Background: an optimization exercise with open tools, aiming at small area and a short achievable clock period. Do not read the settings as production practice. At most, simulation tests tie the RTL to the original design; equivalence was not proved. The series may have gaps, and a smaller design here may also do less where the tests do not look. For runs 1, 2 and 6 to 8, only the layout was checked, not whether the RTL still works. No activity file was given, so power comes from the tool's default toggle rates.

==> design.v <==
module FP16_mcl(
    input [15:0] data1,
    input [15:0] data2,
    input rst,
    input input_valid,
    input clk,
    output reg [15:0] datanew,
    output reg output_update
    );
    wire G1;
    wire G10;
    wire G11;
    wire G12;
    wire G13;
    wire G14;
    wire G15;
    wire G16;
    wire G17;
    wire G18;
    wire G19;
    wire G2;
    wire G20;
    wire G21;
    wire G22;
    wire G23;
    wire G24;
    wire G25;
    wire G26;
    wire G27;
    wire G28;
    wire G29;
    wire G3;
    wire G30;
    wire G31;
    wire G32;
    wire G33;
    wire G34;
    wire G35;
    wire G36;
    wire G37;
    wire G38;
    wire G39;
    wire G4;
    wire G40;
    wire G41;
    wire G42;
    wire G43;
    wire G5;
    wire G6;
    wire G7;
    wire G8;
    wire G9;
    wire P1;
    wire P10;
    wire P11;
    wire P12;
    wire P13;
    wire P14;
    wire P15;
    wire P16;
    wire P17;
    wire P18;
    wire P19;
    wire P2;
    wire P20;
    wire P21;
    wire P22;
    wire P23;
    wire P24;
    wire P25;
    wire P26;
    wire P3;
    wire P4;
    wire P5;
    wire P6;
    wire P7;
    wire P8;
    wire P9;
    wire all_k0;
    wire all_k1;
    wire any_k0;
    wire any_k1;
    wire bm5_0;
    wire bm5_1;
    wire bm5_10;
    wire bm5_11;
    wire bm5_2;
    wire bm5_3;
    wire bm5_4;
    wire bm5_5;
    wire bm5_6;
    wire bm5_7;
    wire bm5_8;
    wire bm5_9;
    wire bp0_0;
    wire bp0_1;
    wire bp0_10;
    wire bp0_11;
    wire bp0_2;
    wire bp0_3;
    wire bp0_4;
    wire bp0_5;
    wire bp0_6;
    wire bp0_7;
    wire bp0_8;
    wire bp0_9;
    wire bp1_0;
    wire bp1_1;
    wire bp1_10;
    wire bp1_11;
    wire bp1_2;
    wire bp1_3;
    wire bp1_4;
    wire bp1_5;
    wire bp1_6;
    wire bp1_7;
    wire bp1_8;
    wire bp1_9;
    wire bp2_0;
    wire bp2_1;
    wire bp2_10;
    wire bp2_11;
    wire bp2_2;
    wire bp2_3;
    wire bp2_4;
    wire bp2_5;
    wire bp2_6;
    wire bp2_7;
    wire bp2_8;
    wire bp2_9;
    wire bp3_0;
    wire bp3_1;
    wire bp3_10;
    wire bp3_11;
    wire bp3_2;
    wire bp3_3;
    wire bp3_4;
    wire bp3_5;
    wire bp3_6;
    wire bp3_7;
    wire bp3_8;
    wire bp3_9;
    wire bp4_0;
    wire bp4_1;
    wire bp4_10;
    wire bp4_11;
    wire bp4_2;
    wire bp4_3;
    wire bp4_4;
    wire bp4_5;
    wire bp4_6;
    wire bp4_7;
    wire bp4_8;
    wire bp4_9;
    wire c10_k1;
    wire c12_0_k0;
    wire c12_0_k1;
    wire c12_1_k0;
    wire c12_1_k1;
    wire ex1_k0;
    wire ex1_k1;
    wire ex2_k0;
    wire ex2_k1;
    wire fc_1_10_2;
    wire fc_1_10_3;
    wire fc_1_11_4;
    wire fc_1_11_5;
    wire fc_1_12_6;
    wire fc_1_12_7;
    wire fc_1_13_8;
    wire fc_1_13_9;
    wire fc_1_14_10;
    wire fc_1_14_11;
    wire fc_1_15_12;
    wire fc_1_16_13;
    wire fc_1_8_0;
    wire fc_1_9_1;
    wire fc_2_10_18;
    wire fc_2_11_19;
    wire fc_2_12_20;
    wire fc_2_13_21;
    wire fc_2_14_22;
    wire fc_2_15_23;
    wire fc_2_16_24;
    wire fc_2_17_25;
    wire fc_2_18_26;
    wire fc_2_6_14;
    wire fc_2_7_15;
    wire fc_2_8_16;
    wire fc_2_9_17;
    wire fc_3_10_33;
    wire fc_3_11_34;
    wire fc_3_12_35;
    wire fc_3_13_36;
    wire fc_3_14_37;
    wire fc_3_15_38;
    wire fc_3_16_39;
    wire fc_3_17_40;
    wire fc_3_18_41;
    wire fc_3_19_42;
    wire fc_3_20_43;
    wire fc_3_4_27;
    wire fc_3_5_28;
    wire fc_3_6_29;
    wire fc_3_7_30;
    wire fc_3_8_31;
    wire fc_3_9_32;
    wire fs_1_10_2;
    wire fs_1_10_3;
    wire fs_1_11_4;
    wire fs_1_11_5;
    wire fs_1_12_6;
    wire fs_1_12_7;
    wire fs_1_13_8;
    wire fs_1_13_9;
    wire fs_1_14_10;
    wire fs_1_14_11;
    wire fs_1_15_12;
    wire fs_1_16_13;
    wire fs_1_8_0;
    wire fs_1_9_1;
    wire fs_2_10_18;
    wire fs_2_11_19;
    wire fs_2_12_20;
    wire fs_2_13_21;
    wire fs_2_14_22;
    wire fs_2_15_23;
    wire fs_2_16_24;
    wire fs_2_17_25;
    wire fs_2_18_26;
    wire fs_2_6_14;
    wire fs_2_7_15;
    wire fs_2_8_16;
    wire fs_2_9_17;
    wire fs_3_10_33;
    wire fs_3_11_34;
    wire fs_3_12_35;
    wire fs_3_13_36;
    wire fs_3_14_37;
    wire fs_3_15_38;
    wire fs_3_16_39;
    wire fs_3_17_40;
    wire fs_3_18_41;
    wire fs_3_19_42;
    wire fs_3_20_43;
    wire fs_3_4_27;
    wire fs_3_5_28;
    wire fs_3_6_29;
    wire fs_3_7_30;
    wire fs_3_8_31;
    wire fs_3_9_32;
    wire g0;
    wire g10;
    wire g11;
    wire g12;
    wire g13;
    wire g14;
    wire g15;
    wire g16;
    wire g17;
    wire g18;
    wire g19;
    wire g2;
    wire g20;
    wire g21;
    wire g3;
    wire g4;
    wire g5;
    wire g6;
    wire g7;
    wire g8;
    wire g9;
    wire hc_1_6_0;
    wire hc_1_7_1;
    wire hc_1_8_2;
    wire hc_1_9_3;
    wire hc_2_4_4;
    wire hc_2_5_5;
    wire hc_3_2_6;
    wire hc_3_3_7;
    wire hrc12;
    wire hrc13;
    wire hrc14;
    wire hrc15;
    wire hrc16;
    wire hrc17;
    wire hrc18;
    wire hrc19;
    wire hrc20;
    wire hrc21;
    wire hrs11;
    wire hrs12;
    wire hrs13;
    wire hrs14;
    wire hrs15;
    wire hrs16;
    wire hrs17;
    wire hrs18;
    wire hrs19;
    wire hrs20;
    wire hrs21;
    wire hs_1_6_0;
    wire hs_1_7_1;
    wire hs_1_8_2;
    wire hs_1_9_3;
    wire hs_2_4_4;
    wire hs_2_5_5;
    wire hs_3_2_6;
    wire hs_3_3_7;
    wire k1_k0;
    wire k1_k1;
    wire l10_k0;
    wire l10_k1;
    wire l9_k0;
    wire l9_k1;
    wire n_bm5_11_c21;
    wire n_bm5_2_c12;
    wire n_bm5_2_c13;
    wire n_bm5_5_c15;
    wire n_bm5_7_c17;
    wire n_bm5_9_c19;
    wire neg0;
    wire neg1;
    wire neg2;
    wire neg3;
    wire neg4;
    wire nneg0;
    wire nneg1;
    wire nneg2;
    wire nneg3;
    wire nneg4;
    wire one0;
    wire one1;
    wire one2;
    wire one3;
    wire one4;
    wire p0;
    wire p10;
    wire p11;
    wire p12;
    wire p13;
    wire p14;
    wire p15;
    wire p16;
    wire p17;
    wire p18;
    wire p19;
    wire p2;
    wire p20;
    wire p21;
    wire p3;
    wire p4;
    wire p5;
    wire p6;
    wire p7;
    wire p8;
    wire p9;
    wire pl10;
    wire pl9;
    wire q0_10;
    wire q0_11;
    wire q0_12;
    wire q0_13;
    wire q0_14;
    wire q0_15;
    wire q0_16;
    wire q0_17;
    wire q0_18;
    wire q0_19;
    wire q0_20;
    wire q0_21;
    wire q0_c12;
    wire q10_k0;
    wire q10_k1;
    wire q11_0_k0;
    wire q11_0_k1;
    wire q11_1_k0;
    wire q11_1_k1;
    wire q1_11;
    wire q1_12;
    wire q1_13;
    wire q1_14;
    wire q1_15;
    wire q1_16;
    wire q1_17;
    wire q1_18;
    wire q1_19;
    wire q1_20;
    wire q1_c12;
    wire sg0;
    wire two0;
    wire two1;
    wire two2;
    wire two3;
    wire two4;
    wire ug12;
    wire ug13;
    wire ug14;
    wire ug15;
    wire ug16;
    wire ug17;
    wire ug18;
    wire ug19;
    wire ug20;
    wire ug21;
    wire up12;
    wire up13;
    wire up14;
    wire up15;
    wire up16;
    wire up17;
    wire up18;
    wire up19;
    wire up20;
    wire up21;
    wire z9_0;
    reg one0_r1;
    reg data1_0_r1;
    reg neg0_r1;
    reg data1_1_r1;
    reg two0_r1;
    reg data1_2_r1;
    reg data1_3_r1;
    reg data1_4_r1;
    reg data1_5_r1;
    reg data1_6_r1;
    reg data1_7_r1;
    reg data1_8_r1;
    reg data1_9_r1;
    reg one1_r1;
    reg neg1_r1;
    reg two1_r1;
    reg one2_r1;
    reg neg2_r1;
    reg two2_r1;
    reg one3_r1;
    reg neg3_r1;
    reg two3_r1;
    reg one4_r1;
    reg neg4_r1;
    reg two4_r1;
    reg data2_9_r1;
    reg bp0_0_r2;
    reg neg0_r2;
    reg hs_3_2_6_r2;
    reg neg1_r2;
    reg hs_3_3_7_r2;
    reg hc_3_2_6_r2;
    reg fs_3_4_27_r2;
    reg hc_3_3_7_r2;
    reg fs_3_5_28_r2;
    reg fc_3_4_27_r2;
    reg fs_3_6_29_r2;
    reg fc_3_5_28_r2;
    reg fs_3_7_30_r2;
    reg fc_3_6_29_r2;
    reg fs_3_8_31_r2;
    reg fc_3_7_30_r2;
    reg fs_3_9_32_r2;
    reg fc_3_8_31_r2;
    reg fs_3_10_33_r2;
    reg fc_3_9_32_r2;
    reg fs_3_11_34_r2;
    reg fc_3_10_33_r2;
    reg fs_3_12_35_r2;
    reg fc_3_11_34_r2;
    reg fs_3_13_36_r2;
    reg fc_3_12_35_r2;
    reg fs_3_14_37_r2;
    reg fc_3_13_36_r2;
    reg fs_3_15_38_r2;
    reg fc_3_14_37_r2;
    reg fs_3_16_39_r2;
    reg fc_3_15_38_r2;
    reg fs_3_17_40_r2;
    reg fc_3_16_39_r2;
    reg fs_3_18_41_r2;
    reg fc_3_17_40_r2;
    reg fs_3_19_42_r2;
    reg fc_3_18_41_r2;
    reg fs_3_20_43_r2;
    reg fc_3_19_42_r2;
    reg n_bm5_11_c21_r2;
    reg fc_3_20_43_r2;
    reg bp0_1_r2;
    reg z9_0_r1;
    reg z9_0_r2;
    reg es0_5_r1;
    reg es0_5_r2;
    reg es0_4_r1;
    reg es0_4_r2;
    reg es0_3_r1;
    reg es0_3_r2;
    reg es0_2_r1;
    reg es0_2_r2;
    reg es0_1_r1;
    reg es0_1_r2;
    reg es0_0_r1;
    reg es0_0_r2;
    reg sg0_r1;
    reg sg0_r2;
    wire inf0 = (&data1[14:10]) | (&data2[14:10]);
    wire zero0 = ~(|data1[14:0]) | ~(|data2[14:0]);
    wire [5:0] esum0 = data1[14:10] + data2[14:10];
    wire [5:0] es0 = inf0 ? 6'd63 : zero0 ? 6'd0 : esum0;
    assign sg0 = data1[15] ^ data2[15];
    wire [10:0] t1, t2;
    assign t1[0] = 1'b1;
    assign t1[1] = ~(|data1[0:0]);
    assign t1[2] = ~(|data1[1:0]);
    assign t1[3] = ~(|data1[2:0]);
    assign t1[4] = ~(|data1[3:0]);
    assign t1[5] = ~(|data1[4:0]);
    assign t1[6] = ~(|data1[5:0]);
    assign t1[7] = ~(|data1[6:0]);
    assign t1[8] = ~(|data1[7:0]);
    assign t1[9] = ~(|data1[8:0]);
    assign t1[10] = ~(|data1[9:0]);
    assign t2[0] = 1'b1;
    assign t2[1] = ~(|data2[0:0]);
    assign t2[2] = ~(|data2[1:0]);
    assign t2[3] = ~(|data2[2:0]);
    assign t2[4] = ~(|data2[3:0]);
    assign t2[5] = ~(|data2[4:0]);
    assign t2[6] = ~(|data2[5:0]);
    assign t2[7] = ~(|data2[6:0]);
    assign t2[8] = ~(|data2[7:0]);
    assign t2[9] = ~(|data2[8:0]);
    assign t2[10] = ~(|data2[9:0]);
    assign z9_0 = (t1[0] & t2[9]) | (t1[1] & t2[8]) | (t1[2] & t2[7]) | (t1[3] & t2[6]) | (t1[4] & t2[5]) | (t1[5] & t2[4]) | (t1[6] & t2[3]) | (t1[7] & t2[2]) | (t1[8] & t2[1]) | (t1[9] & t2[0]);
    assign neg0 = data2[1] & ~(data2[0] & 1'b0);
    assign one0 = data2[0] ^ 1'b0;
    assign two0 = (data2[1] & ~data2[0] & ~1'b0) | (~data2[1] & data2[0] & 1'b0);
    assign bp0_0 = ((one0_r1 & data1_0_r1)) ^ neg0_r1;
    assign bp0_1 = ((one0_r1 & data1_1_r1) | (two0_r1 & data1_0_r1)) ^ neg0_r1;
    assign bp0_2 = ((one0_r1 & data1_2_r1) | (two0_r1 & data1_1_r1)) ^ neg0_r1;
    assign bp0_3 = ((one0_r1 & data1_3_r1) | (two0_r1 & data1_2_r1)) ^ neg0_r1;
    assign bp0_4 = ((one0_r1 & data1_4_r1) | (two0_r1 & data1_3_r1)) ^ neg0_r1;
    assign bp0_5 = ((one0_r1 & data1_5_r1) | (two0_r1 & data1_4_r1)) ^ neg0_r1;
    assign bp0_6 = ((one0_r1 & data1_6_r1) | (two0_r1 & data1_5_r1)) ^ neg0_r1;
    assign bp0_7 = ((one0_r1 & data1_7_r1) | (two0_r1 & data1_6_r1)) ^ neg0_r1;
    assign bp0_8 = ((one0_r1 & data1_8_r1) | (two0_r1 & data1_7_r1)) ^ neg0_r1;
    assign bp0_9 = ((one0_r1 & data1_9_r1) | (two0_r1 & data1_8_r1)) ^ neg0_r1;
    assign bp0_10 = ((one0_r1 & 1'b1) | (two0_r1 & data1_9_r1)) ^ neg0_r1;
    assign bp0_11 = ((two0_r1 & 1'b1)) ^ neg0_r1;
    assign nneg0 = ~neg0_r1;
    assign neg1 = data2[3] & ~(data2[2] & data2[1]);
    assign one1 = data2[2] ^ data2[1];
    assign two1 = (data2[3] & ~data2[2] & ~data2[1]) | (~data2[3] & data2[2] & data2[1]);
    assign bp1_0 = ((one1_r1 & data1_0_r1)) ^ neg1_r1;
    assign bp1_1 = ((one1_r1 & data1_1_r1) | (two1_r1 & data1_0_r1)) ^ neg1_r1;
    assign bp1_2 = ((one1_r1 & data1_2_r1) | (two1_r1 & data1_1_r1)) ^ neg1_r1;
    assign bp1_3 = ((one1_r1 & data1_3_r1) | (two1_r1 & data1_2_r1)) ^ neg1_r1;
    assign bp1_4 = ((one1_r1 & data1_4_r1) | (two1_r1 & data1_3_r1)) ^ neg1_r1;
    assign bp1_5 = ((one1_r1 & data1_5_r1) | (two1_r1 & data1_4_r1)) ^ neg1_r1;
    assign bp1_6 = ((one1_r1 & data1_6_r1) | (two1_r1 & data1_5_r1)) ^ neg1_r1;
    assign bp1_7 = ((one1_r1 & data1_7_r1) | (two1_r1 & data1_6_r1)) ^ neg1_r1;
    assign bp1_8 = ((one1_r1 & data1_8_r1) | (two1_r1 & data1_7_r1)) ^ neg1_r1;
    assign bp1_9 = ((one1_r1 & data1_9_r1) | (two1_r1 & data1_8_r1)) ^ neg1_r1;
    assign bp1_10 = ((one1_r1 & 1'b1) | (two1_r1 & data1_9_r1)) ^ neg1_r1;
    assign bp1_11 = ((two1_r1 & 1'b1)) ^ neg1_r1;
    assign nneg1 = ~neg1_r1;
    assign neg2 = data2[5] & ~(data2[4] & data2[3]);
    assign one2 = data2[4] ^ data2[3];
    assign two2 = (data2[5] & ~data2[4] & ~data2[3]) | (~data2[5] & data2[4] & data2[3]);
    assign bp2_0 = ((one2_r1 & data1_0_r1)) ^ neg2_r1;
    assign bp2_1 = ((one2_r1 & data1_1_r1) | (two2_r1 & data1_0_r1)) ^ neg2_r1;
    assign bp2_2 = ((one2_r1 & data1_2_r1) | (two2_r1 & data1_1_r1)) ^ neg2_r1;
    assign bp2_3 = ((one2_r1 & data1_3_r1) | (two2_r1 & data1_2_r1)) ^ neg2_r1;
    assign bp2_4 = ((one2_r1 & data1_4_r1) | (two2_r1 & data1_3_r1)) ^ neg2_r1;
    assign bp2_5 = ((one2_r1 & data1_5_r1) | (two2_r1 & data1_4_r1)) ^ neg2_r1;
    assign bp2_6 = ((one2_r1 & data1_6_r1) | (two2_r1 & data1_5_r1)) ^ neg2_r1;
    assign bp2_7 = ((one2_r1 & data1_7_r1) | (two2_r1 & data1_6_r1)) ^ neg2_r1;
    assign bp2_8 = ((one2_r1 & data1_8_r1) | (two2_r1 & data1_7_r1)) ^ neg2_r1;
    assign bp2_9 = ((one2_r1 & data1_9_r1) | (two2_r1 & data1_8_r1)) ^ neg2_r1;
    assign bp2_10 = ((one2_r1 & 1'b1) | (two2_r1 & data1_9_r1)) ^ neg2_r1;
    assign bp2_11 = ((two2_r1 & 1'b1)) ^ neg2_r1;
    assign nneg2 = ~neg2_r1;
    assign neg3 = data2[7] & ~(data2[6] & data2[5]);
    assign one3 = data2[6] ^ data2[5];
    assign two3 = (data2[7] & ~data2[6] & ~data2[5]) | (~data2[7] & data2[6] & data2[5]);
    assign bp3_0 = ((one3_r1 & data1_0_r1)) ^ neg3_r1;
    assign bp3_1 = ((one3_r1 & data1_1_r1) | (two3_r1 & data1_0_r1)) ^ neg3_r1;
    assign bp3_2 = ((one3_r1 & data1_2_r1) | (two3_r1 & data1_1_r1)) ^ neg3_r1;
    assign bp3_3 = ((one3_r1 & data1_3_r1) | (two3_r1 & data1_2_r1)) ^ neg3_r1;
    assign bp3_4 = ((one3_r1 & data1_4_r1) | (two3_r1 & data1_3_r1)) ^ neg3_r1;
    assign bp3_5 = ((one3_r1 & data1_5_r1) | (two3_r1 & data1_4_r1)) ^ neg3_r1;
    assign bp3_6 = ((one3_r1 & data1_6_r1) | (two3_r1 & data1_5_r1)) ^ neg3_r1;
    assign bp3_7 = ((one3_r1 & data1_7_r1) | (two3_r1 & data1_6_r1)) ^ neg3_r1;
    assign bp3_8 = ((one3_r1 & data1_8_r1) | (two3_r1 & data1_7_r1)) ^ neg3_r1;
    assign bp3_9 = ((one3_r1 & data1_9_r1) | (two3_r1 & data1_8_r1)) ^ neg3_r1;
    assign bp3_10 = ((one3_r1 & 1'b1) | (two3_r1 & data1_9_r1)) ^ neg3_r1;
    assign bp3_11 = ((two3_r1 & 1'b1)) ^ neg3_r1;
    assign nneg3 = ~neg3_r1;
    assign neg4 = data2[9] & ~(data2[8] & data2[7]);
    assign one4 = data2[8] ^ data2[7];
    assign two4 = (data2[9] & ~data2[8] & ~data2[7]) | (~data2[9] & data2[8] & data2[7]);
    assign bp4_0 = ((one4_r1 & data1_0_r1)) ^ neg4_r1;
    assign bp4_1 = ((one4_r1 & data1_1_r1) | (two4_r1 & data1_0_r1)) ^ neg4_r1;
    assign bp4_2 = ((one4_r1 & data1_2_r1) | (two4_r1 & data1_1_r1)) ^ neg4_r1;
    assign bp4_3 = ((one4_r1 & data1_3_r1) | (two4_r1 & data1_2_r1)) ^ neg4_r1;
    assign bp4_4 = ((one4_r1 & data1_4_r1) | (two4_r1 & data1_3_r1)) ^ neg4_r1;
    assign bp4_5 = ((one4_r1 & data1_5_r1) | (two4_r1 & data1_4_r1)) ^ neg4_r1;
    assign bp4_6 = ((one4_r1 & data1_6_r1) | (two4_r1 & data1_5_r1)) ^ neg4_r1;
    assign bp4_7 = ((one4_r1 & data1_7_r1) | (two4_r1 & data1_6_r1)) ^ neg4_r1;
    assign bp4_8 = ((one4_r1 & data1_8_r1) | (two4_r1 & data1_7_r1)) ^ neg4_r1;
    assign bp4_9 = ((one4_r1 & data1_9_r1) | (two4_r1 & data1_8_r1)) ^ neg4_r1;
    assign bp4_10 = ((one4_r1 & 1'b1) | (two4_r1 & data1_9_r1)) ^ neg4_r1;
    assign bp4_11 = ((two4_r1 & 1'b1)) ^ neg4_r1;
    assign nneg4 = ~neg4_r1;
    assign bm5_0 = data2_9_r1 ? 1'b0 : data1_0_r1;
    assign bm5_1 = data2_9_r1 ? data1_0_r1 : data1_1_r1;
    assign bm5_2 = data2_9_r1 ? data1_1_r1 : data1_2_r1;
    assign bm5_3 = data2_9_r1 ? data1_2_r1 : data1_3_r1;
    assign bm5_4 = data2_9_r1 ? data1_3_r1 : data1_4_r1;
    assign bm5_5 = data2_9_r1 ? data1_4_r1 : data1_5_r1;
    assign bm5_6 = data2_9_r1 ? data1_5_r1 : data1_6_r1;
    assign bm5_7 = data2_9_r1 ? data1_6_r1 : data1_7_r1;
    assign bm5_8 = data2_9_r1 ? data1_7_r1 : data1_8_r1;
    assign bm5_9 = data2_9_r1 ? data1_8_r1 : data1_9_r1;
    assign bm5_10 = data2_9_r1 ? data1_9_r1 : 1'b1;
    assign bm5_11 = data2_9_r1;
    assign n_bm5_2_c12 = ~bm5_2;
    assign n_bm5_2_c13 = ~bm5_2;
    assign n_bm5_5_c15 = ~bm5_5;
    assign n_bm5_7_c17 = ~bm5_7;
    assign n_bm5_9_c19 = ~bm5_9;
    assign n_bm5_11_c21 = ~bm5_11;
    assign hs_1_6_0 = bp0_6 ^ bp1_4;
    assign hc_1_6_0 = bp0_6 & bp1_4;
    assign hs_1_7_1 = bp0_7 ^ bp1_5;
    assign hc_1_7_1 = bp0_7 & bp1_5;
    assign fs_1_8_0 = bp0_8 ^ bp1_6 ^ bp2_4;
    assign fc_1_8_0 = (bp0_8 & bp1_6) | (bp0_8 & bp2_4) | (bp1_6 & bp2_4);
    assign hs_1_8_2 = bp3_2 ^ bp4_0;
    assign hc_1_8_2 = bp3_2 & bp4_0;
    assign fs_1_9_1 = bp0_9 ^ bp1_7 ^ bp2_5;
    assign fc_1_9_1 = (bp0_9 & bp1_7) | (bp0_9 & bp2_5) | (bp1_7 & bp2_5);
    assign hs_1_9_3 = bp3_3 ^ bp4_1;
    assign hc_1_9_3 = bp3_3 & bp4_1;
    assign fs_1_10_2 = bp0_10 ^ bp1_8 ^ bp2_6;
    assign fc_1_10_2 = (bp0_10 & bp1_8) | (bp0_10 & bp2_6) | (bp1_8 & bp2_6);
    assign fs_1_10_3 = bp3_4 ^ bp4_2 ^ bm5_0;
    assign fc_1_10_3 = (bp3_4 & bp4_2) | (bp3_4 & bm5_0) | (bp4_2 & bm5_0);
    assign fs_1_11_4 = bp0_11 ^ bp1_9 ^ bp2_7;
    assign fc_1_11_4 = (bp0_11 & bp1_9) | (bp0_11 & bp2_7) | (bp1_9 & bp2_7);
    assign fs_1_11_5 = bp3_5 ^ bp4_3 ^ bm5_1;
    assign fc_1_11_5 = (bp3_5 & bp4_3) | (bp3_5 & bm5_1) | (bp4_3 & bm5_1);
    assign fs_1_12_6 = nneg0 ^ bp1_10 ^ bp2_8;
    assign fc_1_12_6 = (nneg0 & bp1_10) | (nneg0 & bp2_8) | (bp1_10 & bp2_8);
    assign fs_1_12_7 = bp3_6 ^ bp4_4 ^ n_bm5_2_c12;
    assign fc_1_12_7 = (bp3_6 & bp4_4) | (bp3_6 & n_bm5_2_c12) | (bp4_4 & n_bm5_2_c12);
    assign fs_1_13_8 = bp1_11 ^ bp2_9 ^ bp3_7;
    assign fc_1_13_8 = (bp1_11 & bp2_9) | (bp1_11 & bp3_7) | (bp2_9 & bp3_7);
    assign fs_1_13_9 = bp4_5 ^ bm5_3 ^ n_bm5_2_c13;
    assign fc_1_13_9 = (bp4_5 & bm5_3) | (bp4_5 & n_bm5_2_c13) | (bm5_3 & n_bm5_2_c13);
    assign fs_1_14_10 = nneg1 ^ bp2_10 ^ bp3_8;
    assign fc_1_14_10 = (nneg1 & bp2_10) | (nneg1 & bp3_8) | (bp2_10 & bp3_8);
    assign fs_1_14_11 = bp4_6 ^ bm5_4 ^ bm5_2;
    assign fc_1_14_11 = (bp4_6 & bm5_4) | (bp4_6 & bm5_2) | (bm5_4 & bm5_2);
    assign fs_1_15_12 = bp2_11 ^ bp3_9 ^ bp4_7;
    assign fc_1_15_12 = (bp2_11 & bp3_9) | (bp2_11 & bp4_7) | (bp3_9 & bp4_7);
    assign fs_1_16_13 = nneg2 ^ bp3_10 ^ bp4_8;
    assign fc_1_16_13 = (nneg2 & bp3_10) | (nneg2 & bp4_8) | (bp3_10 & bp4_8);
    assign hs_2_4_4 = bp0_4 ^ bp1_2;
    assign hc_2_4_4 = bp0_4 & bp1_2;
    assign hs_2_5_5 = bp0_5 ^ bp1_3;
    assign hc_2_5_5 = bp0_5 & bp1_3;
    assign fs_2_6_14 = hs_1_6_0 ^ bp2_2 ^ bp3_0;
    assign fc_2_6_14 = (hs_1_6_0 & bp2_2) | (hs_1_6_0 & bp3_0) | (bp2_2 & bp3_0);
    assign fs_2_7_15 = hs_1_7_1 ^ bp2_3 ^ bp3_1;
    assign fc_2_7_15 = (hs_1_7_1 & bp2_3) | (hs_1_7_1 & bp3_1) | (bp2_3 & bp3_1);
    assign fs_2_8_16 = fs_1_8_0 ^ hs_1_8_2 ^ neg4_r1;
    assign fc_2_8_16 = (fs_1_8_0 & hs_1_8_2) | (fs_1_8_0 & neg4_r1) | (hs_1_8_2 & neg4_r1);
    assign fs_2_9_17 = fs_1_9_1 ^ hs_1_9_3 ^ fc_1_8_0;
    assign fc_2_9_17 = (fs_1_9_1 & hs_1_9_3) | (fs_1_9_1 & fc_1_8_0) | (hs_1_9_3 & fc_1_8_0);
    assign fs_2_10_18 = fs_1_10_2 ^ fs_1_10_3 ^ fc_1_9_1;
    assign fc_2_10_18 = (fs_1_10_2 & fs_1_10_3) | (fs_1_10_2 & fc_1_9_1) | (fs_1_10_3 & fc_1_9_1);
    assign fs_2_11_19 = fs_1_11_4 ^ fs_1_11_5 ^ fc_1_10_2;
    assign fc_2_11_19 = (fs_1_11_4 & fs_1_11_5) | (fs_1_11_4 & fc_1_10_2) | (fs_1_11_5 & fc_1_10_2);
    assign fs_2_12_20 = fs_1_12_6 ^ fs_1_12_7 ^ fc_1_11_4;
    assign fc_2_12_20 = (fs_1_12_6 & fs_1_12_7) | (fs_1_12_6 & fc_1_11_4) | (fs_1_12_7 & fc_1_11_4);
    assign fs_2_13_21 = fs_1_13_8 ^ fs_1_13_9 ^ fc_1_12_6;
    assign fc_2_13_21 = (fs_1_13_8 & fs_1_13_9) | (fs_1_13_8 & fc_1_12_6) | (fs_1_13_9 & fc_1_12_6);
    assign fs_2_14_22 = fs_1_14_10 ^ fs_1_14_11 ^ fc_1_13_8;
    assign fc_2_14_22 = (fs_1_14_10 & fs_1_14_11) | (fs_1_14_10 & fc_1_13_8) | (fs_1_14_11 & fc_1_13_8);
    assign fs_2_15_23 = fs_1_15_12 ^ n_bm5_5_c15 ^ fc_1_14_10;
    assign fc_2_15_23 = (fs_1_15_12 & n_bm5_5_c15) | (fs_1_15_12 & fc_1_14_10) | (n_bm5_5_c15 & fc_1_14_10);
    assign fs_2_16_24 = fs_1_16_13 ^ bm5_6 ^ bm5_5;
    assign fc_2_16_24 = (fs_1_16_13 & bm5_6) | (fs_1_16_13 & bm5_5) | (bm5_6 & bm5_5);
    assign fs_2_17_25 = bp3_11 ^ bp4_9 ^ n_bm5_7_c17;
    assign fc_2_17_25 = (bp3_11 & bp4_9) | (bp3_11 & n_bm5_7_c17) | (bp4_9 & n_bm5_7_c17);
    assign fs_2_18_26 = nneg3 ^ bp4_10 ^ bm5_8;
    assign fc_2_18_26 = (nneg3 & bp4_10) | (nneg3 & bm5_8) | (bp4_10 & bm5_8);
    assign hs_3_2_6 = bp0_2 ^ bp1_0;
    assign hc_3_2_6 = bp0_2 & bp1_0;
    assign hs_3_3_7 = bp0_3 ^ bp1_1;
    assign hc_3_3_7 = bp0_3 & bp1_1;
    assign fs_3_4_27 = hs_2_4_4 ^ bp2_0 ^ neg2_r1;
    assign fc_3_4_27 = (hs_2_4_4 & bp2_0) | (hs_2_4_4 & neg2_r1) | (bp2_0 & neg2_r1);
    assign fs_3_5_28 = hs_2_5_5 ^ bp2_1 ^ hc_2_4_4;
    assign fc_3_5_28 = (hs_2_5_5 & bp2_1) | (hs_2_5_5 & hc_2_4_4) | (bp2_1 & hc_2_4_4);
    assign fs_3_6_29 = fs_2_6_14 ^ neg3_r1 ^ hc_2_5_5;
    assign fc_3_6_29 = (fs_2_6_14 & neg3_r1) | (fs_2_6_14 & hc_2_5_5) | (neg3_r1 & hc_2_5_5);
    assign fs_3_7_30 = fs_2_7_15 ^ hc_1_6_0 ^ fc_2_6_14;
    assign fc_3_7_30 = (fs_2_7_15 & hc_1_6_0) | (fs_2_7_15 & fc_2_6_14) | (hc_1_6_0 & fc_2_6_14);
    assign fs_3_8_31 = fs_2_8_16 ^ hc_1_7_1 ^ fc_2_7_15;
    assign fc_3_8_31 = (fs_2_8_16 & hc_1_7_1) | (fs_2_8_16 & fc_2_7_15) | (hc_1_7_1 & fc_2_7_15);
    assign fs_3_9_32 = fs_2_9_17 ^ hc_1_8_2 ^ fc_2_8_16;
    assign fc_3_9_32 = (fs_2_9_17 & hc_1_8_2) | (fs_2_9_17 & fc_2_8_16) | (hc_1_8_2 & fc_2_8_16);
    assign fs_3_10_33 = fs_2_10_18 ^ hc_1_9_3 ^ fc_2_9_17;
    assign fc_3_10_33 = (fs_2_10_18 & hc_1_9_3) | (fs_2_10_18 & fc_2_9_17) | (hc_1_9_3 & fc_2_9_17);
    assign fs_3_11_34 = fs_2_11_19 ^ fc_1_10_3 ^ fc_2_10_18;
    assign fc_3_11_34 = (fs_2_11_19 & fc_1_10_3) | (fs_2_11_19 & fc_2_10_18) | (fc_1_10_3 & fc_2_10_18);
    assign fs_3_12_35 = fs_2_12_20 ^ fc_1_11_5 ^ fc_2_11_19;
    assign fc_3_12_35 = (fs_2_12_20 & fc_1_11_5) | (fs_2_12_20 & fc_2_11_19) | (fc_1_11_5 & fc_2_11_19);
    assign fs_3_13_36 = fs_2_13_21 ^ fc_1_12_7 ^ fc_2_12_20;
    assign fc_3_13_36 = (fs_2_13_21 & fc_1_12_7) | (fs_2_13_21 & fc_2_12_20) | (fc_1_12_7 & fc_2_12_20);
    assign fs_3_14_37 = fs_2_14_22 ^ fc_1_13_9 ^ fc_2_13_21;
    assign fc_3_14_37 = (fs_2_14_22 & fc_1_13_9) | (fs_2_14_22 & fc_2_13_21) | (fc_1_13_9 & fc_2_13_21);
    assign fs_3_15_38 = fs_2_15_23 ^ fc_1_14_11 ^ fc_2_14_22;
    assign fc_3_15_38 = (fs_2_15_23 & fc_1_14_11) | (fs_2_15_23 & fc_2_14_22) | (fc_1_14_11 & fc_2_14_22);
    assign fs_3_16_39 = fs_2_16_24 ^ fc_1_15_12 ^ fc_2_15_23;
    assign fc_3_16_39 = (fs_2_16_24 & fc_1_15_12) | (fs_2_16_24 & fc_2_15_23) | (fc_1_15_12 & fc_2_15_23);
    assign fs_3_17_40 = fs_2_17_25 ^ fc_1_16_13 ^ fc_2_16_24;
    assign fc_3_17_40 = (fs_2_17_25 & fc_1_16_13) | (fs_2_17_25 & fc_2_16_24) | (fc_1_16_13 & fc_2_16_24);
    assign fs_3_18_41 = fs_2_18_26 ^ bm5_7 ^ fc_2_17_25;
    assign fc_3_18_41 = (fs_2_18_26 & bm5_7) | (fs_2_18_26 & fc_2_17_25) | (bm5_7 & fc_2_17_25);
    assign fs_3_19_42 = bp4_11 ^ n_bm5_9_c19 ^ fc_2_18_26;
    assign fc_3_19_42 = (bp4_11 & n_bm5_9_c19) | (bp4_11 & fc_2_18_26) | (n_bm5_9_c19 & fc_2_18_26);
    assign fs_3_20_43 = nneg4 ^ bm5_10 ^ bm5_9;
    assign fc_3_20_43 = (nneg4 & bm5_10) | (nneg4 & bm5_9) | (bm5_10 & bm5_9);
    assign g0 = bp0_0_r2 & neg0_r2;
    assign p0 = bp0_0_r2 ^ neg0_r2;
    assign g2 = hs_3_2_6_r2 & neg1_r2;
    assign p2 = hs_3_2_6_r2 ^ neg1_r2;
    assign g3 = hs_3_3_7_r2 & hc_3_2_6_r2;
    assign p3 = hs_3_3_7_r2 ^ hc_3_2_6_r2;
    assign g4 = fs_3_4_27_r2 & hc_3_3_7_r2;
    assign p4 = fs_3_4_27_r2 ^ hc_3_3_7_r2;
    assign g5 = fs_3_5_28_r2 & fc_3_4_27_r2;
    assign p5 = fs_3_5_28_r2 ^ fc_3_4_27_r2;
    assign g6 = fs_3_6_29_r2 & fc_3_5_28_r2;
    assign p6 = fs_3_6_29_r2 ^ fc_3_5_28_r2;
    assign g7 = fs_3_7_30_r2 & fc_3_6_29_r2;
    assign p7 = fs_3_7_30_r2 ^ fc_3_6_29_r2;
    assign g8 = fs_3_8_31_r2 & fc_3_7_30_r2;
    assign p8 = fs_3_8_31_r2 ^ fc_3_7_30_r2;
    assign g9 = fs_3_9_32_r2 & fc_3_8_31_r2;
    assign p9 = fs_3_9_32_r2 ^ fc_3_8_31_r2;
    assign g10 = fs_3_10_33_r2 & fc_3_9_32_r2;
    assign p10 = fs_3_10_33_r2 ^ fc_3_9_32_r2;
    assign g11 = fs_3_11_34_r2 & fc_3_10_33_r2;
    assign p11 = fs_3_11_34_r2 ^ fc_3_10_33_r2;
    assign g12 = fs_3_12_35_r2 & fc_3_11_34_r2;
    assign p12 = fs_3_12_35_r2 ^ fc_3_11_34_r2;
    assign g13 = fs_3_13_36_r2 & fc_3_12_35_r2;
    assign p13 = fs_3_13_36_r2 ^ fc_3_12_35_r2;
    assign g14 = fs_3_14_37_r2 & fc_3_13_36_r2;
    assign p14 = fs_3_14_37_r2 ^ fc_3_13_36_r2;
    assign g15 = fs_3_15_38_r2 & fc_3_14_37_r2;
    assign p15 = fs_3_15_38_r2 ^ fc_3_14_37_r2;
    assign g16 = fs_3_16_39_r2 & fc_3_15_38_r2;
    assign p16 = fs_3_16_39_r2 ^ fc_3_15_38_r2;
    assign g17 = fs_3_17_40_r2 & fc_3_16_39_r2;
    assign p17 = fs_3_17_40_r2 ^ fc_3_16_39_r2;
    assign g18 = fs_3_18_41_r2 & fc_3_17_40_r2;
    assign p18 = fs_3_18_41_r2 ^ fc_3_17_40_r2;
    assign g19 = fs_3_19_42_r2 & fc_3_18_41_r2;
    assign p19 = fs_3_19_42_r2 ^ fc_3_18_41_r2;
    assign g20 = fs_3_20_43_r2 & fc_3_19_42_r2;
    assign p20 = fs_3_20_43_r2 ^ fc_3_19_42_r2;
    assign g21 = n_bm5_11_c21_r2 & fc_3_20_43_r2;
    assign p21 = n_bm5_11_c21_r2 ^ fc_3_20_43_r2;
    assign G1 = bp0_1_r2 & g0;
    assign P1 = bp0_1_r2 & p0;
    assign G2 = g3 | (p3 & g2);
    assign P2 = p3 & p2;
    assign G3 = g5 | (p5 & g4);
    assign P3 = p5 & p4;
    assign G4 = g7 | (p7 & g6);
    assign P4 = p7 & p6;
    assign G5 = g2 | (p2 & G1);
    assign P5 = p2 & P1;
    assign G6 = G2 | (P2 & G1);
    assign P6 = P2 & P1;
    assign G7 = g6 | (p6 & G3);
    assign P7 = p6 & P3;
    assign G8 = G4 | (P4 & G3);
    assign P8 = P4 & P3;
    assign G9 = g4 | (p4 & G6);
    assign P9 = p4 & P6;
    assign G10 = G3 | (P3 & G6);
    assign P10 = P3 & P6;
    assign G11 = G7 | (P7 & G6);
    assign P11 = P7 & P6;
    assign G12 = G8 | (P8 & G6);
    assign P12 = P8 & P6;
    assign G13 = g8 | (p8 & G12);
    assign P13 = p8 & P12;
    assign hrs11 = fs_3_11_34_r2 ^ fc_3_10_33_r2;
    assign hrc12 = fs_3_11_34_r2 & fc_3_10_33_r2;
    assign hrs12 = fs_3_12_35_r2 ^ fc_3_11_34_r2;
    assign hrc13 = fs_3_12_35_r2 & fc_3_11_34_r2;
    assign hrs13 = fs_3_13_36_r2 ^ fc_3_12_35_r2;
    assign hrc14 = fs_3_13_36_r2 & fc_3_12_35_r2;
    assign hrs14 = fs_3_14_37_r2 ^ fc_3_13_36_r2;
    assign hrc15 = fs_3_14_37_r2 & fc_3_13_36_r2;
    assign hrs15 = fs_3_15_38_r2 ^ fc_3_14_37_r2;
    assign hrc16 = fs_3_15_38_r2 & fc_3_14_37_r2;
    assign hrs16 = fs_3_16_39_r2 ^ fc_3_15_38_r2;
    assign hrc17 = fs_3_16_39_r2 & fc_3_15_38_r2;
    assign hrs17 = fs_3_17_40_r2 ^ fc_3_16_39_r2;
    assign hrc18 = fs_3_17_40_r2 & fc_3_16_39_r2;
    assign hrs18 = fs_3_18_41_r2 ^ fc_3_17_40_r2;
    assign hrc19 = fs_3_18_41_r2 & fc_3_17_40_r2;
    assign hrs19 = fs_3_19_42_r2 ^ fc_3_18_41_r2;
    assign hrc20 = fs_3_19_42_r2 & fc_3_18_41_r2;
    assign hrs20 = fs_3_20_43_r2 ^ fc_3_19_42_r2;
    assign hrc21 = fs_3_20_43_r2 & fc_3_19_42_r2;
    assign hrs21 = n_bm5_11_c21_r2 ^ fc_3_20_43_r2;
    assign ug12 = hrs12 & hrc12;
    assign up12 = hrs12 ^ hrc12;
    assign ug13 = hrs13 & hrc13;
    assign up13 = hrs13 ^ hrc13;
    assign ug14 = hrs14 & hrc14;
    assign up14 = hrs14 ^ hrc14;
    assign ug15 = hrs15 & hrc15;
    assign up15 = hrs15 ^ hrc15;
    assign ug16 = hrs16 & hrc16;
    assign up16 = hrs16 ^ hrc16;
    assign ug17 = hrs17 & hrc17;
    assign up17 = hrs17 ^ hrc17;
    assign ug18 = hrs18 & hrc18;
    assign up18 = hrs18 ^ hrc18;
    assign ug19 = hrs19 & hrc19;
    assign up19 = hrs19 ^ hrc19;
    assign ug20 = hrs20 & hrc20;
    assign up20 = hrs20 ^ hrc20;
    assign ug21 = hrs21 & hrc21;
    assign up21 = hrs21 ^ hrc21;
    assign G14 = ug13 | (up13 & ug12);
    assign P14 = up13 & up12;
    assign G15 = ug15 | (up15 & ug14);
    assign P15 = up15 & up14;
    assign G16 = ug17 | (up17 & ug16);
    assign P16 = up17 & up16;
    assign G17 = ug19 | (up19 & ug18);
    assign P17 = up19 & up18;
    assign G18 = ug14 | (up14 & G14);
    assign P18 = up14 & P14;
    assign G19 = G15 | (P15 & G14);
    assign P19 = P15 & P14;
    assign G20 = ug18 | (up18 & G16);
    assign P20 = up18 & P16;
    assign G21 = G17 | (P17 & G16);
    assign P21 = P17 & P16;
    assign G22 = ug16 | (up16 & G19);
    assign P22 = up16 & P19;
    assign G23 = G16 | (P16 & G19);
    assign P23 = P16 & P19;
    assign G24 = G20 | (P20 & G19);
    assign P24 = P20 & P19;
    assign G25 = G21 | (P21 & G19);
    assign P25 = P21 & P19;
    assign G26 = ug20 | (up20 & G25);
    assign P26 = up20 & P25;
    assign l9_k0 = p9;
    assign all_k0 = fs_3_10_33_r2 & fc_3_9_32_r2 & g9;
    assign any_k0 = fs_3_10_33_r2 | fc_3_9_32_r2 | g9;
    assign ex2_k0 = (fs_3_10_33_r2 & fc_3_9_32_r2 & ~g9) | (fs_3_10_33_r2 & ~fc_3_9_32_r2 & g9) | (~fs_3_10_33_r2 & fc_3_9_32_r2 & g9);
    assign ex1_k0 = (fs_3_10_33_r2 & ~fc_3_9_32_r2 & ~g9) | (~fs_3_10_33_r2 & fc_3_9_32_r2 & ~g9) | (~fs_3_10_33_r2 & ~fc_3_9_32_r2 & g9);
    assign l10_k0 = ex1_k0 | all_k0;
    assign c12_1_k0 = all_k0 | (hrs11 & any_k0);
    assign q11_1_k0 = hrs11 ^ (any_k0 & ~all_k0);
    assign k1_k0 = ex2_k0 | (all_k0 & ~l9_k0) | (ex1_k0 & l9_k0);
    assign c12_0_k0 = (all_k0 & l9_k0) | (k1_k0 & hrs11);
    assign q11_0_k0 = hrs11 ^ k1_k0;
    assign q10_k0 = l10_k0 ^ l9_k0;
    assign l9_k1 = ~p9;
    assign c10_k1 = fs_3_9_32_r2 | fc_3_8_31_r2;
    assign all_k1 = fs_3_10_33_r2 & fc_3_9_32_r2 & c10_k1;
    assign any_k1 = fs_3_10_33_r2 | fc_3_9_32_r2 | c10_k1;
    assign ex2_k1 = (fs_3_10_33_r2 & fc_3_9_32_r2 & ~c10_k1) | (fs_3_10_33_r2 & ~fc_3_9_32_r2 & c10_k1) | (~fs_3_10_33_r2 & fc_3_9_32_r2 & c10_k1);
    assign ex1_k1 = (fs_3_10_33_r2 & ~fc_3_9_32_r2 & ~c10_k1) | (~fs_3_10_33_r2 & fc_3_9_32_r2 & ~c10_k1) | (~fs_3_10_33_r2 & ~fc_3_9_32_r2 & c10_k1);
    assign l10_k1 = ex1_k1 | all_k1;
    assign c12_1_k1 = all_k1 | (hrs11 & any_k1);
    assign q11_1_k1 = hrs11 ^ (any_k1 & ~all_k1);
    assign k1_k1 = ex2_k1 | (all_k1 & ~l9_k1) | (ex1_k1 & l9_k1);
    assign c12_0_k1 = (all_k1 & l9_k1) | (k1_k1 & hrs11);
    assign q11_0_k1 = hrs11 ^ k1_k1;
    assign q10_k1 = l10_k1 ^ l9_k1;
    assign pl9 = G13 ? l9_k1 : l9_k0;
    assign pl10 = G13 ? l10_k1 : l10_k0;
    assign q0_10 = G13 ? q10_k1 : q10_k0;
    assign q0_c12 = G13 ? c12_0_k1 : c12_0_k0;
    assign q0_11 = G13 ? q11_0_k1 : q11_0_k0;
    assign q0_12 = up12 ^ q0_c12;
    assign G27 = ug12 | (up12 & q0_c12);
    assign q0_13 = up13 ^ G27;
    assign G28 = G14 | (P14 & q0_c12);
    assign q0_14 = up14 ^ G28;
    assign G29 = G18 | (P18 & q0_c12);
    assign q0_15 = up15 ^ G29;
    assign G30 = G19 | (P19 & q0_c12);
    assign q0_16 = up16 ^ G30;
    assign G31 = G22 | (P22 & q0_c12);
    assign q0_17 = up17 ^ G31;
    assign G32 = G23 | (P23 & q0_c12);
    assign q0_18 = up18 ^ G32;
    assign G33 = G24 | (P24 & q0_c12);
    assign q0_19 = up19 ^ G33;
    assign G34 = G25 | (P25 & q0_c12);
    assign q0_20 = up20 ^ G34;
    assign G35 = G26 | (P26 & q0_c12);
    assign q0_21 = up21 ^ G35;
    assign q1_c12 = G13 ? c12_1_k1 : c12_1_k0;
    assign q1_11 = G13 ? q11_1_k1 : q11_1_k0;
    assign q1_12 = up12 ^ q1_c12;
    assign G36 = ug12 | (up12 & q1_c12);
    assign q1_13 = up13 ^ G36;
    assign G37 = G14 | (P14 & q1_c12);
    assign q1_14 = up14 ^ G37;
    assign G38 = G18 | (P18 & q1_c12);
    assign q1_15 = up15 ^ G38;
    assign G39 = G19 | (P19 & q1_c12);
    assign q1_16 = up16 ^ G39;
    assign G40 = G22 | (P22 & q1_c12);
    assign q1_17 = up17 ^ G40;
    assign G41 = G23 | (P23 & q1_c12);
    assign q1_18 = up18 ^ G41;
    assign G42 = G24 | (P24 & q1_c12);
    assign q1_19 = up19 ^ G42;
    assign G43 = G25 | (P25 & q1_c12);
    assign q1_20 = up20 ^ G43;
    wire z9 = z9_0_r2;
    wire k = q0_21;
    wire tie0 = pl9 & z9;
    wire tie1 = pl10 & ~pl9 & z9;
    wire [9:0] frac1 = {q1_20, q1_19, q1_18, q1_17, q1_16, q1_15, q1_14, q1_13, q1_12, q1_11 & ~tie1};
    wire [9:0] frac0 = {q0_19, q0_18, q0_17, q0_16, q0_15, q0_14, q0_13, q0_12, q0_11, q0_10 & ~tie0};
    wire [5:0] esr = {es0_5_r2, es0_4_r2, es0_3_r2, es0_2_r2, es0_1_r2, es0_0_r2};
    wire sat1 = esr >= 6'd45;
    wire sat0 = esr >= 6'd46;
    wire flz1 = esr <= 6'd14;
    wire flz0 = esr <= 6'd15;
    wire [4:0] eo1 = esr[4:0] + 5'd18;
    wire [4:0] eo0 = esr[4:0] + 5'd17;
    wire sg = sg0_r2;
    wire [15:0] res1 = sat1 ? {sg, 15'h7fff} : flz1 ? 16'h0000 : {sg, eo1, frac1};
    wire [15:0] res0 = sat0 ? {sg, 15'h7fff} : flz0 ? 16'h0000 : {sg, eo0, frac0};
    wire [15:0] res = k ? res1 : res0;
    reg [1:0] vld;
    always @(posedge clk or posedge rst)
        if (rst) begin
            vld <= 2'd0;
            output_update <= 1'b0;
        end else begin
            vld <= {vld[0:0], input_valid};
            output_update <= vld[1];
        end
    always @(posedge clk) begin
        one0_r1 <= one0;
        data1_0_r1 <= data1[0];
        neg0_r1 <= neg0;
        data1_1_r1 <= data1[1];
        two0_r1 <= two0;
        data1_2_r1 <= data1[2];
        data1_3_r1 <= data1[3];
        data1_4_r1 <= data1[4];
        data1_5_r1 <= data1[5];
        data1_6_r1 <= data1[6];
        data1_7_r1 <= data1[7];
        data1_8_r1 <= data1[8];
        data1_9_r1 <= data1[9];
        one1_r1 <= one1;
        neg1_r1 <= neg1;
        two1_r1 <= two1;
        one2_r1 <= one2;
        neg2_r1 <= neg2;
        two2_r1 <= two2;
        one3_r1 <= one3;
        neg3_r1 <= neg3;
        two3_r1 <= two3;
        one4_r1 <= one4;
        neg4_r1 <= neg4;
        two4_r1 <= two4;
        data2_9_r1 <= data2[9];
        bp0_0_r2 <= bp0_0;
        neg0_r2 <= neg0_r1;
        hs_3_2_6_r2 <= hs_3_2_6;
        neg1_r2 <= neg1_r1;
        hs_3_3_7_r2 <= hs_3_3_7;
        hc_3_2_6_r2 <= hc_3_2_6;
        fs_3_4_27_r2 <= fs_3_4_27;
        hc_3_3_7_r2 <= hc_3_3_7;
        fs_3_5_28_r2 <= fs_3_5_28;
        fc_3_4_27_r2 <= fc_3_4_27;
        fs_3_6_29_r2 <= fs_3_6_29;
        fc_3_5_28_r2 <= fc_3_5_28;
        fs_3_7_30_r2 <= fs_3_7_30;
        fc_3_6_29_r2 <= fc_3_6_29;
        fs_3_8_31_r2 <= fs_3_8_31;
        fc_3_7_30_r2 <= fc_3_7_30;
        fs_3_9_32_r2 <= fs_3_9_32;
        fc_3_8_31_r2 <= fc_3_8_31;
        fs_3_10_33_r2 <= fs_3_10_33;
        fc_3_9_32_r2 <= fc_3_9_32;
        fs_3_11_34_r2 <= fs_3_11_34;
        fc_3_10_33_r2 <= fc_3_10_33;
        fs_3_12_35_r2 <= fs_3_12_35;
        fc_3_11_34_r2 <= fc_3_11_34;
        fs_3_13_36_r2 <= fs_3_13_36;
        fc_3_12_35_r2 <= fc_3_12_35;
        fs_3_14_37_r2 <= fs_3_14_37;
        fc_3_13_36_r2 <= fc_3_13_36;
        fs_3_15_38_r2 <= fs_3_15_38;
        fc_3_14_37_r2 <= fc_3_14_37;
        fs_3_16_39_r2 <= fs_3_16_39;
        fc_3_15_38_r2 <= fc_3_15_38;
        fs_3_17_40_r2 <= fs_3_17_40;
        fc_3_16_39_r2 <= fc_3_16_39;
        fs_3_18_41_r2 <= fs_3_18_41;
        fc_3_17_40_r2 <= fc_3_17_40;
        fs_3_19_42_r2 <= fs_3_19_42;
        fc_3_18_41_r2 <= fc_3_18_41;
        fs_3_20_43_r2 <= fs_3_20_43;
        fc_3_19_42_r2 <= fc_3_19_42;
        n_bm5_11_c21_r2 <= n_bm5_11_c21;
        fc_3_20_43_r2 <= fc_3_20_43;
        bp0_1_r2 <= bp0_1;
        z9_0_r1 <= z9_0;
        z9_0_r2 <= z9_0_r1;
        es0_5_r1 <= es0[5];
        es0_5_r2 <= es0_5_r1;
        es0_4_r1 <= es0[4];
        es0_4_r2 <= es0_4_r1;
        es0_3_r1 <= es0[3];
        es0_3_r2 <= es0_3_r1;
        es0_2_r1 <= es0[2];
        es0_2_r2 <= es0_2_r1;
        es0_1_r1 <= es0[1];
        es0_1_r2 <= es0_1_r1;
        es0_0_r1 <= es0[0];
        es0_0_r2 <= es0_0_r1;
        sg0_r1 <= sg0;
        sg0_r2 <= sg0_r1;
        datanew <= res;
    end
endmodule
==> flow/run.sh <==
#!/bin/bash
# The standard layout, with the port buffers made from the smallest buffer cell.
bash standard.sh 'BUFFER_PORTS_ARGS=-buffer_cell sky130_fd_sc_hd__buf_1' finish > standard.log 2>&1
==> standard.sh <==
#!/bin/bash
# synth_recipe.tcl (not shown) runs the flow's synth.tcl, then flattens the netlist and writes it again
# the make line also repeats each setting of config.mk as NAME=value (left out here)
make -C /OpenROAD-flow-scripts/flow DESIGN_CONFIG=/design/flow/config.mk WORK_HOME=/design/flow/orfs CLKGATE_MAP_FILE= SYNTH_SCRIPT=/design/flow/synth_recipe.tcl "${@:-finish}"
==> config.mk <==
export PLATFORM = sky130hd
export DESIGN_NAME = FP16_mcl
export DESIGN_NICKNAME = FP16_mcl
export VERILOG_FILES = /design/flow/design.v
export SDC_FILE = /design/flow/constraint.sdc
export NUM_CORES = 4
export LEC_CHECK = 0
export ABC_AREA = 1
export CAP_MARGIN = 20
export CORE_MARGIN = 2
export CORE_UTILIZATION = 60
export CTS_BUF_LIST = sky130_fd_sc_hd__clkbuf_4 sky130_fd_sc_hd__clkbuf_8
export SETUP_SLACK_MARGIN = 2.95
export SLEW_MARGIN = 20
==> constraint.sdc <==
create_clock -name core_clock -period 5.5 [get_ports {clk}]
set_input_delay 1.1000 -clock core_clock [delete_from_list [all_inputs] [get_ports {clk}]]
set_output_delay 1.1000 -clock core_clock [all_outputs]
set_load 0.01 [all_outputs]
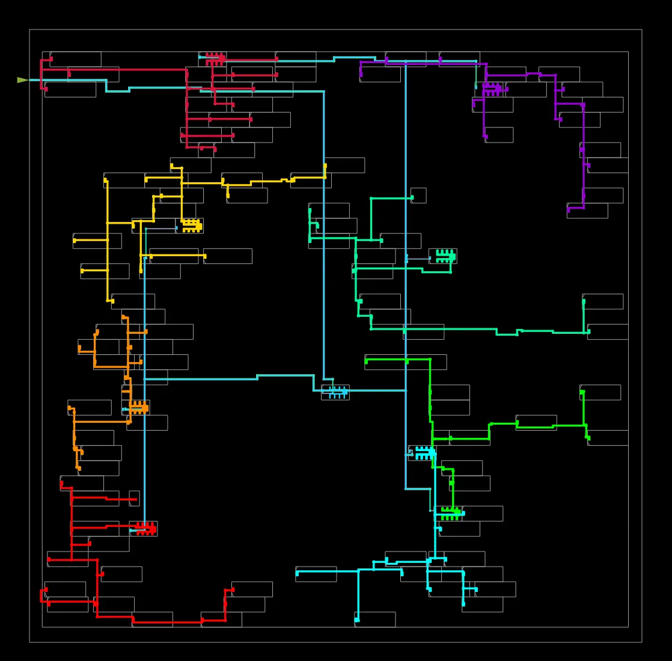
*The clock tree on the layout, run 1*
htree depth: 3
CTS Sinks: 104
cts bufs inserted: 9
FF+latch count: 104
Root Driver: clkbuf_8

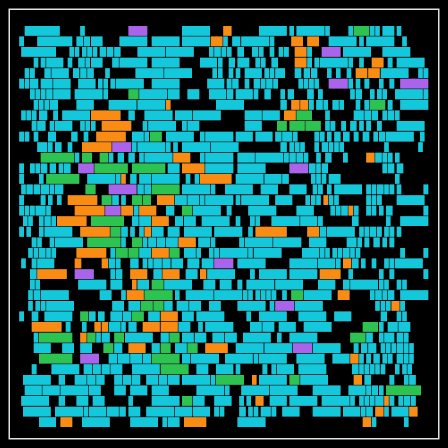
*Sizing map, run 1*
| colour | size | cells | share |
|---|---|---|---|
| cyan | _0 and _1 cells | 757 | 85% |
| orange | _2 cells | 69 | 7.8% |
| purple | _6 and larger | 14 | 1.6% |
| green | _3 and _4 cells | 50 | 5.6% |

==> results.toml, run 1 <==
[outcome]
status = "complete, no violations"

[power]
p_leak_nw = 3.72
power.density_nw_per_um2 = 540
power.total_mw = 4.18

[clock_tree]
holdBufCountCts = 0
insertion_delay_ns = 0.39
cts_tree = "built"
clkTransAtPathRegs_ns = 0.10

[cells_and_area]
largest_reg_flops = 16
seqCellArea_um2 = 2140
layout-area-overhead-vs-synth_pct = 14.5
fill_cells = 863
drive_above_1_share = 0.149
largest-register = "datanew"
reg_top3 = "datanew x16, vld x2"
final_cell_mix = "161 x nand2_1, 100 x inv_1, 82 x dfxtp_1, 60 x xor2_1, 51 x buf_1"
antenna_cells = 0

[timing]
finalSetupViolations = 0
fin_crit_ns = 2.67
slew_viol_final = 0
fin_crit_sh = 0.485
hold_viol_final = 0
finalSetupTns_ns = 0
rsz0062_at_grt = "yes"
worstMarginPinSlew_ns = 0.568

[global_routing]
grt_use_met2 = 0.426
grt_pass1_vias = 5383
grt_use_total = 0.267
grt_pass1_wl_um = 24900
top_usage_layer = "met2"
antenna_found_initial = 0
met1_usage = 0.346
grt_remaining_overflow = 0

[yosys]
yosysTopAreaCellShare = 0.300
synth_area_leaders = "dfxtp_1 30%, fa_1 14%, ha_1 9.6%"
async_reset_ff_frac = 0.0288
syn_area_um2 = 6750
yosys.area.top_type = "dfxtp_1"
synth_cell_types = 35
synth_nets = 956
netlist_instances = 823
synth_edf_count = 0

[min_path]
hold_depth = 0
min_path_type = "flop to flop"

[setup_path]
start_kind = "flop"
reg2reg_depth = 8
cp-end-kind = "flop"
arrival_ns = 2.93
worstPathRequired_ns = 5.77

[drt]
drt_iter0_markers = 428
ant_nets = 0
vias_per_cell = 5.38
wire_per_inst_um = 14.7
num_vias = 5544

[floorplan]
die_w_um = 110
start_util = 0.620
pin_count = 52

[placement]
hpwl_um = 11500
io_buffers = 51
dpl.cell_count = 998

[run]
drv_cap = 0
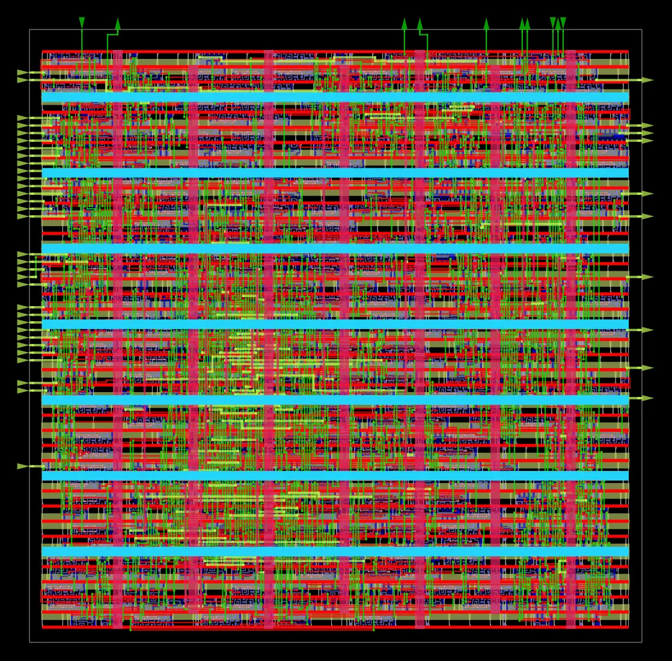
*Finished layout with every layer on, run 1*
WL final: 15,200 um
Final Core Density: 0.710
Non-Filler Instances: 1,030
Die Y: 110 um
final instance area: 7730 um^2

run 1: worst paths after layout:
kind                            start       endpoint  slack [ns]
max                        data1_4_r1   fs_3_8_31_r2        2.83
min                          es0_5_r1       es0_5_r2        0.34
max reg2reg                data1_4_r1   fs_3_8_31_r2        2.83
min reg2reg                  es0_5_r1       es0_5_r2        0.34
max in group asynchronous         rst  output_update        4.85
min in group asynchronous         rst         vld[0]        0.53
run 1: routing by layer:
metal	wire, um	vias up
li1	-	2767
met1	6850	2542
met2	6980	193
met3	842	42
met4	495	0
met5	0	-
run 1: cell usage after synthesis (all sizes together), types with 14 or more instances:
library cell,instances
a21oi,28
clkbuf,15
clkinv,14
dfxtp,101
fa,46
ha,52
inv,112
nand2,174
nand3,45
nor2,54
o21ai,40
o22ai,45
xor2,63
run 1: worst max-delay path, stage by stage, from the launching register on:
cell and delay, ns:
dfxtp_2 0.36, clkinvlp_4 0.22, buf_4 0.22, o22ai_4 0.12
xor2_2 0.20, fa_1 0.44, inv_1 0.08, fa_1 0.44
fa_1 0.48
run 1: power by group:
group / switching, mW / internal [mW]
Clock: 0.257 / 0.181
Combinational: 1.64 / 1.01
Sequential: 0.0999 / 0.990
Total: 2.00 / 2.18
run 1: layout make-up:
type,count,area share
clock buffers,11,0.0188
inverters,126,0.0685
flip-flops and latches,104,0.277
multi-input cells,577,0.564
repair inverters,1,0.000972
clock inverters,5,0.00437
repair buffers,66,0.0436
well taps,140,0.0227
run 1: kinds of logic after synthesis:
logic type / after synthesis / synth area share
buffers and inverters: 142 / 0.0801
AND/OR/NAND/NOR: 287 / 0.179
adder cells (fa/ha/maj): 98 / 0.233
XOR/XNOR: 68 / 0.0882
flip-flops: 104 / 0.311
AO/OA/AOI/OAI: 124 / 0.109
run 1: through the flow:
step	setup WS, ns	hold WS [ns]	util	instance area, um^2
finish	2.83	0.336	0.710	7730
global route	2.75	0.344	0.710	7730
CTS	2.89	0.337	0.690	7510
detailed placement	2.58	0.313	0.648	7050
global placement	2.65	0.313	0.648	7050
floorplan	2.96	0.310	-	6780
run 1: timing repair:
action                                  in CTS  in global routing
setup buffers                               10                  5
endpoints found under the setup margin      26                 36
pin swaps                                   14                 19
cloned                                       1                  0
gates resized for setup                     68                 39
--- run 2 (changed files replaced; the others as in run 1) ---
==> design.v <==
module FP16_mcl(
    input [15:0] data1,
    input [15:0] data2,
    input rst,
    input input_valid,
    input clk,
    output reg [15:0] datanew,
    output reg output_update
    );
    wire G1;
    wire G10;
    wire G11;
    wire G12;
    wire G13;
    wire G14;
    wire G15;
    wire G16;
    wire G17;
    wire G18;
    wire G19;
    wire G2;
    wire G20;
    wire G21;
    wire G22;
    wire G23;
    wire G24;
    wire G25;
    wire G26;
    wire G27;
    wire G28;
    wire G29;
    wire G3;
    wire G30;
    wire G31;
    wire G32;
    wire G33;
    wire G34;
    wire G35;
    wire G36;
    wire G37;
    wire G38;
    wire G39;
    wire G4;
    wire G40;
    wire G41;
    wire G42;
    wire G43;
    wire G5;
    wire G6;
    wire G7;
    wire G8;
    wire G9;
    wire P1;
    wire P10;
    wire P11;
    wire P12;
    wire P13;
    wire P14;
    wire P15;
    wire P16;
    wire P17;
    wire P18;
    wire P19;
    wire P2;
    wire P20;
    wire P21;
    wire P22;
    wire P23;
    wire P24;
    wire P25;
    wire P26;
    wire P3;
    wire P4;
    wire P5;
    wire P6;
    wire P7;
    wire P8;
    wire P9;
    wire bm5_0;
    wire bm5_1;
    wire bm5_10;
    wire bm5_11;
    wire bm5_2;
    wire bm5_3;
    wire bm5_4;
    wire bm5_5;
    wire bm5_6;
    wire bm5_7;
    wire bm5_8;
    wire bm5_9;
    wire bp0_0;
    wire bp0_1;
    wire bp0_10;
    wire bp0_11;
    wire bp0_2;
    wire bp0_3;
    wire bp0_4;
    wire bp0_5;
    wire bp0_6;
    wire bp0_7;
    wire bp0_8;
    wire bp0_9;
    wire bp1_0;
    wire bp1_1;
    wire bp1_10;
    wire bp1_11;
    wire bp1_2;
    wire bp1_3;
    wire bp1_4;
    wire bp1_5;
    wire bp1_6;
    wire bp1_7;
    wire bp1_8;
    wire bp1_9;
    wire bp2_0;
    wire bp2_1;
    wire bp2_10;
    wire bp2_11;
    wire bp2_2;
    wire bp2_3;
    wire bp2_4;
    wire bp2_5;
    wire bp2_6;
    wire bp2_7;
    wire bp2_8;
    wire bp2_9;
    wire bp3_0;
    wire bp3_1;
    wire bp3_10;
    wire bp3_11;
    wire bp3_2;
    wire bp3_3;
    wire bp3_4;
    wire bp3_5;
    wire bp3_6;
    wire bp3_7;
    wire bp3_8;
    wire bp3_9;
    wire bp4_0;
    wire bp4_1;
    wire bp4_10;
    wire bp4_11;
    wire bp4_2;
    wire bp4_3;
    wire bp4_4;
    wire bp4_5;
    wire bp4_6;
    wire bp4_7;
    wire bp4_8;
    wire bp4_9;
    wire c10_k1;
    wire c11_k0;
    wire c11_k1;
    wire c12_0_k0;
    wire c12_0_k1;
    wire c12_1_k0;
    wire c12_1_k1;
    wire fc_1_10_2;
    wire fc_1_10_3;
    wire fc_1_11_4;
    wire fc_1_11_5;
    wire fc_1_12_6;
    wire fc_1_12_7;
    wire fc_1_13_8;
    wire fc_1_13_9;
    wire fc_1_14_10;
    wire fc_1_14_11;
    wire fc_1_15_12;
    wire fc_1_16_13;
    wire fc_1_8_0;
    wire fc_1_9_1;
    wire fc_2_10_18;
    wire fc_2_11_19;
    wire fc_2_12_20;
    wire fc_2_13_21;
    wire fc_2_14_22;
    wire fc_2_15_23;
    wire fc_2_16_24;
    wire fc_2_17_25;
    wire fc_2_18_26;
    wire fc_2_6_14;
    wire fc_2_7_15;
    wire fc_2_8_16;
    wire fc_2_9_17;
    wire fc_3_10_33;
    wire fc_3_11_34;
    wire fc_3_12_35;
    wire fc_3_13_36;
    wire fc_3_14_37;
    wire fc_3_15_38;
    wire fc_3_16_39;
    wire fc_3_17_40;
    wire fc_3_18_41;
    wire fc_3_19_42;
    wire fc_3_20_43;
    wire fc_3_4_27;
    wire fc_3_5_28;
    wire fc_3_6_29;
    wire fc_3_7_30;
    wire fc_3_8_31;
    wire fc_3_9_32;
    wire fs_1_10_2;
    wire fs_1_10_3;
    wire fs_1_11_4;
    wire fs_1_11_5;
    wire fs_1_12_6;
    wire fs_1_12_7;
    wire fs_1_13_8;
    wire fs_1_13_9;
    wire fs_1_14_10;
    wire fs_1_14_11;
    wire fs_1_15_12;
    wire fs_1_16_13;
    wire fs_1_8_0;
    wire fs_1_9_1;
    wire fs_2_10_18;
    wire fs_2_11_19;
    wire fs_2_12_20;
    wire fs_2_13_21;
    wire fs_2_14_22;
    wire fs_2_15_23;
    wire fs_2_16_24;
    wire fs_2_17_25;
    wire fs_2_18_26;
    wire fs_2_6_14;
    wire fs_2_7_15;
    wire fs_2_8_16;
    wire fs_2_9_17;
    wire fs_3_10_33;
    wire fs_3_11_34;
    wire fs_3_12_35;
    wire fs_3_13_36;
    wire fs_3_14_37;
    wire fs_3_15_38;
    wire fs_3_16_39;
    wire fs_3_17_40;
    wire fs_3_18_41;
    wire fs_3_19_42;
    wire fs_3_20_43;
    wire fs_3_4_27;
    wire fs_3_5_28;
    wire fs_3_6_29;
    wire fs_3_7_30;
    wire fs_3_8_31;
    wire fs_3_9_32;
    wire g0;
    wire g10;
    wire g11;
    wire g12;
    wire g13;
    wire g14;
    wire g15;
    wire g16;
    wire g17;
    wire g18;
    wire g19;
    wire g2;
    wire g20;
    wire g21;
    wire g3;
    wire g4;
    wire g5;
    wire g6;
    wire g7;
    wire g8;
    wire g9;
    wire hc_1_6_0;
    wire hc_1_7_1;
    wire hc_1_8_2;
    wire hc_1_9_3;
    wire hc_2_4_4;
    wire hc_2_5_5;
    wire hc_3_2_6;
    wire hc_3_3_7;
    wire hrc12;
    wire hrc13;
    wire hrc14;
    wire hrc15;
    wire hrc16;
    wire hrc17;
    wire hrc18;
    wire hrc19;
    wire hrc20;
    wire hrc21;
    wire hrs11;
    wire hrs12;
    wire hrs13;
    wire hrs14;
    wire hrs15;
    wire hrs16;
    wire hrs17;
    wire hrs18;
    wire hrs19;
    wire hrs20;
    wire hrs21;
    wire hs_1_6_0;
    wire hs_1_7_1;
    wire hs_1_8_2;
    wire hs_1_9_3;
    wire hs_2_4_4;
    wire hs_2_5_5;
    wire hs_3_2_6;
    wire hs_3_3_7;
    wire l10_k0;
    wire l10_k1;
    wire l9_k0;
    wire l9_k1;
    wire n_bm5_11_c21;
    wire n_bm5_2_c12;
    wire n_bm5_2_c13;
    wire n_bm5_5_c15;
    wire n_bm5_7_c17;
    wire n_bm5_9_c19;
    wire neg0;
    wire neg1;
    wire neg2;
    wire neg3;
    wire neg4;
    wire nneg0;
    wire nneg1;
    wire nneg2;
    wire nneg3;
    wire nneg4;
    wire one0;
    wire one1;
    wire one2;
    wire one3;
    wire one4;
    wire p0;
    wire p10;
    wire p11;
    wire p12;
    wire p13;
    wire p14;
    wire p15;
    wire p16;
    wire p17;
    wire p18;
    wire p19;
    wire p2;
    wire p20;
    wire p21;
    wire p3;
    wire p4;
    wire p5;
    wire p6;
    wire p7;
    wire p8;
    wire p9;
    wire pl10;
    wire pl9;
    wire q0_10;
    wire q0_11;
    wire q0_12;
    wire q0_13;
    wire q0_14;
    wire q0_15;
    wire q0_16;
    wire q0_17;
    wire q0_18;
    wire q0_19;
    wire q0_20;
    wire q0_21;
    wire q0_c12;
    wire q10_k0;
    wire q10_k1;
    wire q11_0_k0;
    wire q11_0_k1;
    wire q11_1_k0;
    wire q11_1_k1;
    wire q1_11;
    wire q1_12;
    wire q1_13;
    wire q1_14;
    wire q1_15;
    wire q1_16;
    wire q1_17;
    wire q1_18;
    wire q1_19;
    wire q1_20;
    wire q1_c12;
    wire r0_k0;
    wire r0_k1;
    wire sg0;
    wire two0;
    wire two1;
    wire two2;
    wire two3;
    wire two4;
    wire ug12;
    wire ug13;
    wire ug14;
    wire ug15;
    wire ug16;
    wire ug17;
    wire ug18;
    wire ug19;
    wire ug20;
    wire ug21;
    wire up12;
    wire up13;
    wire up14;
    wire up15;
    wire up16;
    wire up17;
    wire up18;
    wire up19;
    wire up20;
    wire up21;
    wire z9_0;
    reg one0_r1;
    reg data1_0_r1;
    reg neg0_r1;
    reg data1_1_r1;
    reg two0_r1;
    reg data1_2_r1;
    reg data1_3_r1;
    reg data1_4_r1;
    reg data1_5_r1;
    reg data1_6_r1;
    reg data1_7_r1;
    reg data1_8_r1;
    reg data1_9_r1;
    reg one1_r1;
    reg neg1_r1;
    reg two1_r1;
    reg one2_r1;
    reg neg2_r1;
    reg two2_r1;
    reg one3_r1;
    reg neg3_r1;
    reg two3_r1;
    reg one4_r1;
    reg neg4_r1;
    reg two4_r1;
    reg data2_9_r1;
    reg bp0_2_r2;
    reg bp1_0_r2;
    reg bp0_3_r2;
    reg bp1_1_r2;
    reg hs_2_4_4_r2;
    reg bp2_0_r2;
    reg neg2_r2;
    reg hs_2_5_5_r2;
    reg bp2_1_r2;
    reg hc_2_4_4_r2;
    reg fs_2_6_14_r2;
    reg neg3_r2;
    reg hc_2_5_5_r2;
    reg fs_2_7_15_r2;
    reg hc_1_6_0_r2;
    reg fc_2_6_14_r2;
    reg fs_2_8_16_r2;
    reg hc_1_7_1_r2;
    reg fc_2_7_15_r2;
    reg fs_2_9_17_r2;
    reg hc_1_8_2_r2;
    reg fc_2_8_16_r2;
    reg fs_2_10_18_r2;
    reg hc_1_9_3_r2;
    reg fc_2_9_17_r2;
    reg fs_2_11_19_r2;
    reg fc_1_10_3_r2;
    reg fc_2_10_18_r2;
    reg fs_2_12_20_r2;
    reg fc_1_11_5_r2;
    reg fc_2_11_19_r2;
    reg fs_2_13_21_r2;
    reg fc_1_12_7_r2;
    reg fc_2_12_20_r2;
    reg fs_2_14_22_r2;
    reg fc_1_13_9_r2;
    reg fc_2_13_21_r2;
    reg fs_2_15_23_r2;
    reg fc_1_14_11_r2;
    reg fc_2_14_22_r2;
    reg fs_2_16_24_r2;
    reg fc_1_15_12_r2;
    reg fc_2_15_23_r2;
    reg fs_2_17_25_r2;
    reg fc_1_16_13_r2;
    reg fc_2_16_24_r2;
    reg fs_2_18_26_r2;
    reg bm5_7_r2;
    reg fc_2_17_25_r2;
    reg bp4_11_r2;
    reg n_bm5_9_c19_r2;
    reg fc_2_18_26_r2;
    reg nneg4_r2;
    reg bm5_10_r2;
    reg bm5_9_r2;
    reg bp0_0_r2;
    reg neg0_r2;
    reg neg1_r2;
    reg n_bm5_11_c21_r2;
    reg bp0_1_r2;
    reg g4_r3;
    reg p4_r3;
    reg G6_r3;
    reg P6_r3;
    reg G3_r3;
    reg P3_r3;
    reg G7_r3;
    reg P7_r3;
    reg G8_r3;
    reg P8_r3;
    reg g8_r3;
    reg p8_r3;
    reg ug16_r3;
    reg up16_r3;
    reg G19_r3;
    reg P19_r3;
    reg G16_r3;
    reg P16_r3;
    reg G20_r3;
    reg P20_r3;
    reg G21_r3;
    reg P21_r3;
    reg ug20_r3;
    reg up20_r3;
    reg p9_r3;
    reg p10_r3;
    reg g9_r3;
    reg g10_r3;
    reg hrs11_r3;
    reg fs_3_9_32_r3;
    reg fc_3_8_31_r3;
    reg up12_r3;
    reg ug12_r3;
    reg up13_r3;
    reg G14_r3;
    reg P14_r3;
    reg up14_r3;
    reg G18_r3;
    reg P18_r3;
    reg up15_r3;
    reg up17_r3;
    reg up18_r3;
    reg up19_r3;
    reg up21_r3;
    reg z9_0_r1;
    reg z9_0_r2;
    reg z9_0_r3;
    reg es0_5_r1;
    reg es0_5_r2;
    reg es0_5_r3;
    reg es0_4_r1;
    reg es0_4_r2;
    reg es0_4_r3;
    reg es0_3_r1;
    reg es0_3_r2;
    reg es0_3_r3;
    reg es0_2_r1;
    reg es0_2_r2;
    reg es0_2_r3;
    reg es0_1_r1;
    reg es0_1_r2;
    reg es0_1_r3;
    reg es0_0_r1;
    reg es0_0_r2;
    reg es0_0_r3;
    reg sg0_r1;
    reg sg0_r2;
    reg sg0_r3;
    wire inf0 = (&data1[14:10]) | (&data2[14:10]);
    wire zero0 = ~(|data1[14:0]) | ~(|data2[14:0]);
    wire [5:0] esum0 = data1[14:10] + data2[14:10];
    wire [5:0] es0 = inf0 ? 6'd63 : zero0 ? 6'd0 : esum0;
    assign sg0 = data1[15] ^ data2[15];
    wire [10:0] t1, t2;
    assign t1[0] = 1'b1;
    assign t1[1] = ~(|data1[0:0]);
    assign t1[2] = ~(|data1[1:0]);
    assign t1[3] = ~(|data1[2:0]);
    assign t1[4] = ~(|data1[3:0]);
    assign t1[5] = ~(|data1[4:0]);
    assign t1[6] = ~(|data1[5:0]);
    assign t1[7] = ~(|data1[6:0]);
    assign t1[8] = ~(|data1[7:0]);
    assign t1[9] = ~(|data1[8:0]);
    assign t1[10] = ~(|data1[9:0]);
    assign t2[0] = 1'b1;
    assign t2[1] = ~(|data2[0:0]);
    assign t2[2] = ~(|data2[1:0]);
    assign t2[3] = ~(|data2[2:0]);
    assign t2[4] = ~(|data2[3:0]);
    assign t2[5] = ~(|data2[4:0]);
    assign t2[6] = ~(|data2[5:0]);
    assign t2[7] = ~(|data2[6:0]);
    assign t2[8] = ~(|data2[7:0]);
    assign t2[9] = ~(|data2[8:0]);
    assign t2[10] = ~(|data2[9:0]);
    assign z9_0 = (t1[0] & t2[9]) | (t1[1] & t2[8]) | (t1[2] & t2[7]) | (t1[3] & t2[6]) | (t1[4] & t2[5]) | (t1[5] & t2[4]) | (t1[6] & t2[3]) | (t1[7] & t2[2]) | (t1[8] & t2[1]) | (t1[9] & t2[0]);
    assign neg0 = data2[1] & ~(data2[0] & 1'b0);
    assign one0 = data2[0] ^ 1'b0;
    assign two0 = (data2[1] & ~data2[0] & ~1'b0) | (~data2[1] & data2[0] & 1'b0);
    assign bp0_0 = ((one0_r1 & data1_0_r1)) ^ neg0_r1;
    assign bp0_1 = ((one0_r1 & data1_1_r1) | (two0_r1 & data1_0_r1)) ^ neg0_r1;
    assign bp0_2 = ((one0_r1 & data1_2_r1) | (two0_r1 & data1_1_r1)) ^ neg0_r1;
    assign bp0_3 = ((one0_r1 & data1_3_r1) | (two0_r1 & data1_2_r1)) ^ neg0_r1;
    assign bp0_4 = ((one0_r1 & data1_4_r1) | (two0_r1 & data1_3_r1)) ^ neg0_r1;
    assign bp0_5 = ((one0_r1 & data1_5_r1) | (two0_r1 & data1_4_r1)) ^ neg0_r1;
    assign bp0_6 = ((one0_r1 & data1_6_r1) | (two0_r1 & data1_5_r1)) ^ neg0_r1;
    assign bp0_7 = ((one0_r1 & data1_7_r1) | (two0_r1 & data1_6_r1)) ^ neg0_r1;
    assign bp0_8 = ((one0_r1 & data1_8_r1) | (two0_r1 & data1_7_r1)) ^ neg0_r1;
    assign bp0_9 = ((one0_r1 & data1_9_r1) | (two0_r1 & data1_8_r1)) ^ neg0_r1;
    assign bp0_10 = ((one0_r1 & 1'b1) | (two0_r1 & data1_9_r1)) ^ neg0_r1;
    assign bp0_11 = ((two0_r1 & 1'b1)) ^ neg0_r1;
    assign nneg0 = ~neg0_r1;
    assign neg1 = data2[3] & ~(data2[2] & data2[1]);
    assign one1 = data2[2] ^ data2[1];
    assign two1 = (data2[3] & ~data2[2] & ~data2[1]) | (~data2[3] & data2[2] & data2[1]);
    assign bp1_0 = ((one1_r1 & data1_0_r1)) ^ neg1_r1;
    assign bp1_1 = ((one1_r1 & data1_1_r1) | (two1_r1 & data1_0_r1)) ^ neg1_r1;
    assign bp1_2 = ((one1_r1 & data1_2_r1) | (two1_r1 & data1_1_r1)) ^ neg1_r1;
    assign bp1_3 = ((one1_r1 & data1_3_r1) | (two1_r1 & data1_2_r1)) ^ neg1_r1;
    assign bp1_4 = ((one1_r1 & data1_4_r1) | (two1_r1 & data1_3_r1)) ^ neg1_r1;
    assign bp1_5 = ((one1_r1 & data1_5_r1) | (two1_r1 & data1_4_r1)) ^ neg1_r1;
    assign bp1_6 = ((one1_r1 & data1_6_r1) | (two1_r1 & data1_5_r1)) ^ neg1_r1;
    assign bp1_7 = ((one1_r1 & data1_7_r1) | (two1_r1 & data1_6_r1)) ^ neg1_r1;
    assign bp1_8 = ((one1_r1 & data1_8_r1) | (two1_r1 & data1_7_r1)) ^ neg1_r1;
    assign bp1_9 = ((one1_r1 & data1_9_r1) | (two1_r1 & data1_8_r1)) ^ neg1_r1;
    assign bp1_10 = ((one1_r1 & 1'b1) | (two1_r1 & data1_9_r1)) ^ neg1_r1;
    assign bp1_11 = ((two1_r1 & 1'b1)) ^ neg1_r1;
    assign nneg1 = ~neg1_r1;
    assign neg2 = data2[5] & ~(data2[4] & data2[3]);
    assign one2 = data2[4] ^ data2[3];
    assign two2 = (data2[5] & ~data2[4] & ~data2[3]) | (~data2[5] & data2[4] & data2[3]);
    assign bp2_0 = ((one2_r1 & data1_0_r1)) ^ neg2_r1;
    assign bp2_1 = ((one2_r1 & data1_1_r1) | (two2_r1 & data1_0_r1)) ^ neg2_r1;
    assign bp2_2 = ((one2_r1 & data1_2_r1) | (two2_r1 & data1_1_r1)) ^ neg2_r1;
    assign bp2_3 = ((one2_r1 & data1_3_r1) | (two2_r1 & data1_2_r1)) ^ neg2_r1;
    assign bp2_4 = ((one2_r1 & data1_4_r1) | (two2_r1 & data1_3_r1)) ^ neg2_r1;
    assign bp2_5 = ((one2_r1 & data1_5_r1) | (two2_r1 & data1_4_r1)) ^ neg2_r1;
    assign bp2_6 = ((one2_r1 & data1_6_r1) | (two2_r1 & data1_5_r1)) ^ neg2_r1;
    assign bp2_7 = ((one2_r1 & data1_7_r1) | (two2_r1 & data1_6_r1)) ^ neg2_r1;
    assign bp2_8 = ((one2_r1 & data1_8_r1) | (two2_r1 & data1_7_r1)) ^ neg2_r1;
    assign bp2_9 = ((one2_r1 & data1_9_r1) | (two2_r1 & data1_8_r1)) ^ neg2_r1;
    assign bp2_10 = ((one2_r1 & 1'b1) | (two2_r1 & data1_9_r1)) ^ neg2_r1;
    assign bp2_11 = ((two2_r1 & 1'b1)) ^ neg2_r1;
    assign nneg2 = ~neg2_r1;
    assign neg3 = data2[7] & ~(data2[6] & data2[5]);
    assign one3 = data2[6] ^ data2[5];
    assign two3 = (data2[7] & ~data2[6] & ~data2[5]) | (~data2[7] & data2[6] & data2[5]);
    assign bp3_0 = ((one3_r1 & data1_0_r1)) ^ neg3_r1;
    assign bp3_1 = ((one3_r1 & data1_1_r1) | (two3_r1 & data1_0_r1)) ^ neg3_r1;
    assign bp3_2 = ((one3_r1 & data1_2_r1) | (two3_r1 & data1_1_r1)) ^ neg3_r1;
    assign bp3_3 = ((one3_r1 & data1_3_r1) | (two3_r1 & data1_2_r1)) ^ neg3_r1;
    assign bp3_4 = ((one3_r1 & data1_4_r1) | (two3_r1 & data1_3_r1)) ^ neg3_r1;
    assign bp3_5 = ((one3_r1 & data1_5_r1) | (two3_r1 & data1_4_r1)) ^ neg3_r1;
    assign bp3_6 = ((one3_r1 & data1_6_r1) | (two3_r1 & data1_5_r1)) ^ neg3_r1;
    assign bp3_7 = ((one3_r1 & data1_7_r1) | (two3_r1 & data1_6_r1)) ^ neg3_r1;
    assign bp3_8 = ((one3_r1 & data1_8_r1) | (two3_r1 & data1_7_r1)) ^ neg3_r1;
    assign bp3_9 = ((one3_r1 & data1_9_r1) | (two3_r1 & data1_8_r1)) ^ neg3_r1;
    assign bp3_10 = ((one3_r1 & 1'b1) | (two3_r1 & data1_9_r1)) ^ neg3_r1;
    assign bp3_11 = ((two3_r1 & 1'b1)) ^ neg3_r1;
    assign nneg3 = ~neg3_r1;
    assign neg4 = data2[9] & ~(data2[8] & data2[7]);
    assign one4 = data2[8] ^ data2[7];
    assign two4 = (data2[9] & ~data2[8] & ~data2[7]) | (~data2[9] & data2[8] & data2[7]);
    assign bp4_0 = ((one4_r1 & data1_0_r1)) ^ neg4_r1;
    assign bp4_1 = ((one4_r1 & data1_1_r1) | (two4_r1 & data1_0_r1)) ^ neg4_r1;
    assign bp4_2 = ((one4_r1 & data1_2_r1) | (two4_r1 & data1_1_r1)) ^ neg4_r1;
    assign bp4_3 = ((one4_r1 & data1_3_r1) | (two4_r1 & data1_2_r1)) ^ neg4_r1;
    assign bp4_4 = ((one4_r1 & data1_4_r1) | (two4_r1 & data1_3_r1)) ^ neg4_r1;
    assign bp4_5 = ((one4_r1 & data1_5_r1) | (two4_r1 & data1_4_r1)) ^ neg4_r1;
    assign bp4_6 = ((one4_r1 & data1_6_r1) | (two4_r1 & data1_5_r1)) ^ neg4_r1;
    assign bp4_7 = ((one4_r1 & data1_7_r1) | (two4_r1 & data1_6_r1)) ^ neg4_r1;
    assign bp4_8 = ((one4_r1 & data1_8_r1) | (two4_r1 & data1_7_r1)) ^ neg4_r1;
    assign bp4_9 = ((one4_r1 & data1_9_r1) | (two4_r1 & data1_8_r1)) ^ neg4_r1;
    assign bp4_10 = ((one4_r1 & 1'b1) | (two4_r1 & data1_9_r1)) ^ neg4_r1;
    assign bp4_11 = ((two4_r1 & 1'b1)) ^ neg4_r1;
    assign nneg4 = ~neg4_r1;
    assign bm5_0 = data2_9_r1 ? 1'b0 : data1_0_r1;
    assign bm5_1 = data2_9_r1 ? data1_0_r1 : data1_1_r1;
    assign bm5_2 = data2_9_r1 ? data1_1_r1 : data1_2_r1;
    assign bm5_3 = data2_9_r1 ? data1_2_r1 : data1_3_r1;
    assign bm5_4 = data2_9_r1 ? data1_3_r1 : data1_4_r1;
    assign bm5_5 = data2_9_r1 ? data1_4_r1 : data1_5_r1;
    assign bm5_6 = data2_9_r1 ? data1_5_r1 : data1_6_r1;
    assign bm5_7 = data2_9_r1 ? data1_6_r1 : data1_7_r1;
    assign bm5_8 = data2_9_r1 ? data1_7_r1 : data1_8_r1;
    assign bm5_9 = data2_9_r1 ? data1_8_r1 : data1_9_r1;
    assign bm5_10 = data2_9_r1 ? data1_9_r1 : 1'b1;
    assign bm5_11 = data2_9_r1;
    assign n_bm5_2_c12 = ~bm5_2;
    assign n_bm5_2_c13 = ~bm5_2;
    assign n_bm5_5_c15 = ~bm5_5;
    assign n_bm5_7_c17 = ~bm5_7;
    assign n_bm5_9_c19 = ~bm5_9;
    assign n_bm5_11_c21 = ~bm5_11;
    assign hs_1_6_0 = bp0_6 ^ bp1_4;
    assign hc_1_6_0 = bp0_6 & bp1_4;
    assign hs_1_7_1 = bp0_7 ^ bp1_5;
    assign hc_1_7_1 = bp0_7 & bp1_5;
    assign fs_1_8_0 = bp0_8 ^ bp1_6 ^ bp2_4;
    assign fc_1_8_0 = (bp0_8 & bp1_6) | (bp0_8 & bp2_4) | (bp1_6 & bp2_4);
    assign hs_1_8_2 = bp3_2 ^ bp4_0;
    assign hc_1_8_2 = bp3_2 & bp4_0;
    assign fs_1_9_1 = bp0_9 ^ bp1_7 ^ bp2_5;
    assign fc_1_9_1 = (bp0_9 & bp1_7) | (bp0_9 & bp2_5) | (bp1_7 & bp2_5);
    assign hs_1_9_3 = bp3_3 ^ bp4_1;
    assign hc_1_9_3 = bp3_3 & bp4_1;
    assign fs_1_10_2 = bp0_10 ^ bp1_8 ^ bp2_6;
    assign fc_1_10_2 = (bp0_10 & bp1_8) | (bp0_10 & bp2_6) | (bp1_8 & bp2_6);
    assign fs_1_10_3 = bp3_4 ^ bp4_2 ^ bm5_0;
    assign fc_1_10_3 = (bp3_4 & bp4_2) | (bp3_4 & bm5_0) | (bp4_2 & bm5_0);
    assign fs_1_11_4 = bp0_11 ^ bp1_9 ^ bp2_7;
    assign fc_1_11_4 = (bp0_11 & bp1_9) | (bp0_11 & bp2_7) | (bp1_9 & bp2_7);
    assign fs_1_11_5 = bp3_5 ^ bp4_3 ^ bm5_1;
    assign fc_1_11_5 = (bp3_5 & bp4_3) | (bp3_5 & bm5_1) | (bp4_3 & bm5_1);
    assign fs_1_12_6 = nneg0 ^ bp1_10 ^ bp2_8;
    assign fc_1_12_6 = (nneg0 & bp1_10) | (nneg0 & bp2_8) | (bp1_10 & bp2_8);
    assign fs_1_12_7 = bp3_6 ^ bp4_4 ^ n_bm5_2_c12;
    assign fc_1_12_7 = (bp3_6 & bp4_4) | (bp3_6 & n_bm5_2_c12) | (bp4_4 & n_bm5_2_c12);
    assign fs_1_13_8 = bp1_11 ^ bp2_9 ^ bp3_7;
    assign fc_1_13_8 = (bp1_11 & bp2_9) | (bp1_11 & bp3_7) | (bp2_9 & bp3_7);
    assign fs_1_13_9 = bp4_5 ^ bm5_3 ^ n_bm5_2_c13;
    assign fc_1_13_9 = (bp4_5 & bm5_3) | (bp4_5 & n_bm5_2_c13) | (bm5_3 & n_bm5_2_c13);
    assign fs_1_14_10 = nneg1 ^ bp2_10 ^ bp3_8;
    assign fc_1_14_10 = (nneg1 & bp2_10) | (nneg1 & bp3_8) | (bp2_10 & bp3_8);
    assign fs_1_14_11 = bp4_6 ^ bm5_4 ^ bm5_2;
    assign fc_1_14_11 = (bp4_6 & bm5_4) | (bp4_6 & bm5_2) | (bm5_4 & bm5_2);
    assign fs_1_15_12 = bp2_11 ^ bp3_9 ^ bp4_7;
    assign fc_1_15_12 = (bp2_11 & bp3_9) | (bp2_11 & bp4_7) | (bp3_9 & bp4_7);
    assign fs_1_16_13 = nneg2 ^ bp3_10 ^ bp4_8;
    assign fc_1_16_13 = (nneg2 & bp3_10) | (nneg2 & bp4_8) | (bp3_10 & bp4_8);
    assign hs_2_4_4 = bp0_4 ^ bp1_2;
    assign hc_2_4_4 = bp0_4 & bp1_2;
    assign hs_2_5_5 = bp0_5 ^ bp1_3;
    assign hc_2_5_5 = bp0_5 & bp1_3;
    assign fs_2_6_14 = hs_1_6_0 ^ bp2_2 ^ bp3_0;
    assign fc_2_6_14 = (hs_1_6_0 & bp2_2) | (hs_1_6_0 & bp3_0) | (bp2_2 & bp3_0);
    assign fs_2_7_15 = hs_1_7_1 ^ bp2_3 ^ bp3_1;
    assign fc_2_7_15 = (hs_1_7_1 & bp2_3) | (hs_1_7_1 & bp3_1) | (bp2_3 & bp3_1);
    assign fs_2_8_16 = fs_1_8_0 ^ hs_1_8_2 ^ neg4_r1;
    assign fc_2_8_16 = (fs_1_8_0 & hs_1_8_2) | (fs_1_8_0 & neg4_r1) | (hs_1_8_2 & neg4_r1);
    assign fs_2_9_17 = fs_1_9_1 ^ hs_1_9_3 ^ fc_1_8_0;
    assign fc_2_9_17 = (fs_1_9_1 & hs_1_9_3) | (fs_1_9_1 & fc_1_8_0) | (hs_1_9_3 & fc_1_8_0);
    assign fs_2_10_18 = fs_1_10_2 ^ fs_1_10_3 ^ fc_1_9_1;
    assign fc_2_10_18 = (fs_1_10_2 & fs_1_10_3) | (fs_1_10_2 & fc_1_9_1) | (fs_1_10_3 & fc_1_9_1);
    assign fs_2_11_19 = fs_1_11_4 ^ fs_1_11_5 ^ fc_1_10_2;
    assign fc_2_11_19 = (fs_1_11_4 & fs_1_11_5) | (fs_1_11_4 & fc_1_10_2) | (fs_1_11_5 & fc_1_10_2);
    assign fs_2_12_20 = fs_1_12_6 ^ fs_1_12_7 ^ fc_1_11_4;
    assign fc_2_12_20 = (fs_1_12_6 & fs_1_12_7) | (fs_1_12_6 & fc_1_11_4) | (fs_1_12_7 & fc_1_11_4);
    assign fs_2_13_21 = fs_1_13_8 ^ fs_1_13_9 ^ fc_1_12_6;
    assign fc_2_13_21 = (fs_1_13_8 & fs_1_13_9) | (fs_1_13_8 & fc_1_12_6) | (fs_1_13_9 & fc_1_12_6);
    assign fs_2_14_22 = fs_1_14_10 ^ fs_1_14_11 ^ fc_1_13_8;
    assign fc_2_14_22 = (fs_1_14_10 & fs_1_14_11) | (fs_1_14_10 & fc_1_13_8) | (fs_1_14_11 & fc_1_13_8);
    assign fs_2_15_23 = fs_1_15_12 ^ n_bm5_5_c15 ^ fc_1_14_10;
    assign fc_2_15_23 = (fs_1_15_12 & n_bm5_5_c15) | (fs_1_15_12 & fc_1_14_10) | (n_bm5_5_c15 & fc_1_14_10);
    assign fs_2_16_24 = fs_1_16_13 ^ bm5_6 ^ bm5_5;
    assign fc_2_16_24 = (fs_1_16_13 & bm5_6) | (fs_1_16_13 & bm5_5) | (bm5_6 & bm5_5);
    assign fs_2_17_25 = bp3_11 ^ bp4_9 ^ n_bm5_7_c17;
    assign fc_2_17_25 = (bp3_11 & bp4_9) | (bp3_11 & n_bm5_7_c17) | (bp4_9 & n_bm5_7_c17);
    assign fs_2_18_26 = nneg3 ^ bp4_10 ^ bm5_8;
    assign fc_2_18_26 = (nneg3 & bp4_10) | (nneg3 & bm5_8) | (bp4_10 & bm5_8);
    assign hs_3_2_6 = bp0_2_r2 ^ bp1_0_r2;
    assign hc_3_2_6 = bp0_2_r2 & bp1_0_r2;
    assign hs_3_3_7 = bp0_3_r2 ^ bp1_1_r2;
    assign hc_3_3_7 = bp0_3_r2 & bp1_1_r2;
    assign fs_3_4_27 = hs_2_4_4_r2 ^ bp2_0_r2 ^ neg2_r2;
    assign fc_3_4_27 = (hs_2_4_4_r2 & bp2_0_r2) | (hs_2_4_4_r2 & neg2_r2) | (bp2_0_r2 & neg2_r2);
    assign fs_3_5_28 = hs_2_5_5_r2 ^ bp2_1_r2 ^ hc_2_4_4_r2;
    assign fc_3_5_28 = (hs_2_5_5_r2 & bp2_1_r2) | (hs_2_5_5_r2 & hc_2_4_4_r2) | (bp2_1_r2 & hc_2_4_4_r2);
    assign fs_3_6_29 = fs_2_6_14_r2 ^ neg3_r2 ^ hc_2_5_5_r2;
    assign fc_3_6_29 = (fs_2_6_14_r2 & neg3_r2) | (fs_2_6_14_r2 & hc_2_5_5_r2) | (neg3_r2 & hc_2_5_5_r2);
    assign fs_3_7_30 = fs_2_7_15_r2 ^ hc_1_6_0_r2 ^ fc_2_6_14_r2;
    assign fc_3_7_30 = (fs_2_7_15_r2 & hc_1_6_0_r2) | (fs_2_7_15_r2 & fc_2_6_14_r2) | (hc_1_6_0_r2 & fc_2_6_14_r2);
    assign fs_3_8_31 = fs_2_8_16_r2 ^ hc_1_7_1_r2 ^ fc_2_7_15_r2;
    assign fc_3_8_31 = (fs_2_8_16_r2 & hc_1_7_1_r2) | (fs_2_8_16_r2 & fc_2_7_15_r2) | (hc_1_7_1_r2 & fc_2_7_15_r2);
    assign fs_3_9_32 = fs_2_9_17_r2 ^ hc_1_8_2_r2 ^ fc_2_8_16_r2;
    assign fc_3_9_32 = (fs_2_9_17_r2 & hc_1_8_2_r2) | (fs_2_9_17_r2 & fc_2_8_16_r2) | (hc_1_8_2_r2 & fc_2_8_16_r2);
    assign fs_3_10_33 = fs_2_10_18_r2 ^ hc_1_9_3_r2 ^ fc_2_9_17_r2;
    assign fc_3_10_33 = (fs_2_10_18_r2 & hc_1_9_3_r2) | (fs_2_10_18_r2 & fc_2_9_17_r2) | (hc_1_9_3_r2 & fc_2_9_17_r2);
    assign fs_3_11_34 = fs_2_11_19_r2 ^ fc_1_10_3_r2 ^ fc_2_10_18_r2;
    assign fc_3_11_34 = (fs_2_11_19_r2 & fc_1_10_3_r2) | (fs_2_11_19_r2 & fc_2_10_18_r2) | (fc_1_10_3_r2 & fc_2_10_18_r2);
    assign fs_3_12_35 = fs_2_12_20_r2 ^ fc_1_11_5_r2 ^ fc_2_11_19_r2;
    assign fc_3_12_35 = (fs_2_12_20_r2 & fc_1_11_5_r2) | (fs_2_12_20_r2 & fc_2_11_19_r2) | (fc_1_11_5_r2 & fc_2_11_19_r2);
    assign fs_3_13_36 = fs_2_13_21_r2 ^ fc_1_12_7_r2 ^ fc_2_12_20_r2;
    assign fc_3_13_36 = (fs_2_13_21_r2 & fc_1_12_7_r2) | (fs_2_13_21_r2 & fc_2_12_20_r2) | (fc_1_12_7_r2 & fc_2_12_20_r2);
    assign fs_3_14_37 = fs_2_14_22_r2 ^ fc_1_13_9_r2 ^ fc_2_13_21_r2;
    assign fc_3_14_37 = (fs_2_14_22_r2 & fc_1_13_9_r2) | (fs_2_14_22_r2 & fc_2_13_21_r2) | (fc_1_13_9_r2 & fc_2_13_21_r2);
    assign fs_3_15_38 = fs_2_15_23_r2 ^ fc_1_14_11_r2 ^ fc_2_14_22_r2;
    assign fc_3_15_38 = (fs_2_15_23_r2 & fc_1_14_11_r2) | (fs_2_15_23_r2 & fc_2_14_22_r2) | (fc_1_14_11_r2 & fc_2_14_22_r2);
    assign fs_3_16_39 = fs_2_16_24_r2 ^ fc_1_15_12_r2 ^ fc_2_15_23_r2;
    assign fc_3_16_39 = (fs_2_16_24_r2 & fc_1_15_12_r2) | (fs_2_16_24_r2 & fc_2_15_23_r2) | (fc_1_15_12_r2 & fc_2_15_23_r2);
    assign fs_3_17_40 = fs_2_17_25_r2 ^ fc_1_16_13_r2 ^ fc_2_16_24_r2;
    assign fc_3_17_40 = (fs_2_17_25_r2 & fc_1_16_13_r2) | (fs_2_17_25_r2 & fc_2_16_24_r2) | (fc_1_16_13_r2 & fc_2_16_24_r2);
    assign fs_3_18_41 = fs_2_18_26_r2 ^ bm5_7_r2 ^ fc_2_17_25_r2;
    assign fc_3_18_41 = (fs_2_18_26_r2 & bm5_7_r2) | (fs_2_18_26_r2 & fc_2_17_25_r2) | (bm5_7_r2 & fc_2_17_25_r2);
    assign fs_3_19_42 = bp4_11_r2 ^ n_bm5_9_c19_r2 ^ fc_2_18_26_r2;
    assign fc_3_19_42 = (bp4_11_r2 & n_bm5_9_c19_r2) | (bp4_11_r2 & fc_2_18_26_r2) | (n_bm5_9_c19_r2 & fc_2_18_26_r2);
    assign fs_3_20_43 = nneg4_r2 ^ bm5_10_r2 ^ bm5_9_r2;
    assign fc_3_20_43 = (nneg4_r2 & bm5_10_r2) | (nneg4_r2 & bm5_9_r2) | (bm5_10_r2 & bm5_9_r2);
    assign g0 = bp0_0_r2 & neg0_r2;
    assign p0 = bp0_0_r2 ^ neg0_r2;
    assign g2 = hs_3_2_6 & neg1_r2;
    assign p2 = hs_3_2_6 ^ neg1_r2;
    assign g3 = hs_3_3_7 & hc_3_2_6;
    assign p3 = hs_3_3_7 ^ hc_3_2_6;
    assign g4 = fs_3_4_27 & hc_3_3_7;
    assign p4 = fs_3_4_27 ^ hc_3_3_7;
    assign g5 = fs_3_5_28 & fc_3_4_27;
    assign p5 = fs_3_5_28 ^ fc_3_4_27;
    assign g6 = fs_3_6_29 & fc_3_5_28;
    assign p6 = fs_3_6_29 ^ fc_3_5_28;
    assign g7 = fs_3_7_30 & fc_3_6_29;
    assign p7 = fs_3_7_30 ^ fc_3_6_29;
    assign g8 = fs_3_8_31 & fc_3_7_30;
    assign p8 = fs_3_8_31 ^ fc_3_7_30;
    assign g9 = fs_3_9_32 & fc_3_8_31;
    assign p9 = fs_3_9_32 ^ fc_3_8_31;
    assign g10 = fs_3_10_33 & fc_3_9_32;
    assign p10 = fs_3_10_33 ^ fc_3_9_32;
    assign g11 = fs_3_11_34 & fc_3_10_33;
    assign p11 = fs_3_11_34 ^ fc_3_10_33;
    assign g12 = fs_3_12_35 & fc_3_11_34;
    assign p12 = fs_3_12_35 ^ fc_3_11_34;
    assign g13 = fs_3_13_36 & fc_3_12_35;
    assign p13 = fs_3_13_36 ^ fc_3_12_35;
    assign g14 = fs_3_14_37 & fc_3_13_36;
    assign p14 = fs_3_14_37 ^ fc_3_13_36;
    assign g15 = fs_3_15_38 & fc_3_14_37;
    assign p15 = fs_3_15_38 ^ fc_3_14_37;
    assign g16 = fs_3_16_39 & fc_3_15_38;
    assign p16 = fs_3_16_39 ^ fc_3_15_38;
    assign g17 = fs_3_17_40 & fc_3_16_39;
    assign p17 = fs_3_17_40 ^ fc_3_16_39;
    assign g18 = fs_3_18_41 & fc_3_17_40;
    assign p18 = fs_3_18_41 ^ fc_3_17_40;
    assign g19 = fs_3_19_42 & fc_3_18_41;
    assign p19 = fs_3_19_42 ^ fc_3_18_41;
    assign g20 = fs_3_20_43 & fc_3_19_42;
    assign p20 = fs_3_20_43 ^ fc_3_19_42;
    assign g21 = n_bm5_11_c21_r2 & fc_3_20_43;
    assign p21 = n_bm5_11_c21_r2 ^ fc_3_20_43;
    assign G1 = bp0_1_r2 & g0;
    assign P1 = bp0_1_r2 & p0;
    assign G2 = g3 | (p3 & g2);
    assign P2 = p3 & p2;
    assign G3 = g5 | (p5 & g4);
    assign P3 = p5 & p4;
    assign G4 = g7 | (p7 & g6);
    assign P4 = p7 & p6;
    assign G5 = g2 | (p2 & G1);
    assign P5 = p2 & P1;
    assign G6 = G2 | (P2 & G1);
    assign P6 = P2 & P1;
    assign G7 = g6 | (p6 & G3);
    assign P7 = p6 & P3;
    assign G8 = G4 | (P4 & G3);
    assign P8 = P4 & P3;
    assign G9 = g4_r3 | (p4_r3 & G6_r3);
    assign P9 = p4_r3 & P6_r3;
    assign G10 = G3_r3 | (P3_r3 & G6_r3);
    assign P10 = P3_r3 & P6_r3;
    assign G11 = G7_r3 | (P7_r3 & G6_r3);
    assign P11 = P7_r3 & P6_r3;
    assign G12 = G8_r3 | (P8_r3 & G6_r3);
    assign P12 = P8_r3 & P6_r3;
    assign G13 = g8_r3 | (p8_r3 & G12);
    assign P13 = p8_r3 & P12;
    assign hrs11 = fs_3_11_34 ^ fc_3_10_33;
    assign hrc12 = fs_3_11_34 & fc_3_10_33;
    assign hrs12 = fs_3_12_35 ^ fc_3_11_34;
    assign hrc13 = fs_3_12_35 & fc_3_11_34;
    assign hrs13 = fs_3_13_36 ^ fc_3_12_35;
    assign hrc14 = fs_3_13_36 & fc_3_12_35;
    assign hrs14 = fs_3_14_37 ^ fc_3_13_36;
    assign hrc15 = fs_3_14_37 & fc_3_13_36;
    assign hrs15 = fs_3_15_38 ^ fc_3_14_37;
    assign hrc16 = fs_3_15_38 & fc_3_14_37;
    assign hrs16 = fs_3_16_39 ^ fc_3_15_38;
    assign hrc17 = fs_3_16_39 & fc_3_15_38;
    assign hrs17 = fs_3_17_40 ^ fc_3_16_39;
    assign hrc18 = fs_3_17_40 & fc_3_16_39;
    assign hrs18 = fs_3_18_41 ^ fc_3_17_40;
    assign hrc19 = fs_3_18_41 & fc_3_17_40;
    assign hrs19 = fs_3_19_42 ^ fc_3_18_41;
    assign hrc20 = fs_3_19_42 & fc_3_18_41;
    assign hrs20 = fs_3_20_43 ^ fc_3_19_42;
    assign hrc21 = fs_3_20_43 & fc_3_19_42;
    assign hrs21 = n_bm5_11_c21_r2 ^ fc_3_20_43;
    assign ug12 = hrs12 & hrc12;
    assign up12 = hrs12 ^ hrc12;
    assign ug13 = hrs13 & hrc13;
    assign up13 = hrs13 ^ hrc13;
    assign ug14 = hrs14 & hrc14;
    assign up14 = hrs14 ^ hrc14;
    assign ug15 = hrs15 & hrc15;
    assign up15 = hrs15 ^ hrc15;
    assign ug16 = hrs16 & hrc16;
    assign up16 = hrs16 ^ hrc16;
    assign ug17 = hrs17 & hrc17;
    assign up17 = hrs17 ^ hrc17;
    assign ug18 = hrs18 & hrc18;
    assign up18 = hrs18 ^ hrc18;
    assign ug19 = hrs19 & hrc19;
    assign up19 = hrs19 ^ hrc19;
    assign ug20 = hrs20 & hrc20;
    assign up20 = hrs20 ^ hrc20;
    assign ug21 = hrs21 & hrc21;
    assign up21 = hrs21 ^ hrc21;
    assign G14 = ug13 | (up13 & ug12);
    assign P14 = up13 & up12;
    assign G15 = ug15 | (up15 & ug14);
    assign P15 = up15 & up14;
    assign G16 = ug17 | (up17 & ug16);
    assign P16 = up17 & up16;
    assign G17 = ug19 | (up19 & ug18);
    assign P17 = up19 & up18;
    assign G18 = ug14 | (up14 & G14);
    assign P18 = up14 & P14;
    assign G19 = G15 | (P15 & G14);
    assign P19 = P15 & P14;
    assign G20 = ug18 | (up18 & G16);
    assign P20 = up18 & P16;
    assign G21 = G17 | (P17 & G16);
    assign P21 = P17 & P16;
    assign G22 = ug16_r3 | (up16_r3 & G19_r3);
    assign P22 = up16_r3 & P19_r3;
    assign G23 = G16_r3 | (P16_r3 & G19_r3);
    assign P23 = P16_r3 & P19_r3;
    assign G24 = G20_r3 | (P20_r3 & G19_r3);
    assign P24 = P20_r3 & P19_r3;
    assign G25 = G21_r3 | (P21_r3 & G19_r3);
    assign P25 = P21_r3 & P19_r3;
    assign G26 = ug20_r3 | (up20_r3 & G25);
    assign P26 = up20_r3 & P25;
    assign l9_k0 = p9_r3;
    assign l10_k0 = p10_r3 ^ g9_r3;
    assign c11_k0 = g10_r3 | (p10_r3 & g9_r3);
    assign r0_k0 = l10_k0 & l9_k0;
    assign c12_0_k0 = (hrs11_r3 & c11_k0) | (hrs11_r3 & r0_k0) | (c11_k0 & r0_k0);
    assign q11_0_k0 = hrs11_r3 ^ c11_k0 ^ r0_k0;
    assign c12_1_k0 = (hrs11_r3 & c11_k0) | (hrs11_r3 & l10_k0) | (c11_k0 & l10_k0);
    assign q11_1_k0 = hrs11_r3 ^ c11_k0 ^ l10_k0;
    assign q10_k0 = l10_k0 ^ l9_k0;
    assign l9_k1 = ~p9_r3;
    assign c10_k1 = fs_3_9_32_r3 | fc_3_8_31_r3;
    assign l10_k1 = p10_r3 ^ c10_k1;
    assign c11_k1 = g10_r3 | (p10_r3 & c10_k1);
    assign r0_k1 = l10_k1 & l9_k1;
    assign c12_0_k1 = (hrs11_r3 & c11_k1) | (hrs11_r3 & r0_k1) | (c11_k1 & r0_k1);
    assign q11_0_k1 = hrs11_r3 ^ c11_k1 ^ r0_k1;
    assign c12_1_k1 = (hrs11_r3 & c11_k1) | (hrs11_r3 & l10_k1) | (c11_k1 & l10_k1);
    assign q11_1_k1 = hrs11_r3 ^ c11_k1 ^ l10_k1;
    assign q10_k1 = l10_k1 ^ l9_k1;
    assign pl9 = G13 ? l9_k1 : l9_k0;
    assign pl10 = G13 ? l10_k1 : l10_k0;
    assign q0_10 = G13 ? q10_k1 : q10_k0;
    assign q0_c12 = G13 ? c12_0_k1 : c12_0_k0;
    assign q0_11 = G13 ? q11_0_k1 : q11_0_k0;
    assign q0_12 = up12_r3 ^ q0_c12;
    assign G27 = ug12_r3 | (up12_r3 & q0_c12);
    assign q0_13 = up13_r3 ^ G27;
    assign G28 = G14_r3 | (P14_r3 & q0_c12);
    assign q0_14 = up14_r3 ^ G28;
    assign G29 = G18_r3 | (P18_r3 & q0_c12);
    assign q0_15 = up15_r3 ^ G29;
    assign G30 = G19_r3 | (P19_r3 & q0_c12);
    assign q0_16 = up16_r3 ^ G30;
    assign G31 = G22 | (P22 & q0_c12);
    assign q0_17 = up17_r3 ^ G31;
    assign G32 = G23 | (P23 & q0_c12);
    assign q0_18 = up18_r3 ^ G32;
    assign G33 = G24 | (P24 & q0_c12);
    assign q0_19 = up19_r3 ^ G33;
    assign G34 = G25 | (P25 & q0_c12);
    assign q0_20 = up20_r3 ^ G34;
    assign G35 = G26 | (P26 & q0_c12);
    assign q0_21 = up21_r3 ^ G35;
    assign q1_c12 = G13 ? c12_1_k1 : c12_1_k0;
    assign q1_11 = G13 ? q11_1_k1 : q11_1_k0;
    assign q1_12 = up12_r3 ^ q1_c12;
    assign G36 = ug12_r3 | (up12_r3 & q1_c12);
    assign q1_13 = up13_r3 ^ G36;
    assign G37 = G14_r3 | (P14_r3 & q1_c12);
    assign q1_14 = up14_r3 ^ G37;
    assign G38 = G18_r3 | (P18_r3 & q1_c12);
    assign q1_15 = up15_r3 ^ G38;
    assign G39 = G19_r3 | (P19_r3 & q1_c12);
    assign q1_16 = up16_r3 ^ G39;
    assign G40 = G22 | (P22 & q1_c12);
    assign q1_17 = up17_r3 ^ G40;
    assign G41 = G23 | (P23 & q1_c12);
    assign q1_18 = up18_r3 ^ G41;
    assign G42 = G24 | (P24 & q1_c12);
    assign q1_19 = up19_r3 ^ G42;
    assign G43 = G25 | (P25 & q1_c12);
    assign q1_20 = up20_r3 ^ G43;
    wire z9 = z9_0_r3;
    wire k = q0_21;
    wire tie0 = pl9 & z9;
    wire tie1 = pl10 & ~pl9 & z9;
    wire [9:0] frac1 = {q1_20, q1_19, q1_18, q1_17, q1_16, q1_15, q1_14, q1_13, q1_12, q1_11 & ~tie1};
    wire [9:0] frac0 = {q0_19, q0_18, q0_17, q0_16, q0_15, q0_14, q0_13, q0_12, q0_11, q0_10 & ~tie0};
    wire [5:0] esr = {es0_5_r3, es0_4_r3, es0_3_r3, es0_2_r3, es0_1_r3, es0_0_r3};
    wire sat1 = esr >= 6'd45;
    wire sat0 = esr >= 6'd46;
    wire flz1 = esr <= 6'd14;
    wire flz0 = esr <= 6'd15;
    wire [4:0] eo1 = esr[4:0] + 5'd18;
    wire [4:0] eo0 = esr[4:0] + 5'd17;
    wire sg = sg0_r3;
    wire [15:0] res1 = sat1 ? {sg, 15'h7fff} : flz1 ? 16'h0000 : {sg, eo1, frac1};
    wire [15:0] res0 = sat0 ? {sg, 15'h7fff} : flz0 ? 16'h0000 : {sg, eo0, frac0};
    wire [15:0] res = k ? res1 : res0;
    reg [2:0] vld;
    always @(posedge clk or posedge rst)
        if (rst) begin
            vld <= 3'd0;
            output_update <= 1'b0;
        end else begin
            vld <= {vld[1:0], input_valid};
            output_update <= vld[2];
        end
    always @(posedge clk) begin
        one0_r1 <= one0;
        data1_0_r1 <= data1[0];
        neg0_r1 <= neg0;
        data1_1_r1 <= data1[1];
        two0_r1 <= two0;
        data1_2_r1 <= data1[2];
        data1_3_r1 <= data1[3];
        data1_4_r1 <= data1[4];
        data1_5_r1 <= data1[5];
        data1_6_r1 <= data1[6];
        data1_7_r1 <= data1[7];
        data1_8_r1 <= data1[8];
        data1_9_r1 <= data1[9];
        one1_r1 <= one1;
        neg1_r1 <= neg1;
        two1_r1 <= two1;
        one2_r1 <= one2;
        neg2_r1 <= neg2;
        two2_r1 <= two2;
        one3_r1 <= one3;
        neg3_r1 <= neg3;
        two3_r1 <= two3;
        one4_r1 <= one4;
        neg4_r1 <= neg4;
        two4_r1 <= two4;
        data2_9_r1 <= data2[9];
        bp0_2_r2 <= bp0_2;
        bp1_0_r2 <= bp1_0;
        bp0_3_r2 <= bp0_3;
        bp1_1_r2 <= bp1_1;
        hs_2_4_4_r2 <= hs_2_4_4;
        bp2_0_r2 <= bp2_0;
        neg2_r2 <= neg2_r1;
        hs_2_5_5_r2 <= hs_2_5_5;
        bp2_1_r2 <= bp2_1;
        hc_2_4_4_r2 <= hc_2_4_4;
        fs_2_6_14_r2 <= fs_2_6_14;
        neg3_r2 <= neg3_r1;
        hc_2_5_5_r2 <= hc_2_5_5;
        fs_2_7_15_r2 <= fs_2_7_15;
        hc_1_6_0_r2 <= hc_1_6_0;
        fc_2_6_14_r2 <= fc_2_6_14;
        fs_2_8_16_r2 <= fs_2_8_16;
        hc_1_7_1_r2 <= hc_1_7_1;
        fc_2_7_15_r2 <= fc_2_7_15;
        fs_2_9_17_r2 <= fs_2_9_17;
        hc_1_8_2_r2 <= hc_1_8_2;
        fc_2_8_16_r2 <= fc_2_8_16;
        fs_2_10_18_r2 <= fs_2_10_18;
        hc_1_9_3_r2 <= hc_1_9_3;
        fc_2_9_17_r2 <= fc_2_9_17;
        fs_2_11_19_r2 <= fs_2_11_19;
        fc_1_10_3_r2 <= fc_1_10_3;
        fc_2_10_18_r2 <= fc_2_10_18;
        fs_2_12_20_r2 <= fs_2_12_20;
        fc_1_11_5_r2 <= fc_1_11_5;
        fc_2_11_19_r2 <= fc_2_11_19;
        fs_2_13_21_r2 <= fs_2_13_21;
        fc_1_12_7_r2 <= fc_1_12_7;
        fc_2_12_20_r2 <= fc_2_12_20;
        fs_2_14_22_r2 <= fs_2_14_22;
        fc_1_13_9_r2 <= fc_1_13_9;
        fc_2_13_21_r2 <= fc_2_13_21;
        fs_2_15_23_r2 <= fs_2_15_23;
        fc_1_14_11_r2 <= fc_1_14_11;
        fc_2_14_22_r2 <= fc_2_14_22;
        fs_2_16_24_r2 <= fs_2_16_24;
        fc_1_15_12_r2 <= fc_1_15_12;
        fc_2_15_23_r2 <= fc_2_15_23;
        fs_2_17_25_r2 <= fs_2_17_25;
        fc_1_16_13_r2 <= fc_1_16_13;
        fc_2_16_24_r2 <= fc_2_16_24;
        fs_2_18_26_r2 <= fs_2_18_26;
        bm5_7_r2 <= bm5_7;
        fc_2_17_25_r2 <= fc_2_17_25;
        bp4_11_r2 <= bp4_11;
        n_bm5_9_c19_r2 <= n_bm5_9_c19;
        fc_2_18_26_r2 <= fc_2_18_26;
        nneg4_r2 <= nneg4;
        bm5_10_r2 <= bm5_10;
        bm5_9_r2 <= bm5_9;
        bp0_0_r2 <= bp0_0;
        neg0_r2 <= neg0_r1;
        neg1_r2 <= neg1_r1;
        n_bm5_11_c21_r2 <= n_bm5_11_c21;
        bp0_1_r2 <= bp0_1;
        g4_r3 <= g4;
        p4_r3 <= p4;
        G6_r3 <= G6;
        P6_r3 <= P6;
        G3_r3 <= G3;
        P3_r3 <= P3;
        G7_r3 <= G7;
        P7_r3 <= P7;
        G8_r3 <= G8;
        P8_r3 <= P8;
        g8_r3 <= g8;
        p8_r3 <= p8;
        ug16_r3 <= ug16;
        up16_r3 <= up16;
        G19_r3 <= G19;
        P19_r3 <= P19;
        G16_r3 <= G16;
        P16_r3 <= P16;
        G20_r3 <= G20;
        P20_r3 <= P20;
        G21_r3 <= G21;
        P21_r3 <= P21;
        ug20_r3 <= ug20;
        up20_r3 <= up20;
        p9_r3 <= p9;
        p10_r3 <= p10;
        g9_r3 <= g9;
        g10_r3 <= g10;
        hrs11_r3 <= hrs11;
        fs_3_9_32_r3 <= fs_3_9_32;
        fc_3_8_31_r3 <= fc_3_8_31;
        up12_r3 <= up12;
        ug12_r3 <= ug12;
        up13_r3 <= up13;
        G14_r3 <= G14;
        P14_r3 <= P14;
        up14_r3 <= up14;
        G18_r3 <= G18;
        P18_r3 <= P18;
        up15_r3 <= up15;
        up17_r3 <= up17;
        up18_r3 <= up18;
        up19_r3 <= up19;
        up21_r3 <= up21;
        z9_0_r1 <= z9_0;
        z9_0_r2 <= z9_0_r1;
        z9_0_r3 <= z9_0_r2;
        es0_5_r1 <= es0[5];
        es0_5_r2 <= es0_5_r1;
        es0_5_r3 <= es0_5_r2;
        es0_4_r1 <= es0[4];
        es0_4_r2 <= es0_4_r1;
        es0_4_r3 <= es0_4_r2;
        es0_3_r1 <= es0[3];
        es0_3_r2 <= es0_3_r1;
        es0_3_r3 <= es0_3_r2;
        es0_2_r1 <= es0[2];
        es0_2_r2 <= es0_2_r1;
        es0_2_r3 <= es0_2_r2;
        es0_1_r1 <= es0[1];
        es0_1_r2 <= es0_1_r1;
        es0_1_r3 <= es0_1_r2;
        es0_0_r1 <= es0[0];
        es0_0_r2 <= es0_0_r1;
        es0_0_r3 <= es0_0_r2;
        sg0_r1 <= sg0;
        sg0_r2 <= sg0_r1;
        sg0_r3 <= sg0_r2;
        datanew <= res;
    end
endmodule
==> config.mk <==
export PLATFORM = sky130hd
export DESIGN_NAME = FP16_mcl
export DESIGN_NICKNAME = FP16_mcl
export VERILOG_FILES = /design/flow/design.v
export SDC_FILE = /design/flow/constraint.sdc
export NUM_CORES = 4
export LEC_CHECK = 0
export ABC_CLOCK_PERIOD_IN_PS = 2400
export CAP_MARGIN = 20
export CORE_MARGIN = 2
export CORE_UTILIZATION = 60
export CTS_BUF_LIST = sky130_fd_sc_hd__clkbuf_4 sky130_fd_sc_hd__clkbuf_8
export SETUP_SLACK_MARGIN = 2.9
export SLEW_MARGIN = 20
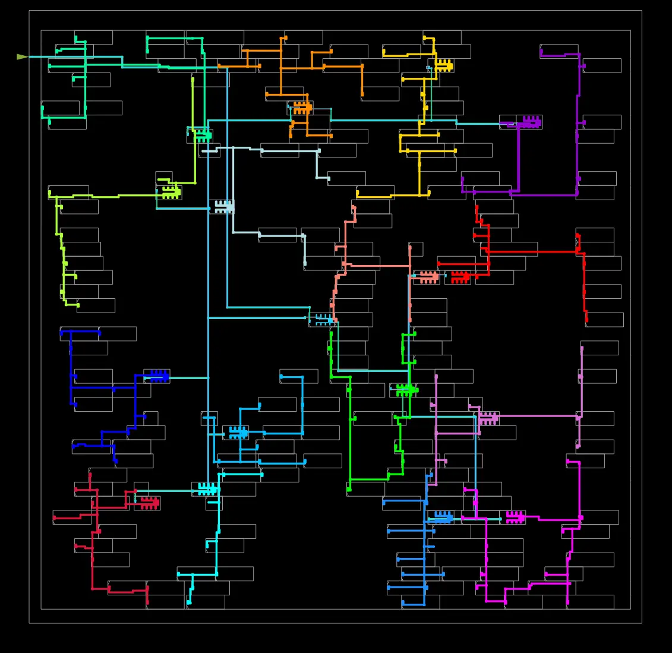
*The clock tree on the layout, run 2*
cts bufs inserted: 17
FF+latch count: 167

==> results.toml, run 2 <==
[outcome]
status = "complete, no violations"

[floorplan]
start_util = 0.616
pin_count = 52
core-area_um2 = 12700
rows = 41
die_w_um = 118
die_height_um = 118
die-area_um2 = 13900

[timing]
finalSetupTns_ns = 0
fin_crit_ns = 2.53
whs_ns = 0.324
finalSetupViolations = 0
finClkSkew_ns = 0.0118
slew_viol_final = 0
rsz0062_at_grt = "yes"
hold_viol_final = 0
fin_crit_sh = 0.461
finalWorstSetupSlack_ns = 2.97
max_clock_freq_mhz = 395
worstMarginPinSlew_ns = 0.663
maxSlewHeadroom = 0.553

[drt]
wire_per_inst_um = 15.8
num_vias = 4983
dr.pass1.iters = 5
vias_per_cell = 5.37
ant_nets = 0
wl_um = 14700
remaining_drc_errors = 0
drt_iter0_markers = 246

[setup_path]
cp-end-kind = "flop"
crit_type = "flop to flop"
path_buf_inv = 3
critPathTopFamily = "simple AND/OR/NAND/NOR gates"
crit_path_max_incr_delay_ns = 0.30
worst-r2r-setup-slack_ns = 2.97
slowest_stage = "dfxtp_1"
path_cells = "or2_4 > ha_4 > or2_4 > ha_4 > o21ba_4 > nand3_4 > a211oi_4 > buf_6 > a311oi_4 > buf_4 > buf_12 > nand2b_4 > a21boi_1"
start_kind = "flop"
path_max_fanout = 6
arrival_ns = 2.91
worstPathRequired_ns = 5.88

[cells_and_area]
drive_above_1_share = 0.106
multi_input_area_um2 = 4280
final_cell_mix = "161 x dfxtp_1, 80 x xnor2_1, 53 x ha_1, 51 x buf_1, 46 x fa_1"
largest_reg_flops = 16
antenna_cells = 0
layout-area-overhead-vs-synth_pct = 13.4
stdcell_count = 928
seqCellArea_um2 = 3370
final_nets = 881
largest-register = "datanew"
reg_top3 = "datanew x16, vld x3"
stdcell_area_um2 = 8850
fill_cells = 983
fin_util = 0.699
final_common_cell = "dfxtp_1"

[global_routing]
grt_pass1_vias = 5058
antenna_found_initial = 0
grt_remaining_overflow = 0
grt_use_total = 0.221
grt_pass1_wl_um = 24400
grt_max_degree = 17

[clock_tree]
clock-root-buffer = "clkbuf_8"
clkTransAtPathRegs_ns = 0.09
cts_tree = "built"
holdBufCountCts = 0
clockBufferDepth = 2
clock_sinks = 167
insertion_delay_ns = 0.45
htreeDepth = 4

[placement]
hpwl_um = 10700
dpl.cell_count = 877
placed_area_um2 = 8060
gp_congestion = 0.860
preCtsSetupSlack_ns = 2.38
io_buffers = 51

[power]
ir_drop_v = 0.000221
pwr-share-seq = 0.358
p_int_mw = 3.29
p_leak_nw = 3.72
power.density_nw_per_um2 = 575
p_clk_frac = 0.188
p_sw_mw = 1.80
power.total_mw = 5.09
swShare = 0.353
combPwrFrac = 0.454

[yosys]
ys_ff_latch = 167
async_reset_ff_frac = 0.0240
synth_area_leaders = "dfxtp_1 42%, fa_1 12%, ha_1 9.0%"
syn_area_per_cell_um2 = 11.3
netlist_instances = 688
ys.flop_type = "dfxtp_1"
ys_warn_count = 1
yosysTopAreaCellShare = 0.418
synth_commonest_cells = "163 x dfxtp_1, 80 x xnor2_1, 56 x ha_1, 47 x fa_1, 45 x a22oi_1"
yosysMostFrequentCell = "dfxtp_1"
synth_edf_count = 0
yosys.area.top_type = "dfxtp_1"
synth_nets = 826
yosysSeqAreaShare = 0.431
synth_cell_types = 55
syn_area_um2 = 7810

[min_path]
min_path_type = "flop to flop"

[run]
drv_cap = 0
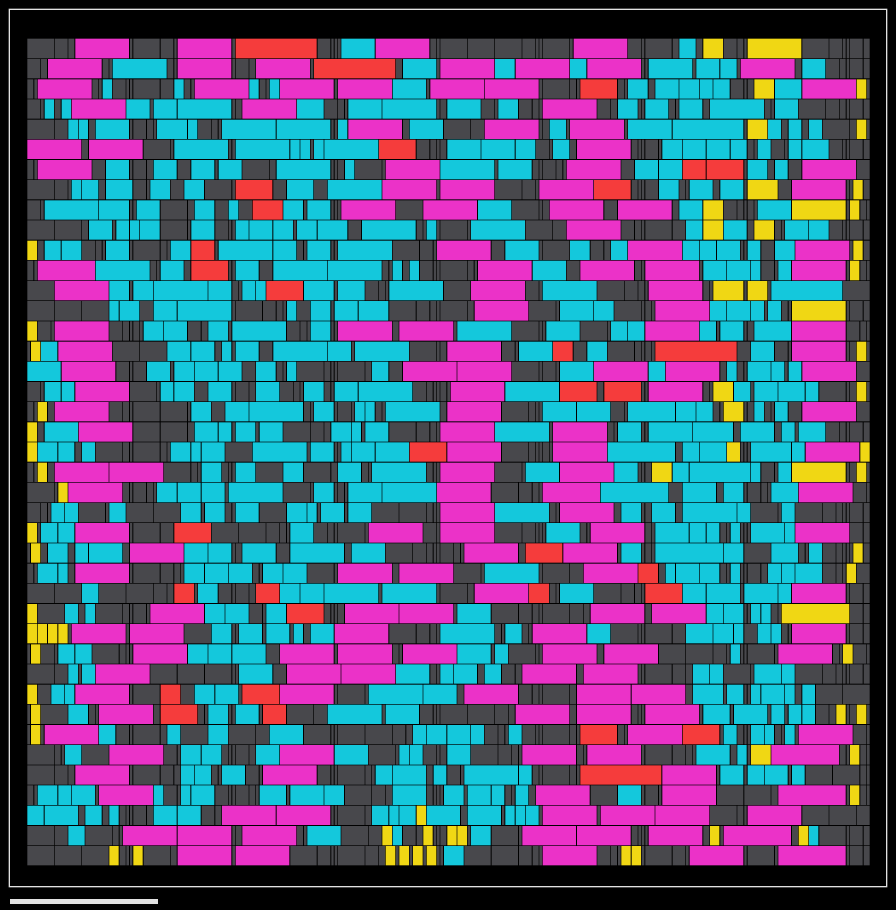
*Placement by cell class, run 2*
Scale bar: 20 um. Fill, decap, tap and diode cells in grey.
| colour | class | cells | share of their area |
|---|---|---|---|
| red | clock drivers and dummy loads | 32 | 5.2% |
| yellow | other buffers and delay cells | 70 | 4.7% |
| cyan | combinational and other logic | 487 | 51% |
| magenta | flops | 167 | 39% |

-- run 2: changes by cell type in the layout (fill, tap and decap cells not counted), moves of 44 or more --
cell | previous run | this run
dfxtp_1 | 82 | 161
nand2_1 | 161 | 9
xnor2_1 | 5 | 80
inv_1 | 100 | 35
xor2_1 | 60 | 8
a22oi_1 | 1 | 45
-- run 2: timing repair --
action / CTS / global route
hold endpoints to repair: 0 / 0
setup buffers: 9 / 8
pin swaps: 6 / 3
gates resized for setup: 16 / 10
gates cloned: 2 / 0
endpoints found under the setup margin: 16 / 16
-- run 2: layer usage --
metal / wire length [um] / GRT usage / vias up / share of wire
met5: 0 / 0 / - / 0
met4: 374 / 0.0843 / 0 / 0.025
met3: 594 / 0.0518 / 29 / 0.040
met2: 7260 / 0.382 / 116 / 0.49
met1: 6470 / 0.266 / 2364 / 0.44
li1: - / - / 2474 / -
-- run 2: power by group through the flow --
| stage | clock network [mW] | logic [mW] | registers (mW) |
|---|---|---|---|
| after floorplan | 0 | 1.50 | 1.79 |
| after global placement | 0 | 1.84 | 1.83 |
| after detailed placement | 0 | 1.86 | 1.84 |
| after CTS | 0.978 | 2.19 | 1.82 |
| after global routing | 1.03 | 2.62 | 1.86 |
| final | 0.957 | 2.31 | 1.82 |
-- run 2: layout make-up --
cell class,count,area share
well taps,172,0.0243
clock inverters,13,0.0222
repair buffers,70,0.0459
inverters,36,0.0153
multi-input cells,451,0.483
clock buffers,19,0.0288
flip-flops and latches,167,0.380
-- run 2: kinds of logic (layout without fill, tap and decap cells) --
family / Yosys count / in the layout / share of synthesized area
AND/OR/NAND/NOR: 83 / 83 / 0.0588
adder cells (fa/ha/maj): 103 / 103 / 0.210
AO/OA/AOI/OAI: 156 / 157 / 0.137
flip-flops: 167 / 167 / 0.431
buffers and inverters: 71 / 138 / 0.0375
multiplexers: 20 / 20 / 0.0266
XOR/XNOR: 88 / 88 / 0.0987
-- run 2: path summary, 6_finish.rpt --
check                             start            end  cells after the start
max                        fs_3_9_32_r3    datanew[15]                     13
min                            es0_4_r2       es0_4_r3                      0
max reg2reg                fs_3_9_32_r3    datanew[15]                     13
min reg2reg                    es0_4_r2       es0_4_r3                      0
max in group asynchronous           rst  output_update                      2
min in group asynchronous           rst         vld[0]                      2
==> run 2 -> run 3 <==
--- a/design.v
+++ b/design.v
@@ -76,6 +76,10 @@
     wire P7;
     wire P8;
     wire P9;
+    wire all_k0;
+    wire all_k1;
+    wire any_k0;
+    wire any_k1;
     wire bm5_0;
     wire bm5_1;
     wire bm5_10;
@@ -149,12 +153,14 @@
     wire bp4_8;
     wire bp4_9;
     wire c10_k1;
-    wire c11_k0;
-    wire c11_k1;
     wire c12_0_k0;
     wire c12_0_k1;
     wire c12_1_k0;
     wire c12_1_k1;
+    wire ex1_k0;
+    wire ex1_k1;
+    wire ex2_k0;
+    wire ex2_k1;
     wire fc_1_10_2;
     wire fc_1_10_3;
     wire fc_1_11_4;
@@ -301,6 +307,8 @@
     wire hs_2_5_5;
     wire hs_3_2_6;
     wire hs_3_3_7;
+    wire k1_k0;
+    wire k1_k1;
     wire l10_k0;
     wire l10_k1;
     wire l9_k0;
@@ -379,8 +387,6 @@
     wire q1_19;
     wire q1_20;
     wire q1_c12;
-    wire r0_k0;
-    wire r0_k1;
     wire sg0;
     wire two0;
     wire two1;
@@ -519,9 +525,9 @@
     reg ug20_r3;
     reg up20_r3;
     reg p9_r3;
-    reg p10_r3;
+    reg fs_3_10_33_r3;
+    reg fc_3_9_32_r3;
     reg g9_r3;
-    reg g10_r3;
     reg hrs11_r3;
     reg fs_3_9_32_r3;
     reg fc_3_8_31_r3;
@@ -929,23 +935,29 @@
     assign G26 = ug20_r3 | (up20_r3 & G25);
     assign P26 = up20_r3 & P25;
     assign l9_k0 = p9_r3;
-    assign l10_k0 = p10_r3 ^ g9_r3;
-    assign c11_k0 = g10_r3 | (p10_r3 & g9_r3);
-    assign r0_k0 = l10_k0 & l9_k0;
-    assign c12_0_k0 = (hrs11_r3 & c11_k0) | (hrs11_r3 & r0_k0) | (c11_k0 & r0_k0);
-    assign q11_0_k0 = hrs11_r3 ^ c11_k0 ^ r0_k0;
-    assign c12_1_k0 = (hrs11_r3 & c11_k0) | (hrs11_r3 & l10_k0) | (c11_k0 & l10_k0);
-    assign q11_1_k0 = hrs11_r3 ^ c11_k0 ^ l10_k0;
+    assign all_k0 = fs_3_10_33_r3 & fc_3_9_32_r3 & g9_r3;
+    assign any_k0 = fs_3_10_33_r3 | fc_3_9_32_r3 | g9_r3;
+    assign ex2_k0 = (fs_3_10_33_r3 & fc_3_9_32_r3 & ~g9_r3) | (fs_3_10_33_r3 & ~fc_3_9_32_r3 & g9_r3) | (~fs_3_10_33_r3 & fc_3_9_32_r3 & g9_r3);
+    assign ex1_k0 = (fs_3_10_33_r3 & ~fc_3_9_32_r3 & ~g9_r3) | (~fs_3_10_33_r3 & fc_3_9_32_r3 & ~g9_r3) | (~fs_3_10_33_r3 & ~fc_3_9_32_r3 & g9_r3);
+    assign l10_k0 = ex1_k0 | all_k0;
+    assign c12_1_k0 = all_k0 | (hrs11_r3 & any_k0);
+    assign q11_1_k0 = hrs11_r3 ^ (any_k0 & ~all_k0);
+    assign k1_k0 = ex2_k0 | (all_k0 & ~l9_k0) | (ex1_k0 & l9_k0);
+    assign c12_0_k0 = (all_k0 & l9_k0) | (k1_k0 & hrs11_r3);
+    assign q11_0_k0 = hrs11_r3 ^ k1_k0;
     assign q10_k0 = l10_k0 ^ l9_k0;
     assign l9_k1 = ~p9_r3;
     assign c10_k1 = fs_3_9_32_r3 | fc_3_8_31_r3;
-    assign l10_k1 = p10_r3 ^ c10_k1;
-    assign c11_k1 = g10_r3 | (p10_r3 & c10_k1);
-    assign r0_k1 = l10_k1 & l9_k1;
-    assign c12_0_k1 = (hrs11_r3 & c11_k1) | (hrs11_r3 & r0_k1) | (c11_k1 & r0_k1);
-    assign q11_0_k1 = hrs11_r3 ^ c11_k1 ^ r0_k1;
-    assign c12_1_k1 = (hrs11_r3 & c11_k1) | (hrs11_r3 & l10_k1) | (c11_k1 & l10_k1);
-    assign q11_1_k1 = hrs11_r3 ^ c11_k1 ^ l10_k1;
+    assign all_k1 = fs_3_10_33_r3 & fc_3_9_32_r3 & c10_k1;
+    assign any_k1 = fs_3_10_33_r3 | fc_3_9_32_r3 | c10_k1;
+    assign ex2_k1 = (fs_3_10_33_r3 & fc_3_9_32_r3 & ~c10_k1) | (fs_3_10_33_r3 & ~fc_3_9_32_r3 & c10_k1) | (~fs_3_10_33_r3 & fc_3_9_32_r3 & c10_k1);
+    assign ex1_k1 = (fs_3_10_33_r3 & ~fc_3_9_32_r3 & ~c10_k1) | (~fs_3_10_33_r3 & fc_3_9_32_r3 & ~c10_k1) | (~fs_3_10_33_r3 & ~fc_3_9_32_r3 & c10_k1);
+    assign l10_k1 = ex1_k1 | all_k1;
+    assign c12_1_k1 = all_k1 | (hrs11_r3 & any_k1);
+    assign q11_1_k1 = hrs11_r3 ^ (any_k1 & ~all_k1);
+    assign k1_k1 = ex2_k1 | (all_k1 & ~l9_k1) | (ex1_k1 & l9_k1);
+    assign c12_0_k1 = (all_k1 & l9_k1) | (k1_k1 & hrs11_r3);
+    assign q11_0_k1 = hrs11_r3 ^ k1_k1;
     assign q10_k1 = l10_k1 ^ l9_k1;
     assign pl9 = G13 ? l9_k1 : l9_k0;
     assign pl10 = G13 ? l10_k1 : l10_k0;
@@ -1128,9 +1140,9 @@
         ug20_r3 <= ug20;
         up20_r3 <= up20;
         p9_r3 <= p9;
-        p10_r3 <= p10;
+        fs_3_10_33_r3 <= fs_3_10_33;
+        fc_3_9_32_r3 <= fc_3_9_32;
         g9_r3 <= g9;
-        g10_r3 <= g10;
         hrs11_r3 <= hrs11;
         fs_3_9_32_r3 <= fs_3_9_32;
         fc_3_8_31_r3 <= fc_3_8_31;
--- a/config.mk
+++ b/config.mk
@@ -5,10 +5,10 @@
 export SDC_FILE = /design/flow/constraint.sdc
 export NUM_CORES = 4
 export LEC_CHECK = 0
-export ABC_CLOCK_PERIOD_IN_PS = 2400
+export ABC_AREA = 1
 export CAP_MARGIN = 20
 export CORE_MARGIN = 2
 export CORE_UTILIZATION = 60
 export CTS_BUF_LIST = sky130_fd_sc_hd__clkbuf_4 sky130_fd_sc_hd__clkbuf_8
-export SETUP_SLACK_MARGIN = 2.9
+export SETUP_SLACK_MARGIN = 3.0
 export SLEW_MARGIN = 20
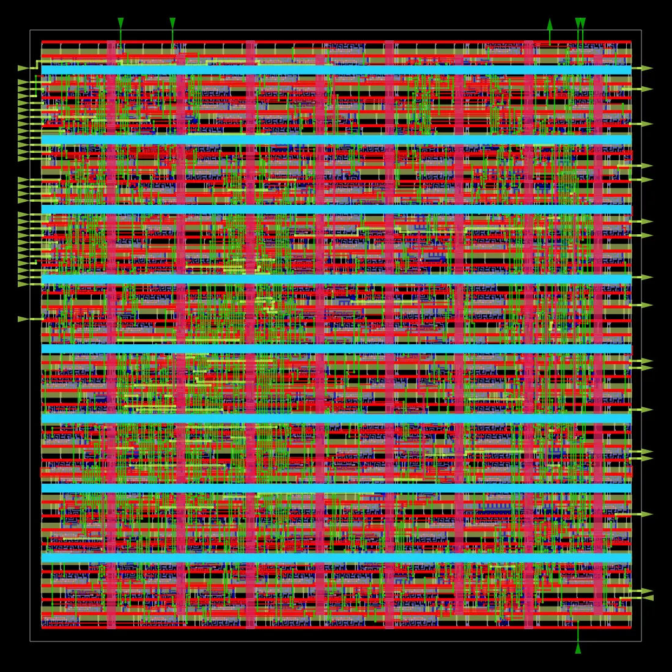
*Finished layout with every layer on, run 3*
final instance area: 8720 um^2
Boundary Pins: 52
Die W: 119 um
Die ar.: 14,200 um^2

==> results.toml, run 3 <==
[outcome]
status = "complete, no violations"

[setup_path]
arrival_ns = 2.68
slowest_stage = "dfxtp_1"
crit_type = "flop to flop"
start_kind = "flop"
worstPathRequired_ns = 5.81
path_max_fanout = 21
path_cells = "o21ai_0 > fa_1 > inv_1 > fa_1"
crit_top_cell = "fa_1"
crit_path_max_incr_delay_ns = 0.72
cp-end-kind = "flop"

[drt]
wire_per_inst_um = 13.3
wl_um = 14800
ant_nets = 0
num_vias = 5543
vias_per_cell = 4.99
dr.pass1.iters = 5
remaining_drc_errors = 0
drt_iter0_markers = 270

[timing]
slew_viol_final = 0
finClkSkew_ns = 0.0116
worstMarginPinSlew_ns = 0.633
max_clock_freq_mhz = 424
rsz0062_at_grt = "no"
hold_viol_final = 0
fin_crit_ns = 2.36
maxSlewHeadroom = 0.574
finalSetupTns_ns = 0
finalSetupViolations = 0
fin_crit_sh = 0.429

[yosys]
synth_cell_types = 35
syn_area_per_cell_um2 = 9.20
synth_nets = 998
synth_area_leaders = "dfxtp_1 41%, fa_1 11%, ha_1 8.0%"
synth_edf_count = 0
ys_warn_count = 1
async_reset_ff_frac = 0.0240
ys_ff_latch = 167
yosysMostFrequentCell = "nand2_1"
netlist_instances = 867
yosysTopAreaCellShare = 0.409
yosys.area.top_type = "dfxtp_1"
ys.flop_type = "dfxtp_1"
yosysSeqAreaShare = 0.422
syn_area_um2 = 7980
synth_commonest_cells = "164 x nand2_1, 163 x dfxtp_1, 105 x inv_1, 67 x xor2_1, 51 x ha_1"

[power]
power.density_nw_per_um2 = 520
p_leak_nw = 4.20
ir_drop_v = 0.000255

[global_routing]
grt_max_degree = 22
grt_use_total = 0.222
top_usage_layer = "met2"
grt_pass1_wl_um = 25100
grt_use_met2 = 0.372
grt_pass1_vias = 5462
gr-usage-met3 = 0.0527
met1_usage = 0.279
antenna_found_initial = 0
grt_remaining_overflow = 0

[clock_tree]
clock_sinks = 167
insertion_delay_ns = 0.44
clock-root-buffer = "clkbuf_8"
clockBufferDepth = 2
postCtsSetupBuffers = 0
numCtsBuffers = 17
htreeDepth = 4
clkTransAtPathRegs_ns = 0.08
cts_tree = "built"

[cells_and_area]
final_cell_mix = "164 x nand2_1, 162 x dfxtp_1, 105 x inv_1, 67 x xor2_1"
antenna_cells = 0
reg_top3 = "datanew x16, vld x3"
final_common_cell = "nand2_1"
drive_above_1_share = 0.0632
final_nets = 1052
fill_cells = 1119
largest-register = "datanew"
largest_reg_flops = 16

[placement]
hpwl_um = 11700
gp_congestion = 0.934
preCtsSetupSlack_ns = 3.01
io_buffers = 51

[floorplan]
rows = 42
core-area_um2 = 13100
start_util = 0.607

[min_path]
min_path_type = "flop to flop"

[run]
drv_cap = 0
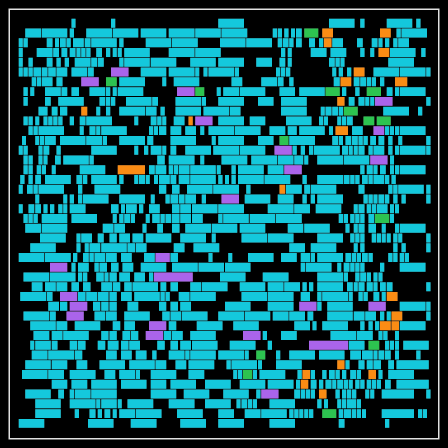
*Sizing map, run 3*
| colour | size | cells | share |
|---|---|---|---|
| purple | _6 and larger | 23 | 2.5% |
| green | _3 and _4 cells | 14 | 1.5% |
| orange | _2 cells | 22 | 2.4% |
| cyan | _0 and _1 cells | 875 | 94% |
final worst slack: 3.14 ns
area grow syn2layout: 9.32%

## run 3: area by class of cell
class | instances | area [um^2] | area share
clock buffers | 19 | 262 | 0.0300
clock inverters | 13 | 146 | 0.0168
inverters | 120 | 450 | 0.0516
multi-input cells | 564 | 4090 | 0.469
flip-flops and latches | 167 | 3360 | 0.386
well taps | 176 | 220 | 0.0253
repair buffers | 51 | 191 | 0.0220
## run 3: logic make-up (layout without fill, tap and decap cells)
family | after synthesis | after routing | synth area share
fa+ha+maj | 96 | 96 | 0.193
simple gates | 273 | 273 | 0.149
xor+xnor | 74 | 74 | 0.0812
compound gates | 121 | 121 | 0.0896
buf+inv | 136 | 203 | 0.0662
flops | 167 | 167 | 0.422
## run 3: path summary, 6_finish.rpt
path | from | endpoint | slack [ns] | depth (start not counted)
max reg2reg | data2_9_r1 | fs_2_13_21_r2 | 3.14 | 4
min reg2reg | es0_5_r1 | es0_5_r2 | 0.32 | 0
max | data2_9_r1 | fs_2_13_21_r2 | 3.14 | 4
max in group asynchronous | rst | vld[2] | 4.86 | 2
min | es0_5_r1 | es0_5_r2 | 0.32 | 0
min in group asynchronous | rst | vld[0] | 0.50 | 2
## run 3: stage by stage
stage          total power, mW  instance area, um^2  hold WS (ns)  instances   util
2_1_floorplan             3.24                 7980         0.310        867      -
3_3_place_gp              3.65                 8310         0.316       1078  0.633
3_5_place_dp              3.70                 8310         0.313       1078  0.633
4_1_cts                   4.60                 8720         0.321       1110  0.664
5_1_grt                   4.99                 8720         0.327       1110  0.664
6_report                  4.53                 8720         0.324       1110  0.664
## run 3: routing by layer
layer	routed length [um]	share of wire
met1	6900	0.47
met2	6950	0.47
met3	641	0.043
met4	293	0.020
met5	0	0
## run 3: critical path, delay by kind of cell (launching register included)
kind                     cells  cell delay [ns]
AO/OA/AOI/OAI                1             0.41
adder cells (fa/ha/maj)      2             1.06
buffers and inverters        1             0.05
flip-flops                   1             0.72
## run 3: repair_timing
item | in CTS | in global routing
endpoints found under the setup margin | 0 | 2
hold buffers | 0 | 0
resized for setup | 0 | 1
## run 3: where the power goes
group | leakage [nW] | switching, mW | total [mW] | internal, mW
clock | 0.196 | 0.440 | 0.872 | 0.432
sequential | 1.42 | 0.178 | 1.76 | 1.58
combinational | 2.59 | 1.15 | 1.90 | 0.750
==> run 3 -> run 4 <==
--- a/config.mk
+++ b/config.mk
@@ -10,5 +10,5 @@
 export CORE_MARGIN = 2
 export CORE_UTILIZATION = 60
 export CTS_BUF_LIST = sky130_fd_sc_hd__clkbuf_4 sky130_fd_sc_hd__clkbuf_8
-export SETUP_SLACK_MARGIN = 3.0
+export SETUP_SLACK_MARGIN = 3.25
 export SLEW_MARGIN = 20
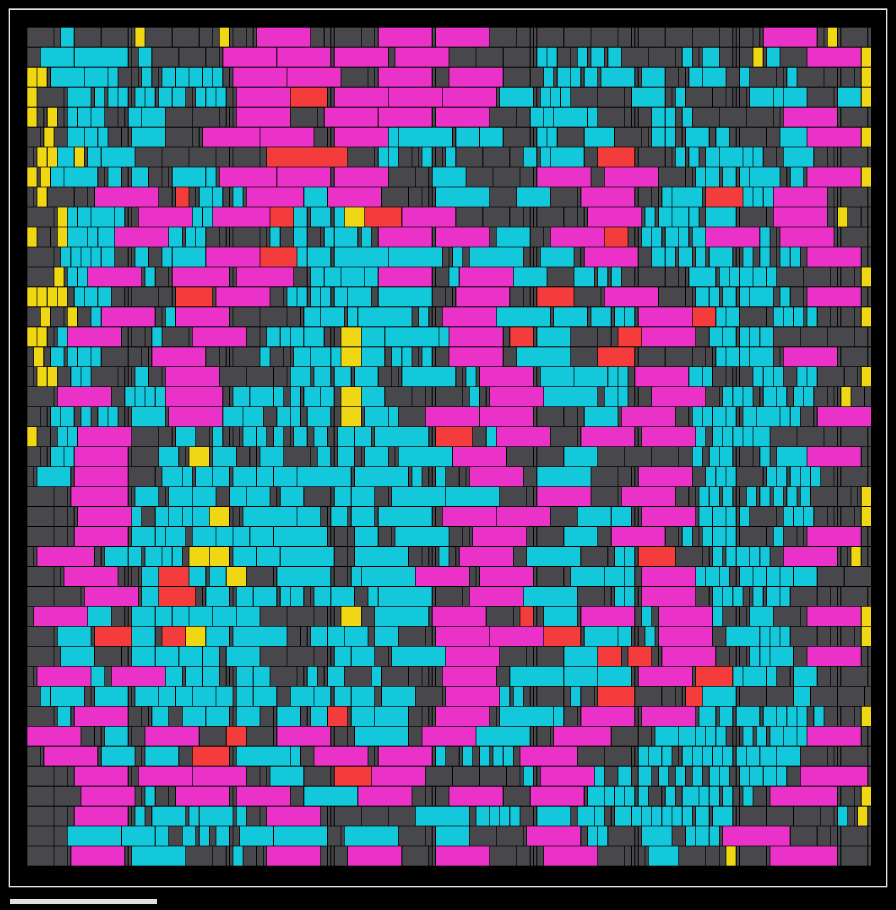
*Placement by cell class, run 4*
Scale bar: 20 um. Fill, decap, tap and diode cells in grey.
| colour | class | cells | share of their area |
|---|---|---|---|
| red | clock drivers and dummy loads | 32 | 4.4% |
| magenta | flops | 167 | 39% |
| yellow | other buffers and delay cells | 63 | 3.3% |
| cyan | combinational and other logic | 685 | 53% |
Cell Rows: 42
final instance area: 8850 um^2
fraction of area in registers: 0.382
core area: 13,100 um^2
Final Core Density: 0.674

==> results.toml, run 4 <==
[drt]
dr.pass1.iters = 5
wl_um = 15500
wl_met2_um = 7070
met1_length_um = 7030
ant_nets = 0
drt_iter0_markers = 415
wl_met3_um = 750
num_vias = 5779
remaining_drc_errors = 0

[cells_and_area]
largest_reg_flops = 16
stdcell_count = 1123
antenna_cells = 0
final_common_cell = "nand2_1"
fill_cells = 1089
layout-area-overhead-vs-synth_pct = 11.0
seqCellArea_um2 = 3380
multi_input_area_um2 = 4100
final_cell_mix = "164 x nand2_1, 151 x dfxtp_1, 105 x inv_1, 67 x xor2_1"
reg_top3 = "datanew x16, vld x3"
drive_above_1_share = 0.102

[placement]
dpl.cell_count = 1078
preCtsSetupSlack_ns = 3.00
hpwl_um = 11900
placed_area_um2 = 8310
io_buffers = 51

[yosys]
ys_warn_count = 1
synth_area_leaders = "dfxtp_1 41%, fa_1 11%, ha_1 8.0%"
ys.flop_type = "dfxtp_1"
ys_ff_latch = 167
synth_edf_count = 0
async_reset_ff_frac = 0.0240
yosysTopAreaCellShare = 0.409
yosysMostFrequentCell = "nand2_1"
syn_area_um2 = 7980
yosysSeqAreaShare = 0.422
yosys.area.top_type = "dfxtp_1"
syn_area_per_cell_um2 = 9.20
netlist_instances = 867
synth_commonest_cells = "164 x nand2_1, 163 x dfxtp_1, 105 x inv_1, 67 x xor2_1, 51 x ha_1"

[timing]
finalSetupTns_ns = 0
finalWorstSetupSlack_ns = 3.31
whs_ns = 0.331
max_clock_freq_mhz = 457
finClkSkew_ns = 0.0185
worstMarginPinSlew_ns = 0.475
slew_viol_final = 0
fin_crit_ns = 2.19
finalSetupViolations = 0
rsz0062_at_grt = "yes"

[floorplan]
die_w_um = 119
die-area_um2 = 14200
pin_count = 52
start_util = 0.607

[global_routing]
grt_pass1_vias = 5443
antenna_found_initial = 0
grt_remaining_overflow = 0
grt_max_degree = 22

[setup_path]
arrival_ns = 2.59
crit_type = "flop to flop"
path_max_fanout = 4
path_cells = "clkinvlp_4 > buf_4 > o22ai_1 > xor2_1 > fa_1 > fa_1"
crit_top_cell = "fa_1"
start_kind = "flop"
timing.rr.end = "fs_2_13_21_r2"
cp-end-kind = "flop"
slowest_stage = "fa_1"
crit_path_max_incr_delay_ns = 0.54
reg2reg_depth = 6

[outcome]
status = "complete, no violations"

[power]
p_leak_nw = 4.25
power.density_nw_per_um2 = 511
ir_drop_v = 0.000241

[clock_tree]
clockBufferDepth = 2
clock_sinks = 167
clkTransAtPathRegs_ns = 0.09
clock-root-buffer = "clkbuf_8"
cts_tree = "built"
holdBufCountCts = 0
insertion_delay_ns = 0.47

[min_path]
hp-start = "es0_3_r2"
hold_depth = 0

[run]
drv_cap = 0
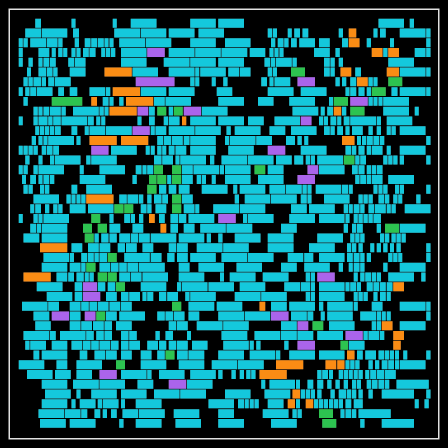
*Sizing map, run 4*
| colour | size | cells | share |
|---|---|---|---|
| orange | _2 cells | 35 | 3.7% |
| cyan | _0 and _1 cells | 850 | 90% |
| green | _3 and _4 cells | 38 | 4.0% |
| purple | _6 and larger | 24 | 2.5% |

[run 4: cell counts after synthesis]
No cell type changed its count.
[run 4: cell type report]
cell class	count	share of cell area
sequential	167	0.382
timing repair inverter	1	0.000565
inverter	120	0.0555
timing repair buffer	63	0.0318
clock buffer	17	0.0264
multi-input combinational	564	0.463
tap	176	0.0249
clock inverter	15	0.0161
[run 4: how the worst max path moves through the flow]
| stage | slack (ns) | end | from |
|---|---|---|---|
| after floorplan | 3.26 | fs_2_8_16_r2 | neg1_r1 |
| after global placement | 3.08 | es0_4_r1 | data1[10] |
| after detailed placement | 3.00 | es0_4_r1 | data1[10] |
| after CTS | 3.21 | fs_2_15_23_r2 | one3_r1 |
| after global routing | 3.24 | fs_2_15_23_r2 | data1_7_r1 |
| final | 3.31 | fs_2_13_21_r2 | two3_r1 |
[run 4: cells by family (layout without fill, tap and decap cells)]
| logic type | Yosys count | in the layout | synth area share |
|---|---|---|---|
| adder cells (fa/ha/maj) | 96 | 96 | 0.193 |
| AO/OA/AOI/OAI | 121 | 121 | 0.0896 |
| buffers and inverters | 136 | 216 | 0.0662 |
| flip-flops | 167 | 167 | 0.422 |
| AND/OR/NAND/NOR | 273 | 273 | 0.149 |
| XOR/XNOR | 74 | 74 | 0.0812 |
[run 4: repair_timing]
item | 4_1_cts | 5_1_grt
resized for setup | 8 | 22
buffers inserted | 0 | 12
cloned | 0 | 1
endpoints found under the setup margin | 14 | 16
[run 4: worst max-delay path, delay by kind of cell (launching register included)]
| family | cells | cell delay (ns) |
|---|---|---|
| AO/OA/AOI/OAI | 1 | 0.17 |
| XOR/XNOR | 1 | 0.21 |
| flip-flops | 1 | 0.44 |
| adder cells (fa/ha/maj) | 2 | 1.00 |
| buffers and inverters | 2 | 0.32 |
[run 4: power by group]
group | total, mW | internal (mW) | switching, mW
logic | 1.92 | 0.758 | 1.16
registers | 1.77 | 1.59 | 0.186
clock network | 0.832 | 0.367 | 0.464
total | 4.52 | 2.71 | 1.81
[run 4: routing by layer]
layer / vias to the layer above / track usage
met1: 2617 / 0.286
met4: 0 / 0.115
met3: 54 / 0.0580
met5: - / 0
met2: 205 / 0.358
li1: 2903 / -
==> run 4 -> run 5 <==
--- a/config.mk
+++ b/config.mk
@@ -8,7 +8,7 @@
 export ABC_AREA = 1
 export CAP_MARGIN = 20
 export CORE_MARGIN = 2
-export CORE_UTILIZATION = 60
+export CORE_UTILIZATION = 75
 export CTS_BUF_LIST = sky130_fd_sc_hd__clkbuf_4 sky130_fd_sc_hd__clkbuf_8
 export SETUP_SLACK_MARGIN = 3.25
 export SLEW_MARGIN = 20
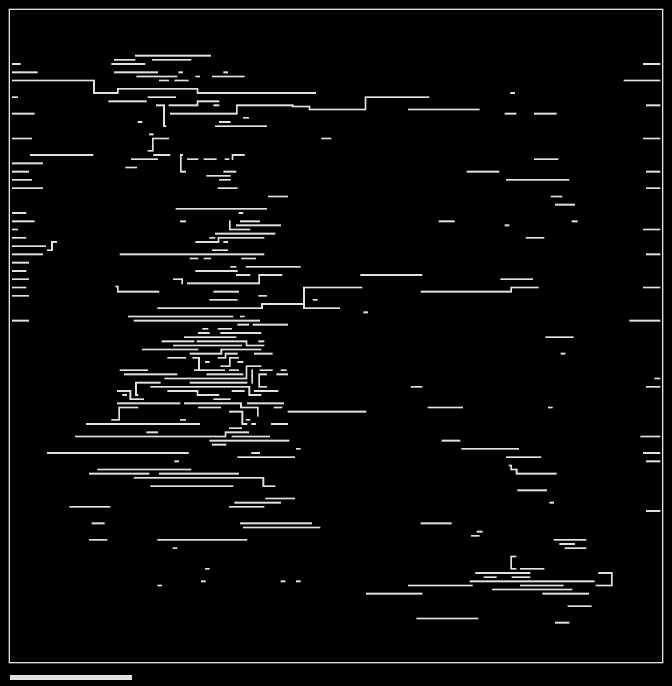
*Metal 3, run 5*
Scale bar: 20 um.
main direction: horizontal
longest straight run: 24.6 um
share of all routed wire: 7.0%

==> results.toml, run 5 <==
[clock_tree]
clockBufferDepth = 2
clock_sinks = 167
numCtsBuffers = 17
htreeDepth = 4
insertion_delay_ns = 0.48
clkTransAtPathRegs_ns = 0.09
cts_tree = "built"
clock-root-buffer = "clkbuf_8"

[power]
p_leak_nw = 4.28
ir_drop_v = 0.000258
power.density_nw_per_um2 = 545

[drt]
drt_iter0_markers = 502
remaining_drc_errors = 0
ant_nets = 0
num_vias = 6321
wl_um = 18800
dr.pass1.iters = 6

[setup_path]
arrival_ns = 2.75
reg2reg_depth = 6
crit_type = "flop to flop"
worst-r2r-setup-slack_ns = 3.12
start_kind = "flop"
rr_startpoint = "one3_r1"
cp-endpoint = "fs_2_15_23_r2"
cp-end-kind = "flop"
timing.rr.end = "fs_2_15_23_r2"
path_max_fanout = 9
cp-startpoint = "one3_r1"

[cells_and_area]
antenna_cells = 0
largest_reg_flops = 16
stdcell_area_um2 = 8860
final_cell_mix = "164 x nand2_1, 152 x dfxtp_1, 102 x inv_1, 67 x xor2_1"
drive_above_1_share = 0.105
layout-area-overhead-vs-synth_pct = 11.1
final_common_cell = "nand2_1"
reg_top3 = "datanew x16, vld x3"
fill_cells = 519

[run]
drv_cap = 0

[yosys]
yosysTopAreaCellShare = 0.409
ys_ff_latch = 167
netlist_instances = 867
synth_edf_count = 0
syn_area_per_cell_um2 = 9.20
ys.flop_type = "dfxtp_1"
synth_area_leaders = "dfxtp_1 41%, fa_1 11%, ha_1 8.0%"
yosysMostFrequentCell = "nand2_1"
yosys.area.top_type = "dfxtp_1"
yosysSeqAreaShare = 0.422
synth_commonest_cells = "164 x nand2_1, 163 x dfxtp_1, 105 x inv_1, 67 x xor2_1, 51 x ha_1"
ys_warn_count = 1
syn_area_um2 = 7980
async_reset_ff_frac = 0.0240

[floorplan]
rows = 37
start_util = 0.773
pin_count = 52
core-area_um2 = 10300
die_w_um = 107

[outcome]
status = "complete, no violations"

[min_path]
hold_depth = 0
hp-start = "es0_5_r2"

[timing]
finalSetupTns_ns = 0
finalSetupViolations = 0
slew_viol_final = 0
finClkSkew_ns = 0.0126
fin_crit_ns = 2.38
worstMarginPinSlew_ns = 0.485
rsz0062_at_grt = "yes"
max_clock_freq_mhz = 420

[global_routing]
grt_remaining_overflow = 0
antenna_found_initial = 0
grt_max_degree = 22
grt_pass1_vias = 6442
grt_pass1_wl_um = 29400

[placement]
placed_area_um2 = 8260
io_buffers = 51
hpwl_um = 13200
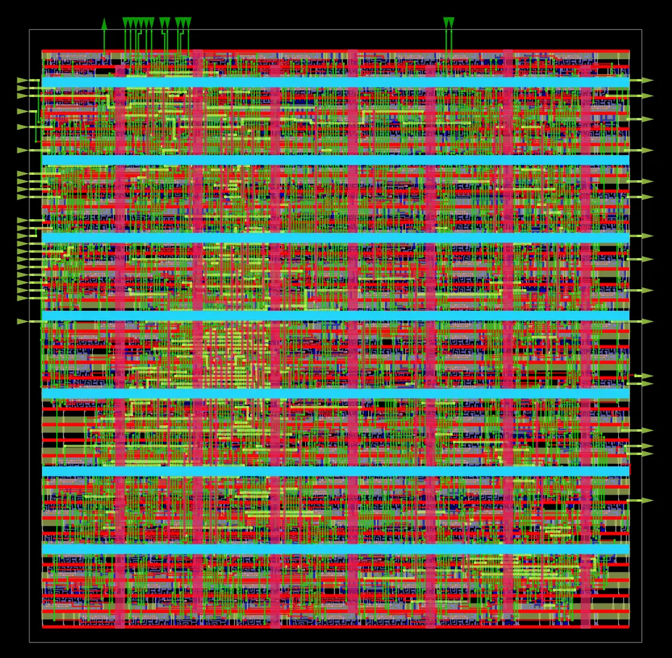
*Finished layout with every layer on, run 5*
Die ar.: 11,500 um^2
Die Y: 107 um
Non-Filler Instances: 1,082
Final Core Density: 0.859

==> run 5: cell counts after synthesis <==
No cell type changed its count.
==> run 5: logic make-up (layout without fill, tap and decap cells) <==
family | count (synthesis) | after routing | share of synthesized area
simple gates | 273 | 273 | 0.149
flops | 167 | 167 | 0.422
buf+inv | 136 | 215 | 0.0662
compound gates | 121 | 121 | 0.0896
fa+ha+maj | 96 | 96 | 0.193
xor+xnor | 74 | 74 | 0.0812
==> run 5: cell type report <==
| type | instances | area (um^2) | area share |
|---|---|---|---|
| Multi-Input combinational cell | 564 | 4110 | 0.463 |
| Sequential cell | 167 | 3380 | 0.381 |
| Inverter | 120 | 492 | 0.0555 |
| Timing Repair Buffer | 61 | 267 | 0.0301 |
| Clock buffer | 19 | 249 | 0.0281 |
| Clock inverter | 13 | 193 | 0.0217 |
| Tap cell | 136 | 170 | 0.0192 |
| Timing Repair inverter | 2 | 10.0 | 0.00113 |
==> run 5: per-stage QoR <==
stage / util / std cells / setup slack (ns) / hold WS [ns] / power (mW)
2_1_floorplan: - / 867 / 3.26 / 0.310 / 3.24
3_3_place_gp: 0.800 / 1038 / 3.08 / 0.313 / 3.61
3_5_place_dp: 0.800 / 1038 / 2.94 / 0.315 / 3.79
4_1_cts: 0.845 / 1070 / 3.20 / 0.334 / 4.78
5_1_grt: 0.859 / 1082 / 3.11 / 0.339 / 5.19
6_report: 0.859 / 1082 / 3.12 / 0.335 / 4.83
==> run 5: per-layer routing <==
layer	wire length (um)	vias to the layer above	track usage
li1	-	2921	-
met3	1320	113	0.0790
met1	6970	2933	0.360
met5	0	-	0
met2	9600	354	0.610
met4	916	0	0.171
==> run 5: report_power, final <==
part	switching [mW]	internal [mW]	leakage, nW
Sequential	0.199	1.59	1.42
Combinational	1.29	0.796	2.64
Clock	0.482	0.476	0.224
==> run 5: what timing repair did <==
action	CTS	global route
gates cloned	0	2
gates resized for setup	14	20
pin swaps	0	1
setup endpoints to repair	18	19
hold buffers	0	0
buffers inserted	0	10
==> run 5: worst max-delay path, cell delays in order, from the launching register on <==
cell and delay [ns]:
dfxtp_1 0.41, clkinv_2 0.18, o22ai_1 0.34, xor2_1 0.24, fa_1 0.48, fa_1 0.56
inv_1 0.07
==> run 5 -> run 6 <==
--- a/design.v
+++ b/design.v
@@ -414,11 +414,10 @@
     wire up20;
     wire up21;
     wire z9_0;
-    reg one0_r1;
+    reg data2_1_r1;
+    reg data2_0_r1;
     reg data1_0_r1;
-    reg neg0_r1;
     reg data1_1_r1;
-    reg two0_r1;
     reg data1_2_r1;
     reg data1_3_r1;
     reg data1_4_r1;
@@ -427,19 +426,14 @@
     reg data1_7_r1;
     reg data1_8_r1;
     reg data1_9_r1;
-    reg one1_r1;
-    reg neg1_r1;
-    reg two1_r1;
-    reg one2_r1;
-    reg neg2_r1;
-    reg two2_r1;
-    reg one3_r1;
-    reg neg3_r1;
-    reg two3_r1;
-    reg one4_r1;
-    reg neg4_r1;
-    reg two4_r1;
+    reg data2_3_r1;
+    reg data2_2_r1;
+    reg data2_5_r1;
+    reg data2_4_r1;
+    reg data2_7_r1;
+    reg data2_6_r1;
     reg data2_9_r1;
+    reg data2_8_r1;
     reg bp0_2_r2;
     reg bp1_0_r2;
     reg bp0_3_r2;
@@ -597,86 +591,86 @@
     assign t2[9] = ~(|data2[8:0]);
     assign t2[10] = ~(|data2[9:0]);
     assign z9_0 = (t1[0] & t2[9]) | (t1[1] & t2[8]) | (t1[2] & t2[7]) | (t1[3] & t2[6]) | (t1[4] & t2[5]) | (t1[5] & t2[4]) | (t1[6] & t2[3]) | (t1[7] & t2[2]) | (t1[8] & t2[1]) | (t1[9] & t2[0]);
-    assign neg0 = data2[1] & ~(data2[0] & 1'b0);
-    assign one0 = data2[0] ^ 1'b0;
-    assign two0 = (data2[1] & ~data2[0] & ~1'b0) | (~data2[1] & data2[0] & 1'b0);
-    assign bp0_0 = ((one0_r1 & data1_0_r1)) ^ neg0_r1;
-    assign bp0_1 = ((one0_r1 & data1_1_r1) | (two0_r1 & data1_0_r1)) ^ neg0_r1;
-    assign bp0_2 = ((one0_r1 & data1_2_r1) | (two0_r1 & data1_1_r1)) ^ neg0_r1;
-    assign bp0_3 = ((one0_r1 & data1_3_r1) | (two0_r1 & data1_2_r1)) ^ neg0_r1;
-    assign bp0_4 = ((one0_r1 & data1_4_r1) | (two0_r1 & data1_3_r1)) ^ neg0_r1;
-    assign bp0_5 = ((one0_r1 & data1_5_r1) | (two0_r1 & data1_4_r1)) ^ neg0_r1;
-    assign bp0_6 = ((one0_r1 & data1_6_r1) | (two0_r1 & data1_5_r1)) ^ neg0_r1;
-    assign bp0_7 = ((one0_r1 & data1_7_r1) | (two0_r1 & data1_6_r1)) ^ neg0_r1;
-    assign bp0_8 = ((one0_r1 & data1_8_r1) | (two0_r1 & data1_7_r1)) ^ neg0_r1;
-    assign bp0_9 = ((one0_r1 & data1_9_r1) | (two0_r1 & data1_8_r1)) ^ neg0_r1;
-    assign bp0_10 = ((one0_r1 & 1'b1) | (two0_r1 & data1_9_r1)) ^ neg0_r1;
-    assign bp0_11 = ((two0_r1 & 1'b1)) ^ neg0_r1;
-    assign nneg0 = ~neg0_r1;
-    assign neg1 = data2[3] & ~(data2[2] & data2[1]);
-    assign one1 = data2[2] ^ data2[1];
-    assign two1 = (data2[3] & ~data2[2] & ~data2[1]) | (~data2[3] & data2[2] & data2[1]);
-    assign bp1_0 = ((one1_r1 & data1_0_r1)) ^ neg1_r1;
-    assign bp1_1 = ((one1_r1 & data1_1_r1) | (two1_r1 & data1_0_r1)) ^ neg1_r1;
-    assign bp1_2 = ((one1_r1 & data1_2_r1) | (two1_r1 & data1_1_r1)) ^ neg1_r1;
-    assign bp1_3 = ((one1_r1 & data1_3_r1) | (two1_r1 & data1_2_r1)) ^ neg1_r1;
-    assign bp1_4 = ((one1_r1 & data1_4_r1) | (two1_r1 & data1_3_r1)) ^ neg1_r1;
-    assign bp1_5 = ((one1_r1 & data1_5_r1) | (two1_r1 & data1_4_r1)) ^ neg1_r1;
-    assign bp1_6 = ((one1_r1 & data1_6_r1) | (two1_r1 & data1_5_r1)) ^ neg1_r1;
-    assign bp1_7 = ((one1_r1 & data1_7_r1) | (two1_r1 & data1_6_r1)) ^ neg1_r1;
-    assign bp1_8 = ((one1_r1 & data1_8_r1) | (two1_r1 & data1_7_r1)) ^ neg1_r1;
-    assign bp1_9 = ((one1_r1 & data1_9_r1) | (two1_r1 & data1_8_r1)) ^ neg1_r1;
-    assign bp1_10 = ((one1_r1 & 1'b1) | (two1_r1 & data1_9_r1)) ^ neg1_r1;
-    assign bp1_11 = ((two1_r1 & 1'b1)) ^ neg1_r1;
-    assign nneg1 = ~neg1_r1;
-    assign neg2 = data2[5] & ~(data2[4] & data2[3]);
-    assign one2 = data2[4] ^ data2[3];
-    assign two2 = (data2[5] & ~data2[4] & ~data2[3]) | (~data2[5] & data2[4] & data2[3]);
-    assign bp2_0 = ((one2_r1 & data1_0_r1)) ^ neg2_r1;
-    assign bp2_1 = ((one2_r1 & data1_1_r1) | (two2_r1 & data1_0_r1)) ^ neg2_r1;
-    assign bp2_2 = ((one2_r1 & data1_2_r1) | (two2_r1 & data1_1_r1)) ^ neg2_r1;
-    assign bp2_3 = ((one2_r1 & data1_3_r1) | (two2_r1 & data1_2_r1)) ^ neg2_r1;
-    assign bp2_4 = ((one2_r1 & data1_4_r1) | (two2_r1 & data1_3_r1)) ^ neg2_r1;
-    assign bp2_5 = ((one2_r1 & data1_5_r1) | (two2_r1 & data1_4_r1)) ^ neg2_r1;
-    assign bp2_6 = ((one2_r1 & data1_6_r1) | (two2_r1 & data1_5_r1)) ^ neg2_r1;
-    assign bp2_7 = ((one2_r1 & data1_7_r1) | (two2_r1 & data1_6_r1)) ^ neg2_r1;
-    assign bp2_8 = ((one2_r1 & data1_8_r1) | (two2_r1 & data1_7_r1)) ^ neg2_r1;
-    assign bp2_9 = ((one2_r1 & data1_9_r1) | (two2_r1 & data1_8_r1)) ^ neg2_r1;
-    assign bp2_10 = ((one2_r1 & 1'b1) | (two2_r1 & data1_9_r1)) ^ neg2_r1;
-    assign bp2_11 = ((two2_r1 & 1'b1)) ^ neg2_r1;
-    assign nneg2 = ~neg2_r1;
-    assign neg3 = data2[7] & ~(data2[6] & data2[5]);
-    assign one3 = data2[6] ^ data2[5];
-    assign two3 = (data2[7] & ~data2[6] & ~data2[5]) | (~data2[7] & data2[6] & data2[5]);
-    assign bp3_0 = ((one3_r1 & data1_0_r1)) ^ neg3_r1;
-    assign bp3_1 = ((one3_r1 & data1_1_r1) | (two3_r1 & data1_0_r1)) ^ neg3_r1;
-    assign bp3_2 = ((one3_r1 & data1_2_r1) | (two3_r1 & data1_1_r1)) ^ neg3_r1;
-    assign bp3_3 = ((one3_r1 & data1_3_r1) | (two3_r1 & data1_2_r1)) ^ neg3_r1;
-    assign bp3_4 = ((one3_r1 & data1_4_r1) | (two3_r1 & data1_3_r1)) ^ neg3_r1;
-    assign bp3_5 = ((one3_r1 & data1_5_r1) | (two3_r1 & data1_4_r1)) ^ neg3_r1;
-    assign bp3_6 = ((one3_r1 & data1_6_r1) | (two3_r1 & data1_5_r1)) ^ neg3_r1;
-    assign bp3_7 = ((one3_r1 & data1_7_r1) | (two3_r1 & data1_6_r1)) ^ neg3_r1;
-    assign bp3_8 = ((one3_r1 & data1_8_r1) | (two3_r1 & data1_7_r1)) ^ neg3_r1;
-    assign bp3_9 = ((one3_r1 & data1_9_r1) | (two3_r1 & data1_8_r1)) ^ neg3_r1;
-    assign bp3_10 = ((one3_r1 & 1'b1) | (two3_r1 & data1_9_r1)) ^ neg3_r1;
-    assign bp3_11 = ((two3_r1 & 1'b1)) ^ neg3_r1;
-    assign nneg3 = ~neg3_r1;
-    assign neg4 = data2[9] & ~(data2[8] & data2[7]);
-    assign one4 = data2[8] ^ data2[7];
-    assign two4 = (data2[9] & ~data2[8] & ~data2[7]) | (~data2[9] & data2[8] & data2[7]);
-    assign bp4_0 = ((one4_r1 & data1_0_r1)) ^ neg4_r1;
-    assign bp4_1 = ((one4_r1 & data1_1_r1) | (two4_r1 & data1_0_r1)) ^ neg4_r1;
-    assign bp4_2 = ((one4_r1 & data1_2_r1) | (two4_r1 & data1_1_r1)) ^ neg4_r1;
-    assign bp4_3 = ((one4_r1 & data1_3_r1) | (two4_r1 & data1_2_r1)) ^ neg4_r1;
-    assign bp4_4 = ((one4_r1 & data1_4_r1) | (two4_r1 & data1_3_r1)) ^ neg4_r1;
-    assign bp4_5 = ((one4_r1 & data1_5_r1) | (two4_r1 & data1_4_r1)) ^ neg4_r1;
-    assign bp4_6 = ((one4_r1 & data1_6_r1) | (two4_r1 & data1_5_r1)) ^ neg4_r1;
-    assign bp4_7 = ((one4_r1 & data1_7_r1) | (two4_r1 & data1_6_r1)) ^ neg4_r1;
-    assign bp4_8 = ((one4_r1 & data1_8_r1) | (two4_r1 & data1_7_r1)) ^ neg4_r1;
-    assign bp4_9 = ((one4_r1 & data1_9_r1) | (two4_r1 & data1_8_r1)) ^ neg4_r1;
-    assign bp4_10 = ((one4_r1 & 1'b1) | (two4_r1 & data1_9_r1)) ^ neg4_r1;
-    assign bp4_11 = ((two4_r1 & 1'b1)) ^ neg4_r1;
-    assign nneg4 = ~neg4_r1;
+    assign neg0 = data2_1_r1 & ~(data2_0_r1 & 1'b0);
+    assign one0 = data2_0_r1 ^ 1'b0;
+    assign two0 = (data2_1_r1 & ~data2_0_r1 & ~1'b0) | (~data2_1_r1 & data2_0_r1 & 1'b0);
+    assign bp0_0 = ((one0 & data1_0_r1)) ^ neg0;
+    assign bp0_1 = ((one0 & data1_1_r1) | (two0 & data1_0_r1)) ^ neg0;
+    assign bp0_2 = ((one0 & data1_2_r1) | (two0 & data1_1_r1)) ^ neg0;
+    assign bp0_3 = ((one0 & data1_3_r1) | (two0 & data1_2_r1)) ^ neg0;
+    assign bp0_4 = ((one0 & data1_4_r1) | (two0 & data1_3_r1)) ^ neg0;
+    assign bp0_5 = ((one0 & data1_5_r1) | (two0 & data1_4_r1)) ^ neg0;
+    assign bp0_6 = ((one0 & data1_6_r1) | (two0 & data1_5_r1)) ^ neg0;
+    assign bp0_7 = ((one0 & data1_7_r1) | (two0 & data1_6_r1)) ^ neg0;
+    assign bp0_8 = ((one0 & data1_8_r1) | (two0 & data1_7_r1)) ^ neg0;
+    assign bp0_9 = ((one0 & data1_9_r1) | (two0 & data1_8_r1)) ^ neg0;
+    assign bp0_10 = ((one0 & 1'b1) | (two0 & data1_9_r1)) ^ neg0;
+    assign bp0_11 = ((two0 & 1'b1)) ^ neg0;
+    assign nneg0 = ~neg0;
+    assign neg1 = data2_3_r1 & ~(data2_2_r1 & data2_1_r1);
+    assign one1 = data2_2_r1 ^ data2_1_r1;
+    assign two1 = (data2_3_r1 & ~data2_2_r1 & ~data2_1_r1) | (~data2_3_r1 & data2_2_r1 & data2_1_r1);
+    assign bp1_0 = ((one1 & data1_0_r1)) ^ neg1;
+    assign bp1_1 = ((one1 & data1_1_r1) | (two1 & data1_0_r1)) ^ neg1;
+    assign bp1_2 = ((one1 & data1_2_r1) | (two1 & data1_1_r1)) ^ neg1;
+    assign bp1_3 = ((one1 & data1_3_r1) | (two1 & data1_2_r1)) ^ neg1;
+    assign bp1_4 = ((one1 & data1_4_r1) | (two1 & data1_3_r1)) ^ neg1;
+    assign bp1_5 = ((one1 & data1_5_r1) | (two1 & data1_4_r1)) ^ neg1;
+    assign bp1_6 = ((one1 & data1_6_r1) | (two1 & data1_5_r1)) ^ neg1;
+    assign bp1_7 = ((one1 & data1_7_r1) | (two1 & data1_6_r1)) ^ neg1;
+    assign bp1_8 = ((one1 & data1_8_r1) | (two1 & data1_7_r1)) ^ neg1;
+    assign bp1_9 = ((one1 & data1_9_r1) | (two1 & data1_8_r1)) ^ neg1;
+    assign bp1_10 = ((one1 & 1'b1) | (two1 & data1_9_r1)) ^ neg1;
+    assign bp1_11 = ((two1 & 1'b1)) ^ neg1;
+    assign nneg1 = ~neg1;
+    assign neg2 = data2_5_r1 & ~(data2_4_r1 & data2_3_r1);
+    assign one2 = data2_4_r1 ^ data2_3_r1;
+    assign two2 = (data2_5_r1 & ~data2_4_r1 & ~data2_3_r1) | (~data2_5_r1 & data2_4_r1 & data2_3_r1);
+    assign bp2_0 = ((one2 & data1_0_r1)) ^ neg2;
+    assign bp2_1 = ((one2 & data1_1_r1) | (two2 & data1_0_r1)) ^ neg2;
+    assign bp2_2 = ((one2 & data1_2_r1) | (two2 & data1_1_r1)) ^ neg2;
+    assign bp2_3 = ((one2 & data1_3_r1) | (two2 & data1_2_r1)) ^ neg2;
+    assign bp2_4 = ((one2 & data1_4_r1) | (two2 & data1_3_r1)) ^ neg2;
+    assign bp2_5 = ((one2 & data1_5_r1) | (two2 & data1_4_r1)) ^ neg2;
+    assign bp2_6 = ((one2 & data1_6_r1) | (two2 & data1_5_r1)) ^ neg2;
+    assign bp2_7 = ((one2 & data1_7_r1) | (two2 & data1_6_r1)) ^ neg2;
+    assign bp2_8 = ((one2 & data1_8_r1) | (two2 & data1_7_r1)) ^ neg2;
+    assign bp2_9 = ((one2 & data1_9_r1) | (two2 & data1_8_r1)) ^ neg2;
+    assign bp2_10 = ((one2 & 1'b1) | (two2 & data1_9_r1)) ^ neg2;
+    assign bp2_11 = ((two2 & 1'b1)) ^ neg2;
+    assign nneg2 = ~neg2;
+    assign neg3 = data2_7_r1 & ~(data2_6_r1 & data2_5_r1);
+    assign one3 = data2_6_r1 ^ data2_5_r1;
+    assign two3 = (data2_7_r1 & ~data2_6_r1 & ~data2_5_r1) | (~data2_7_r1 & data2_6_r1 & data2_5_r1);
+    assign bp3_0 = ((one3 & data1_0_r1)) ^ neg3;
+    assign bp3_1 = ((one3 & data1_1_r1) | (two3 & data1_0_r1)) ^ neg3;
+    assign bp3_2 = ((one3 & data1_2_r1) | (two3 & data1_1_r1)) ^ neg3;
+    assign bp3_3 = ((one3 & data1_3_r1) | (two3 & data1_2_r1)) ^ neg3;
+    assign bp3_4 = ((one3 & data1_4_r1) | (two3 & data1_3_r1)) ^ neg3;
+    assign bp3_5 = ((one3 & data1_5_r1) | (two3 & data1_4_r1)) ^ neg3;
+    assign bp3_6 = ((one3 & data1_6_r1) | (two3 & data1_5_r1)) ^ neg3;
+    assign bp3_7 = ((one3 & data1_7_r1) | (two3 & data1_6_r1)) ^ neg3;
+    assign bp3_8 = ((one3 & data1_8_r1) | (two3 & data1_7_r1)) ^ neg3;
+    assign bp3_9 = ((one3 & data1_9_r1) | (two3 & data1_8_r1)) ^ neg3;
+    assign bp3_10 = ((one3 & 1'b1) | (two3 & data1_9_r1)) ^ neg3;
+    assign bp3_11 = ((two3 & 1'b1)) ^ neg3;
+    assign nneg3 = ~neg3;
+    assign neg4 = data2_9_r1 & ~(data2_8_r1 & data2_7_r1);
+    assign one4 = data2_8_r1 ^ data2_7_r1;
+    assign two4 = (data2_9_r1 & ~data2_8_r1 & ~data2_7_r1) | (~data2_9_r1 & data2_8_r1 & data2_7_r1);
+    assign bp4_0 = ((one4 & data1_0_r1)) ^ neg4;
+    assign bp4_1 = ((one4 & data1_1_r1) | (two4 & data1_0_r1)) ^ neg4;
+    assign bp4_2 = ((one4 & data1_2_r1) | (two4 & data1_1_r1)) ^ neg4;
+    assign bp4_3 = ((one4 & data1_3_r1) | (two4 & data1_2_r1)) ^ neg4;
+    assign bp4_4 = ((one4 & data1_4_r1) | (two4 & data1_3_r1)) ^ neg4;
+    assign bp4_5 = ((one4 & data1_5_r1) | (two4 & data1_4_r1)) ^ neg4;
+    assign bp4_6 = ((one4 & data1_6_r1) | (two4 & data1_5_r1)) ^ neg4;
+    assign bp4_7 = ((one4 & data1_7_r1) | (two4 & data1_6_r1)) ^ neg4;
+    assign bp4_8 = ((one4 & data1_8_r1) | (two4 & data1_7_r1)) ^ neg4;
+    assign bp4_9 = ((one4 & data1_9_r1) | (two4 & data1_8_r1)) ^ neg4;
+    assign bp4_10 = ((one4 & 1'b1) | (two4 & data1_9_r1)) ^ neg4;
+    assign bp4_11 = ((two4 & 1'b1)) ^ neg4;
+    assign nneg4 = ~neg4;
     assign bm5_0 = data2_9_r1 ? 1'b0 : data1_0_r1;
     assign bm5_1 = data2_9_r1 ? data1_0_r1 : data1_1_r1;
     assign bm5_2 = data2_9_r1 ? data1_1_r1 : data1_2_r1;
@@ -739,8 +733,8 @@
     assign fc_2_6_14 = (hs_1_6_0 & bp2_2) | (hs_1_6_0 & bp3_0) | (bp2_2 & bp3_0);
     assign fs_2_7_15 = hs_1_7_1 ^ bp2_3 ^ bp3_1;
     assign fc_2_7_15 = (hs_1_7_1 & bp2_3) | (hs_1_7_1 & bp3_1) | (bp2_3 & bp3_1);
-    assign fs_2_8_16 = fs_1_8_0 ^ hs_1_8_2 ^ neg4_r1;
-    assign fc_2_8_16 = (fs_1_8_0 & hs_1_8_2) | (fs_1_8_0 & neg4_r1) | (hs_1_8_2 & neg4_r1);
+    assign fs_2_8_16 = fs_1_8_0 ^ hs_1_8_2 ^ neg4;
+    assign fc_2_8_16 = (fs_1_8_0 & hs_1_8_2) | (fs_1_8_0 & neg4) | (hs_1_8_2 & neg4);
     assign fs_2_9_17 = fs_1_9_1 ^ hs_1_9_3 ^ fc_1_8_0;
     assign fc_2_9_17 = (fs_1_9_1 & hs_1_9_3) | (fs_1_9_1 & fc_1_8_0) | (hs_1_9_3 & fc_1_8_0);
     assign fs_2_10_18 = fs_1_10_2 ^ fs_1_10_3 ^ fc_1_9_1;
@@ -1029,11 +1023,10 @@
             output_update <= vld[2];
         end
     always @(posedge clk) begin
-        one0_r1 <= one0;
+        data2_1_r1 <= data2[1];
+        data2_0_r1 <= data2[0];
         data1_0_r1 <= data1[0];
-        neg0_r1 <= neg0;
         data1_1_r1 <= data1[1];
-        two0_r1 <= two0;
         data1_2_r1 <= data1[2];
         data1_3_r1 <= data1[3];
         data1_4_r1 <= data1[4];
@@ -1042,31 +1035,26 @@
         data1_7_r1 <= data1[7];
         data1_8_r1 <= data1[8];
         data1_9_r1 <= data1[9];
-        one1_r1 <= one1;
-        neg1_r1 <= neg1;
-        two1_r1 <= two1;
-        one2_r1 <= one2;
-        neg2_r1 <= neg2;
-        two2_r1 <= two2;
-        one3_r1 <= one3;
-        neg3_r1 <= neg3;
-        two3_r1 <= two3;
-        one4_r1 <= one4;
-        neg4_r1 <= neg4;
-        two4_r1 <= two4;
+        data2_3_r1 <= data2[3];
+        data2_2_r1 <= data2[2];
+        data2_5_r1 <= data2[5];
+        data2_4_r1 <= data2[4];
+        data2_7_r1 <= data2[7];
+        data2_6_r1 <= data2[6];
         data2_9_r1 <= data2[9];
+        data2_8_r1 <= data2[8];
         bp0_2_r2 <= bp0_2;
         bp1_0_r2 <= bp1_0;
         bp0_3_r2 <= bp0_3;
         bp1_1_r2 <= bp1_1;
         hs_2_4_4_r2 <= hs_2_4_4;
         bp2_0_r2 <= bp2_0;
-        neg2_r2 <= neg2_r1;
+        neg2_r2 <= neg2;
         hs_2_5_5_r2 <= hs_2_5_5;
         bp2_1_r2 <= bp2_1;
         hc_2_4_4_r2 <= hc_2_4_4;
         fs_2_6_14_r2 <= fs_2_6_14;
-        neg3_r2 <= neg3_r1;
+        neg3_r2 <= neg3;
         hc_2_5_5_r2 <= hc_2_5_5;
         fs_2_7_15_r2 <= fs_2_7_15;
         hc_1_6_0_r2 <= hc_1_6_0;
@@ -1111,8 +1099,8 @@
         bm5_10_r2 <= bm5_10;
         bm5_9_r2 <= bm5_9;
         bp0_0_r2 <= bp0_0;
-        neg0_r2 <= neg0_r1;
-        neg1_r2 <= neg1_r1;
+        neg0_r2 <= neg0;
+        neg1_r2 <= neg1;
         n_bm5_11_c21_r2 <= n_bm5_11_c21;
         bp0_1_r2 <= bp0_1;
         g4_r3 <= g4;
--- a/config.mk
+++ b/config.mk
@@ -8,7 +8,7 @@
 export ABC_AREA = 1
 export CAP_MARGIN = 20
 export CORE_MARGIN = 2
-export CORE_UTILIZATION = 75
+export CORE_UTILIZATION = 60
 export CTS_BUF_LIST = sky130_fd_sc_hd__clkbuf_4 sky130_fd_sc_hd__clkbuf_8
 export SETUP_SLACK_MARGIN = 3.25
 export SLEW_MARGIN = 20
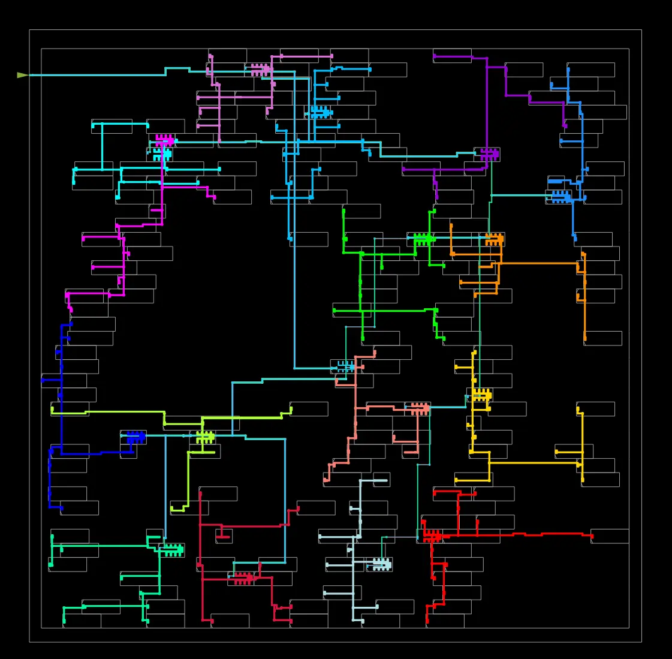
*The clock tree on the layout, run 6*
FF+latch count: 161
CTS Sinks: 161
htree depth: 4

==> results.toml, run 6 <==
[outcome]
status = "complete, no violations"

[setup_path]
slowest_stage = "fa_1"
reg2reg_depth = 7
crit_path_max_incr_delay_ns = 0.54
arrival_ns = 2.72
worst-r2r-setup-slack_ns = 3.19
critPathTopFamily = "adder cells"
rr_startpoint = "data2_3_r1"
path_max_fanout = 6
timing.rr.end = "fs_2_14_22_r2"
crit_type = "flop to flop"
worstPathRequired_ns = 5.92
path_cells = "inv_4 > o21ai_4 > o21ai_4 > o21ai_2 > xor2_1 > fa_1 > fa_1"
start_kind = "flop"
path_buf_inv = 1
cp-end-kind = "flop"

[timing]
worstMarginPinSlew_ns = 0.603
finClkSkew_ns = 0.0139
slew_viol_final = 0
hold_viol_final = 0
finalSetupViolations = 0
fin_crit_sh = 0.420
max_clock_freq_mhz = 433
fin_crit_ns = 2.31
maxSlewHeadroom = 0.594
finalSetupTns_ns = 0
rsz0062_at_grt = "yes"

[yosys]
syn_area_per_cell_um2 = 9.17
synth_nets = 980
synth_edf_count = 0
async_reset_ff_frac = 0.0248
synth_cell_types = 38
syn_area_um2 = 7780
yosysTopAreaCellShare = 0.404
yosys.area.top_type = "dfxtp_1"
yosysSeqAreaShare = 0.417
synth_commonest_cells = "162 x nand2_1, 157 x dfxtp_1, 100 x inv_1, 59 x xor2_1, 51 x ha_1"
ys_warn_count = 1
ys.flop_type = "dfxtp_1"
ys_ff_latch = 161
netlist_instances = 849
yosysMostFrequentCell = "nand2_1"
synth_area_leaders = "dfxtp_1 40%, fa_1 12%, ha_1 8.2%"

[cells_and_area]
final_cell_mix = "160 x nand2_1, 144 x dfxtp_1, 90 x inv_1, 52 x xor2_1, 51 x buf_1"
stdcell_area_um2 = 9320
reg_top3 = "datanew x16, vld x3"
drive_above_1_share = 0.178
largest-register = "datanew"
fin_util = 0.738
final_nets = 1066
layout-area-overhead-vs-synth_pct = 19.7
antenna_cells = 0
largest_reg_flops = 16
final_common_cell = "nand2_1"

[power]
p_clk_frac = 0.194
power.total_mw = 4.62
swShare = 0.402
combPwrFrac = 0.435
power.density_nw_per_um2 = 496
p_sw_mw = 1.86
p_leak_nw = 4.30
ir_drop_v = 0.000220
p_int_mw = 2.76
pwr-share-seq = 0.371

[placement]
io_buffers = 51
placed_area_um2 = 8150
preCtsSetupSlack_ns = 2.25
gp_congestion = 0.878
hpwl_um = 12000

[drt]
ant_nets = 0
remaining_drc_errors = 0
vias_per_cell = 5.39
drt_iter0_markers = 470
wl_um = 17300
num_vias = 6040
dr.pass1.iters = 5
wire_per_inst_um = 15.5

[global_routing]
grt_pass1_vias = 5872
grt_use_total = 0.249
grt_remaining_overflow = 0
grt_pass1_wl_um = 27600
antenna_found_initial = 0
grt_max_degree = 17

[min_path]
whs_endpoint = "es0_2_r3"
hold_depth = 0
hp-start = "es0_2_r2"
min_path_type = "flop to flop"

[floorplan]
rows = 41
die_w_um = 118
die_height_um = 118
core-area_um2 = 12600
start_util = 0.617
pin_count = 52
die-area_um2 = 13900

[clock_tree]
clkTransAtPathRegs_ns = 0.09
insertion_delay_ns = 0.47
holdBufCountCts = 0
numCtsBuffers = 17
clockBufferDepth = 2
clock-root-buffer = "clkbuf_8"
cts_tree = "built"

[run]
drv_cap = 0
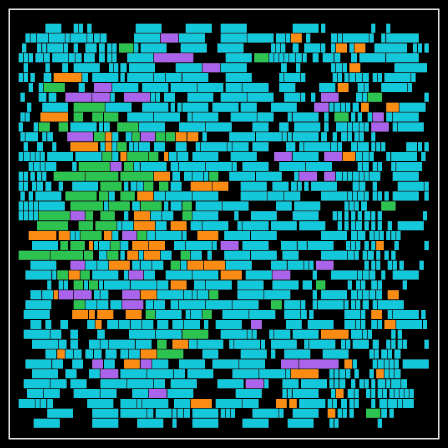
*Sizing map, run 6*
| colour | size | cells | share |
|---|---|---|---|
| purple | _6 and larger | 37 | 3.9% |
| orange | _2 cells | 63 | 6.6% |
| green | _3 and _4 cells | 69 | 7.3% |
| cyan | _0 and _1 cells | 779 | 82% |
nonclk buf count: 81
final worst slack: 3.19 ns

==> run 6: repair_timing <==
| action | CTS | global route |
|---|---|---|
| pin swaps | 25 | 34 |
| gates cloned | 3 | 1 |
| setup endpoints to repair | 34 | 24 |
| resized for setup | 73 | 54 |
| setup buffers | 20 | 7 |
==> run 6: power groups by stage <==
stage,clock (mW),sequential [mW],combinational (mW)
after detailed placement,0,1.74,1.91
after global routing,0.964,1.76,2.35
after floorplan,0,1.73,1.45
after CTS,0.911,1.71,1.98
final,0.895,1.72,2.01
after global placement,0,1.73,1.85
==> run 6: layout make-up <==
type / count / area [um^2]
Multi-Input combinational cell: 562 / 4460
Fill cell: 925 / 3300
Sequential cell: 161 / 3280
Inverter: 111 / 475
Timing Repair Buffer: 81 / 464
Clock buffer: 18 / 248
Tap cell: 172 / 215
Clock inverter: 14 / 174
Timing Repair inverter: 1 / 5.00
==> run 6: logic make-up (layout without fill, tap and decap cells) <==
logic type,after synthesis,count (layout),share of synthesized area
AO/OA/AOI/OAI,134,136,0.102
XOR/XNOR,69,69,0.0777
adder cells (fa/ha/maj),96,96,0.198
buffers and inverters,128,225,0.0637
flip-flops,161,161,0.417
AND/OR/NAND/NOR,261,261,0.142
==> run 6: layer usage <==
metal / up-vias / share of wire / GRT usage
met5: - / 0 / 0
met4: 0 / 0.035 / 0.124
met3: 53 / 0.061 / 0.0678
met2: 250 / 0.49 / 0.405
met1: 2821 / 0.42 / 0.305
li1: 2916 / - / -
==> run 6: worst max path at each step <==
stage,start,to,slack (ns),cells after the start
2_1_floorplan,data2_5_r1,fs_2_13_21_r2,3.25,8
3_3_place_gp,data2_9_r1,fs_2_16_24_r2,2.36,9
3_5_place_dp,data2_9_r1,fs_2_16_24_r2,2.25,9
4_1_cts,data2_5_r1,fs_2_16_24_r2,3.25,9
5_1_grt,data2_3_r1,fs_2_14_22_r2,3.12,7
6_report,data2_3_r1,fs_2_14_22_r2,3.19,7
==> run 6: per-stage QoR <==
stage	cells	hold WS, ns
2_1_floorplan	849	0.310
3_3_place_gp	1057	0.317
3_5_place_dp	1057	0.318
4_1_cts	1112	0.329
5_1_grt	1120	0.345
6_report	1120	0.325
--- run 7: outline of the changes from run 6 ---
design.v: 1176 -> 1236 lines; modules unchanged: 0
  FP16_mcl: edited, 1176 -> 1236 lines
--- a/config.mk
+++ b/config.mk
@@ -11,4 +11,4 @@
 export CORE_UTILIZATION = 60
 export CTS_BUF_LIST = sky130_fd_sc_hd__clkbuf_4 sky130_fd_sc_hd__clkbuf_8
-export SETUP_SLACK_MARGIN = 3.25
+export SETUP_SLACK_MARGIN = 3.4
 export SLEW_MARGIN = 20
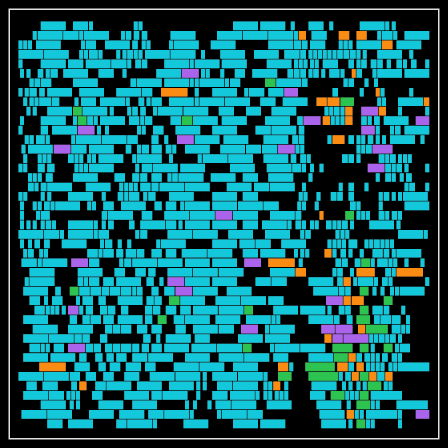
*Sizing map, run 7*
| colour | size | cells | share |
|---|---|---|---|
| cyan | _0 and _1 cells | 888 | 91% |
| green | _3 and _4 cells | 30 | 3.1% |
| orange | _2 cells | 37 | 3.8% |
| purple | _6 and larger | 26 | 2.7% |
final instance area: 9390 um^2
final worst slack: 3.44 ns
area grow syn2layout: 10.8%
nonclk buf count: 61

==> results.toml, run 7 <==
[yosys]
async_reset_ff_frac = 0.0209
syn_area_um2 = 8480
ys.flop_type = "dfxtp_1"
yosysSeqAreaShare = 0.453
yosysTopAreaCellShare = 0.441
syn_area_per_cell_um2 = 9.36
ys_warn_count = 1
yosysMostFrequentCell = "dfxtp_1"
synth_commonest_cells = "187 x dfxtp_1, 160 x nand2_1, 114 x inv_1, 67 x xor2_1, 57 x nand3_1"
synth_edf_count = 0
synth_compound_area_frac = 0.0795
yosys.area_share.adder = 0.181
synthMuxAreaShare = 0
synth_top_family_by_area = "adder cells"
synth_nets = 1037
netlist_instances = 906
yosys.area_share.simple = 0.147

[placement]
gp_congestion = 0.882
io_buffers = 51

[clock_tree]
htreeDepth = 4
clockBufferDepth = 2
clkTransAtPathRegs_ns = 0.09
numCtsBuffers = 17
insertion_delay_ns = 0.47
clock-root-buffer = "clkbuf_8"
cts_tree = "built"
holdBufCountCts = 0

[floorplan]
pin_count = 52
core-area_um2 = 13800
die-area_um2 = 15100
rows = 43
start_util = 0.613

[cells_and_area]
reg_top3 = "datanew x16, vld x3"
final_cell_mix = "181 x dfxtp_1, 149 x nand2_1, 113 x inv_1, 67 x xor2_1, 56 x nand3_1"
stdcell_count = 1161
final_common_cell = "dfxtp_1"
final_nets = 1099
drive_above_1_share = 0.0948
seqCellArea_um2 = 3860
antenna_cells = 0
multi_input_area_um2 = 4180
largest_reg_flops = 16

[drt]
num_vias = 6076
dr.pass1.iters = 5
vias_per_cell = 5.23
drt_iter0_markers = 346
ant_nets = 0

[setup_path]
start_kind = "flop"
crit_path_max_incr_delay_ns = 0.38
slowest_stage = "dfrtp_1"
critPathTopFamily = "flip-flops"
worstPathRequired_ns = 4.40

[min_path]
min_path_type = "flop to flop"

[power]
p_int_mw = 2.93
combPwrFrac = 0.420
swShare = 0.398
p_clk_frac = 0.173
power.density_nw_per_um2 = 519
ir_drop_v = 0.000236
pwr-share-seq = 0.407

[timing]
rsz0062_at_grt = "yes"
hold_viol_final = 0
finClkSkew_ns = 0.0147
slew_viol_final = 0
fin_crit_ns = 2.06
fin_crit_sh = 0.374
max_clock_freq_mhz = 486
finalSetupViolations = 0

[global_routing]
grt_max_degree = 22
grt_pass1_wl_um = 28100
grt_use_total = 0.241

[outcome]
status = "complete, no violations"
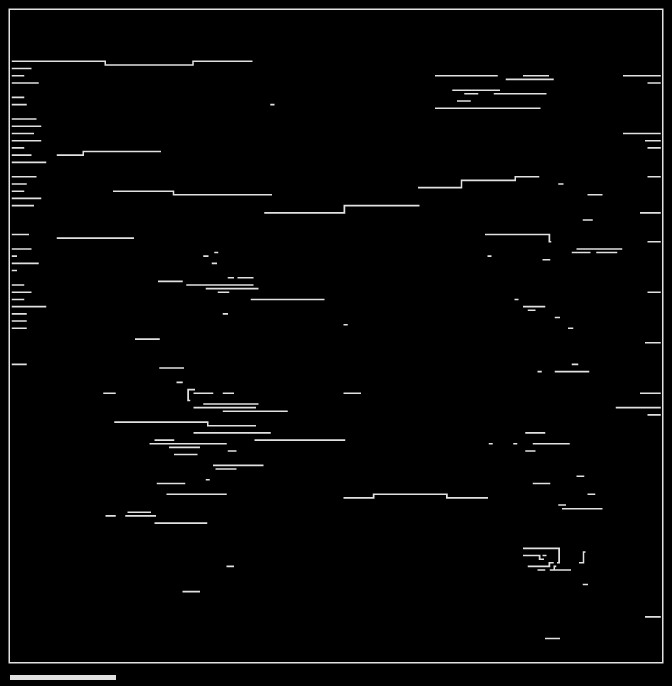
*Metal 3, run 7*
Scale bar: 20 um.
grt met3 use: 0.0526
WL final: 17,000 um

[run 7: cell count changes in the layout (fill, tap and decap cells not counted), sizes merged, moves of 3 or more]
cell,change
dfxtp,+30
nand3,+26
buf,-21
o21ai,-21
inv,+16
xor2,+8
xnor2,-7
a21oi,+5
clkinv,+4
clkinvlp,-3
[run 7: power groups by stage]
stage	clock (mW)	combinational, mW	sequential [mW]
finish	0.844	2.05	1.98
global route	0.923	2.38	2.03
global placement	0	1.81	1.98
floorplan	0	1.39	1.96
CTS	0.866	1.92	1.96
detailed placement	0	1.87	1.99
[run 7: what timing repair did]
| action | 4_1_cts | 5_1_grt |
|---|---|---|
| gates cloned | 0 | 0 |
| pin swaps | 0 | 15 |
| endpoints found under the setup margin | 13 | 20 |
| buffers inserted | 1 | 9 |
| endpoints found under the hold margin | 0 | 0 |
| gates resized for setup | 5 | 38 |
[run 7: worst paths after layout]
path,start,endpoint,slack (ns),cells after the start
max in group asynchronous,rst,vld[1],4.88,2
worst max register to register,fs_1_13_8_r2,up13_r3,3.47,4
min in group asynchronous,rst,output_update,0.48,2
worst min register to register,z9_0_r2,z9_0_r3,0.33,0
worst min-delay path,z9_0_r2,z9_0_r3,0.33,0
worst max-delay path,output_update,output_update,3.44,1
[run 7: logic make-up (layout without fill, tap and decap cells)]
kind of cell             Yosys count  after routing
AO/OA/AOI/OAI                    116            116
flip-flops                       191            191
adder cells (fa/ha/maj)           96             96
AND/OR/NAND/NOR                  287            287
XOR/XNOR                          70             70
buffers and inverters            146            221
[run 7: final cells by class]
cell class | instances | area share
clock buffers | 19 | 0.0265
clock inverters | 13 | 0.0132
inverters | 128 | 0.0511
multi-input cells | 569 | 0.445
flip-flops and latches | 191 | 0.410
well taps | 180 | 0.0240
repair buffers | 61 | 0.0301
[run 7: per-layer routing]
metal,track usage,up-vias,share of wire
li1,-,3023,-
met1,0.302,2805,0.44
met2,0.392,193,0.47
met3,0.0526,55,0.045
met4,0.122,0,0.044
met5,0,-,0
[run 7: per-stage QoR]
step           total power [mW]  setup slack, ns  hold slack, ns  area, um^2  utilization
3_3_place_gp               3.78             3.33           0.311        8820        0.638
3_5_place_dp               3.86             3.32           0.313        8820        0.638
2_1_floorplan              3.34             3.54           0.310        8480            -
4_1_cts                    4.74             3.40           0.335        9210        0.666
6_report                   4.87             3.44           0.332        9390        0.679
5_1_grt                    5.33             3.37           0.345        9390        0.679
==> run 7 -> run 8 <==
--- a/config.mk
+++ b/config.mk
@@ -10,5 +10,5 @@
 export CORE_MARGIN = 2
 export CORE_UTILIZATION = 60
 export CTS_BUF_LIST = sky130_fd_sc_hd__clkbuf_4 sky130_fd_sc_hd__clkbuf_8
-export SETUP_SLACK_MARGIN = 3.4
+export SETUP_SLACK_MARGIN = 3.25
 export SLEW_MARGIN = 20
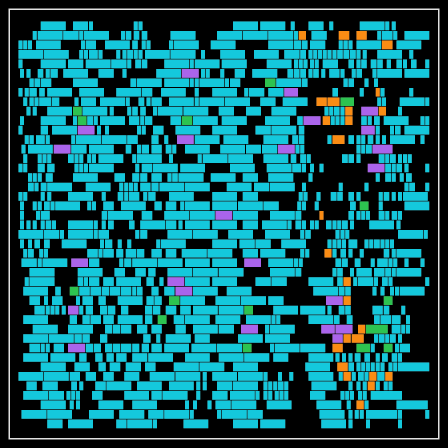
*Sizing map, run 8*
| colour | size | cells | share |
|---|---|---|---|
| orange | _2 cells | 26 | 2.7% |
| cyan | _0 and _1 cells | 910 | 93% |
| green | _3 and _4 cells | 15 | 1.5% |
| purple | _6 and larger | 23 | 2.4% |

==> results.toml, run 8 <==
[clock_tree]
numCtsBuffers = 17
insertion_delay_ns = 0.46
clockBufferDepth = 2
clock-root-buffer = "clkbuf_8"
cts_tree = "built"
clkTransAtPathRegs_ns = 0.10
clock_sinks = 191
htreeDepth = 4

[yosys]
netlist_instances = 906
yosysSeqAreaShare = 0.453
yosysTopAreaCellShare = 0.441
yosys.area_share.simple = 0.147
ys_ff_latch = 191
synth_nets = 1037
synthXorXnorAreaFrac = 0.0723
synthMuxAreaShare = 0
synth_cell_types = 39
yosys.area_share.adder = 0.181
synth_area_leaders = "dfxtp_1 44%, fa_1 11%, ha_1 7.5%"
ys_warn_count = 1
syn_area_per_cell_um2 = 9.36
ys.flop_type = "dfxtp_1"
async_reset_ff_frac = 0.0209
yosys.area.top_type = "dfxtp_1"
synth_commonest_cells = "187 x dfxtp_1, 160 x nand2_1, 114 x inv_1, 67 x xor2_1, 57 x nand3_1"
synth_top_family_by_area = "adder cells"
synth_compound_area_frac = 0.0795
syn_area_um2 = 8480
synth_edf_count = 0
yosysMostFrequentCell = "dfxtp_1"

[min_path]
hp-start = "z9_0_r2"
hold_depth = 0
whs_endpoint = "z9_0_r3"
min_path_type = "flop to flop"

[setup_path]
reg2reg_depth = 17
crit_type = "flop to flop"
cp-end-kind = "flop"
worstPathRequired_ns = 5.85
start_kind = "flop"
rr_startpoint = "p3_r3"
path_max_fanout = 7
arrival_ns = 2.45
worst-r2r-setup-slack_ns = 3.40
cp-startpoint = "p3_r3"
timing.rr.end = "datanew[3]"

[timing]
fin_crit_sh = 0.382
finalSetupViolations = 0
finClkSkew_ns = 0.0132
finalSetupTns_ns = 0
worstMarginPinSlew_ns = 0.828
rsz0062_at_grt = "yes"
maxSlewHeadroom = 0.447
slew_viol_final = 0
max_clock_freq_mhz = 477
fin_crit_ns = 2.10
hold_viol_final = 0

[drt]
remaining_drc_errors = 0
wl_um = 16700
drt_iter0_markers = 366
num_vias = 6065
wire_per_inst_um = 14.5
dr.pass1.iters = 5
ant_nets = 0
vias_per_cell = 5.26

[cells_and_area]
antenna_cells = 0
layout-area-overhead-vs-synth_pct = 8.87
drive_above_1_share = 0.0657
final_common_cell = "dfxtp_1"
largest-register = "datanew"
reg_top3 = "datanew x16, vld x3"
final_nets = 1092
final_cell_mix = "187 x dfxtp_1, 156 x nand2_1, 114 x inv_1, 67 x xor2_1, 56 x nand3_1"
largest_reg_flops = 16

[power]
p_leak_nw = 4.44
power.total_mw = 4.72
ir_drop_v = 0.000233
power.density_nw_per_um2 = 512

[global_routing]
grt_max_degree = 22
met1_usage = 0.302
top_usage_layer = "met2"
grt_remaining_overflow = 0
grt_pass1_wl_um = 27900
gr-usage-met3 = 0.0521
grt_use_total = 0.239
antenna_found_initial = 0
grt_pass1_vias = 5940
grt_use_met2 = 0.389

[floorplan]
die-area_um2 = 15100
start_util = 0.613
pin_count = 52
die_w_um = 123
die_height_um = 123

[placement]
io_buffers = 51
hpwl_um = 13100
gp_congestion = 0.882

[outcome]
status = "complete, no violations"

[run]
drv_cap = 0
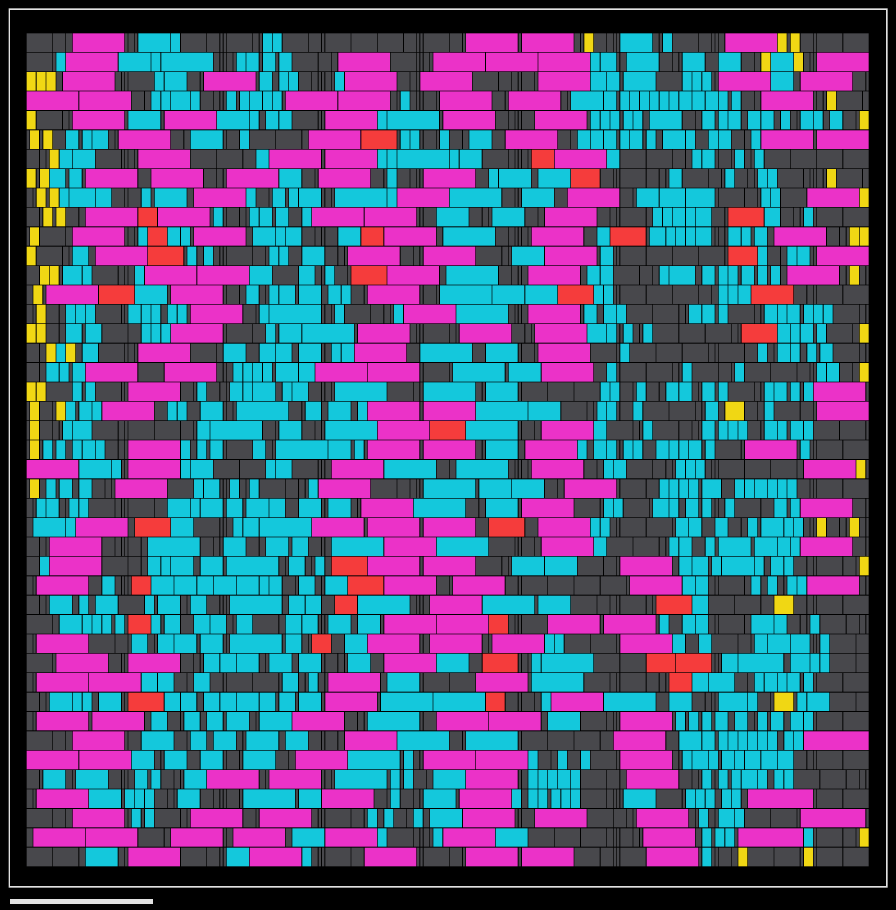
*Placement by cell class, run 8*
Scale bar: 20 um. Fill, decap, tap and diode cells in grey.
fraction of area in registers: 0.416
core area: 13,800 um^2
Final Core Density: 0.668
final instance area: 9230 um^2
Cell Rows: 43

[run 8: cell counts after synthesis]
Identical to the previous run, type by type.
[run 8: metrics by stage]
step / util / cell area [um^2] / std cells / hold WS (ns) / setup WS, ns
4_1_cts: 0.665 / 9190 / 1151 / 0.335 / 3.31
2_1_floorplan: - / 8480 / 906 / 0.310 / 3.54
5_1_grt: 0.668 / 9230 / 1154 / 0.345 / 3.18
3_3_place_gp: 0.638 / 8820 / 1119 / 0.311 / 3.33
6_report: 0.668 / 9230 / 1154 / 0.333 / 3.40
3_5_place_dp: 0.638 / 8820 / 1119 / 0.313 / 3.32
[run 8: critical path: stages, from the launching register on]
cell and delay (ns):
dfxtp_1 0.35, nand2_1 0.05, inv_1 0.04, nand2_1 0.04, nand2_1 0.12, nand2_1 0.07, nand2_1 0.11, nand2_1 0.13
nand2_4 0.14, nand3_4 0.13, nand2_2 0.11, inv_1 0.05, ha_1 0.16, nor2_1 0.10, xor2_1 0.14, o21ai_0 0.08
nand2_1 0.09, nand2_1 0.06
[run 8: repair_timing]
action                     CTS  global route
hold buffers                 0             0
resized for setup            0             7
setup endpoints to repair    0            15
buffers inserted             0             3
[run 8: cell type report]
class,count,area [um^2]
Timing Repair Buffer,54,214
Multi-Input combinational cell,569,4100
Sequential cell,191,3840
Clock buffer,19,249
Clock inverter,13,124
Inverter,128,480
Fill cell,1161,4590
Tap cell,180,225
[run 8: logic make-up (layout without fill, tap and decap cells)]
kind of cell | Yosys count | in the layout
adder cells (fa/ha/maj) | 96 | 96
AO/OA/AOI/OAI | 116 | 116
flip-flops | 191 | 191
AND/OR/NAND/NOR | 287 | 287
XOR/XNOR | 70 | 70
buffers and inverters | 146 | 214
[run 8: worst max path at each step]
stage,end,slack (ns),cells past startpoint
floorplan,up12_r3,3.54,4
global route,datanew[3],3.18,16
CTS,datanew[10],3.31,6
detailed placement,datanew[10],3.32,6
global placement,datanew[10],3.33,6
finish,datanew[3],3.40,17
[run 8: report_power, final]
group	total [mW]	switching (mW)	internal, mW
Clock	0.843	0.503	0.339
Sequential	1.95	0.203	1.75
Combinational	1.93	1.16	0.765
Total	4.72	1.87	2.85
[run 8: per-layer routing]
layer | part of all wire | wire length [um]
met5 | 0 | 0
met4 | 0.041 | 690
met3 | 0.054 | 909
met2 | 0.47 | 7830
met1 | 0.44 | 7290
==> run 9: too many edits to list; what changed since run 8 <==
design.v: 1236 -> 1226 lines; modules unchanged: 0
  FP16_mcl: edited, 1236 -> 1226 lines
--- a/config.mk
+++ b/config.mk
@@ -10,5 +10,7 @@
 export CORE_MARGIN = 2
 export CORE_UTILIZATION = 60
-export CTS_BUF_LIST = sky130_fd_sc_hd__clkbuf_4 sky130_fd_sc_hd__clkbuf_8
-export SETUP_SLACK_MARGIN = 3.25
+export CTS_BUF_LIST = sky130_fd_sc_hd__clkbuf_8 sky130_fd_sc_hd__clkbuf_16
+export CTS_CLUSTER_DIAMETER = 60
+export CTS_CLUSTER_SIZE = 24
+export SETUP_SLACK_MARGIN = 3.4
 export SLEW_MARGIN = 20
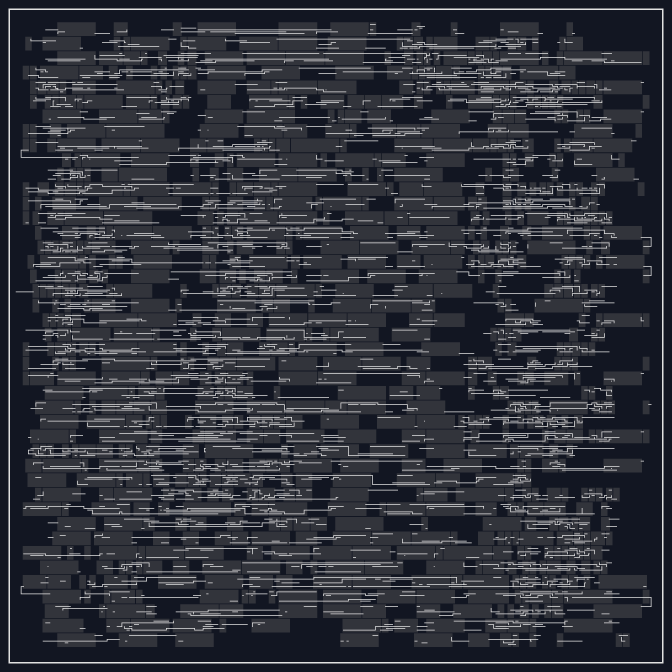
*M1 wires, run 9*
Cells faint in the background.
nets with wire on the layer: 998
main direction: horizontal
wire length on this layer: 7,230 um
WL final: 16,600 um
DR vias: 6,034
met1 usage: 0.296

==> results.toml, run 9 <==
[yosys]
async_reset_ff_frac = 0.0219
yosys.area_share.simple = 0.152
synth_edf_count = 0
ys_ff_latch = 183
synth_commonest_cells = "179 x dfxtp_1, 172 x nand2_1, 117 x inv_1, 66 x xor2_1, 51 x ha_1"
syn_area_per_cell_um2 = 9.24
synth_area_leaders = "dfxtp_1 43%, fa_1 11%, nand2_1 7.7%"
synth_compound_area_frac = 0.0806
netlist_instances = 902
yosys.area_share.adder = 0.185
yosys.area.top_type = "dfxtp_1"
ys.flop_type = "dfxtp_1"
synth_cell_types = 39
ys_warn_count = 1
yosysMostFrequentCell = "dfxtp_1"
synthMuxAreaShare = 0
synthXorXnorAreaFrac = 0.0735
yosysTopAreaCellShare = 0.430
syn_area_um2 = 8340
synth_nets = 1033
yosysSeqAreaShare = 0.442

[floorplan]
core-area_um2 = 13700
start_util = 0.608
die_w_um = 122
die-area_um2 = 14900
pin_count = 52
die_height_um = 122

[cells_and_area]
drive_above_1_share = 0.0690
final_common_cell = "dfxtp_1"
largest_reg_flops = 16
final_nets = 1089
reg_top3 = "datanew x16, vld x3"

[global_routing]
grt_max_degree = 22
grt_remaining_overflow = 0
grt_pass1_wl_um = 27700
grt_pass1_vias = 5926

[setup_path]
worstPathRequired_ns = 4.40
arrival_ns = 0.95
crit_type = "flop to output pin"
cp-end-kind = "output pin"
start_kind = "flop"
path_max_fanout = 1
critPathTopFamily = "flip-flops"
path_cells = "buf_1"
crit_path_max_incr_delay_ns = 0.36
path_buf_inv = 1

[power]
p_clk_frac = 0.243
p_int_mw = 3.12
ir_drop_v = 0.000256
power.total_mw = 5.04
combPwrFrac = 0.378
p_leak_nw = 4.53
power.density_nw_per_um2 = 538
pwr-share-seq = 0.379

[clock_tree]
clkTransAtPathRegs_ns = 0.07
clock-root-buffer = "clkbuf_16"
numCtsBuffers = 17
clock_sinks = 183
cts_tree = "built"
htreeDepth = 4
insertion_delay_ns = 0.43
holdBufCountCts = 0

[placement]
io_buffers = 51
placed_area_um2 = 8680
gp_congestion = 0.932

[timing]
finClkSkew_ns = 0.0115
worstMarginPinSlew_ns = 0.871
max_clock_freq_mhz = 487
slew_viol_final = 0
finalSetupTns_ns = 0
fin_crit_sh = 0.373
maxSlewHeadroom = 0.419
rsz0062_at_grt = "yes"
fin_crit_ns = 2.05
hold_viol_final = 0
finalSetupViolations = 0

[drt]
remaining_drc_errors = 0
vias_per_cell = 5.24
wire_per_inst_um = 14.5
ant_nets = 0
dr.pass1.iters = 5
drt_iter0_markers = 453

[run]
drv_cap = 0

[min_path]
min_path_type = "flop to flop"

[outcome]
status = "complete, no violations"
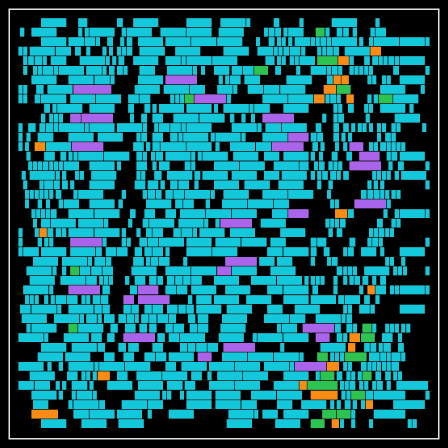
*Sizing map, run 9*
area grow syn2layout: 12.5%
nonclk buf count: 54
final instance area: 9380 um^2

[run 9: cell types whose count changed in the layout (fill, tap and decap cells not counted), moves of 4 or more]
cell / previous run / this run
o21ai_0: 33 / 29
nand2_1: 156 / 169
nand2_2: 10 / 6
nand3_1: 56 / 48
clkbuf_8: 17 / 0
clkbuf_16: 0 / 17
nor2_4: 0 / 5
dfxtp_1: 187 / 176
[run 9: stage by stage]
| step | worst slack, ns | cells |
|---|---|---|
| floorplan | 3.47 | 902 |
| global placement | 3.27 | 1117 |
| detailed placement | 3.13 | 1117 |
| CTS | 3.41 | 1149 |
| global route | 3.32 | 1151 |
| finish | 3.45 | 1151 |
[run 9: cells by family (layout without fill, tap and decap cells)]
logic type               after synthesis  count (layout)
AND/OR/NAND/NOR                      293             293
flip-flops                           183             183
buffers and inverters                146             215
AO/OA/AOI/OAI                        114             114
adder cells (fa/ha/maj)               96              96
XOR/XNOR                              70              70
[run 9: final timing paths]
path	from	to	slack [ns]	depth (start not counted)
worst min-delay path	es3_r2	es3_r3	0.33	0
worst max register to register	fs_1_15_16_r2	up15_r3	3.48	4
max in group asynchronous	rst	vld[0]	4.85	2
worst min register to register	es3_r2	es3_r3	0.33	0
worst max-delay path	datanew[2]	datanew[2]	3.45	1
min in group asynchronous	rst	vld[1]	0.51	2
[run 9: layout make-up]
| cell class | instances | area, um^2 |
|---|---|---|
| well taps | 180 | 225 |
| inverters | 129 | 484 |
| flip-flops and latches | 183 | 3690 |
| clock inverters | 15 | 189 |
| multi-input cells | 573 | 4150 |
| fillers | 1121 | 4340 |
| clock buffers | 17 | 425 |
| repair buffers | 54 | 214 |
[run 9: routing by layer]
layer / track usage / routed length [um] / vias up
li1: - / - / 2997
met1: 0.296 / 7230 / 2805
met2: 0.405 / 8150 / 188
met3: 0.0487 / 747 / 44
met4: 0.109 / 516 / 0
met5: 0 / 0 / -
[run 9: repair_timing]
action / 4_1_cts / 5_1_grt
pin swaps: 0 / 2
endpoints found under the setup margin: 11 / 16
resized for setup: 2 / 15
setup buffers: 0 / 2
[run 9: power by group through the flow]
| stage | Sequential [mW] | Clock [mW] | Combinational [mW] |
|---|---|---|---|
| floorplan | 1.90 | 0 | 1.39 |
| global placement | 1.92 | 0 | 1.79 |
| detailed placement | 1.93 | 0 | 1.85 |
| CTS | 1.90 | 1.25 | 1.89 |
| global route | 1.95 | 1.31 | 2.27 |
| finish | 1.91 | 1.23 | 1.91 |
==> run 9 -> run 10 <==
--- a/config.mk
+++ b/config.mk
@@ -9,8 +9,7 @@
 export CAP_MARGIN = 20
 export CORE_MARGIN = 2
 export CORE_UTILIZATION = 60
-export CTS_BUF_LIST = sky130_fd_sc_hd__clkbuf_8 sky130_fd_sc_hd__clkbuf_16
-export CTS_CLUSTER_DIAMETER = 60
-export CTS_CLUSTER_SIZE = 24
+export CTS_BUF_LIST = sky130_fd_sc_hd__clkbuf_4 sky130_fd_sc_hd__clkbuf_8
 export SETUP_SLACK_MARGIN = 3.4
 export SLEW_MARGIN = 20
+export TNS_END_PERCENT = 10
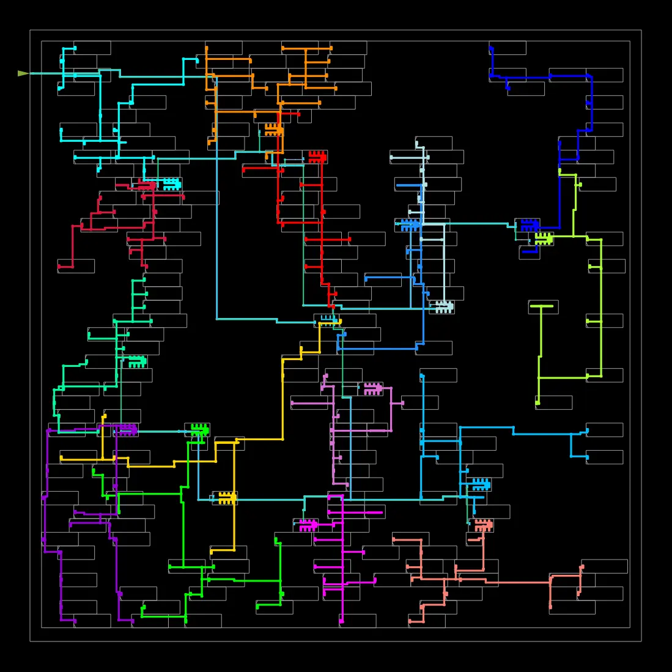
*The clock tree on the layout, run 10*
FF+latch count: 183
CTS Sinks: 183

==> results.toml, run 10 <==
[outcome]
status = "complete, no violations"

[floorplan]
start_util = 0.608
pin_count = 52
die-area_um2 = 14900
rows = 43
core-area_um2 = 13700

[run]
drv_cap = 0

[global_routing]
grt_max_degree = 22
grt_pass1_vias = 5854
grt_remaining_overflow = 0
antenna_found_initial = 1
grt_pass1_wl_um = 27200
grt_use_total = 0.236

[placement]
io_buffers = 51
hpwl_um = 12600
placed_area_um2 = 8680
dpl.cell_count = 1117
gp_congestion = 0.932

[drt]
dr.pass1.iters = 6
ant_nets = 0
wire_per_inst_um = 14.2
remaining_drc_errors = 0
drt_iter0_markers = 373
num_vias = 5935
vias_per_cell = 5.16

[yosys]
synth_nets = 1033
synth_area_leaders = "dfxtp_1 43%, fa_1 11%, nand2_1 7.7%"
synth_cell_types = 39
yosysSeqAreaShare = 0.442
async_reset_ff_frac = 0.0219
ys_ff_latch = 183
yosys.area_share.adder = 0.185
yosys.area.top_type = "dfxtp_1"
yosysTopAreaCellShare = 0.430
netlist_instances = 902
synth_compound_area_frac = 0.0806
syn_area_um2 = 8340
yosys.area_share.simple = 0.152
synth_commonest_cells = "179 x dfxtp_1, 172 x nand2_1, 117 x inv_1, 66 x xor2_1, 51 x ha_1"
synth_edf_count = 0
synthXorXnorAreaFrac = 0.0735
ys.flop_type = "dfxtp_1"
ys_warn_count = 1
syn_area_per_cell_um2 = 9.24
synth_top_family_by_area = "adder cells"
synthMuxAreaShare = 0
yosysMostFrequentCell = "dfxtp_1"

[setup_path]
start_kind = "flop"
crit_path_max_incr_delay_ns = 0.38
path_buf_inv = 1
cp-end-kind = "output pin"
slowest_stage = "dfxtp_1"
crit_type = "flop to output pin"
reg2reg_depth = 4
cp.depth = 1
arrival_ns = 1.01
worstPathRequired_ns = 4.40
path_cells = "buf_1"
critPathTopFamily = "flip-flops"
path_max_fanout = 1

[timing]
slew_viol_final = 0
finClkSkew_ns = 0.0188
rsz0062_at_grt = "yes"
fin_crit_sh = 0.383
max_clock_freq_mhz = 475
fin_crit_ns = 2.11
maxSlewHeadroom = 0.422
finalSetupViolations = 0
worstMarginPinSlew_ns = 0.865
hold_viol_final = 0
finalSetupTns_ns = 0

[power]
power.density_nw_per_um2 = 515
ir_drop_v = 0.000284
p_sw_mw = 1.88
p_clk_frac = 0.196
p_int_mw = 2.84
combPwrFrac = 0.401
pwr-share-seq = 0.403
power.total_mw = 4.72
swShare = 0.398
p_leak_nw = 4.43

[cells_and_area]
fill_cells = 1161
layout-area-overhead-vs-synth_pct = 9.93
largest_reg_flops = 16
final_cell_mix = "177 x dfxtp_1, 169 x nand2_1, 117 x inv_1, 66 x xor2_1"
seqCellArea_um2 = 3690
largest-register = "datanew"
stdcell_area_um2 = 9170
reg_top3 = "datanew x16, vld x3"
final_common_cell = "dfxtp_1"
multi_input_area_um2 = 4140
final_nets = 1087
drive_above_1_share = 0.0650

[clock_tree]
insertion_delay_ns = 0.46
clock-root-buffer = "clkbuf_8"
holdBufCountCts = 0
htreeDepth = 4
clkTransAtPathRegs_ns = 0.11
postCtsSetupBuffers = 0
numCtsBuffers = 17
cts_tree = "built"
clockBufferDepth = 2

[min_path]
min_path_type = "flop to flop"
hold_depth = 0
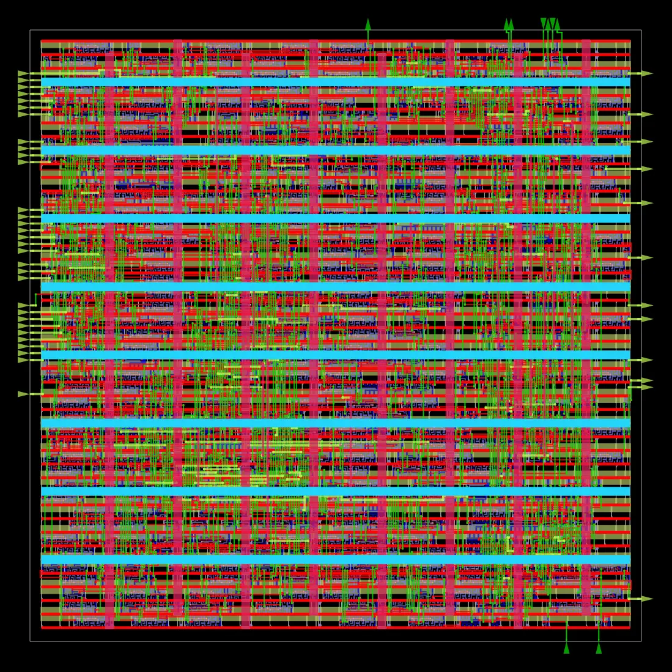
*Finished layout with every layer on, run 10*
WL final: 16,300 um
Die W: 122 um
Non-Filler Instances: 1,150
Die Y: 122 um
Final Core Density: 0.668

-- run 10: cell counts after synthesis --
No cell type changed its count.
-- run 10: final timing paths --
path / slack (ns) / start / end
setup reg to reg: 3.47 / fs_1_15_16_r2 / up15_r3
hold reg to reg: 0.34 / es3_r2 / es3_r3
min in group asynchronous: 0.47 / rst / vld[1]
hold / removal: 0.34 / es3_r2 / es3_r3
setup / recovery: 3.39 / datanew[2] / datanew[2]
max in group asynchronous: 4.89 / rst / vld[2]
-- run 10: power by group through the flow --
stage / Combinational (mW) / Clock [mW] / Sequential, mW
2_1_floorplan: 1.39 / 0 / 1.90
5_1_grt: 2.25 / 1.01 / 1.95
3_3_place_gp: 1.79 / 0 / 1.92
6_report: 1.89 / 0.925 / 1.90
3_5_place_dp: 1.85 / 0 / 1.93
4_1_cts: 1.89 / 0.947 / 1.90
-- run 10: metal layers --
metal | part of all wire | GRT usage | up-vias
met1 | 0.44 | 0.291 | 2735
li1 | - | - | 2993
met4 | 0.027 | 0.109 | 0
met5 | 0 | 0 | -
met3 | 0.044 | 0.0510 | 29
met2 | 0.49 | 0.395 | 178
-- run 10: area by class of cell --
class                           instances  area share
Antenna cell                            1    0.000273
Clock inverter                         15      0.0206
Sequential cell                       183       0.402
Tap cell                              180      0.0246
Multi-Input combinational cell        573       0.452
Inverter                              129      0.0528
Clock buffer                           17      0.0255
Timing Repair Buffer                   52      0.0217
-- run 10: cells by family after synthesis --
family	count (synthesis)
AOI/OAI and AO/OA	114
DFF	183
buffers and inverters	146
and+or+nand+nor	293
xor gates and xnor gates	70
adders and majority gates	96
-- run 10: what timing repair did --
item                                    4_1_cts  5_1_grt
pin swaps                                     0        1
endpoints found under the setup margin       12       22
gates cloned                                  0        0
resized for setup                             1       14
-- run 10: through the flow --
step | setup slack (ns) | hold WS (ns)
6_report | 3.39 | 0.339
5_1_grt | 3.32 | 0.344
4_1_cts | 3.34 | 0.337
3_5_place_dp | 3.13 | 0.312
3_3_place_gp | 3.27 | 0.314
2_1_floorplan | 3.47 | 0.310
==> run 10 -> run 11 <==
--- a/config.mk
+++ b/config.mk
@@ -10,6 +10,5 @@
 export CORE_MARGIN = 2
 export CORE_UTILIZATION = 60
 export CTS_BUF_LIST = sky130_fd_sc_hd__clkbuf_4 sky130_fd_sc_hd__clkbuf_8
-export SETUP_SLACK_MARGIN = 3.4
+export SETUP_SLACK_MARGIN = 3.45
 export SLEW_MARGIN = 20
-export TNS_END_PERCENT = 10
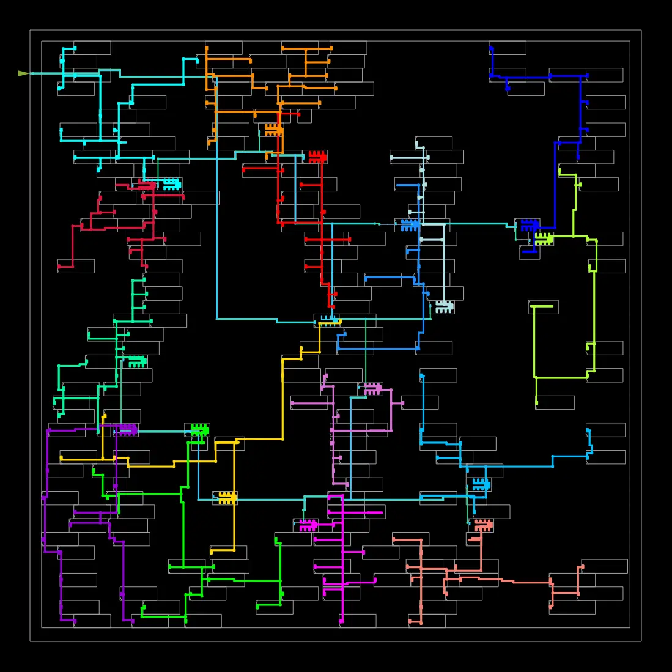
*The clock tree on the layout, run 11*

==> results.toml, run 11 <==
[outcome]
status = "complete, no violations"

[setup_path]
critPathTopFamily = "flip-flops"
crit_path_max_incr_delay_ns = 0.37
rr_startpoint = "fc_1_12_10_r2"
crit_type = "flop to output pin"
reg2reg_depth = 4
timing.rr.end = "up13_r3"
arrival_ns = 0.94
path_cells = "clkbuf_2"
cp-end-kind = "output pin"
worstPathRequired_ns = 4.40
worst-r2r-setup-slack_ns = 3.48
slowest_stage = "dfrtp_1"

[power]
pwr-share-seq = 0.396
p_leak_nw = 4.53
power.total_mw = 4.85
p_int_mw = 2.94
p_clk_frac = 0.190
combPwrFrac = 0.414
power.density_nw_per_um2 = 520

[clock_tree]
insertion_delay_ns = 0.46
clockBufferDepth = 2
numCtsBuffers = 17
clkTransAtPathRegs_ns = 0.11
clock_sinks = 183
htreeDepth = 4

[floorplan]
core-area_um2 = 13700
die-area_um2 = 14900
pin_count = 52
start_util = 0.608

[timing]
hold_viol_final = 0
max_clock_freq_mhz = 491
fin_crit_ns = 2.04
slew_viol_final = 0
maxSlewHeadroom = 0.417
finalSetupViolations = 0
rsz0062_at_grt = "yes"
whs_ns = 0.338
finalSetupTns_ns = 0

[cells_and_area]
multi_input_area_um2 = 4200
final_nets = 1091
reg_top3 = "datanew x16, vld x3"
layout-area-overhead-vs-synth_pct = 11.8
largest_reg_flops = 16
drive_above_1_share = 0.112
largest-register = "datanew"
final_cell_mix = "165 x dfxtp_1, 164 x nand2_1, 115 x inv_1, 66 x xor2_1, 50 x ha_1"
stdcell_area_um2 = 9320

[drt]
num_vias = 5955
vias_per_cell = 5.16
remaining_drc_errors = 0
dr.pass1.iters = 6

[min_path]
min_path_type = "flop to flop"
whs_endpoint = "es3_r3"
hold_depth = 0

[yosys]
yosysSeqAreaShare = 0.442
yosysMostFrequentCell = "dfxtp_1"
synth_commonest_cells = "179 x dfxtp_1, 172 x nand2_1, 117 x inv_1, 66 x xor2_1, 51 x ha_1"
syn_area_um2 = 8340
ys.flop_type = "dfxtp_1"
yosys.area.top_type = "dfxtp_1"
ys_warn_count = 1
synth_area_leaders = "dfxtp_1 43%, fa_1 11%, nand2_1 7.7%"
netlist_instances = 902
synth_nets = 1033
syn_area_per_cell_um2 = 9.24
async_reset_ff_frac = 0.0219
synth_edf_count = 0

[placement]
placed_area_um2 = 8680
gp_congestion = 0.932

[global_routing]
grt_use_total = 0.236
grt_max_degree = 22
antenna_found_initial = 1
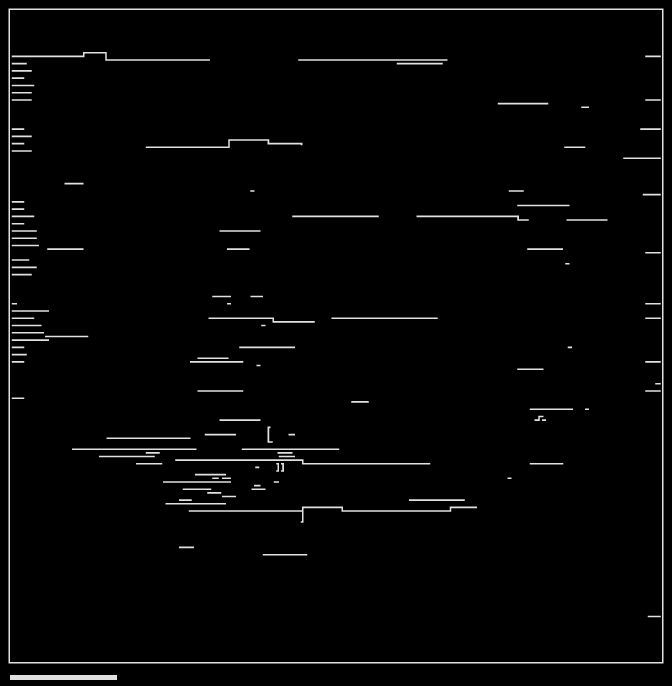
*Metal 3, run 11*
Scale bar: 20 um.
main direction: horizontal
longest straight run: 27.6 um

## run 11: cells by family (layout without fill, tap and decap cells)
kind of cell,count (synthesis),in the layout,synth area share
AOI/OAI and AO/OA,114,114,0.0806
xor gates and xnor gates,70,70,0.0735
adders and majority gates,96,96,0.185
buffers and inverters,146,217,0.0675
DFF,183,183,0.442
other,0,1,0
and+or+nand+nor,293,293,0.152
## run 11: metrics by stage
step                 util  setup WS [ns]
floorplan               -           3.47
global placement    0.633           3.27
detailed placement  0.633           3.13
CTS                 0.666           3.41
global route        0.679           3.36
finish              0.679           3.46
## run 11: timing repair
action / in CTS / in global routing
hold buffers: 0 / 0
pin swaps: 1 / 25
gates resized for setup: 19 / 50
buffers inserted: 0 / 4
endpoints found under the setup margin: 30 / 32
cloned: 0 / 0
endpoints found under the hold margin: 0 / 0
## run 11: worst max-delay path by stage
stage             startpoint       endpoint  slack, ns  depth (start not counted)
2_1_floorplan       data2[1]        z9_0_r1       3.47                          6
3_3_place_gp        data2[1]        z9_0_r1       3.27                          7
3_5_place_dp        data2[1]        z9_0_r1       3.13                          7
4_1_cts        output_update  output_update       3.41                          1
5_1_grt         fc_3_9_34_r3     datanew[3]       3.36                         15
6_report       output_update  output_update       3.46                          1
## run 11: worst reg2reg max path, cell delays in order, from the launching register on
cell	delay (ns)
dfxtp_2	0.34
fa_1	0.50
fa_2	0.57
ha_1	0.23
ha_1	0.27
## run 11: final cells by class
type,count,area share
Antenna cell,1,0.000268
Tap cell,180,0.0242
Sequential cell,183,0.397
Clock buffer,17,0.0251
Inverter,129,0.0519
Clock inverter,15,0.0203
Timing Repair Buffer,56,0.0309
Multi-Input combinational cell,573,0.450
## run 11: layer usage
layer	share of wire	routed length [um]	track usage
met5	0	0	0
met4	0.030	492	0.109
met3	0.044	723	0.0510
met2	0.49	8020	0.396
met1	0.44	7110	0.291
## run 11: power groups by stage
stage | clock, mW | sequential, mW | combinational (mW)
5_1_grt | 1.01 | 1.96 | 2.37
3_5_place_dp | 0 | 1.93 | 1.85
4_1_cts | 0.947 | 1.90 | 1.91
2_1_floorplan | 0 | 1.90 | 1.39
6_report | 0.922 | 1.92 | 2.01
3_3_place_gp | 0 | 1.92 | 1.79
==> run 11 -> run 12 <==
--- a/config.mk
+++ b/config.mk
@@ -10,5 +10,5 @@
 export CORE_MARGIN = 2
 export CORE_UTILIZATION = 60
 export CTS_BUF_LIST = sky130_fd_sc_hd__clkbuf_4 sky130_fd_sc_hd__clkbuf_8
-export SETUP_SLACK_MARGIN = 3.45
+export SETUP_SLACK_MARGIN = 3.4
 export SLEW_MARGIN = 20
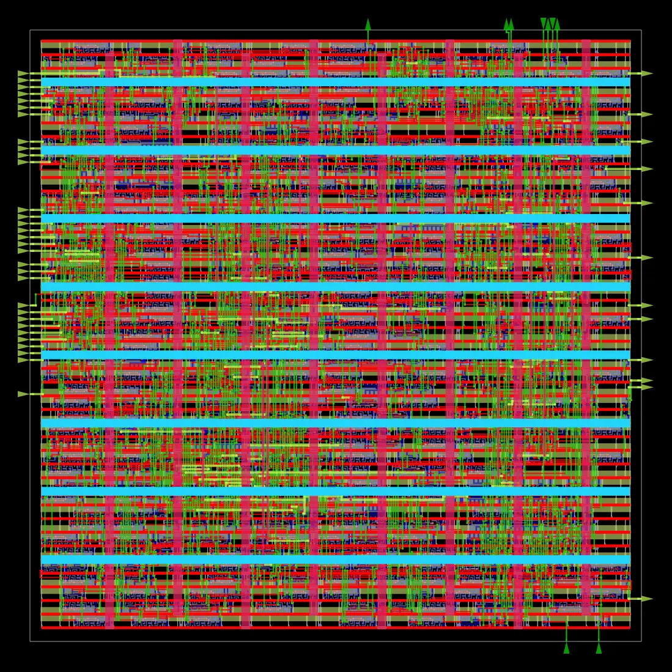
*Finished layout with every layer on, run 12*
final instance area: 9210 um^2
Non-Filler Instances: 1,152

==> results.toml, run 12 <==
[outcome]
status = "complete, no violations"

[yosys]
synthMuxAreaShare = 0
yosys.area.top_type = "dfxtp_1"
ys_warn_count = 1
synth_edf_count = 0
ys_ff_latch = 183
netlist_instances = 902
yosysMostFrequentCell = "dfxtp_1"
syn_area_per_cell_um2 = 9.24
synth_compound_area_frac = 0.0806
synth_nets = 1033
yosysSeqAreaShare = 0.442
syn_area_um2 = 8340
ys.flop_type = "dfxtp_1"
synthXorXnorAreaFrac = 0.0735
synth_commonest_cells = "179 x dfxtp_1, 172 x nand2_1, 117 x inv_1, 66 x xor2_1, 51 x ha_1"
synth_top_family_by_area = "adder cells"
synth_area_leaders = "dfxtp_1 43%, fa_1 11%, nand2_1 7.7%"
yosys.area_share.simple = 0.152
yosys.area_share.adder = 0.185
async_reset_ff_frac = 0.0219

[placement]
placed_area_um2 = 8680
preCtsSetupSlack_ns = 3.13
gp_congestion = 0.932

[cells_and_area]
final_nets = 1089
layout-area-overhead-vs-synth_pct = 10.4
fin_util = 0.671
largest_reg_flops = 16
drive_above_1_share = 0.0772
reg_top3 = "datanew x16, vld x3"
final_cell_mix = "175 x dfxtp_1, 168 x nand2_1, 117 x inv_1, 66 x xor2_1, 51 x ha_1"
largest-register = "datanew"

[timing]
finalWorstSetupSlack_ns = 3.46
max_clock_freq_mhz = 490
maxSlewHeadroom = 0.432
rsz0062_at_grt = "yes"
slew_viol_final = 0
hold_viol_final = 0
worstMarginPinSlew_ns = 0.851
finalSetupViolations = 0
whs_ns = 0.339
finalSetupTns_ns = 0
fin_crit_ns = 2.04

[power]
p_int_mw = 2.87
p_clk_frac = 0.195
p_leak_nw = 4.47
ir_drop_v = 0.000284
power.total_mw = 4.76
combPwrFrac = 0.405
swShare = 0.398
pwr-share-seq = 0.400
power.density_nw_per_um2 = 517

[setup_path]
slowest_stage = "dfxtp_2"
worstPathRequired_ns = 4.40
critPathTopFamily = "flip-flops"
cp-end-kind = "output pin"
path_cells = "buf_2"
crit_path_max_incr_delay_ns = 0.36
crit_type = "flop to output pin"
start_kind = "flop"
path_buf_inv = 1
arrival_ns = 0.94
path_max_fanout = 1

[drt]
dr.pass1.iters = 5
remaining_drc_errors = 0
vias_per_cell = 5.15
num_vias = 5929

[clock_tree]
insertion_delay_ns = 0.46
clockBufferDepth = 2
numCtsBuffers = 17
clkTransAtPathRegs_ns = 0.11
htreeDepth = 4
clock-root-buffer = "clkbuf_8"
clock_sinks = 183

[floorplan]
start_util = 0.608
core-area_um2 = 13700
pin_count = 52
die_w_um = 122
die-area_um2 = 14900

[global_routing]
grt_max_degree = 22
grt_use_total = 0.236
antenna_found_initial = 1

[run]
drv_cap = 0

[min_path]
min_path_type = "flop to flop"
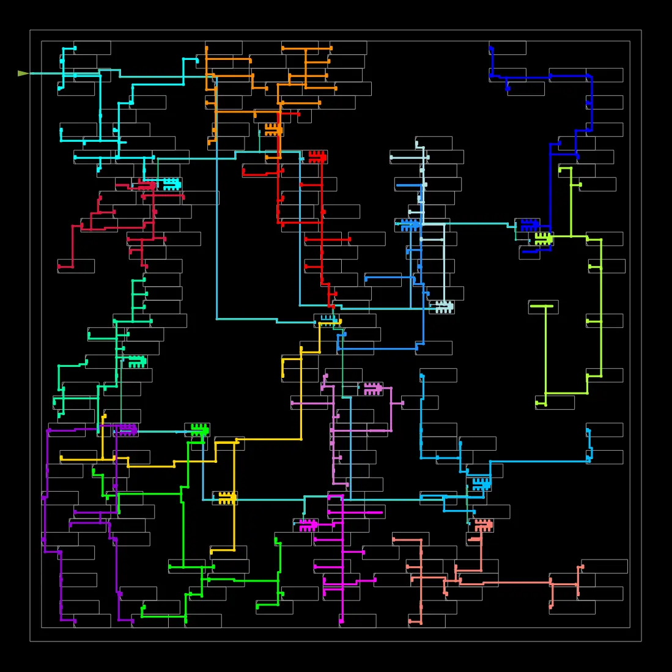
*The clock tree on the layout, run 12*

==> run 12: cell counts after synthesis <==
No cell type changed its count.
==> run 12: layer usage <==
metal	vias to the layer above	global-route usage	share of wire
li1	2994	-	-
met1	2734	0.291	0.44
met2	169	0.396	0.49
met3	32	0.0510	0.043
met4	0	0.109	0.030
met5	-	0	0
==> run 12: path summary, 6_finish.rpt <==
| check | from | to | slack [ns] | cells after the start |
|---|---|---|---|---|
| setup / recovery | datanew[2] | datanew[2] | 3.46 | 1 |
| hold / removal | es3_r2 | es3_r3 | 0.34 | 0 |
| setup reg to reg | fs_1_15_16_r2 | up15_r3 | 3.47 | 4 |
| hold reg to reg | es3_r2 | es3_r3 | 0.34 | 0 |
| max in group asynchronous | rst | vld[2] | 4.89 | 2 |
| min in group asynchronous | rst | vld[1] | 0.47 | 2 |
==> run 12: power by group through the flow <==
stage / logic [mW] / clock network (mW) / registers, mW
after floorplan: 1.39 / 0 / 1.90
after global placement: 1.79 / 0 / 1.92
after detailed placement: 1.85 / 0 / 1.93
after CTS: 1.89 / 0.947 / 1.90
after global routing: 2.29 / 1.01 / 1.95
final: 1.93 / 0.926 / 1.90
==> run 12: cell type report <==
class | count | area (um^2) | area share
Clock inverter | 15 | 189 | 0.0205
Clock buffer | 17 | 234 | 0.0254
Timing Repair Buffer | 54 | 221 | 0.0241
Sequential cell | 183 | 3690 | 0.401
Tap cell | 180 | 225 | 0.0245
Multi-Input combinational cell | 573 | 4160 | 0.452
Inverter | 129 | 484 | 0.0526
Antenna cell | 1 | 2.50 | 0.000272
==> run 12: cell families (layout without fill, tap and decap cells) <==
| group | count (synthesis) | in the layout |
|---|---|---|
| AO/OA/AOI/OAI | 114 | 114 |
| XOR/XNOR | 70 | 70 |
| adder cells (fa/ha/maj) | 96 | 96 |
| buffers and inverters | 146 | 215 |
| flip-flops | 183 | 183 |
| other | 0 | 1 |
| AND/OR/NAND/NOR | 293 | 293 |
==> run 12: what timing repair did <==
action                     4_1_cts  5_1_grt
resized for setup                4       22
hold buffers                     0        0
pin swaps                        0        4
setup endpoints to repair       12       21
buffers inserted                 0        2
==> run 12 -> run 13 <==
--- a/config.mk
+++ b/config.mk
@@ -5,7 +5,7 @@
 export SDC_FILE = /design/flow/constraint.sdc
 export NUM_CORES = 4
 export LEC_CHECK = 0
-export ABC_AREA = 1
+export ABC_AREA = 0
 export CAP_MARGIN = 20
 export CORE_MARGIN = 2
 export CORE_UTILIZATION = 60
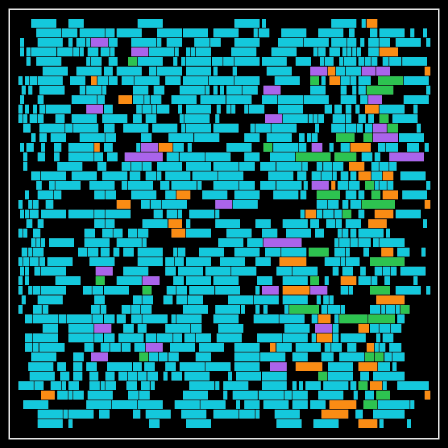
*Sizing map, run 13*
| colour | size | cells | share |
|---|---|---|---|
| cyan | _0 and _1 cells | 718 | 88% |
| purple | _6 and larger | 27 | 3.3% |
| orange | _2 cells | 42 | 5.1% |
| green | _3 and _4 cells | 33 | 4.0% |

==> results.toml, run 13 <==
[global_routing]
grt_pass1_vias = 5699
grt_max_degree = 17
grt_pass1_wl_um = 27400
grt_remaining_overflow = 0
antenna_found_initial = 0
grt_use_total = 0.237

[yosys]
yosysMostFrequentCell = "dfxtp_1"
ys_warn_count = 1
synth_cell_types = 64
syn_area_um2 = 8370
synth_commonest_cells = "179 x dfxtp_1, 64 x xnor2_1, 61 x inv_1, 51 x ha_1, 47 x a22oi_1"
ys_ff_latch = 183
netlist_instances = 763
yosys.area.top_type = "dfxtp_1"
async_reset_ff_frac = 0.0219
synth_area_leaders = "dfxtp_1 43%, fa_1 11%, ha_1 7.6%"
yosysTopAreaCellShare = 0.428
ys.flop_type = "dfxtp_1"
yosysSeqAreaShare = 0.440
synth_nets = 894
synth_edf_count = 0
syn_area_per_cell_um2 = 11.0

[clock_tree]
clkTransAtPathRegs_ns = 0.09
numCtsBuffers = 17
insertion_delay_ns = 0.45
clockBufferDepth = 2
cts_tree = "built"
htreeDepth = 4
clock_sinks = 183
clock-root-buffer = "clkbuf_8"

[timing]
rsz0062_at_grt = "yes"
fin_crit_sh = 0.423
whs_ns = 0.332
hold_viol_final = 0
maxSlewHeadroom = 0.390
finalSetupViolations = 0
max_clock_freq_mhz = 430
finClkSkew_ns = 0.0103
slew_viol_final = 0
fin_crit_ns = 2.33
finalSetupTns_ns = 0
worstMarginPinSlew_ns = 0.913

[placement]
dpl.cell_count = 953
io_buffers = 51
gp_congestion = 0.881
hpwl_um = 11700

[drt]
wl_met3_um = 730
ant_nets = 0
num_vias = 5553
dr.pass1.iters = 5
wl_met2_um = 7820
drt_iter0_markers = 334
highest_layer = "met4"
wl_um = 16300
remaining_drc_errors = 0
vias_per_cell = 5.55
met1_length_um = 7420
wire_per_inst_um = 16.3

[cells_and_area]
reg_top3 = "datanew x16, vld x3"
fill_cells = 1085
final_cell_mix = "173 x dfxtp_1, 64 x xnor2_1, 60 x inv_1, 51 x ha_1, 48 x buf_1"
final_common_cell = "dfxtp_1"
antenna_cells = 0
final_nets = 938
largest-register = "datanew"
drive_above_1_share = 0.124
layout-area-overhead-vs-synth_pct = 12.0
largest_reg_flops = 16

[outcome]
status = "complete, no violations"

[setup_path]
arrival_ns = 2.70
path_cells = "a21o_1 > o2bb2ai_2 > or4_4 > a31oi_4 > nor3_1 > ha_1 > nor2_1 > xnor2_1 > o21ai_0 > mux2i_1"
cp-startpoint = "g6_r3"
crit_type = "flop to flop"
cp-end-kind = "flop"
crit_path_max_incr_delay_ns = 0.47
path_max_fanout = 5
worstPathRequired_ns = 5.87
slowest_stage = "or4_4"
start_kind = "flop"
path_buf_inv = 0
critPathTopFamily = "compound AO/OA/AOI/OAI gates"
rr_startpoint = "g6_r3"

[floorplan]
start_util = 0.608
core-area_um2 = 13800
rows = 43
pin_count = 52

[min_path]
min_path_type = "flop to flop"
hp-start = "fs_1_2_0_r2"

[power]
ir_drop_v = 0.000194
power.density_nw_per_um2 = 545
p_leak_nw = 3.93

[run]
drv_cap = 0
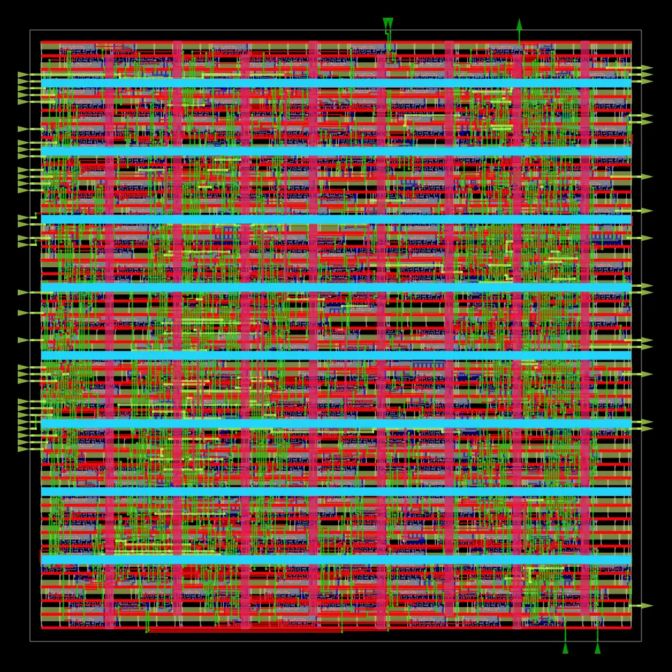
*Finished layout with every layer on, run 13*
Die ar.: 14,900 um^2
final instance area: 9380 um^2
Non-Filler Instances: 1,000
Die W: 122 um
Final Core Density: 0.681

## run 13: changes by cell type after synthesis, moves of 17 or more
cell and change:
inv_1 -56, xor2_1 -46, clkbuf_1 +17, nand2_1 -155, xnor2_1 +60, o22ai_1 -44, nand3_1 -42, a22oi_1 +46
## run 13: final timing paths
| check | depth (start not counted) | end | slack (ns) |
|---|---|---|---|
| worst max-delay path | 10 | datanew[2] | 3.17 |
| worst min-delay path | 0 | fs_1_2_0_r3 | 0.33 |
| worst max register to register | 10 | datanew[2] | 3.17 |
| worst min register to register | 0 | fs_1_2_0_r3 | 0.33 |
| max in group asynchronous | 2 | vld[1] | 4.88 |
| min in group asynchronous | 2 | vld[0] | 0.48 |
## run 13: logic make-up (layout without fill, tap and decap cells)
| family | after synthesis | after routing | synth area share |
|---|---|---|---|
| flops | 183 | 183 | 0.440 |
| compound gates | 154 | 154 | 0.129 |
| simple gates | 121 | 121 | 0.0771 |
| buf+inv | 102 | 159 | 0.0504 |
| fa+ha+maj | 97 | 97 | 0.185 |
| xor+xnor | 84 | 84 | 0.0879 |
| mux | 22 | 22 | 0.0305 |
## run 13: per-stage QoR
step | util | total power, mW | setup slack (ns) | area, um^2
after global routing | 0.681 | 5.55 | 3.10 | 9380
after CTS | 0.677 | 5.07 | 3.23 | 9320
after floorplan | - | 3.45 | 3.17 | 8400
after global placement | 0.625 | 3.82 | 2.88 | 8610
after detailed placement | 0.625 | 3.87 | 2.81 | 8610
final | 0.681 | 5.11 | 3.17 | 9380
## run 13: layer usage
layer,up-vias,track usage
met3,31,0.0520
met5,-,0
met2,172,0.390
met4,0,0.0898
met1,2649,0.306
li1,2701,-
## run 13: final cells by class
class / count / area, um^2 / share of cell area
Sequential cell: 183 / 3690 / 0.394
Clock buffer: 20 / 263 / 0.0280
Inverter: 61 / 229 / 0.0244
Tap cell: 180 / 225 / 0.0240
Timing Repair Buffer: 66 / 355 / 0.0379
Multi-Input combinational cell: 478 / 4490 / 0.478
Clock inverter: 12 / 129 / 0.0137
## run 13: power breakdown
group	total [mW]	internal, mW	switching, mW
clock network	0.877	0.424	0.453
logic	2.22	1.10	1.12
registers	2.02	1.70	0.313
total	5.11	3.22	1.88
## run 13: repair_timing
item,4_1_cts,5_1_grt
gates resized for setup,32,20
setup endpoints to repair,16,20
pin swaps,9,7
gates cloned,1,0
buffers inserted,14,0
hold buffers,0,0
==> run 13 -> run 14 <==
==> config.mk (replaced) <==
export PLATFORM = sky130hd
export DESIGN_NAME = FP16_mcl
export DESIGN_NICKNAME = FP16_mcl
export VERILOG_FILES = /design/flow/design.v
export SDC_FILE = /design/flow/constraint.sdc
export NUM_CORES = 4
export LEC_CHECK = 0
export ABC_AREA = 1
export CAP_MARGIN = 20
export CORE_MARGIN = 2
export CORE_UTILIZATION = 60
export CTS_BUF_LIST = sky130_fd_sc_hd__clkbuf_8
export CTS_CLUSTER_SIZE = 24
export SETUP_SLACK_MARGIN = 3.4
export SLEW_MARGIN = 20
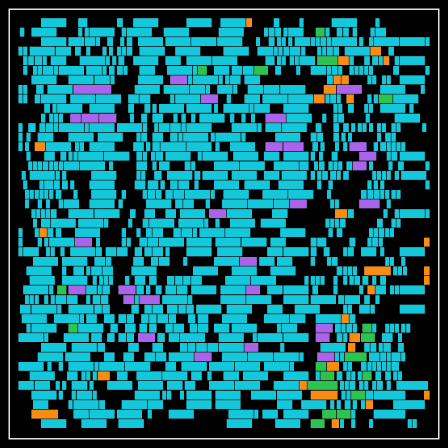
*Sizing map, run 14*
final worst slack: 3.46 ns
area grow syn2layout: 10.4%
final instance area: 9210 um^2

==> results.toml, run 14 <==
[yosys]
syn_area_um2 = 8340
synth_commonest_cells = "179 x dfxtp_1, 172 x nand2_1, 117 x inv_1, 66 x xor2_1, 51 x ha_1"
ys_ff_latch = 183
ys.flop_type = "dfxtp_1"
yosys.area.top_type = "dfxtp_1"
yosysMostFrequentCell = "dfxtp_1"
synth_edf_count = 0
synth_cell_types = 39
async_reset_ff_frac = 0.0219
netlist_instances = 902
ys_warn_count = 1
yosysTopAreaCellShare = 0.430
yosysSeqAreaShare = 0.442
synth_area_leaders = "dfxtp_1 43%, fa_1 11%, nand2_1 7.7%"
syn_area_per_cell_um2 = 9.24
synth_nets = 1033

[clock_tree]
clock_sinks = 183
clockBufferDepth = 2
numCtsBuffers = 17
insertion_delay_ns = 0.46
cts_tree = "built"
clock-root-buffer = "clkbuf_8"
clkTransAtPathRegs_ns = 0.11
htreeDepth = 4

[setup_path]
cp-end-kind = "output pin"
arrival_ns = 0.94
crit_type = "flop to output pin"
crit_path_max_incr_delay_ns = 0.36
path_max_fanout = 1
worst-r2r-setup-slack_ns = 3.47
reg2reg_depth = 4
path_cells = "buf_2"
slowest_stage = "dfxtp_2"
rr_startpoint = "fs_1_15_16_r2"
path_buf_inv = 1
timing.rr.end = "up15_r3"
critPathTopFamily = "flip-flops"
worstPathRequired_ns = 4.40
start_kind = "flop"

[floorplan]
rows = 43
start_util = 0.608
die_w_um = 122
die_height_um = 122
die-area_um2 = 14900
pin_count = 52

[drt]
remaining_drc_errors = 0
wl_um = 16400
drt_iter0_markers = 389
dr.pass1.iters = 5
wire_per_inst_um = 14.2
ant_nets = 0
num_vias = 5929
vias_per_cell = 5.15

[timing]
worstMarginPinSlew_ns = 0.851
fin_crit_sh = 0.371
slew_viol_final = 0
maxSlewHeadroom = 0.432
fin_crit_ns = 2.04
hold_viol_final = 0
max_clock_freq_mhz = 490
rsz0062_at_grt = "yes"
finalSetupViolations = 0
finalSetupTns_ns = 0
finClkSkew_ns = 0.0202
whs_ns = 0.339

[outcome]
status = "complete, no violations"

[global_routing]
grt_pass1_wl_um = 27200
antenna_found_initial = 1
gr-usage-met3 = 0.0510
grt_max_degree = 22
grt_remaining_overflow = 0
top_usage_layer = "met2"
met1_usage = 0.291
grt_use_met2 = 0.396
grt_use_total = 0.236
grt_pass1_vias = 5867

[cells_and_area]
reg_top3 = "datanew x16, vld x3"
largest-register = "datanew"
final_cell_mix = "175 x dfxtp_1, 168 x nand2_1, 117 x inv_1, 66 x xor2_1, 51 x ha_1"
largest_reg_flops = 16
final_common_cell = "dfxtp_1"
drive_above_1_share = 0.0772
final_nets = 1089

[placement]
io_buffers = 51
hpwl_um = 12600
gp_congestion = 0.932
preCtsSetupSlack_ns = 3.13
placed_area_um2 = 8680

[power]
ir_drop_v = 0.000284
power.density_nw_per_um2 = 517
p_leak_nw = 4.47

[min_path]
hold_depth = 0
hp-start = "es3_r2"
min_path_type = "flop to flop"
whs_endpoint = "es3_r3"

[run]
drv_cap = 0
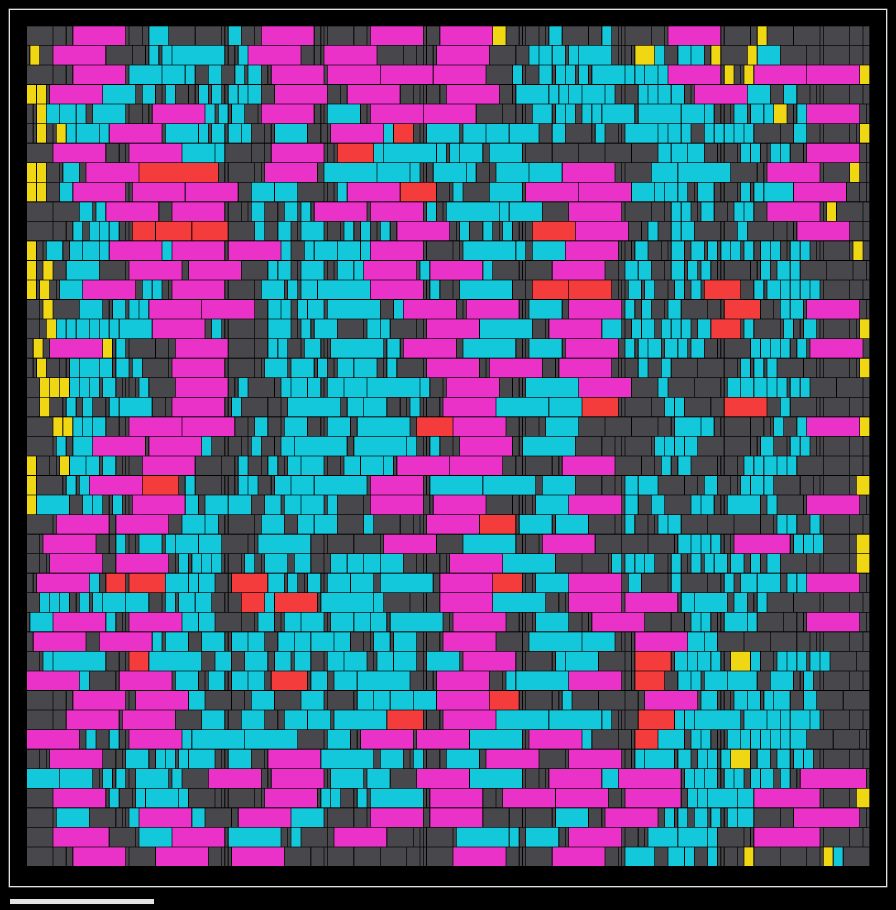
*Placement by cell class, run 14*
Scale bar: 20 um. Fill, decap, tap and diode cells in grey.
| colour | class | cells | share of their area |
|---|---|---|---|
| cyan | combinational and other logic | 702 | 52% |
| red | clock drivers and dummy loads | 32 | 4.7% |
| yellow | other buffers and delay cells | 54 | 2.5% |
| magenta | flops | 183 | 41% |
core area: 13,700 um^2
Final Core Density: 0.671
fraction of area in registers: 0.401

==> run 14: changes by cell type after synthesis, sizes merged, moves of 17 or more <==
cell    before  now
a22oi       47    1
clkbuf      29   12
inv         61  117
nand2       17  179
nand3        9   53
nor2        27   46
o22ai        1   45
xnor2       64    4
xor2        20   66
==> run 14: metal layers <==
layer,up-vias,part of all wire
met5,-,0
met4,0,0.030
met3,32,0.043
met2,169,0.49
met1,2734,0.44
li1,2994,-
==> run 14: report_power, final <==
group          internal (mW)  switching (mW)
Sequential              1.70           0.202
Clock                  0.388           0.539
Combinational          0.778            1.15
Total                   2.87            1.89
==> run 14: area by class of cell <==
type	instances	area [um^2]
Clock inverter	15	189
Timing Repair Buffer	54	221
Antenna cell	1	2.50
Inverter	129	484
Clock buffer	17	234
Sequential cell	183	3690
Tap cell	180	225
Fill cell	1155	4510
Multi-Input combinational cell	573	4160
==> run 14: logic make-up (layout without fill, tap and decap cells) <==
| kind of cell | after synthesis | in the layout | share of synthesized area |
|---|---|---|---|
| AO/OA/AOI/OAI | 114 | 114 | 0.0806 |
| XOR/XNOR | 70 | 70 | 0.0735 |
| adder cells (fa/ha/maj) | 96 | 96 | 0.185 |
| buffers and inverters | 146 | 215 | 0.0675 |
| flip-flops | 183 | 183 | 0.442 |
| other | 0 | 1 | 0 |
| AND/OR/NAND/NOR | 293 | 293 | 0.152 |
==> run 14: how the worst max path moves through the flow <==
stage,startpoint,end,slack (ns),cells after the start
floorplan,data2[1],z9_0_r1,3.47,6
global placement,data2[1],z9_0_r1,3.27,7
detailed placement,data2[1],z9_0_r1,3.13,7
CTS,datanew[2],datanew[2],3.41,1
global route,fs_3_10_35_r3,datanew[3],3.31,15
finish,datanew[2],datanew[2],3.46,1
==> run 14: metrics by stage <==
step                instances  power [mW]
floorplan                 902        3.29
global placement         1117        3.71
detailed placement       1117        3.78
CTS                      1149        4.74
global route             1151        5.25
finish                   1152        4.76
==> run 14: repair_timing <==
item                       in CTS  in global routing
setup endpoints to repair      12                 21
hold buffers                    0                  0
buffers inserted                0                  2
gates cloned                    0                  0
pin swaps                       0                  4
resized for setup               4                 22
hold endpoints to repair        0                  0
==> run 14 -> run 15 <==
--- a/design.v
+++ b/design.v
@@ -53,7 +53,6 @@
     wire P10;
     wire P11;
     wire P12;
-    wire P13;
     wire P14;
     wire P15;
     wire P16;
@@ -529,22 +528,10 @@
     reg bp0_0_r2;
     reg neg0_r2;
     reg bp0_1_r2;
-    reg bp0_1_r3;
-    reg g0_r3;
-    reg p0_r3;
-    reg fs_2_3_20_r3;
     reg fs_1_2_0_r2;
-    reg fs_1_2_0_r3;
-    reg g5_r3;
-    reg p5_r3;
-    reg g4_r3;
-    reg p4_r3;
-    reg g7_r3;
-    reg p7_r3;
-    reg g6_r3;
-    reg p6_r3;
     reg g8_r3;
     reg p8_r3;
+    reg G12_r3;
     reg ug13_r3;
     reg up13_r3;
     reg ug12_r3;
@@ -589,8 +576,8 @@
     reg sg0_r1;
     reg sg0_r2;
     reg sg0_r3;
-    assign inf0 = (&data1[14:10]) | (&data2[14:10]);
-    assign zero0 = ~(|data1[14:0]) | ~(|data2[14:0]);
+    assign inf0 = (&{data1[14], data1[13], data1[12], data1[11], data1[10]}) | (&{data2[14], data2[13], data2[12], data2[11], data2[10]});
+    assign zero0 = ~(|{data1[14], data1[13], data1[12], data1[11], data1[10], data1[9], data1[8], data1[7], data1[6], data1[5], data1[4], data1[3], data1[2], data1[1], data1[0]}) | ~(|{data2[14], data2[13], data2[12], data2[11], data2[10], data2[9], data2[8], data2[7], data2[6], data2[5], data2[4], data2[3], data2[2], data2[1], data2[0]});
     assign es0 = inf0_r1 | (~zero0_r1 & ((data1_10_r1 ^ data2_10_r1)));
     assign es1 = inf0_r1 | (~zero0_r1 & ((data1_11_r1 ^ data2_11_r1) ^ (((data1_10_r1 & data2_10_r1)))));
     assign es2 = inf0_r1 | (~zero0_r1 & ((data1_12_r1 ^ data2_12_r1) ^ (((data1_11_r1 ^ data2_11_r1) & (data1_10_r1 & data2_10_r1)) | ((data1_11_r1 & data2_11_r1)))));
@@ -598,30 +585,7 @@
     assign es4 = inf0_r1 | (~zero0_r1 & ((data1_14_r1 ^ data2_14_r1) ^ (((data1_11_r1 ^ data2_11_r1) & (data1_12_r1 ^ data2_12_r1) & (data1_13_r1 ^ data2_13_r1) & (data1_10_r1 & data2_10_r1)) | ((data1_12_r1 ^ data2_12_r1) & (data1_13_r1 ^ data2_13_r1) & (data1_11_r1 & data2_11_r1)) | ((data1_13_r1 ^ data2_13_r1) & (data1_12_r1 & data2_12_r1)) | ((data1_13_r1 & data2_13_r1)))));
     assign es5 = inf0_r1 | (~zero0_r1 & ((((data1_11_r1 ^ data2_11_r1) & (data1_12_r1 ^ data2_12_r1) & (data1_13_r1 ^ data2_13_r1) & (data1_14_r1 ^ data2_14_r1) & (data1_10_r1 & data2_10_r1)) | ((data1_12_r1 ^ data2_12_r1) & (data1_13_r1 ^ data2_13_r1) & (data1_14_r1 ^ data2_14_r1) & (data1_11_r1 & data2_11_r1)) | ((data1_13_r1 ^ data2_13_r1) & (data1_14_r1 ^ data2_14_r1) & (data1_12_r1 & data2_12_r1)) | ((data1_14_r1 ^ data2_14_r1) & (data1_13_r1 & data2_13_r1)) | ((data1_14_r1 & data2_14_r1)))));
     assign sg0 = data1[15] ^ data2[15];
-    wire [10:0] t1, t2;
-    assign t1[0] = 1'b1;
-    assign t1[1] = ~(|data1[0:0]);
-    assign t1[2] = ~(|data1[1:0]);
-    assign t1[3] = ~(|data1[2:0]);
-    assign t1[4] = ~(|data1[3:0]);
-    assign t1[5] = ~(|data1[4:0]);
-    assign t1[6] = ~(|data1[5:0]);
-    assign t1[7] = ~(|data1[6:0]);
-    assign t1[8] = ~(|data1[7:0]);
-    assign t1[9] = ~(|data1[8:0]);
-    assign t1[10] = ~(|data1[9:0]);
-    assign t2[0] = 1'b1;
-    assign t2[1] = ~(|data2[0:0]);
-    assign t2[2] = ~(|data2[1:0]);
-    assign t2[3] = ~(|data2[2:0]);
-    assign t2[4] = ~(|data2[3:0]);
-    assign t2[5] = ~(|data2[4:0]);
-    assign t2[6] = ~(|data2[5:0]);
-    assign t2[7] = ~(|data2[6:0]);
-    assign t2[8] = ~(|data2[7:0]);
-    assign t2[9] = ~(|data2[8:0]);
-    assign t2[10] = ~(|data2[9:0]);
-    assign z9_0 = (t1[0] & t2[9]) | (t1[1] & t2[8]) | (t1[2] & t2[7]) | (t1[3] & t2[6]) | (t1[4] & t2[5]) | (t1[5] & t2[4]) | (t1[6] & t2[3]) | (t1[7] & t2[2]) | (t1[8] & t2[1]) | (t1[9] & t2[0]);
+    assign z9_0 = (1'b1 & ~(|{data2[8], data2[7], data2[6], data2[5], data2[4], data2[3], data2[2], data2[1], data2[0]})) | (~(|{data1[0]}) & ~(|{data2[7], data2[6], data2[5], data2[4], data2[3], data2[2], data2[1], data2[0]})) | (~(|{data1[1], data1[0]}) & ~(|{data2[6], data2[5], data2[4], data2[3], data2[2], data2[1], data2[0]})) | (~(|{data1[2], data1[1], data1[0]}) & ~(|{data2[5], data2[4], data2[3], data2[2], data2[1], data2[0]})) | (~(|{data1[3], data1[2], data1[1], data1[0]}) & ~(|{data2[4], data2[3], data2[2], data2[1], data2[0]})) | (~(|{data1[4], data1[3], data1[2], data1[1], data1[0]}) & ~(|{data2[3], data2[2], data2[1], data2[0]})) | (~(|{data1[5], data1[4], data1[3], data1[2], data1[1], data1[0]}) & ~(|{data2[2], data2[1], data2[0]})) | (~(|{data1[6], data1[5], data1[4], data1[3], data1[2], data1[1], data1[0]}) & ~(|{data2[1], data2[0]})) | (~(|{data1[7], data1[6], data1[5], data1[4], data1[3], data1[2], data1[1], data1[0]}) & ~(|{data2[0]})) | (~(|{data1[8], data1[7], data1[6], data1[5], data1[4], data1[3], data1[2], data1[1], data1[0]}) & 1'b1);
     assign neg0 = data2[1] & ~(data2[0] & 1'b0);
     assign one0 = data2[0] ^ 1'b0;
     assign two0 = (data2[1] & ~data2[0] & ~1'b0) | (~data2[1] & data2[0] & 1'b0);
@@ -870,31 +834,30 @@
     assign p20 = hs_3_20_9 ^ fc_3_19_44;
     assign g21 = hs_3_21_10 & hc_3_20_9;
     assign p21 = hs_3_21_10 ^ hc_3_20_9;
-    assign G1 = bp0_1_r3 & g0_r3;
-    assign P1 = bp0_1_r3 & p0_r3;
-    assign P2 = fs_2_3_20_r3 & fs_1_2_0_r3;
-    assign G3 = g5_r3 | (p5_r3 & g4_r3);
-    assign P3 = p5_r3 & p4_r3;
-    assign G4 = g7_r3 | (p7_r3 & g6_r3);
-    assign P4 = p7_r3 & p6_r3;
-    assign G5 = fs_1_2_0_r3 & G1;
-    assign P5 = fs_1_2_0_r3 & P1;
+    assign G1 = bp0_1_r2 & g0;
+    assign P1 = bp0_1_r2 & p0;
+    assign P2 = fs_2_3_20 & fs_1_2_0_r2;
+    assign G3 = g5 | (p5 & g4);
+    assign P3 = p5 & p4;
+    assign G4 = g7 | (p7 & g6);
+    assign P4 = p7 & p6;
+    assign G5 = fs_1_2_0_r2 & G1;
+    assign P5 = fs_1_2_0_r2 & P1;
     assign G6 = P2 & G1;
     assign P6 = P2 & P1;
-    assign G7 = g6_r3 | (p6_r3 & G3);
-    assign P7 = p6_r3 & P3;
+    assign G7 = g6 | (p6 & G3);
+    assign P7 = p6 & P3;
     assign G8 = G4 | (P4 & G3);
     assign P8 = P4 & P3;
-    assign G9 = g4_r3 | (p4_r3 & G6);
-    assign P9 = p4_r3 & P6;
+    assign G9 = g4 | (p4 & G6);
+    assign P9 = p4 & P6;
     assign G10 = G3 | (P3 & G6);
     assign P10 = P3 & P6;
     assign G11 = G7 | (P7 & G6);
     assign P11 = P7 & P6;
     assign G12 = G8 | (P8 & G6);
     assign P12 = P8 & P6;
-    assign G13 = g8_r3 | (p8_r3 & G12);
-    assign P13 = p8_r3 & P12;
+    assign G13 = g8_r3 | (p8_r3 & G12_r3);
     assign hrs11 = fs_3_11_36 ^ fc_3_10_35;
     assign hrc12 = fs_3_11_36 & fc_3_10_35;
     assign hrs12 = fs_3_12_37 ^ fc_3_11_36;
@@ -1161,22 +1124,10 @@
         bp0_0_r2 <= bp0_0;
         neg0_r2 <= neg0_r1;
         bp0_1_r2 <= bp0_1;
-        bp0_1_r3 <= bp0_1_r2;
-        g0_r3 <= g0;
-        p0_r3 <= p0;
-        fs_2_3_20_r3 <= fs_2_3_20;
         fs_1_2_0_r2 <= fs_1_2_0;
-        fs_1_2_0_r3 <= fs_1_2_0_r2;
-        g5_r3 <= g5;
-        p5_r3 <= p5;
-        g4_r3 <= g4;
-        p4_r3 <= p4;
-        g7_r3 <= g7;
-        p7_r3 <= p7;
-        g6_r3 <= g6;
-        p6_r3 <= p6;
         g8_r3 <= g8;
         p8_r3 <= p8;
+        G12_r3 <= G12;
         ug13_r3 <= ug13;
         up13_r3 <= up13;
         ug12_r3 <= ug12;
--- a/config.mk
+++ b/config.mk
@@ -9,7 +9,6 @@
 export CAP_MARGIN = 20
 export CORE_MARGIN = 2
 export CORE_UTILIZATION = 60
-export CTS_BUF_LIST = sky130_fd_sc_hd__clkbuf_8
-export CTS_CLUSTER_SIZE = 24
-export SETUP_SLACK_MARGIN = 3.4
+export CTS_BUF_LIST = sky130_fd_sc_hd__clkbuf_4 sky130_fd_sc_hd__clkbuf_8
+export SETUP_SLACK_MARGIN = 3.5
 export SLEW_MARGIN = 20
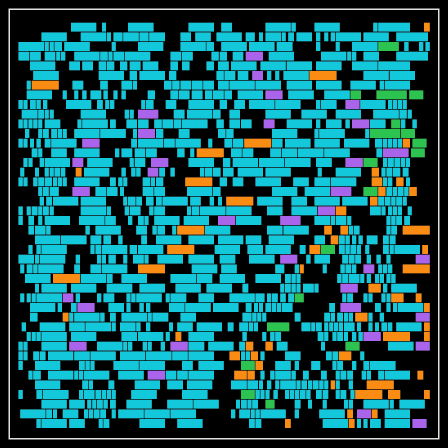
*Sizing map, run 15*
| colour | size | cells | share |
|---|---|---|---|
| orange | _2 cells | 56 | 6.0% |
| green | _3 and _4 cells | 18 | 1.9% |
| purple | _6 and larger | 34 | 3.6% |
| cyan | _0 and _1 cells | 831 | 88% |

==> results.toml, run 15 <==
[timing]
hold_viol_final = 0
fin_crit_sh = 0.373
max_clock_freq_mhz = 487
slew_viol_final = 0
maxSlewHeadroom = 0.434
rsz0062_at_grt = "yes"
finalWorstSetupSlack_ns = 3.45
finalSetupViolations = 0
finClkSkew_ns = 0.0122

[setup_path]
crit_path_max_incr_delay_ns = 0.37
cp-end-kind = "output pin"
crit_type = "flop to output pin"
reg2reg_depth = 4
path_cells = "clkbuf_2"
arrival_ns = 0.95
start_kind = "flop"
slowest_stage = "dfrtp_1"
path_buf_inv = 1
worstPathRequired_ns = 4.40

[clock_tree]
insertion_delay_ns = 0.47
clkTransAtPathRegs_ns = 0.10
htreeDepth = 4
clockBufferDepth = 2
clock-root-buffer = "clkbuf_8"

[yosys]
netlist_instances = 871
yosys.area.top_type = "dfxtp_1"
ys_warn_count = 1
synth_cell_types = 43
async_reset_ff_frac = 0.0233
ys.flop_type = "dfxtp_1"
syn_area_per_cell_um2 = 9.34
yosysSeqAreaShare = 0.426
ys_ff_latch = 172
yosysTopAreaCellShare = 0.413
syn_area_um2 = 8130

[min_path]
min_path_type = "flop to flop"
whs_endpoint = "sg0_r3"
hp-start = "sg0_r2"
hold_depth = 0

[cells_and_area]
reg_top3 = "datanew x16, vld x3"
final_nets = 1057
antenna_cells = 0
final_cell_mix = "151 x dfxtp_1, 141 x nand2_1, 117 x inv_1, 70 x xor2_1, 51 x ha_1"
largest-register = "datanew"
fin_util = 0.680

[global_routing]
grt_max_degree = 22
grt_pass1_wl_um = 26300
grt_use_total = 0.232
grt_remaining_overflow = 0
grt_pass1_vias = 5623

[power]
power.density_nw_per_um2 = 512
p_leak_nw = 4.32

[placement]
gp_congestion = 0.908

[drt]
remaining_drc_errors = 0
num_vias = 5767
ant_nets = 0
vias_per_cell = 5.17

[floorplan]
start_util = 0.614
pin_count = 52
rows = 42

[outcome]
status = "complete, no violations"

[run]
drv_cap = 0
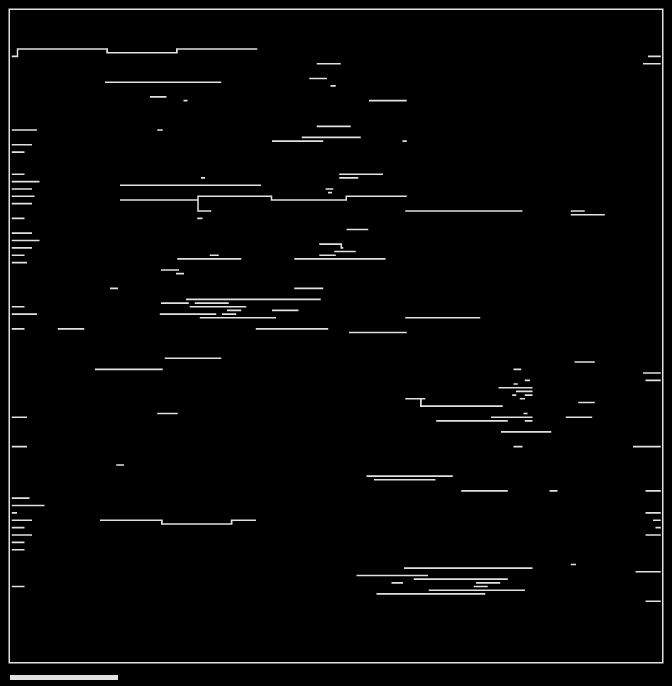
*Metal 3, run 15*
Scale bar: 20 um.
wire length on this layer: 799 um
share of all routed wire: 5.0%
longest straight run: 25.8 um
nets with wire on the layer: 92

## run 15: cell count changes after synthesis, moves of 3 or more
cell     before  now
nor2_1       41   29
nand2_1     172  147
xor2_1       66   70
o21ai_0      29   41
nand3_1      50   38
nand3_2       3    6
dfxtp_1     179  168
## run 15: cells by family after synthesis
kind of cell | Yosys count | synth area share
buffers and inverters | 149 | 0.0712
XOR/XNOR | 74 | 0.0797
AO/OA/AOI/OAI | 130 | 0.0937
flip-flops | 172 | 0.426
adder cells (fa/ha/maj) | 96 | 0.189
AND/OR/NAND/NOR | 250 | 0.140
## run 15: worst max path at each step
stage	endpoint	start	slack, ns	cells past startpoint
floorplan	up12_r3	fs_1_12_10_r2	3.54	4
global placement	z9_0_r1	data2[1]	3.31	10
detailed placement	z9_0_r1	data2[1]	3.27	10
CTS	output_update	output_update	3.41	1
global route	datanew[3]	fs_3_10_35_r3	3.40	16
finish	output_update	output_update	3.45	1
## run 15: final cells by class
cell class	count	area (um^2)
tap	176	220
inverter	131	492
clock inverter	15	153
fill	1113	4240
clock buffer	17	234
timing repair buffer	54	267
multi-input combinational	550	4140
sequential	172	3490
## run 15: repair_timing
action,in CTS,in global routing
gates resized for setup,31,30
pin swaps,10,10
setup buffers,0,2
endpoints found under the setup margin,24,38
## run 15: metal layers
metal  GRT usage  share of wire  vias to the layer above  wire [um]
li1            -              -                     2903          -
met1       0.307           0.47                     2639       7470
met2       0.369           0.46                      185       7380
met3      0.0481          0.050                       40        799
met4       0.100          0.023                        0        367
met5           0              0                        -          0
## run 15: metrics by stage
stage,cells,power (mW),area (um^2),hold slack [ns]
after floorplan,871,3.20,8130,0.310
after global placement,1081,3.61,8470,0.311
after detailed placement,1081,3.68,8470,0.313
after CTS,1113,4.58,8910,0.331
after global routing,1115,5.02,9000,0.349
final,1115,4.60,9000,0.326
## run 15: power by group
part / internal [mW] / total, mW / switching, mW
combinational: 0.793 / 1.94 / 1.15
clock: 0.336 / 0.845 / 0.509
sequential: 1.60 / 1.82 / 0.215
total: 2.73 / 4.60 / 1.87

-- afterwards: timing with drivers on the ports --
No port has a modelled driver above. Below, the same layouts with a new extraction and two added sets of constraints.
Step 1, drivers: a clkbuf_16 drives clk and a buf_2 each remaining input, both assumed.
Step 2 times the ports against the registers' clock, not the clock port: input delays grow and output delays shrink by t, the midpoint of the rising clock arrivals with the driver on.
Slacks: no drivers / after step 1 / after step 2; pairs: no drivers / after step 1.
run | shift t [ns] | setup WS [ns] | worst setup path at the end | worst register clock-pin slew, ns
run 1 | 0.416 | 2.830 / 2.830 / 2.830 | register to register | 0.10 / 0.10
run 2 | 0.480 | 2.967 / 2.967 / 2.722 | input to register | 0.09 / 0.09
run 3 | 0.472 | 3.139 / 3.139 / 3.019 | input to register | 0.09 / 0.09
run 4 | 0.497 | 3.311 / 3.311 / 2.993 | input to register | 0.10 / 0.10
run 5 | 0.510 | 3.119 / 3.119 / 2.903 | input to register | 0.10 / 0.10
run 6 | 0.506 | 3.193 / 3.193 / 2.992 | input to register | 0.09 / 0.09
run 7 | 0.494 | 3.444 / 3.406 / 3.370 | input to register | 0.10 / 0.10
run 8 | 0.493 | 3.401 / 3.401 / 3.374 | input to register | 0.10 / 0.10
run 9 | 0.464 | 3.446 / 3.405 / 3.069 | input to register | 0.08 / 0.08
run 10 | 0.490 | 3.394 / 3.356 / 3.083 | input to register | 0.11 / 0.11
run 11 | 0.486 | 3.463 / 3.425 / 3.078 | input to register | 0.11 / 0.11
run 12 | 0.489 | 3.458 / 3.421 / 3.084 | input to register | 0.11 / 0.11
run 13 | 0.482 | 3.173 / 3.173 / 3.089 | input to register | 0.09 / 0.09
run 14 | 0.489 | 3.458 / 3.421 / 3.084 | input to register | 0.11 / 0.11
run 15 | 0.498 | 3.447 / 3.408 / 3.235 | input to register | 0.10 / 0.10
After both steps setup and hold are still met in every run listed. For run 11, which loses most, drivers alone change the setup slack by -0.038 ns; drivers and shift together by -0.385 ns.
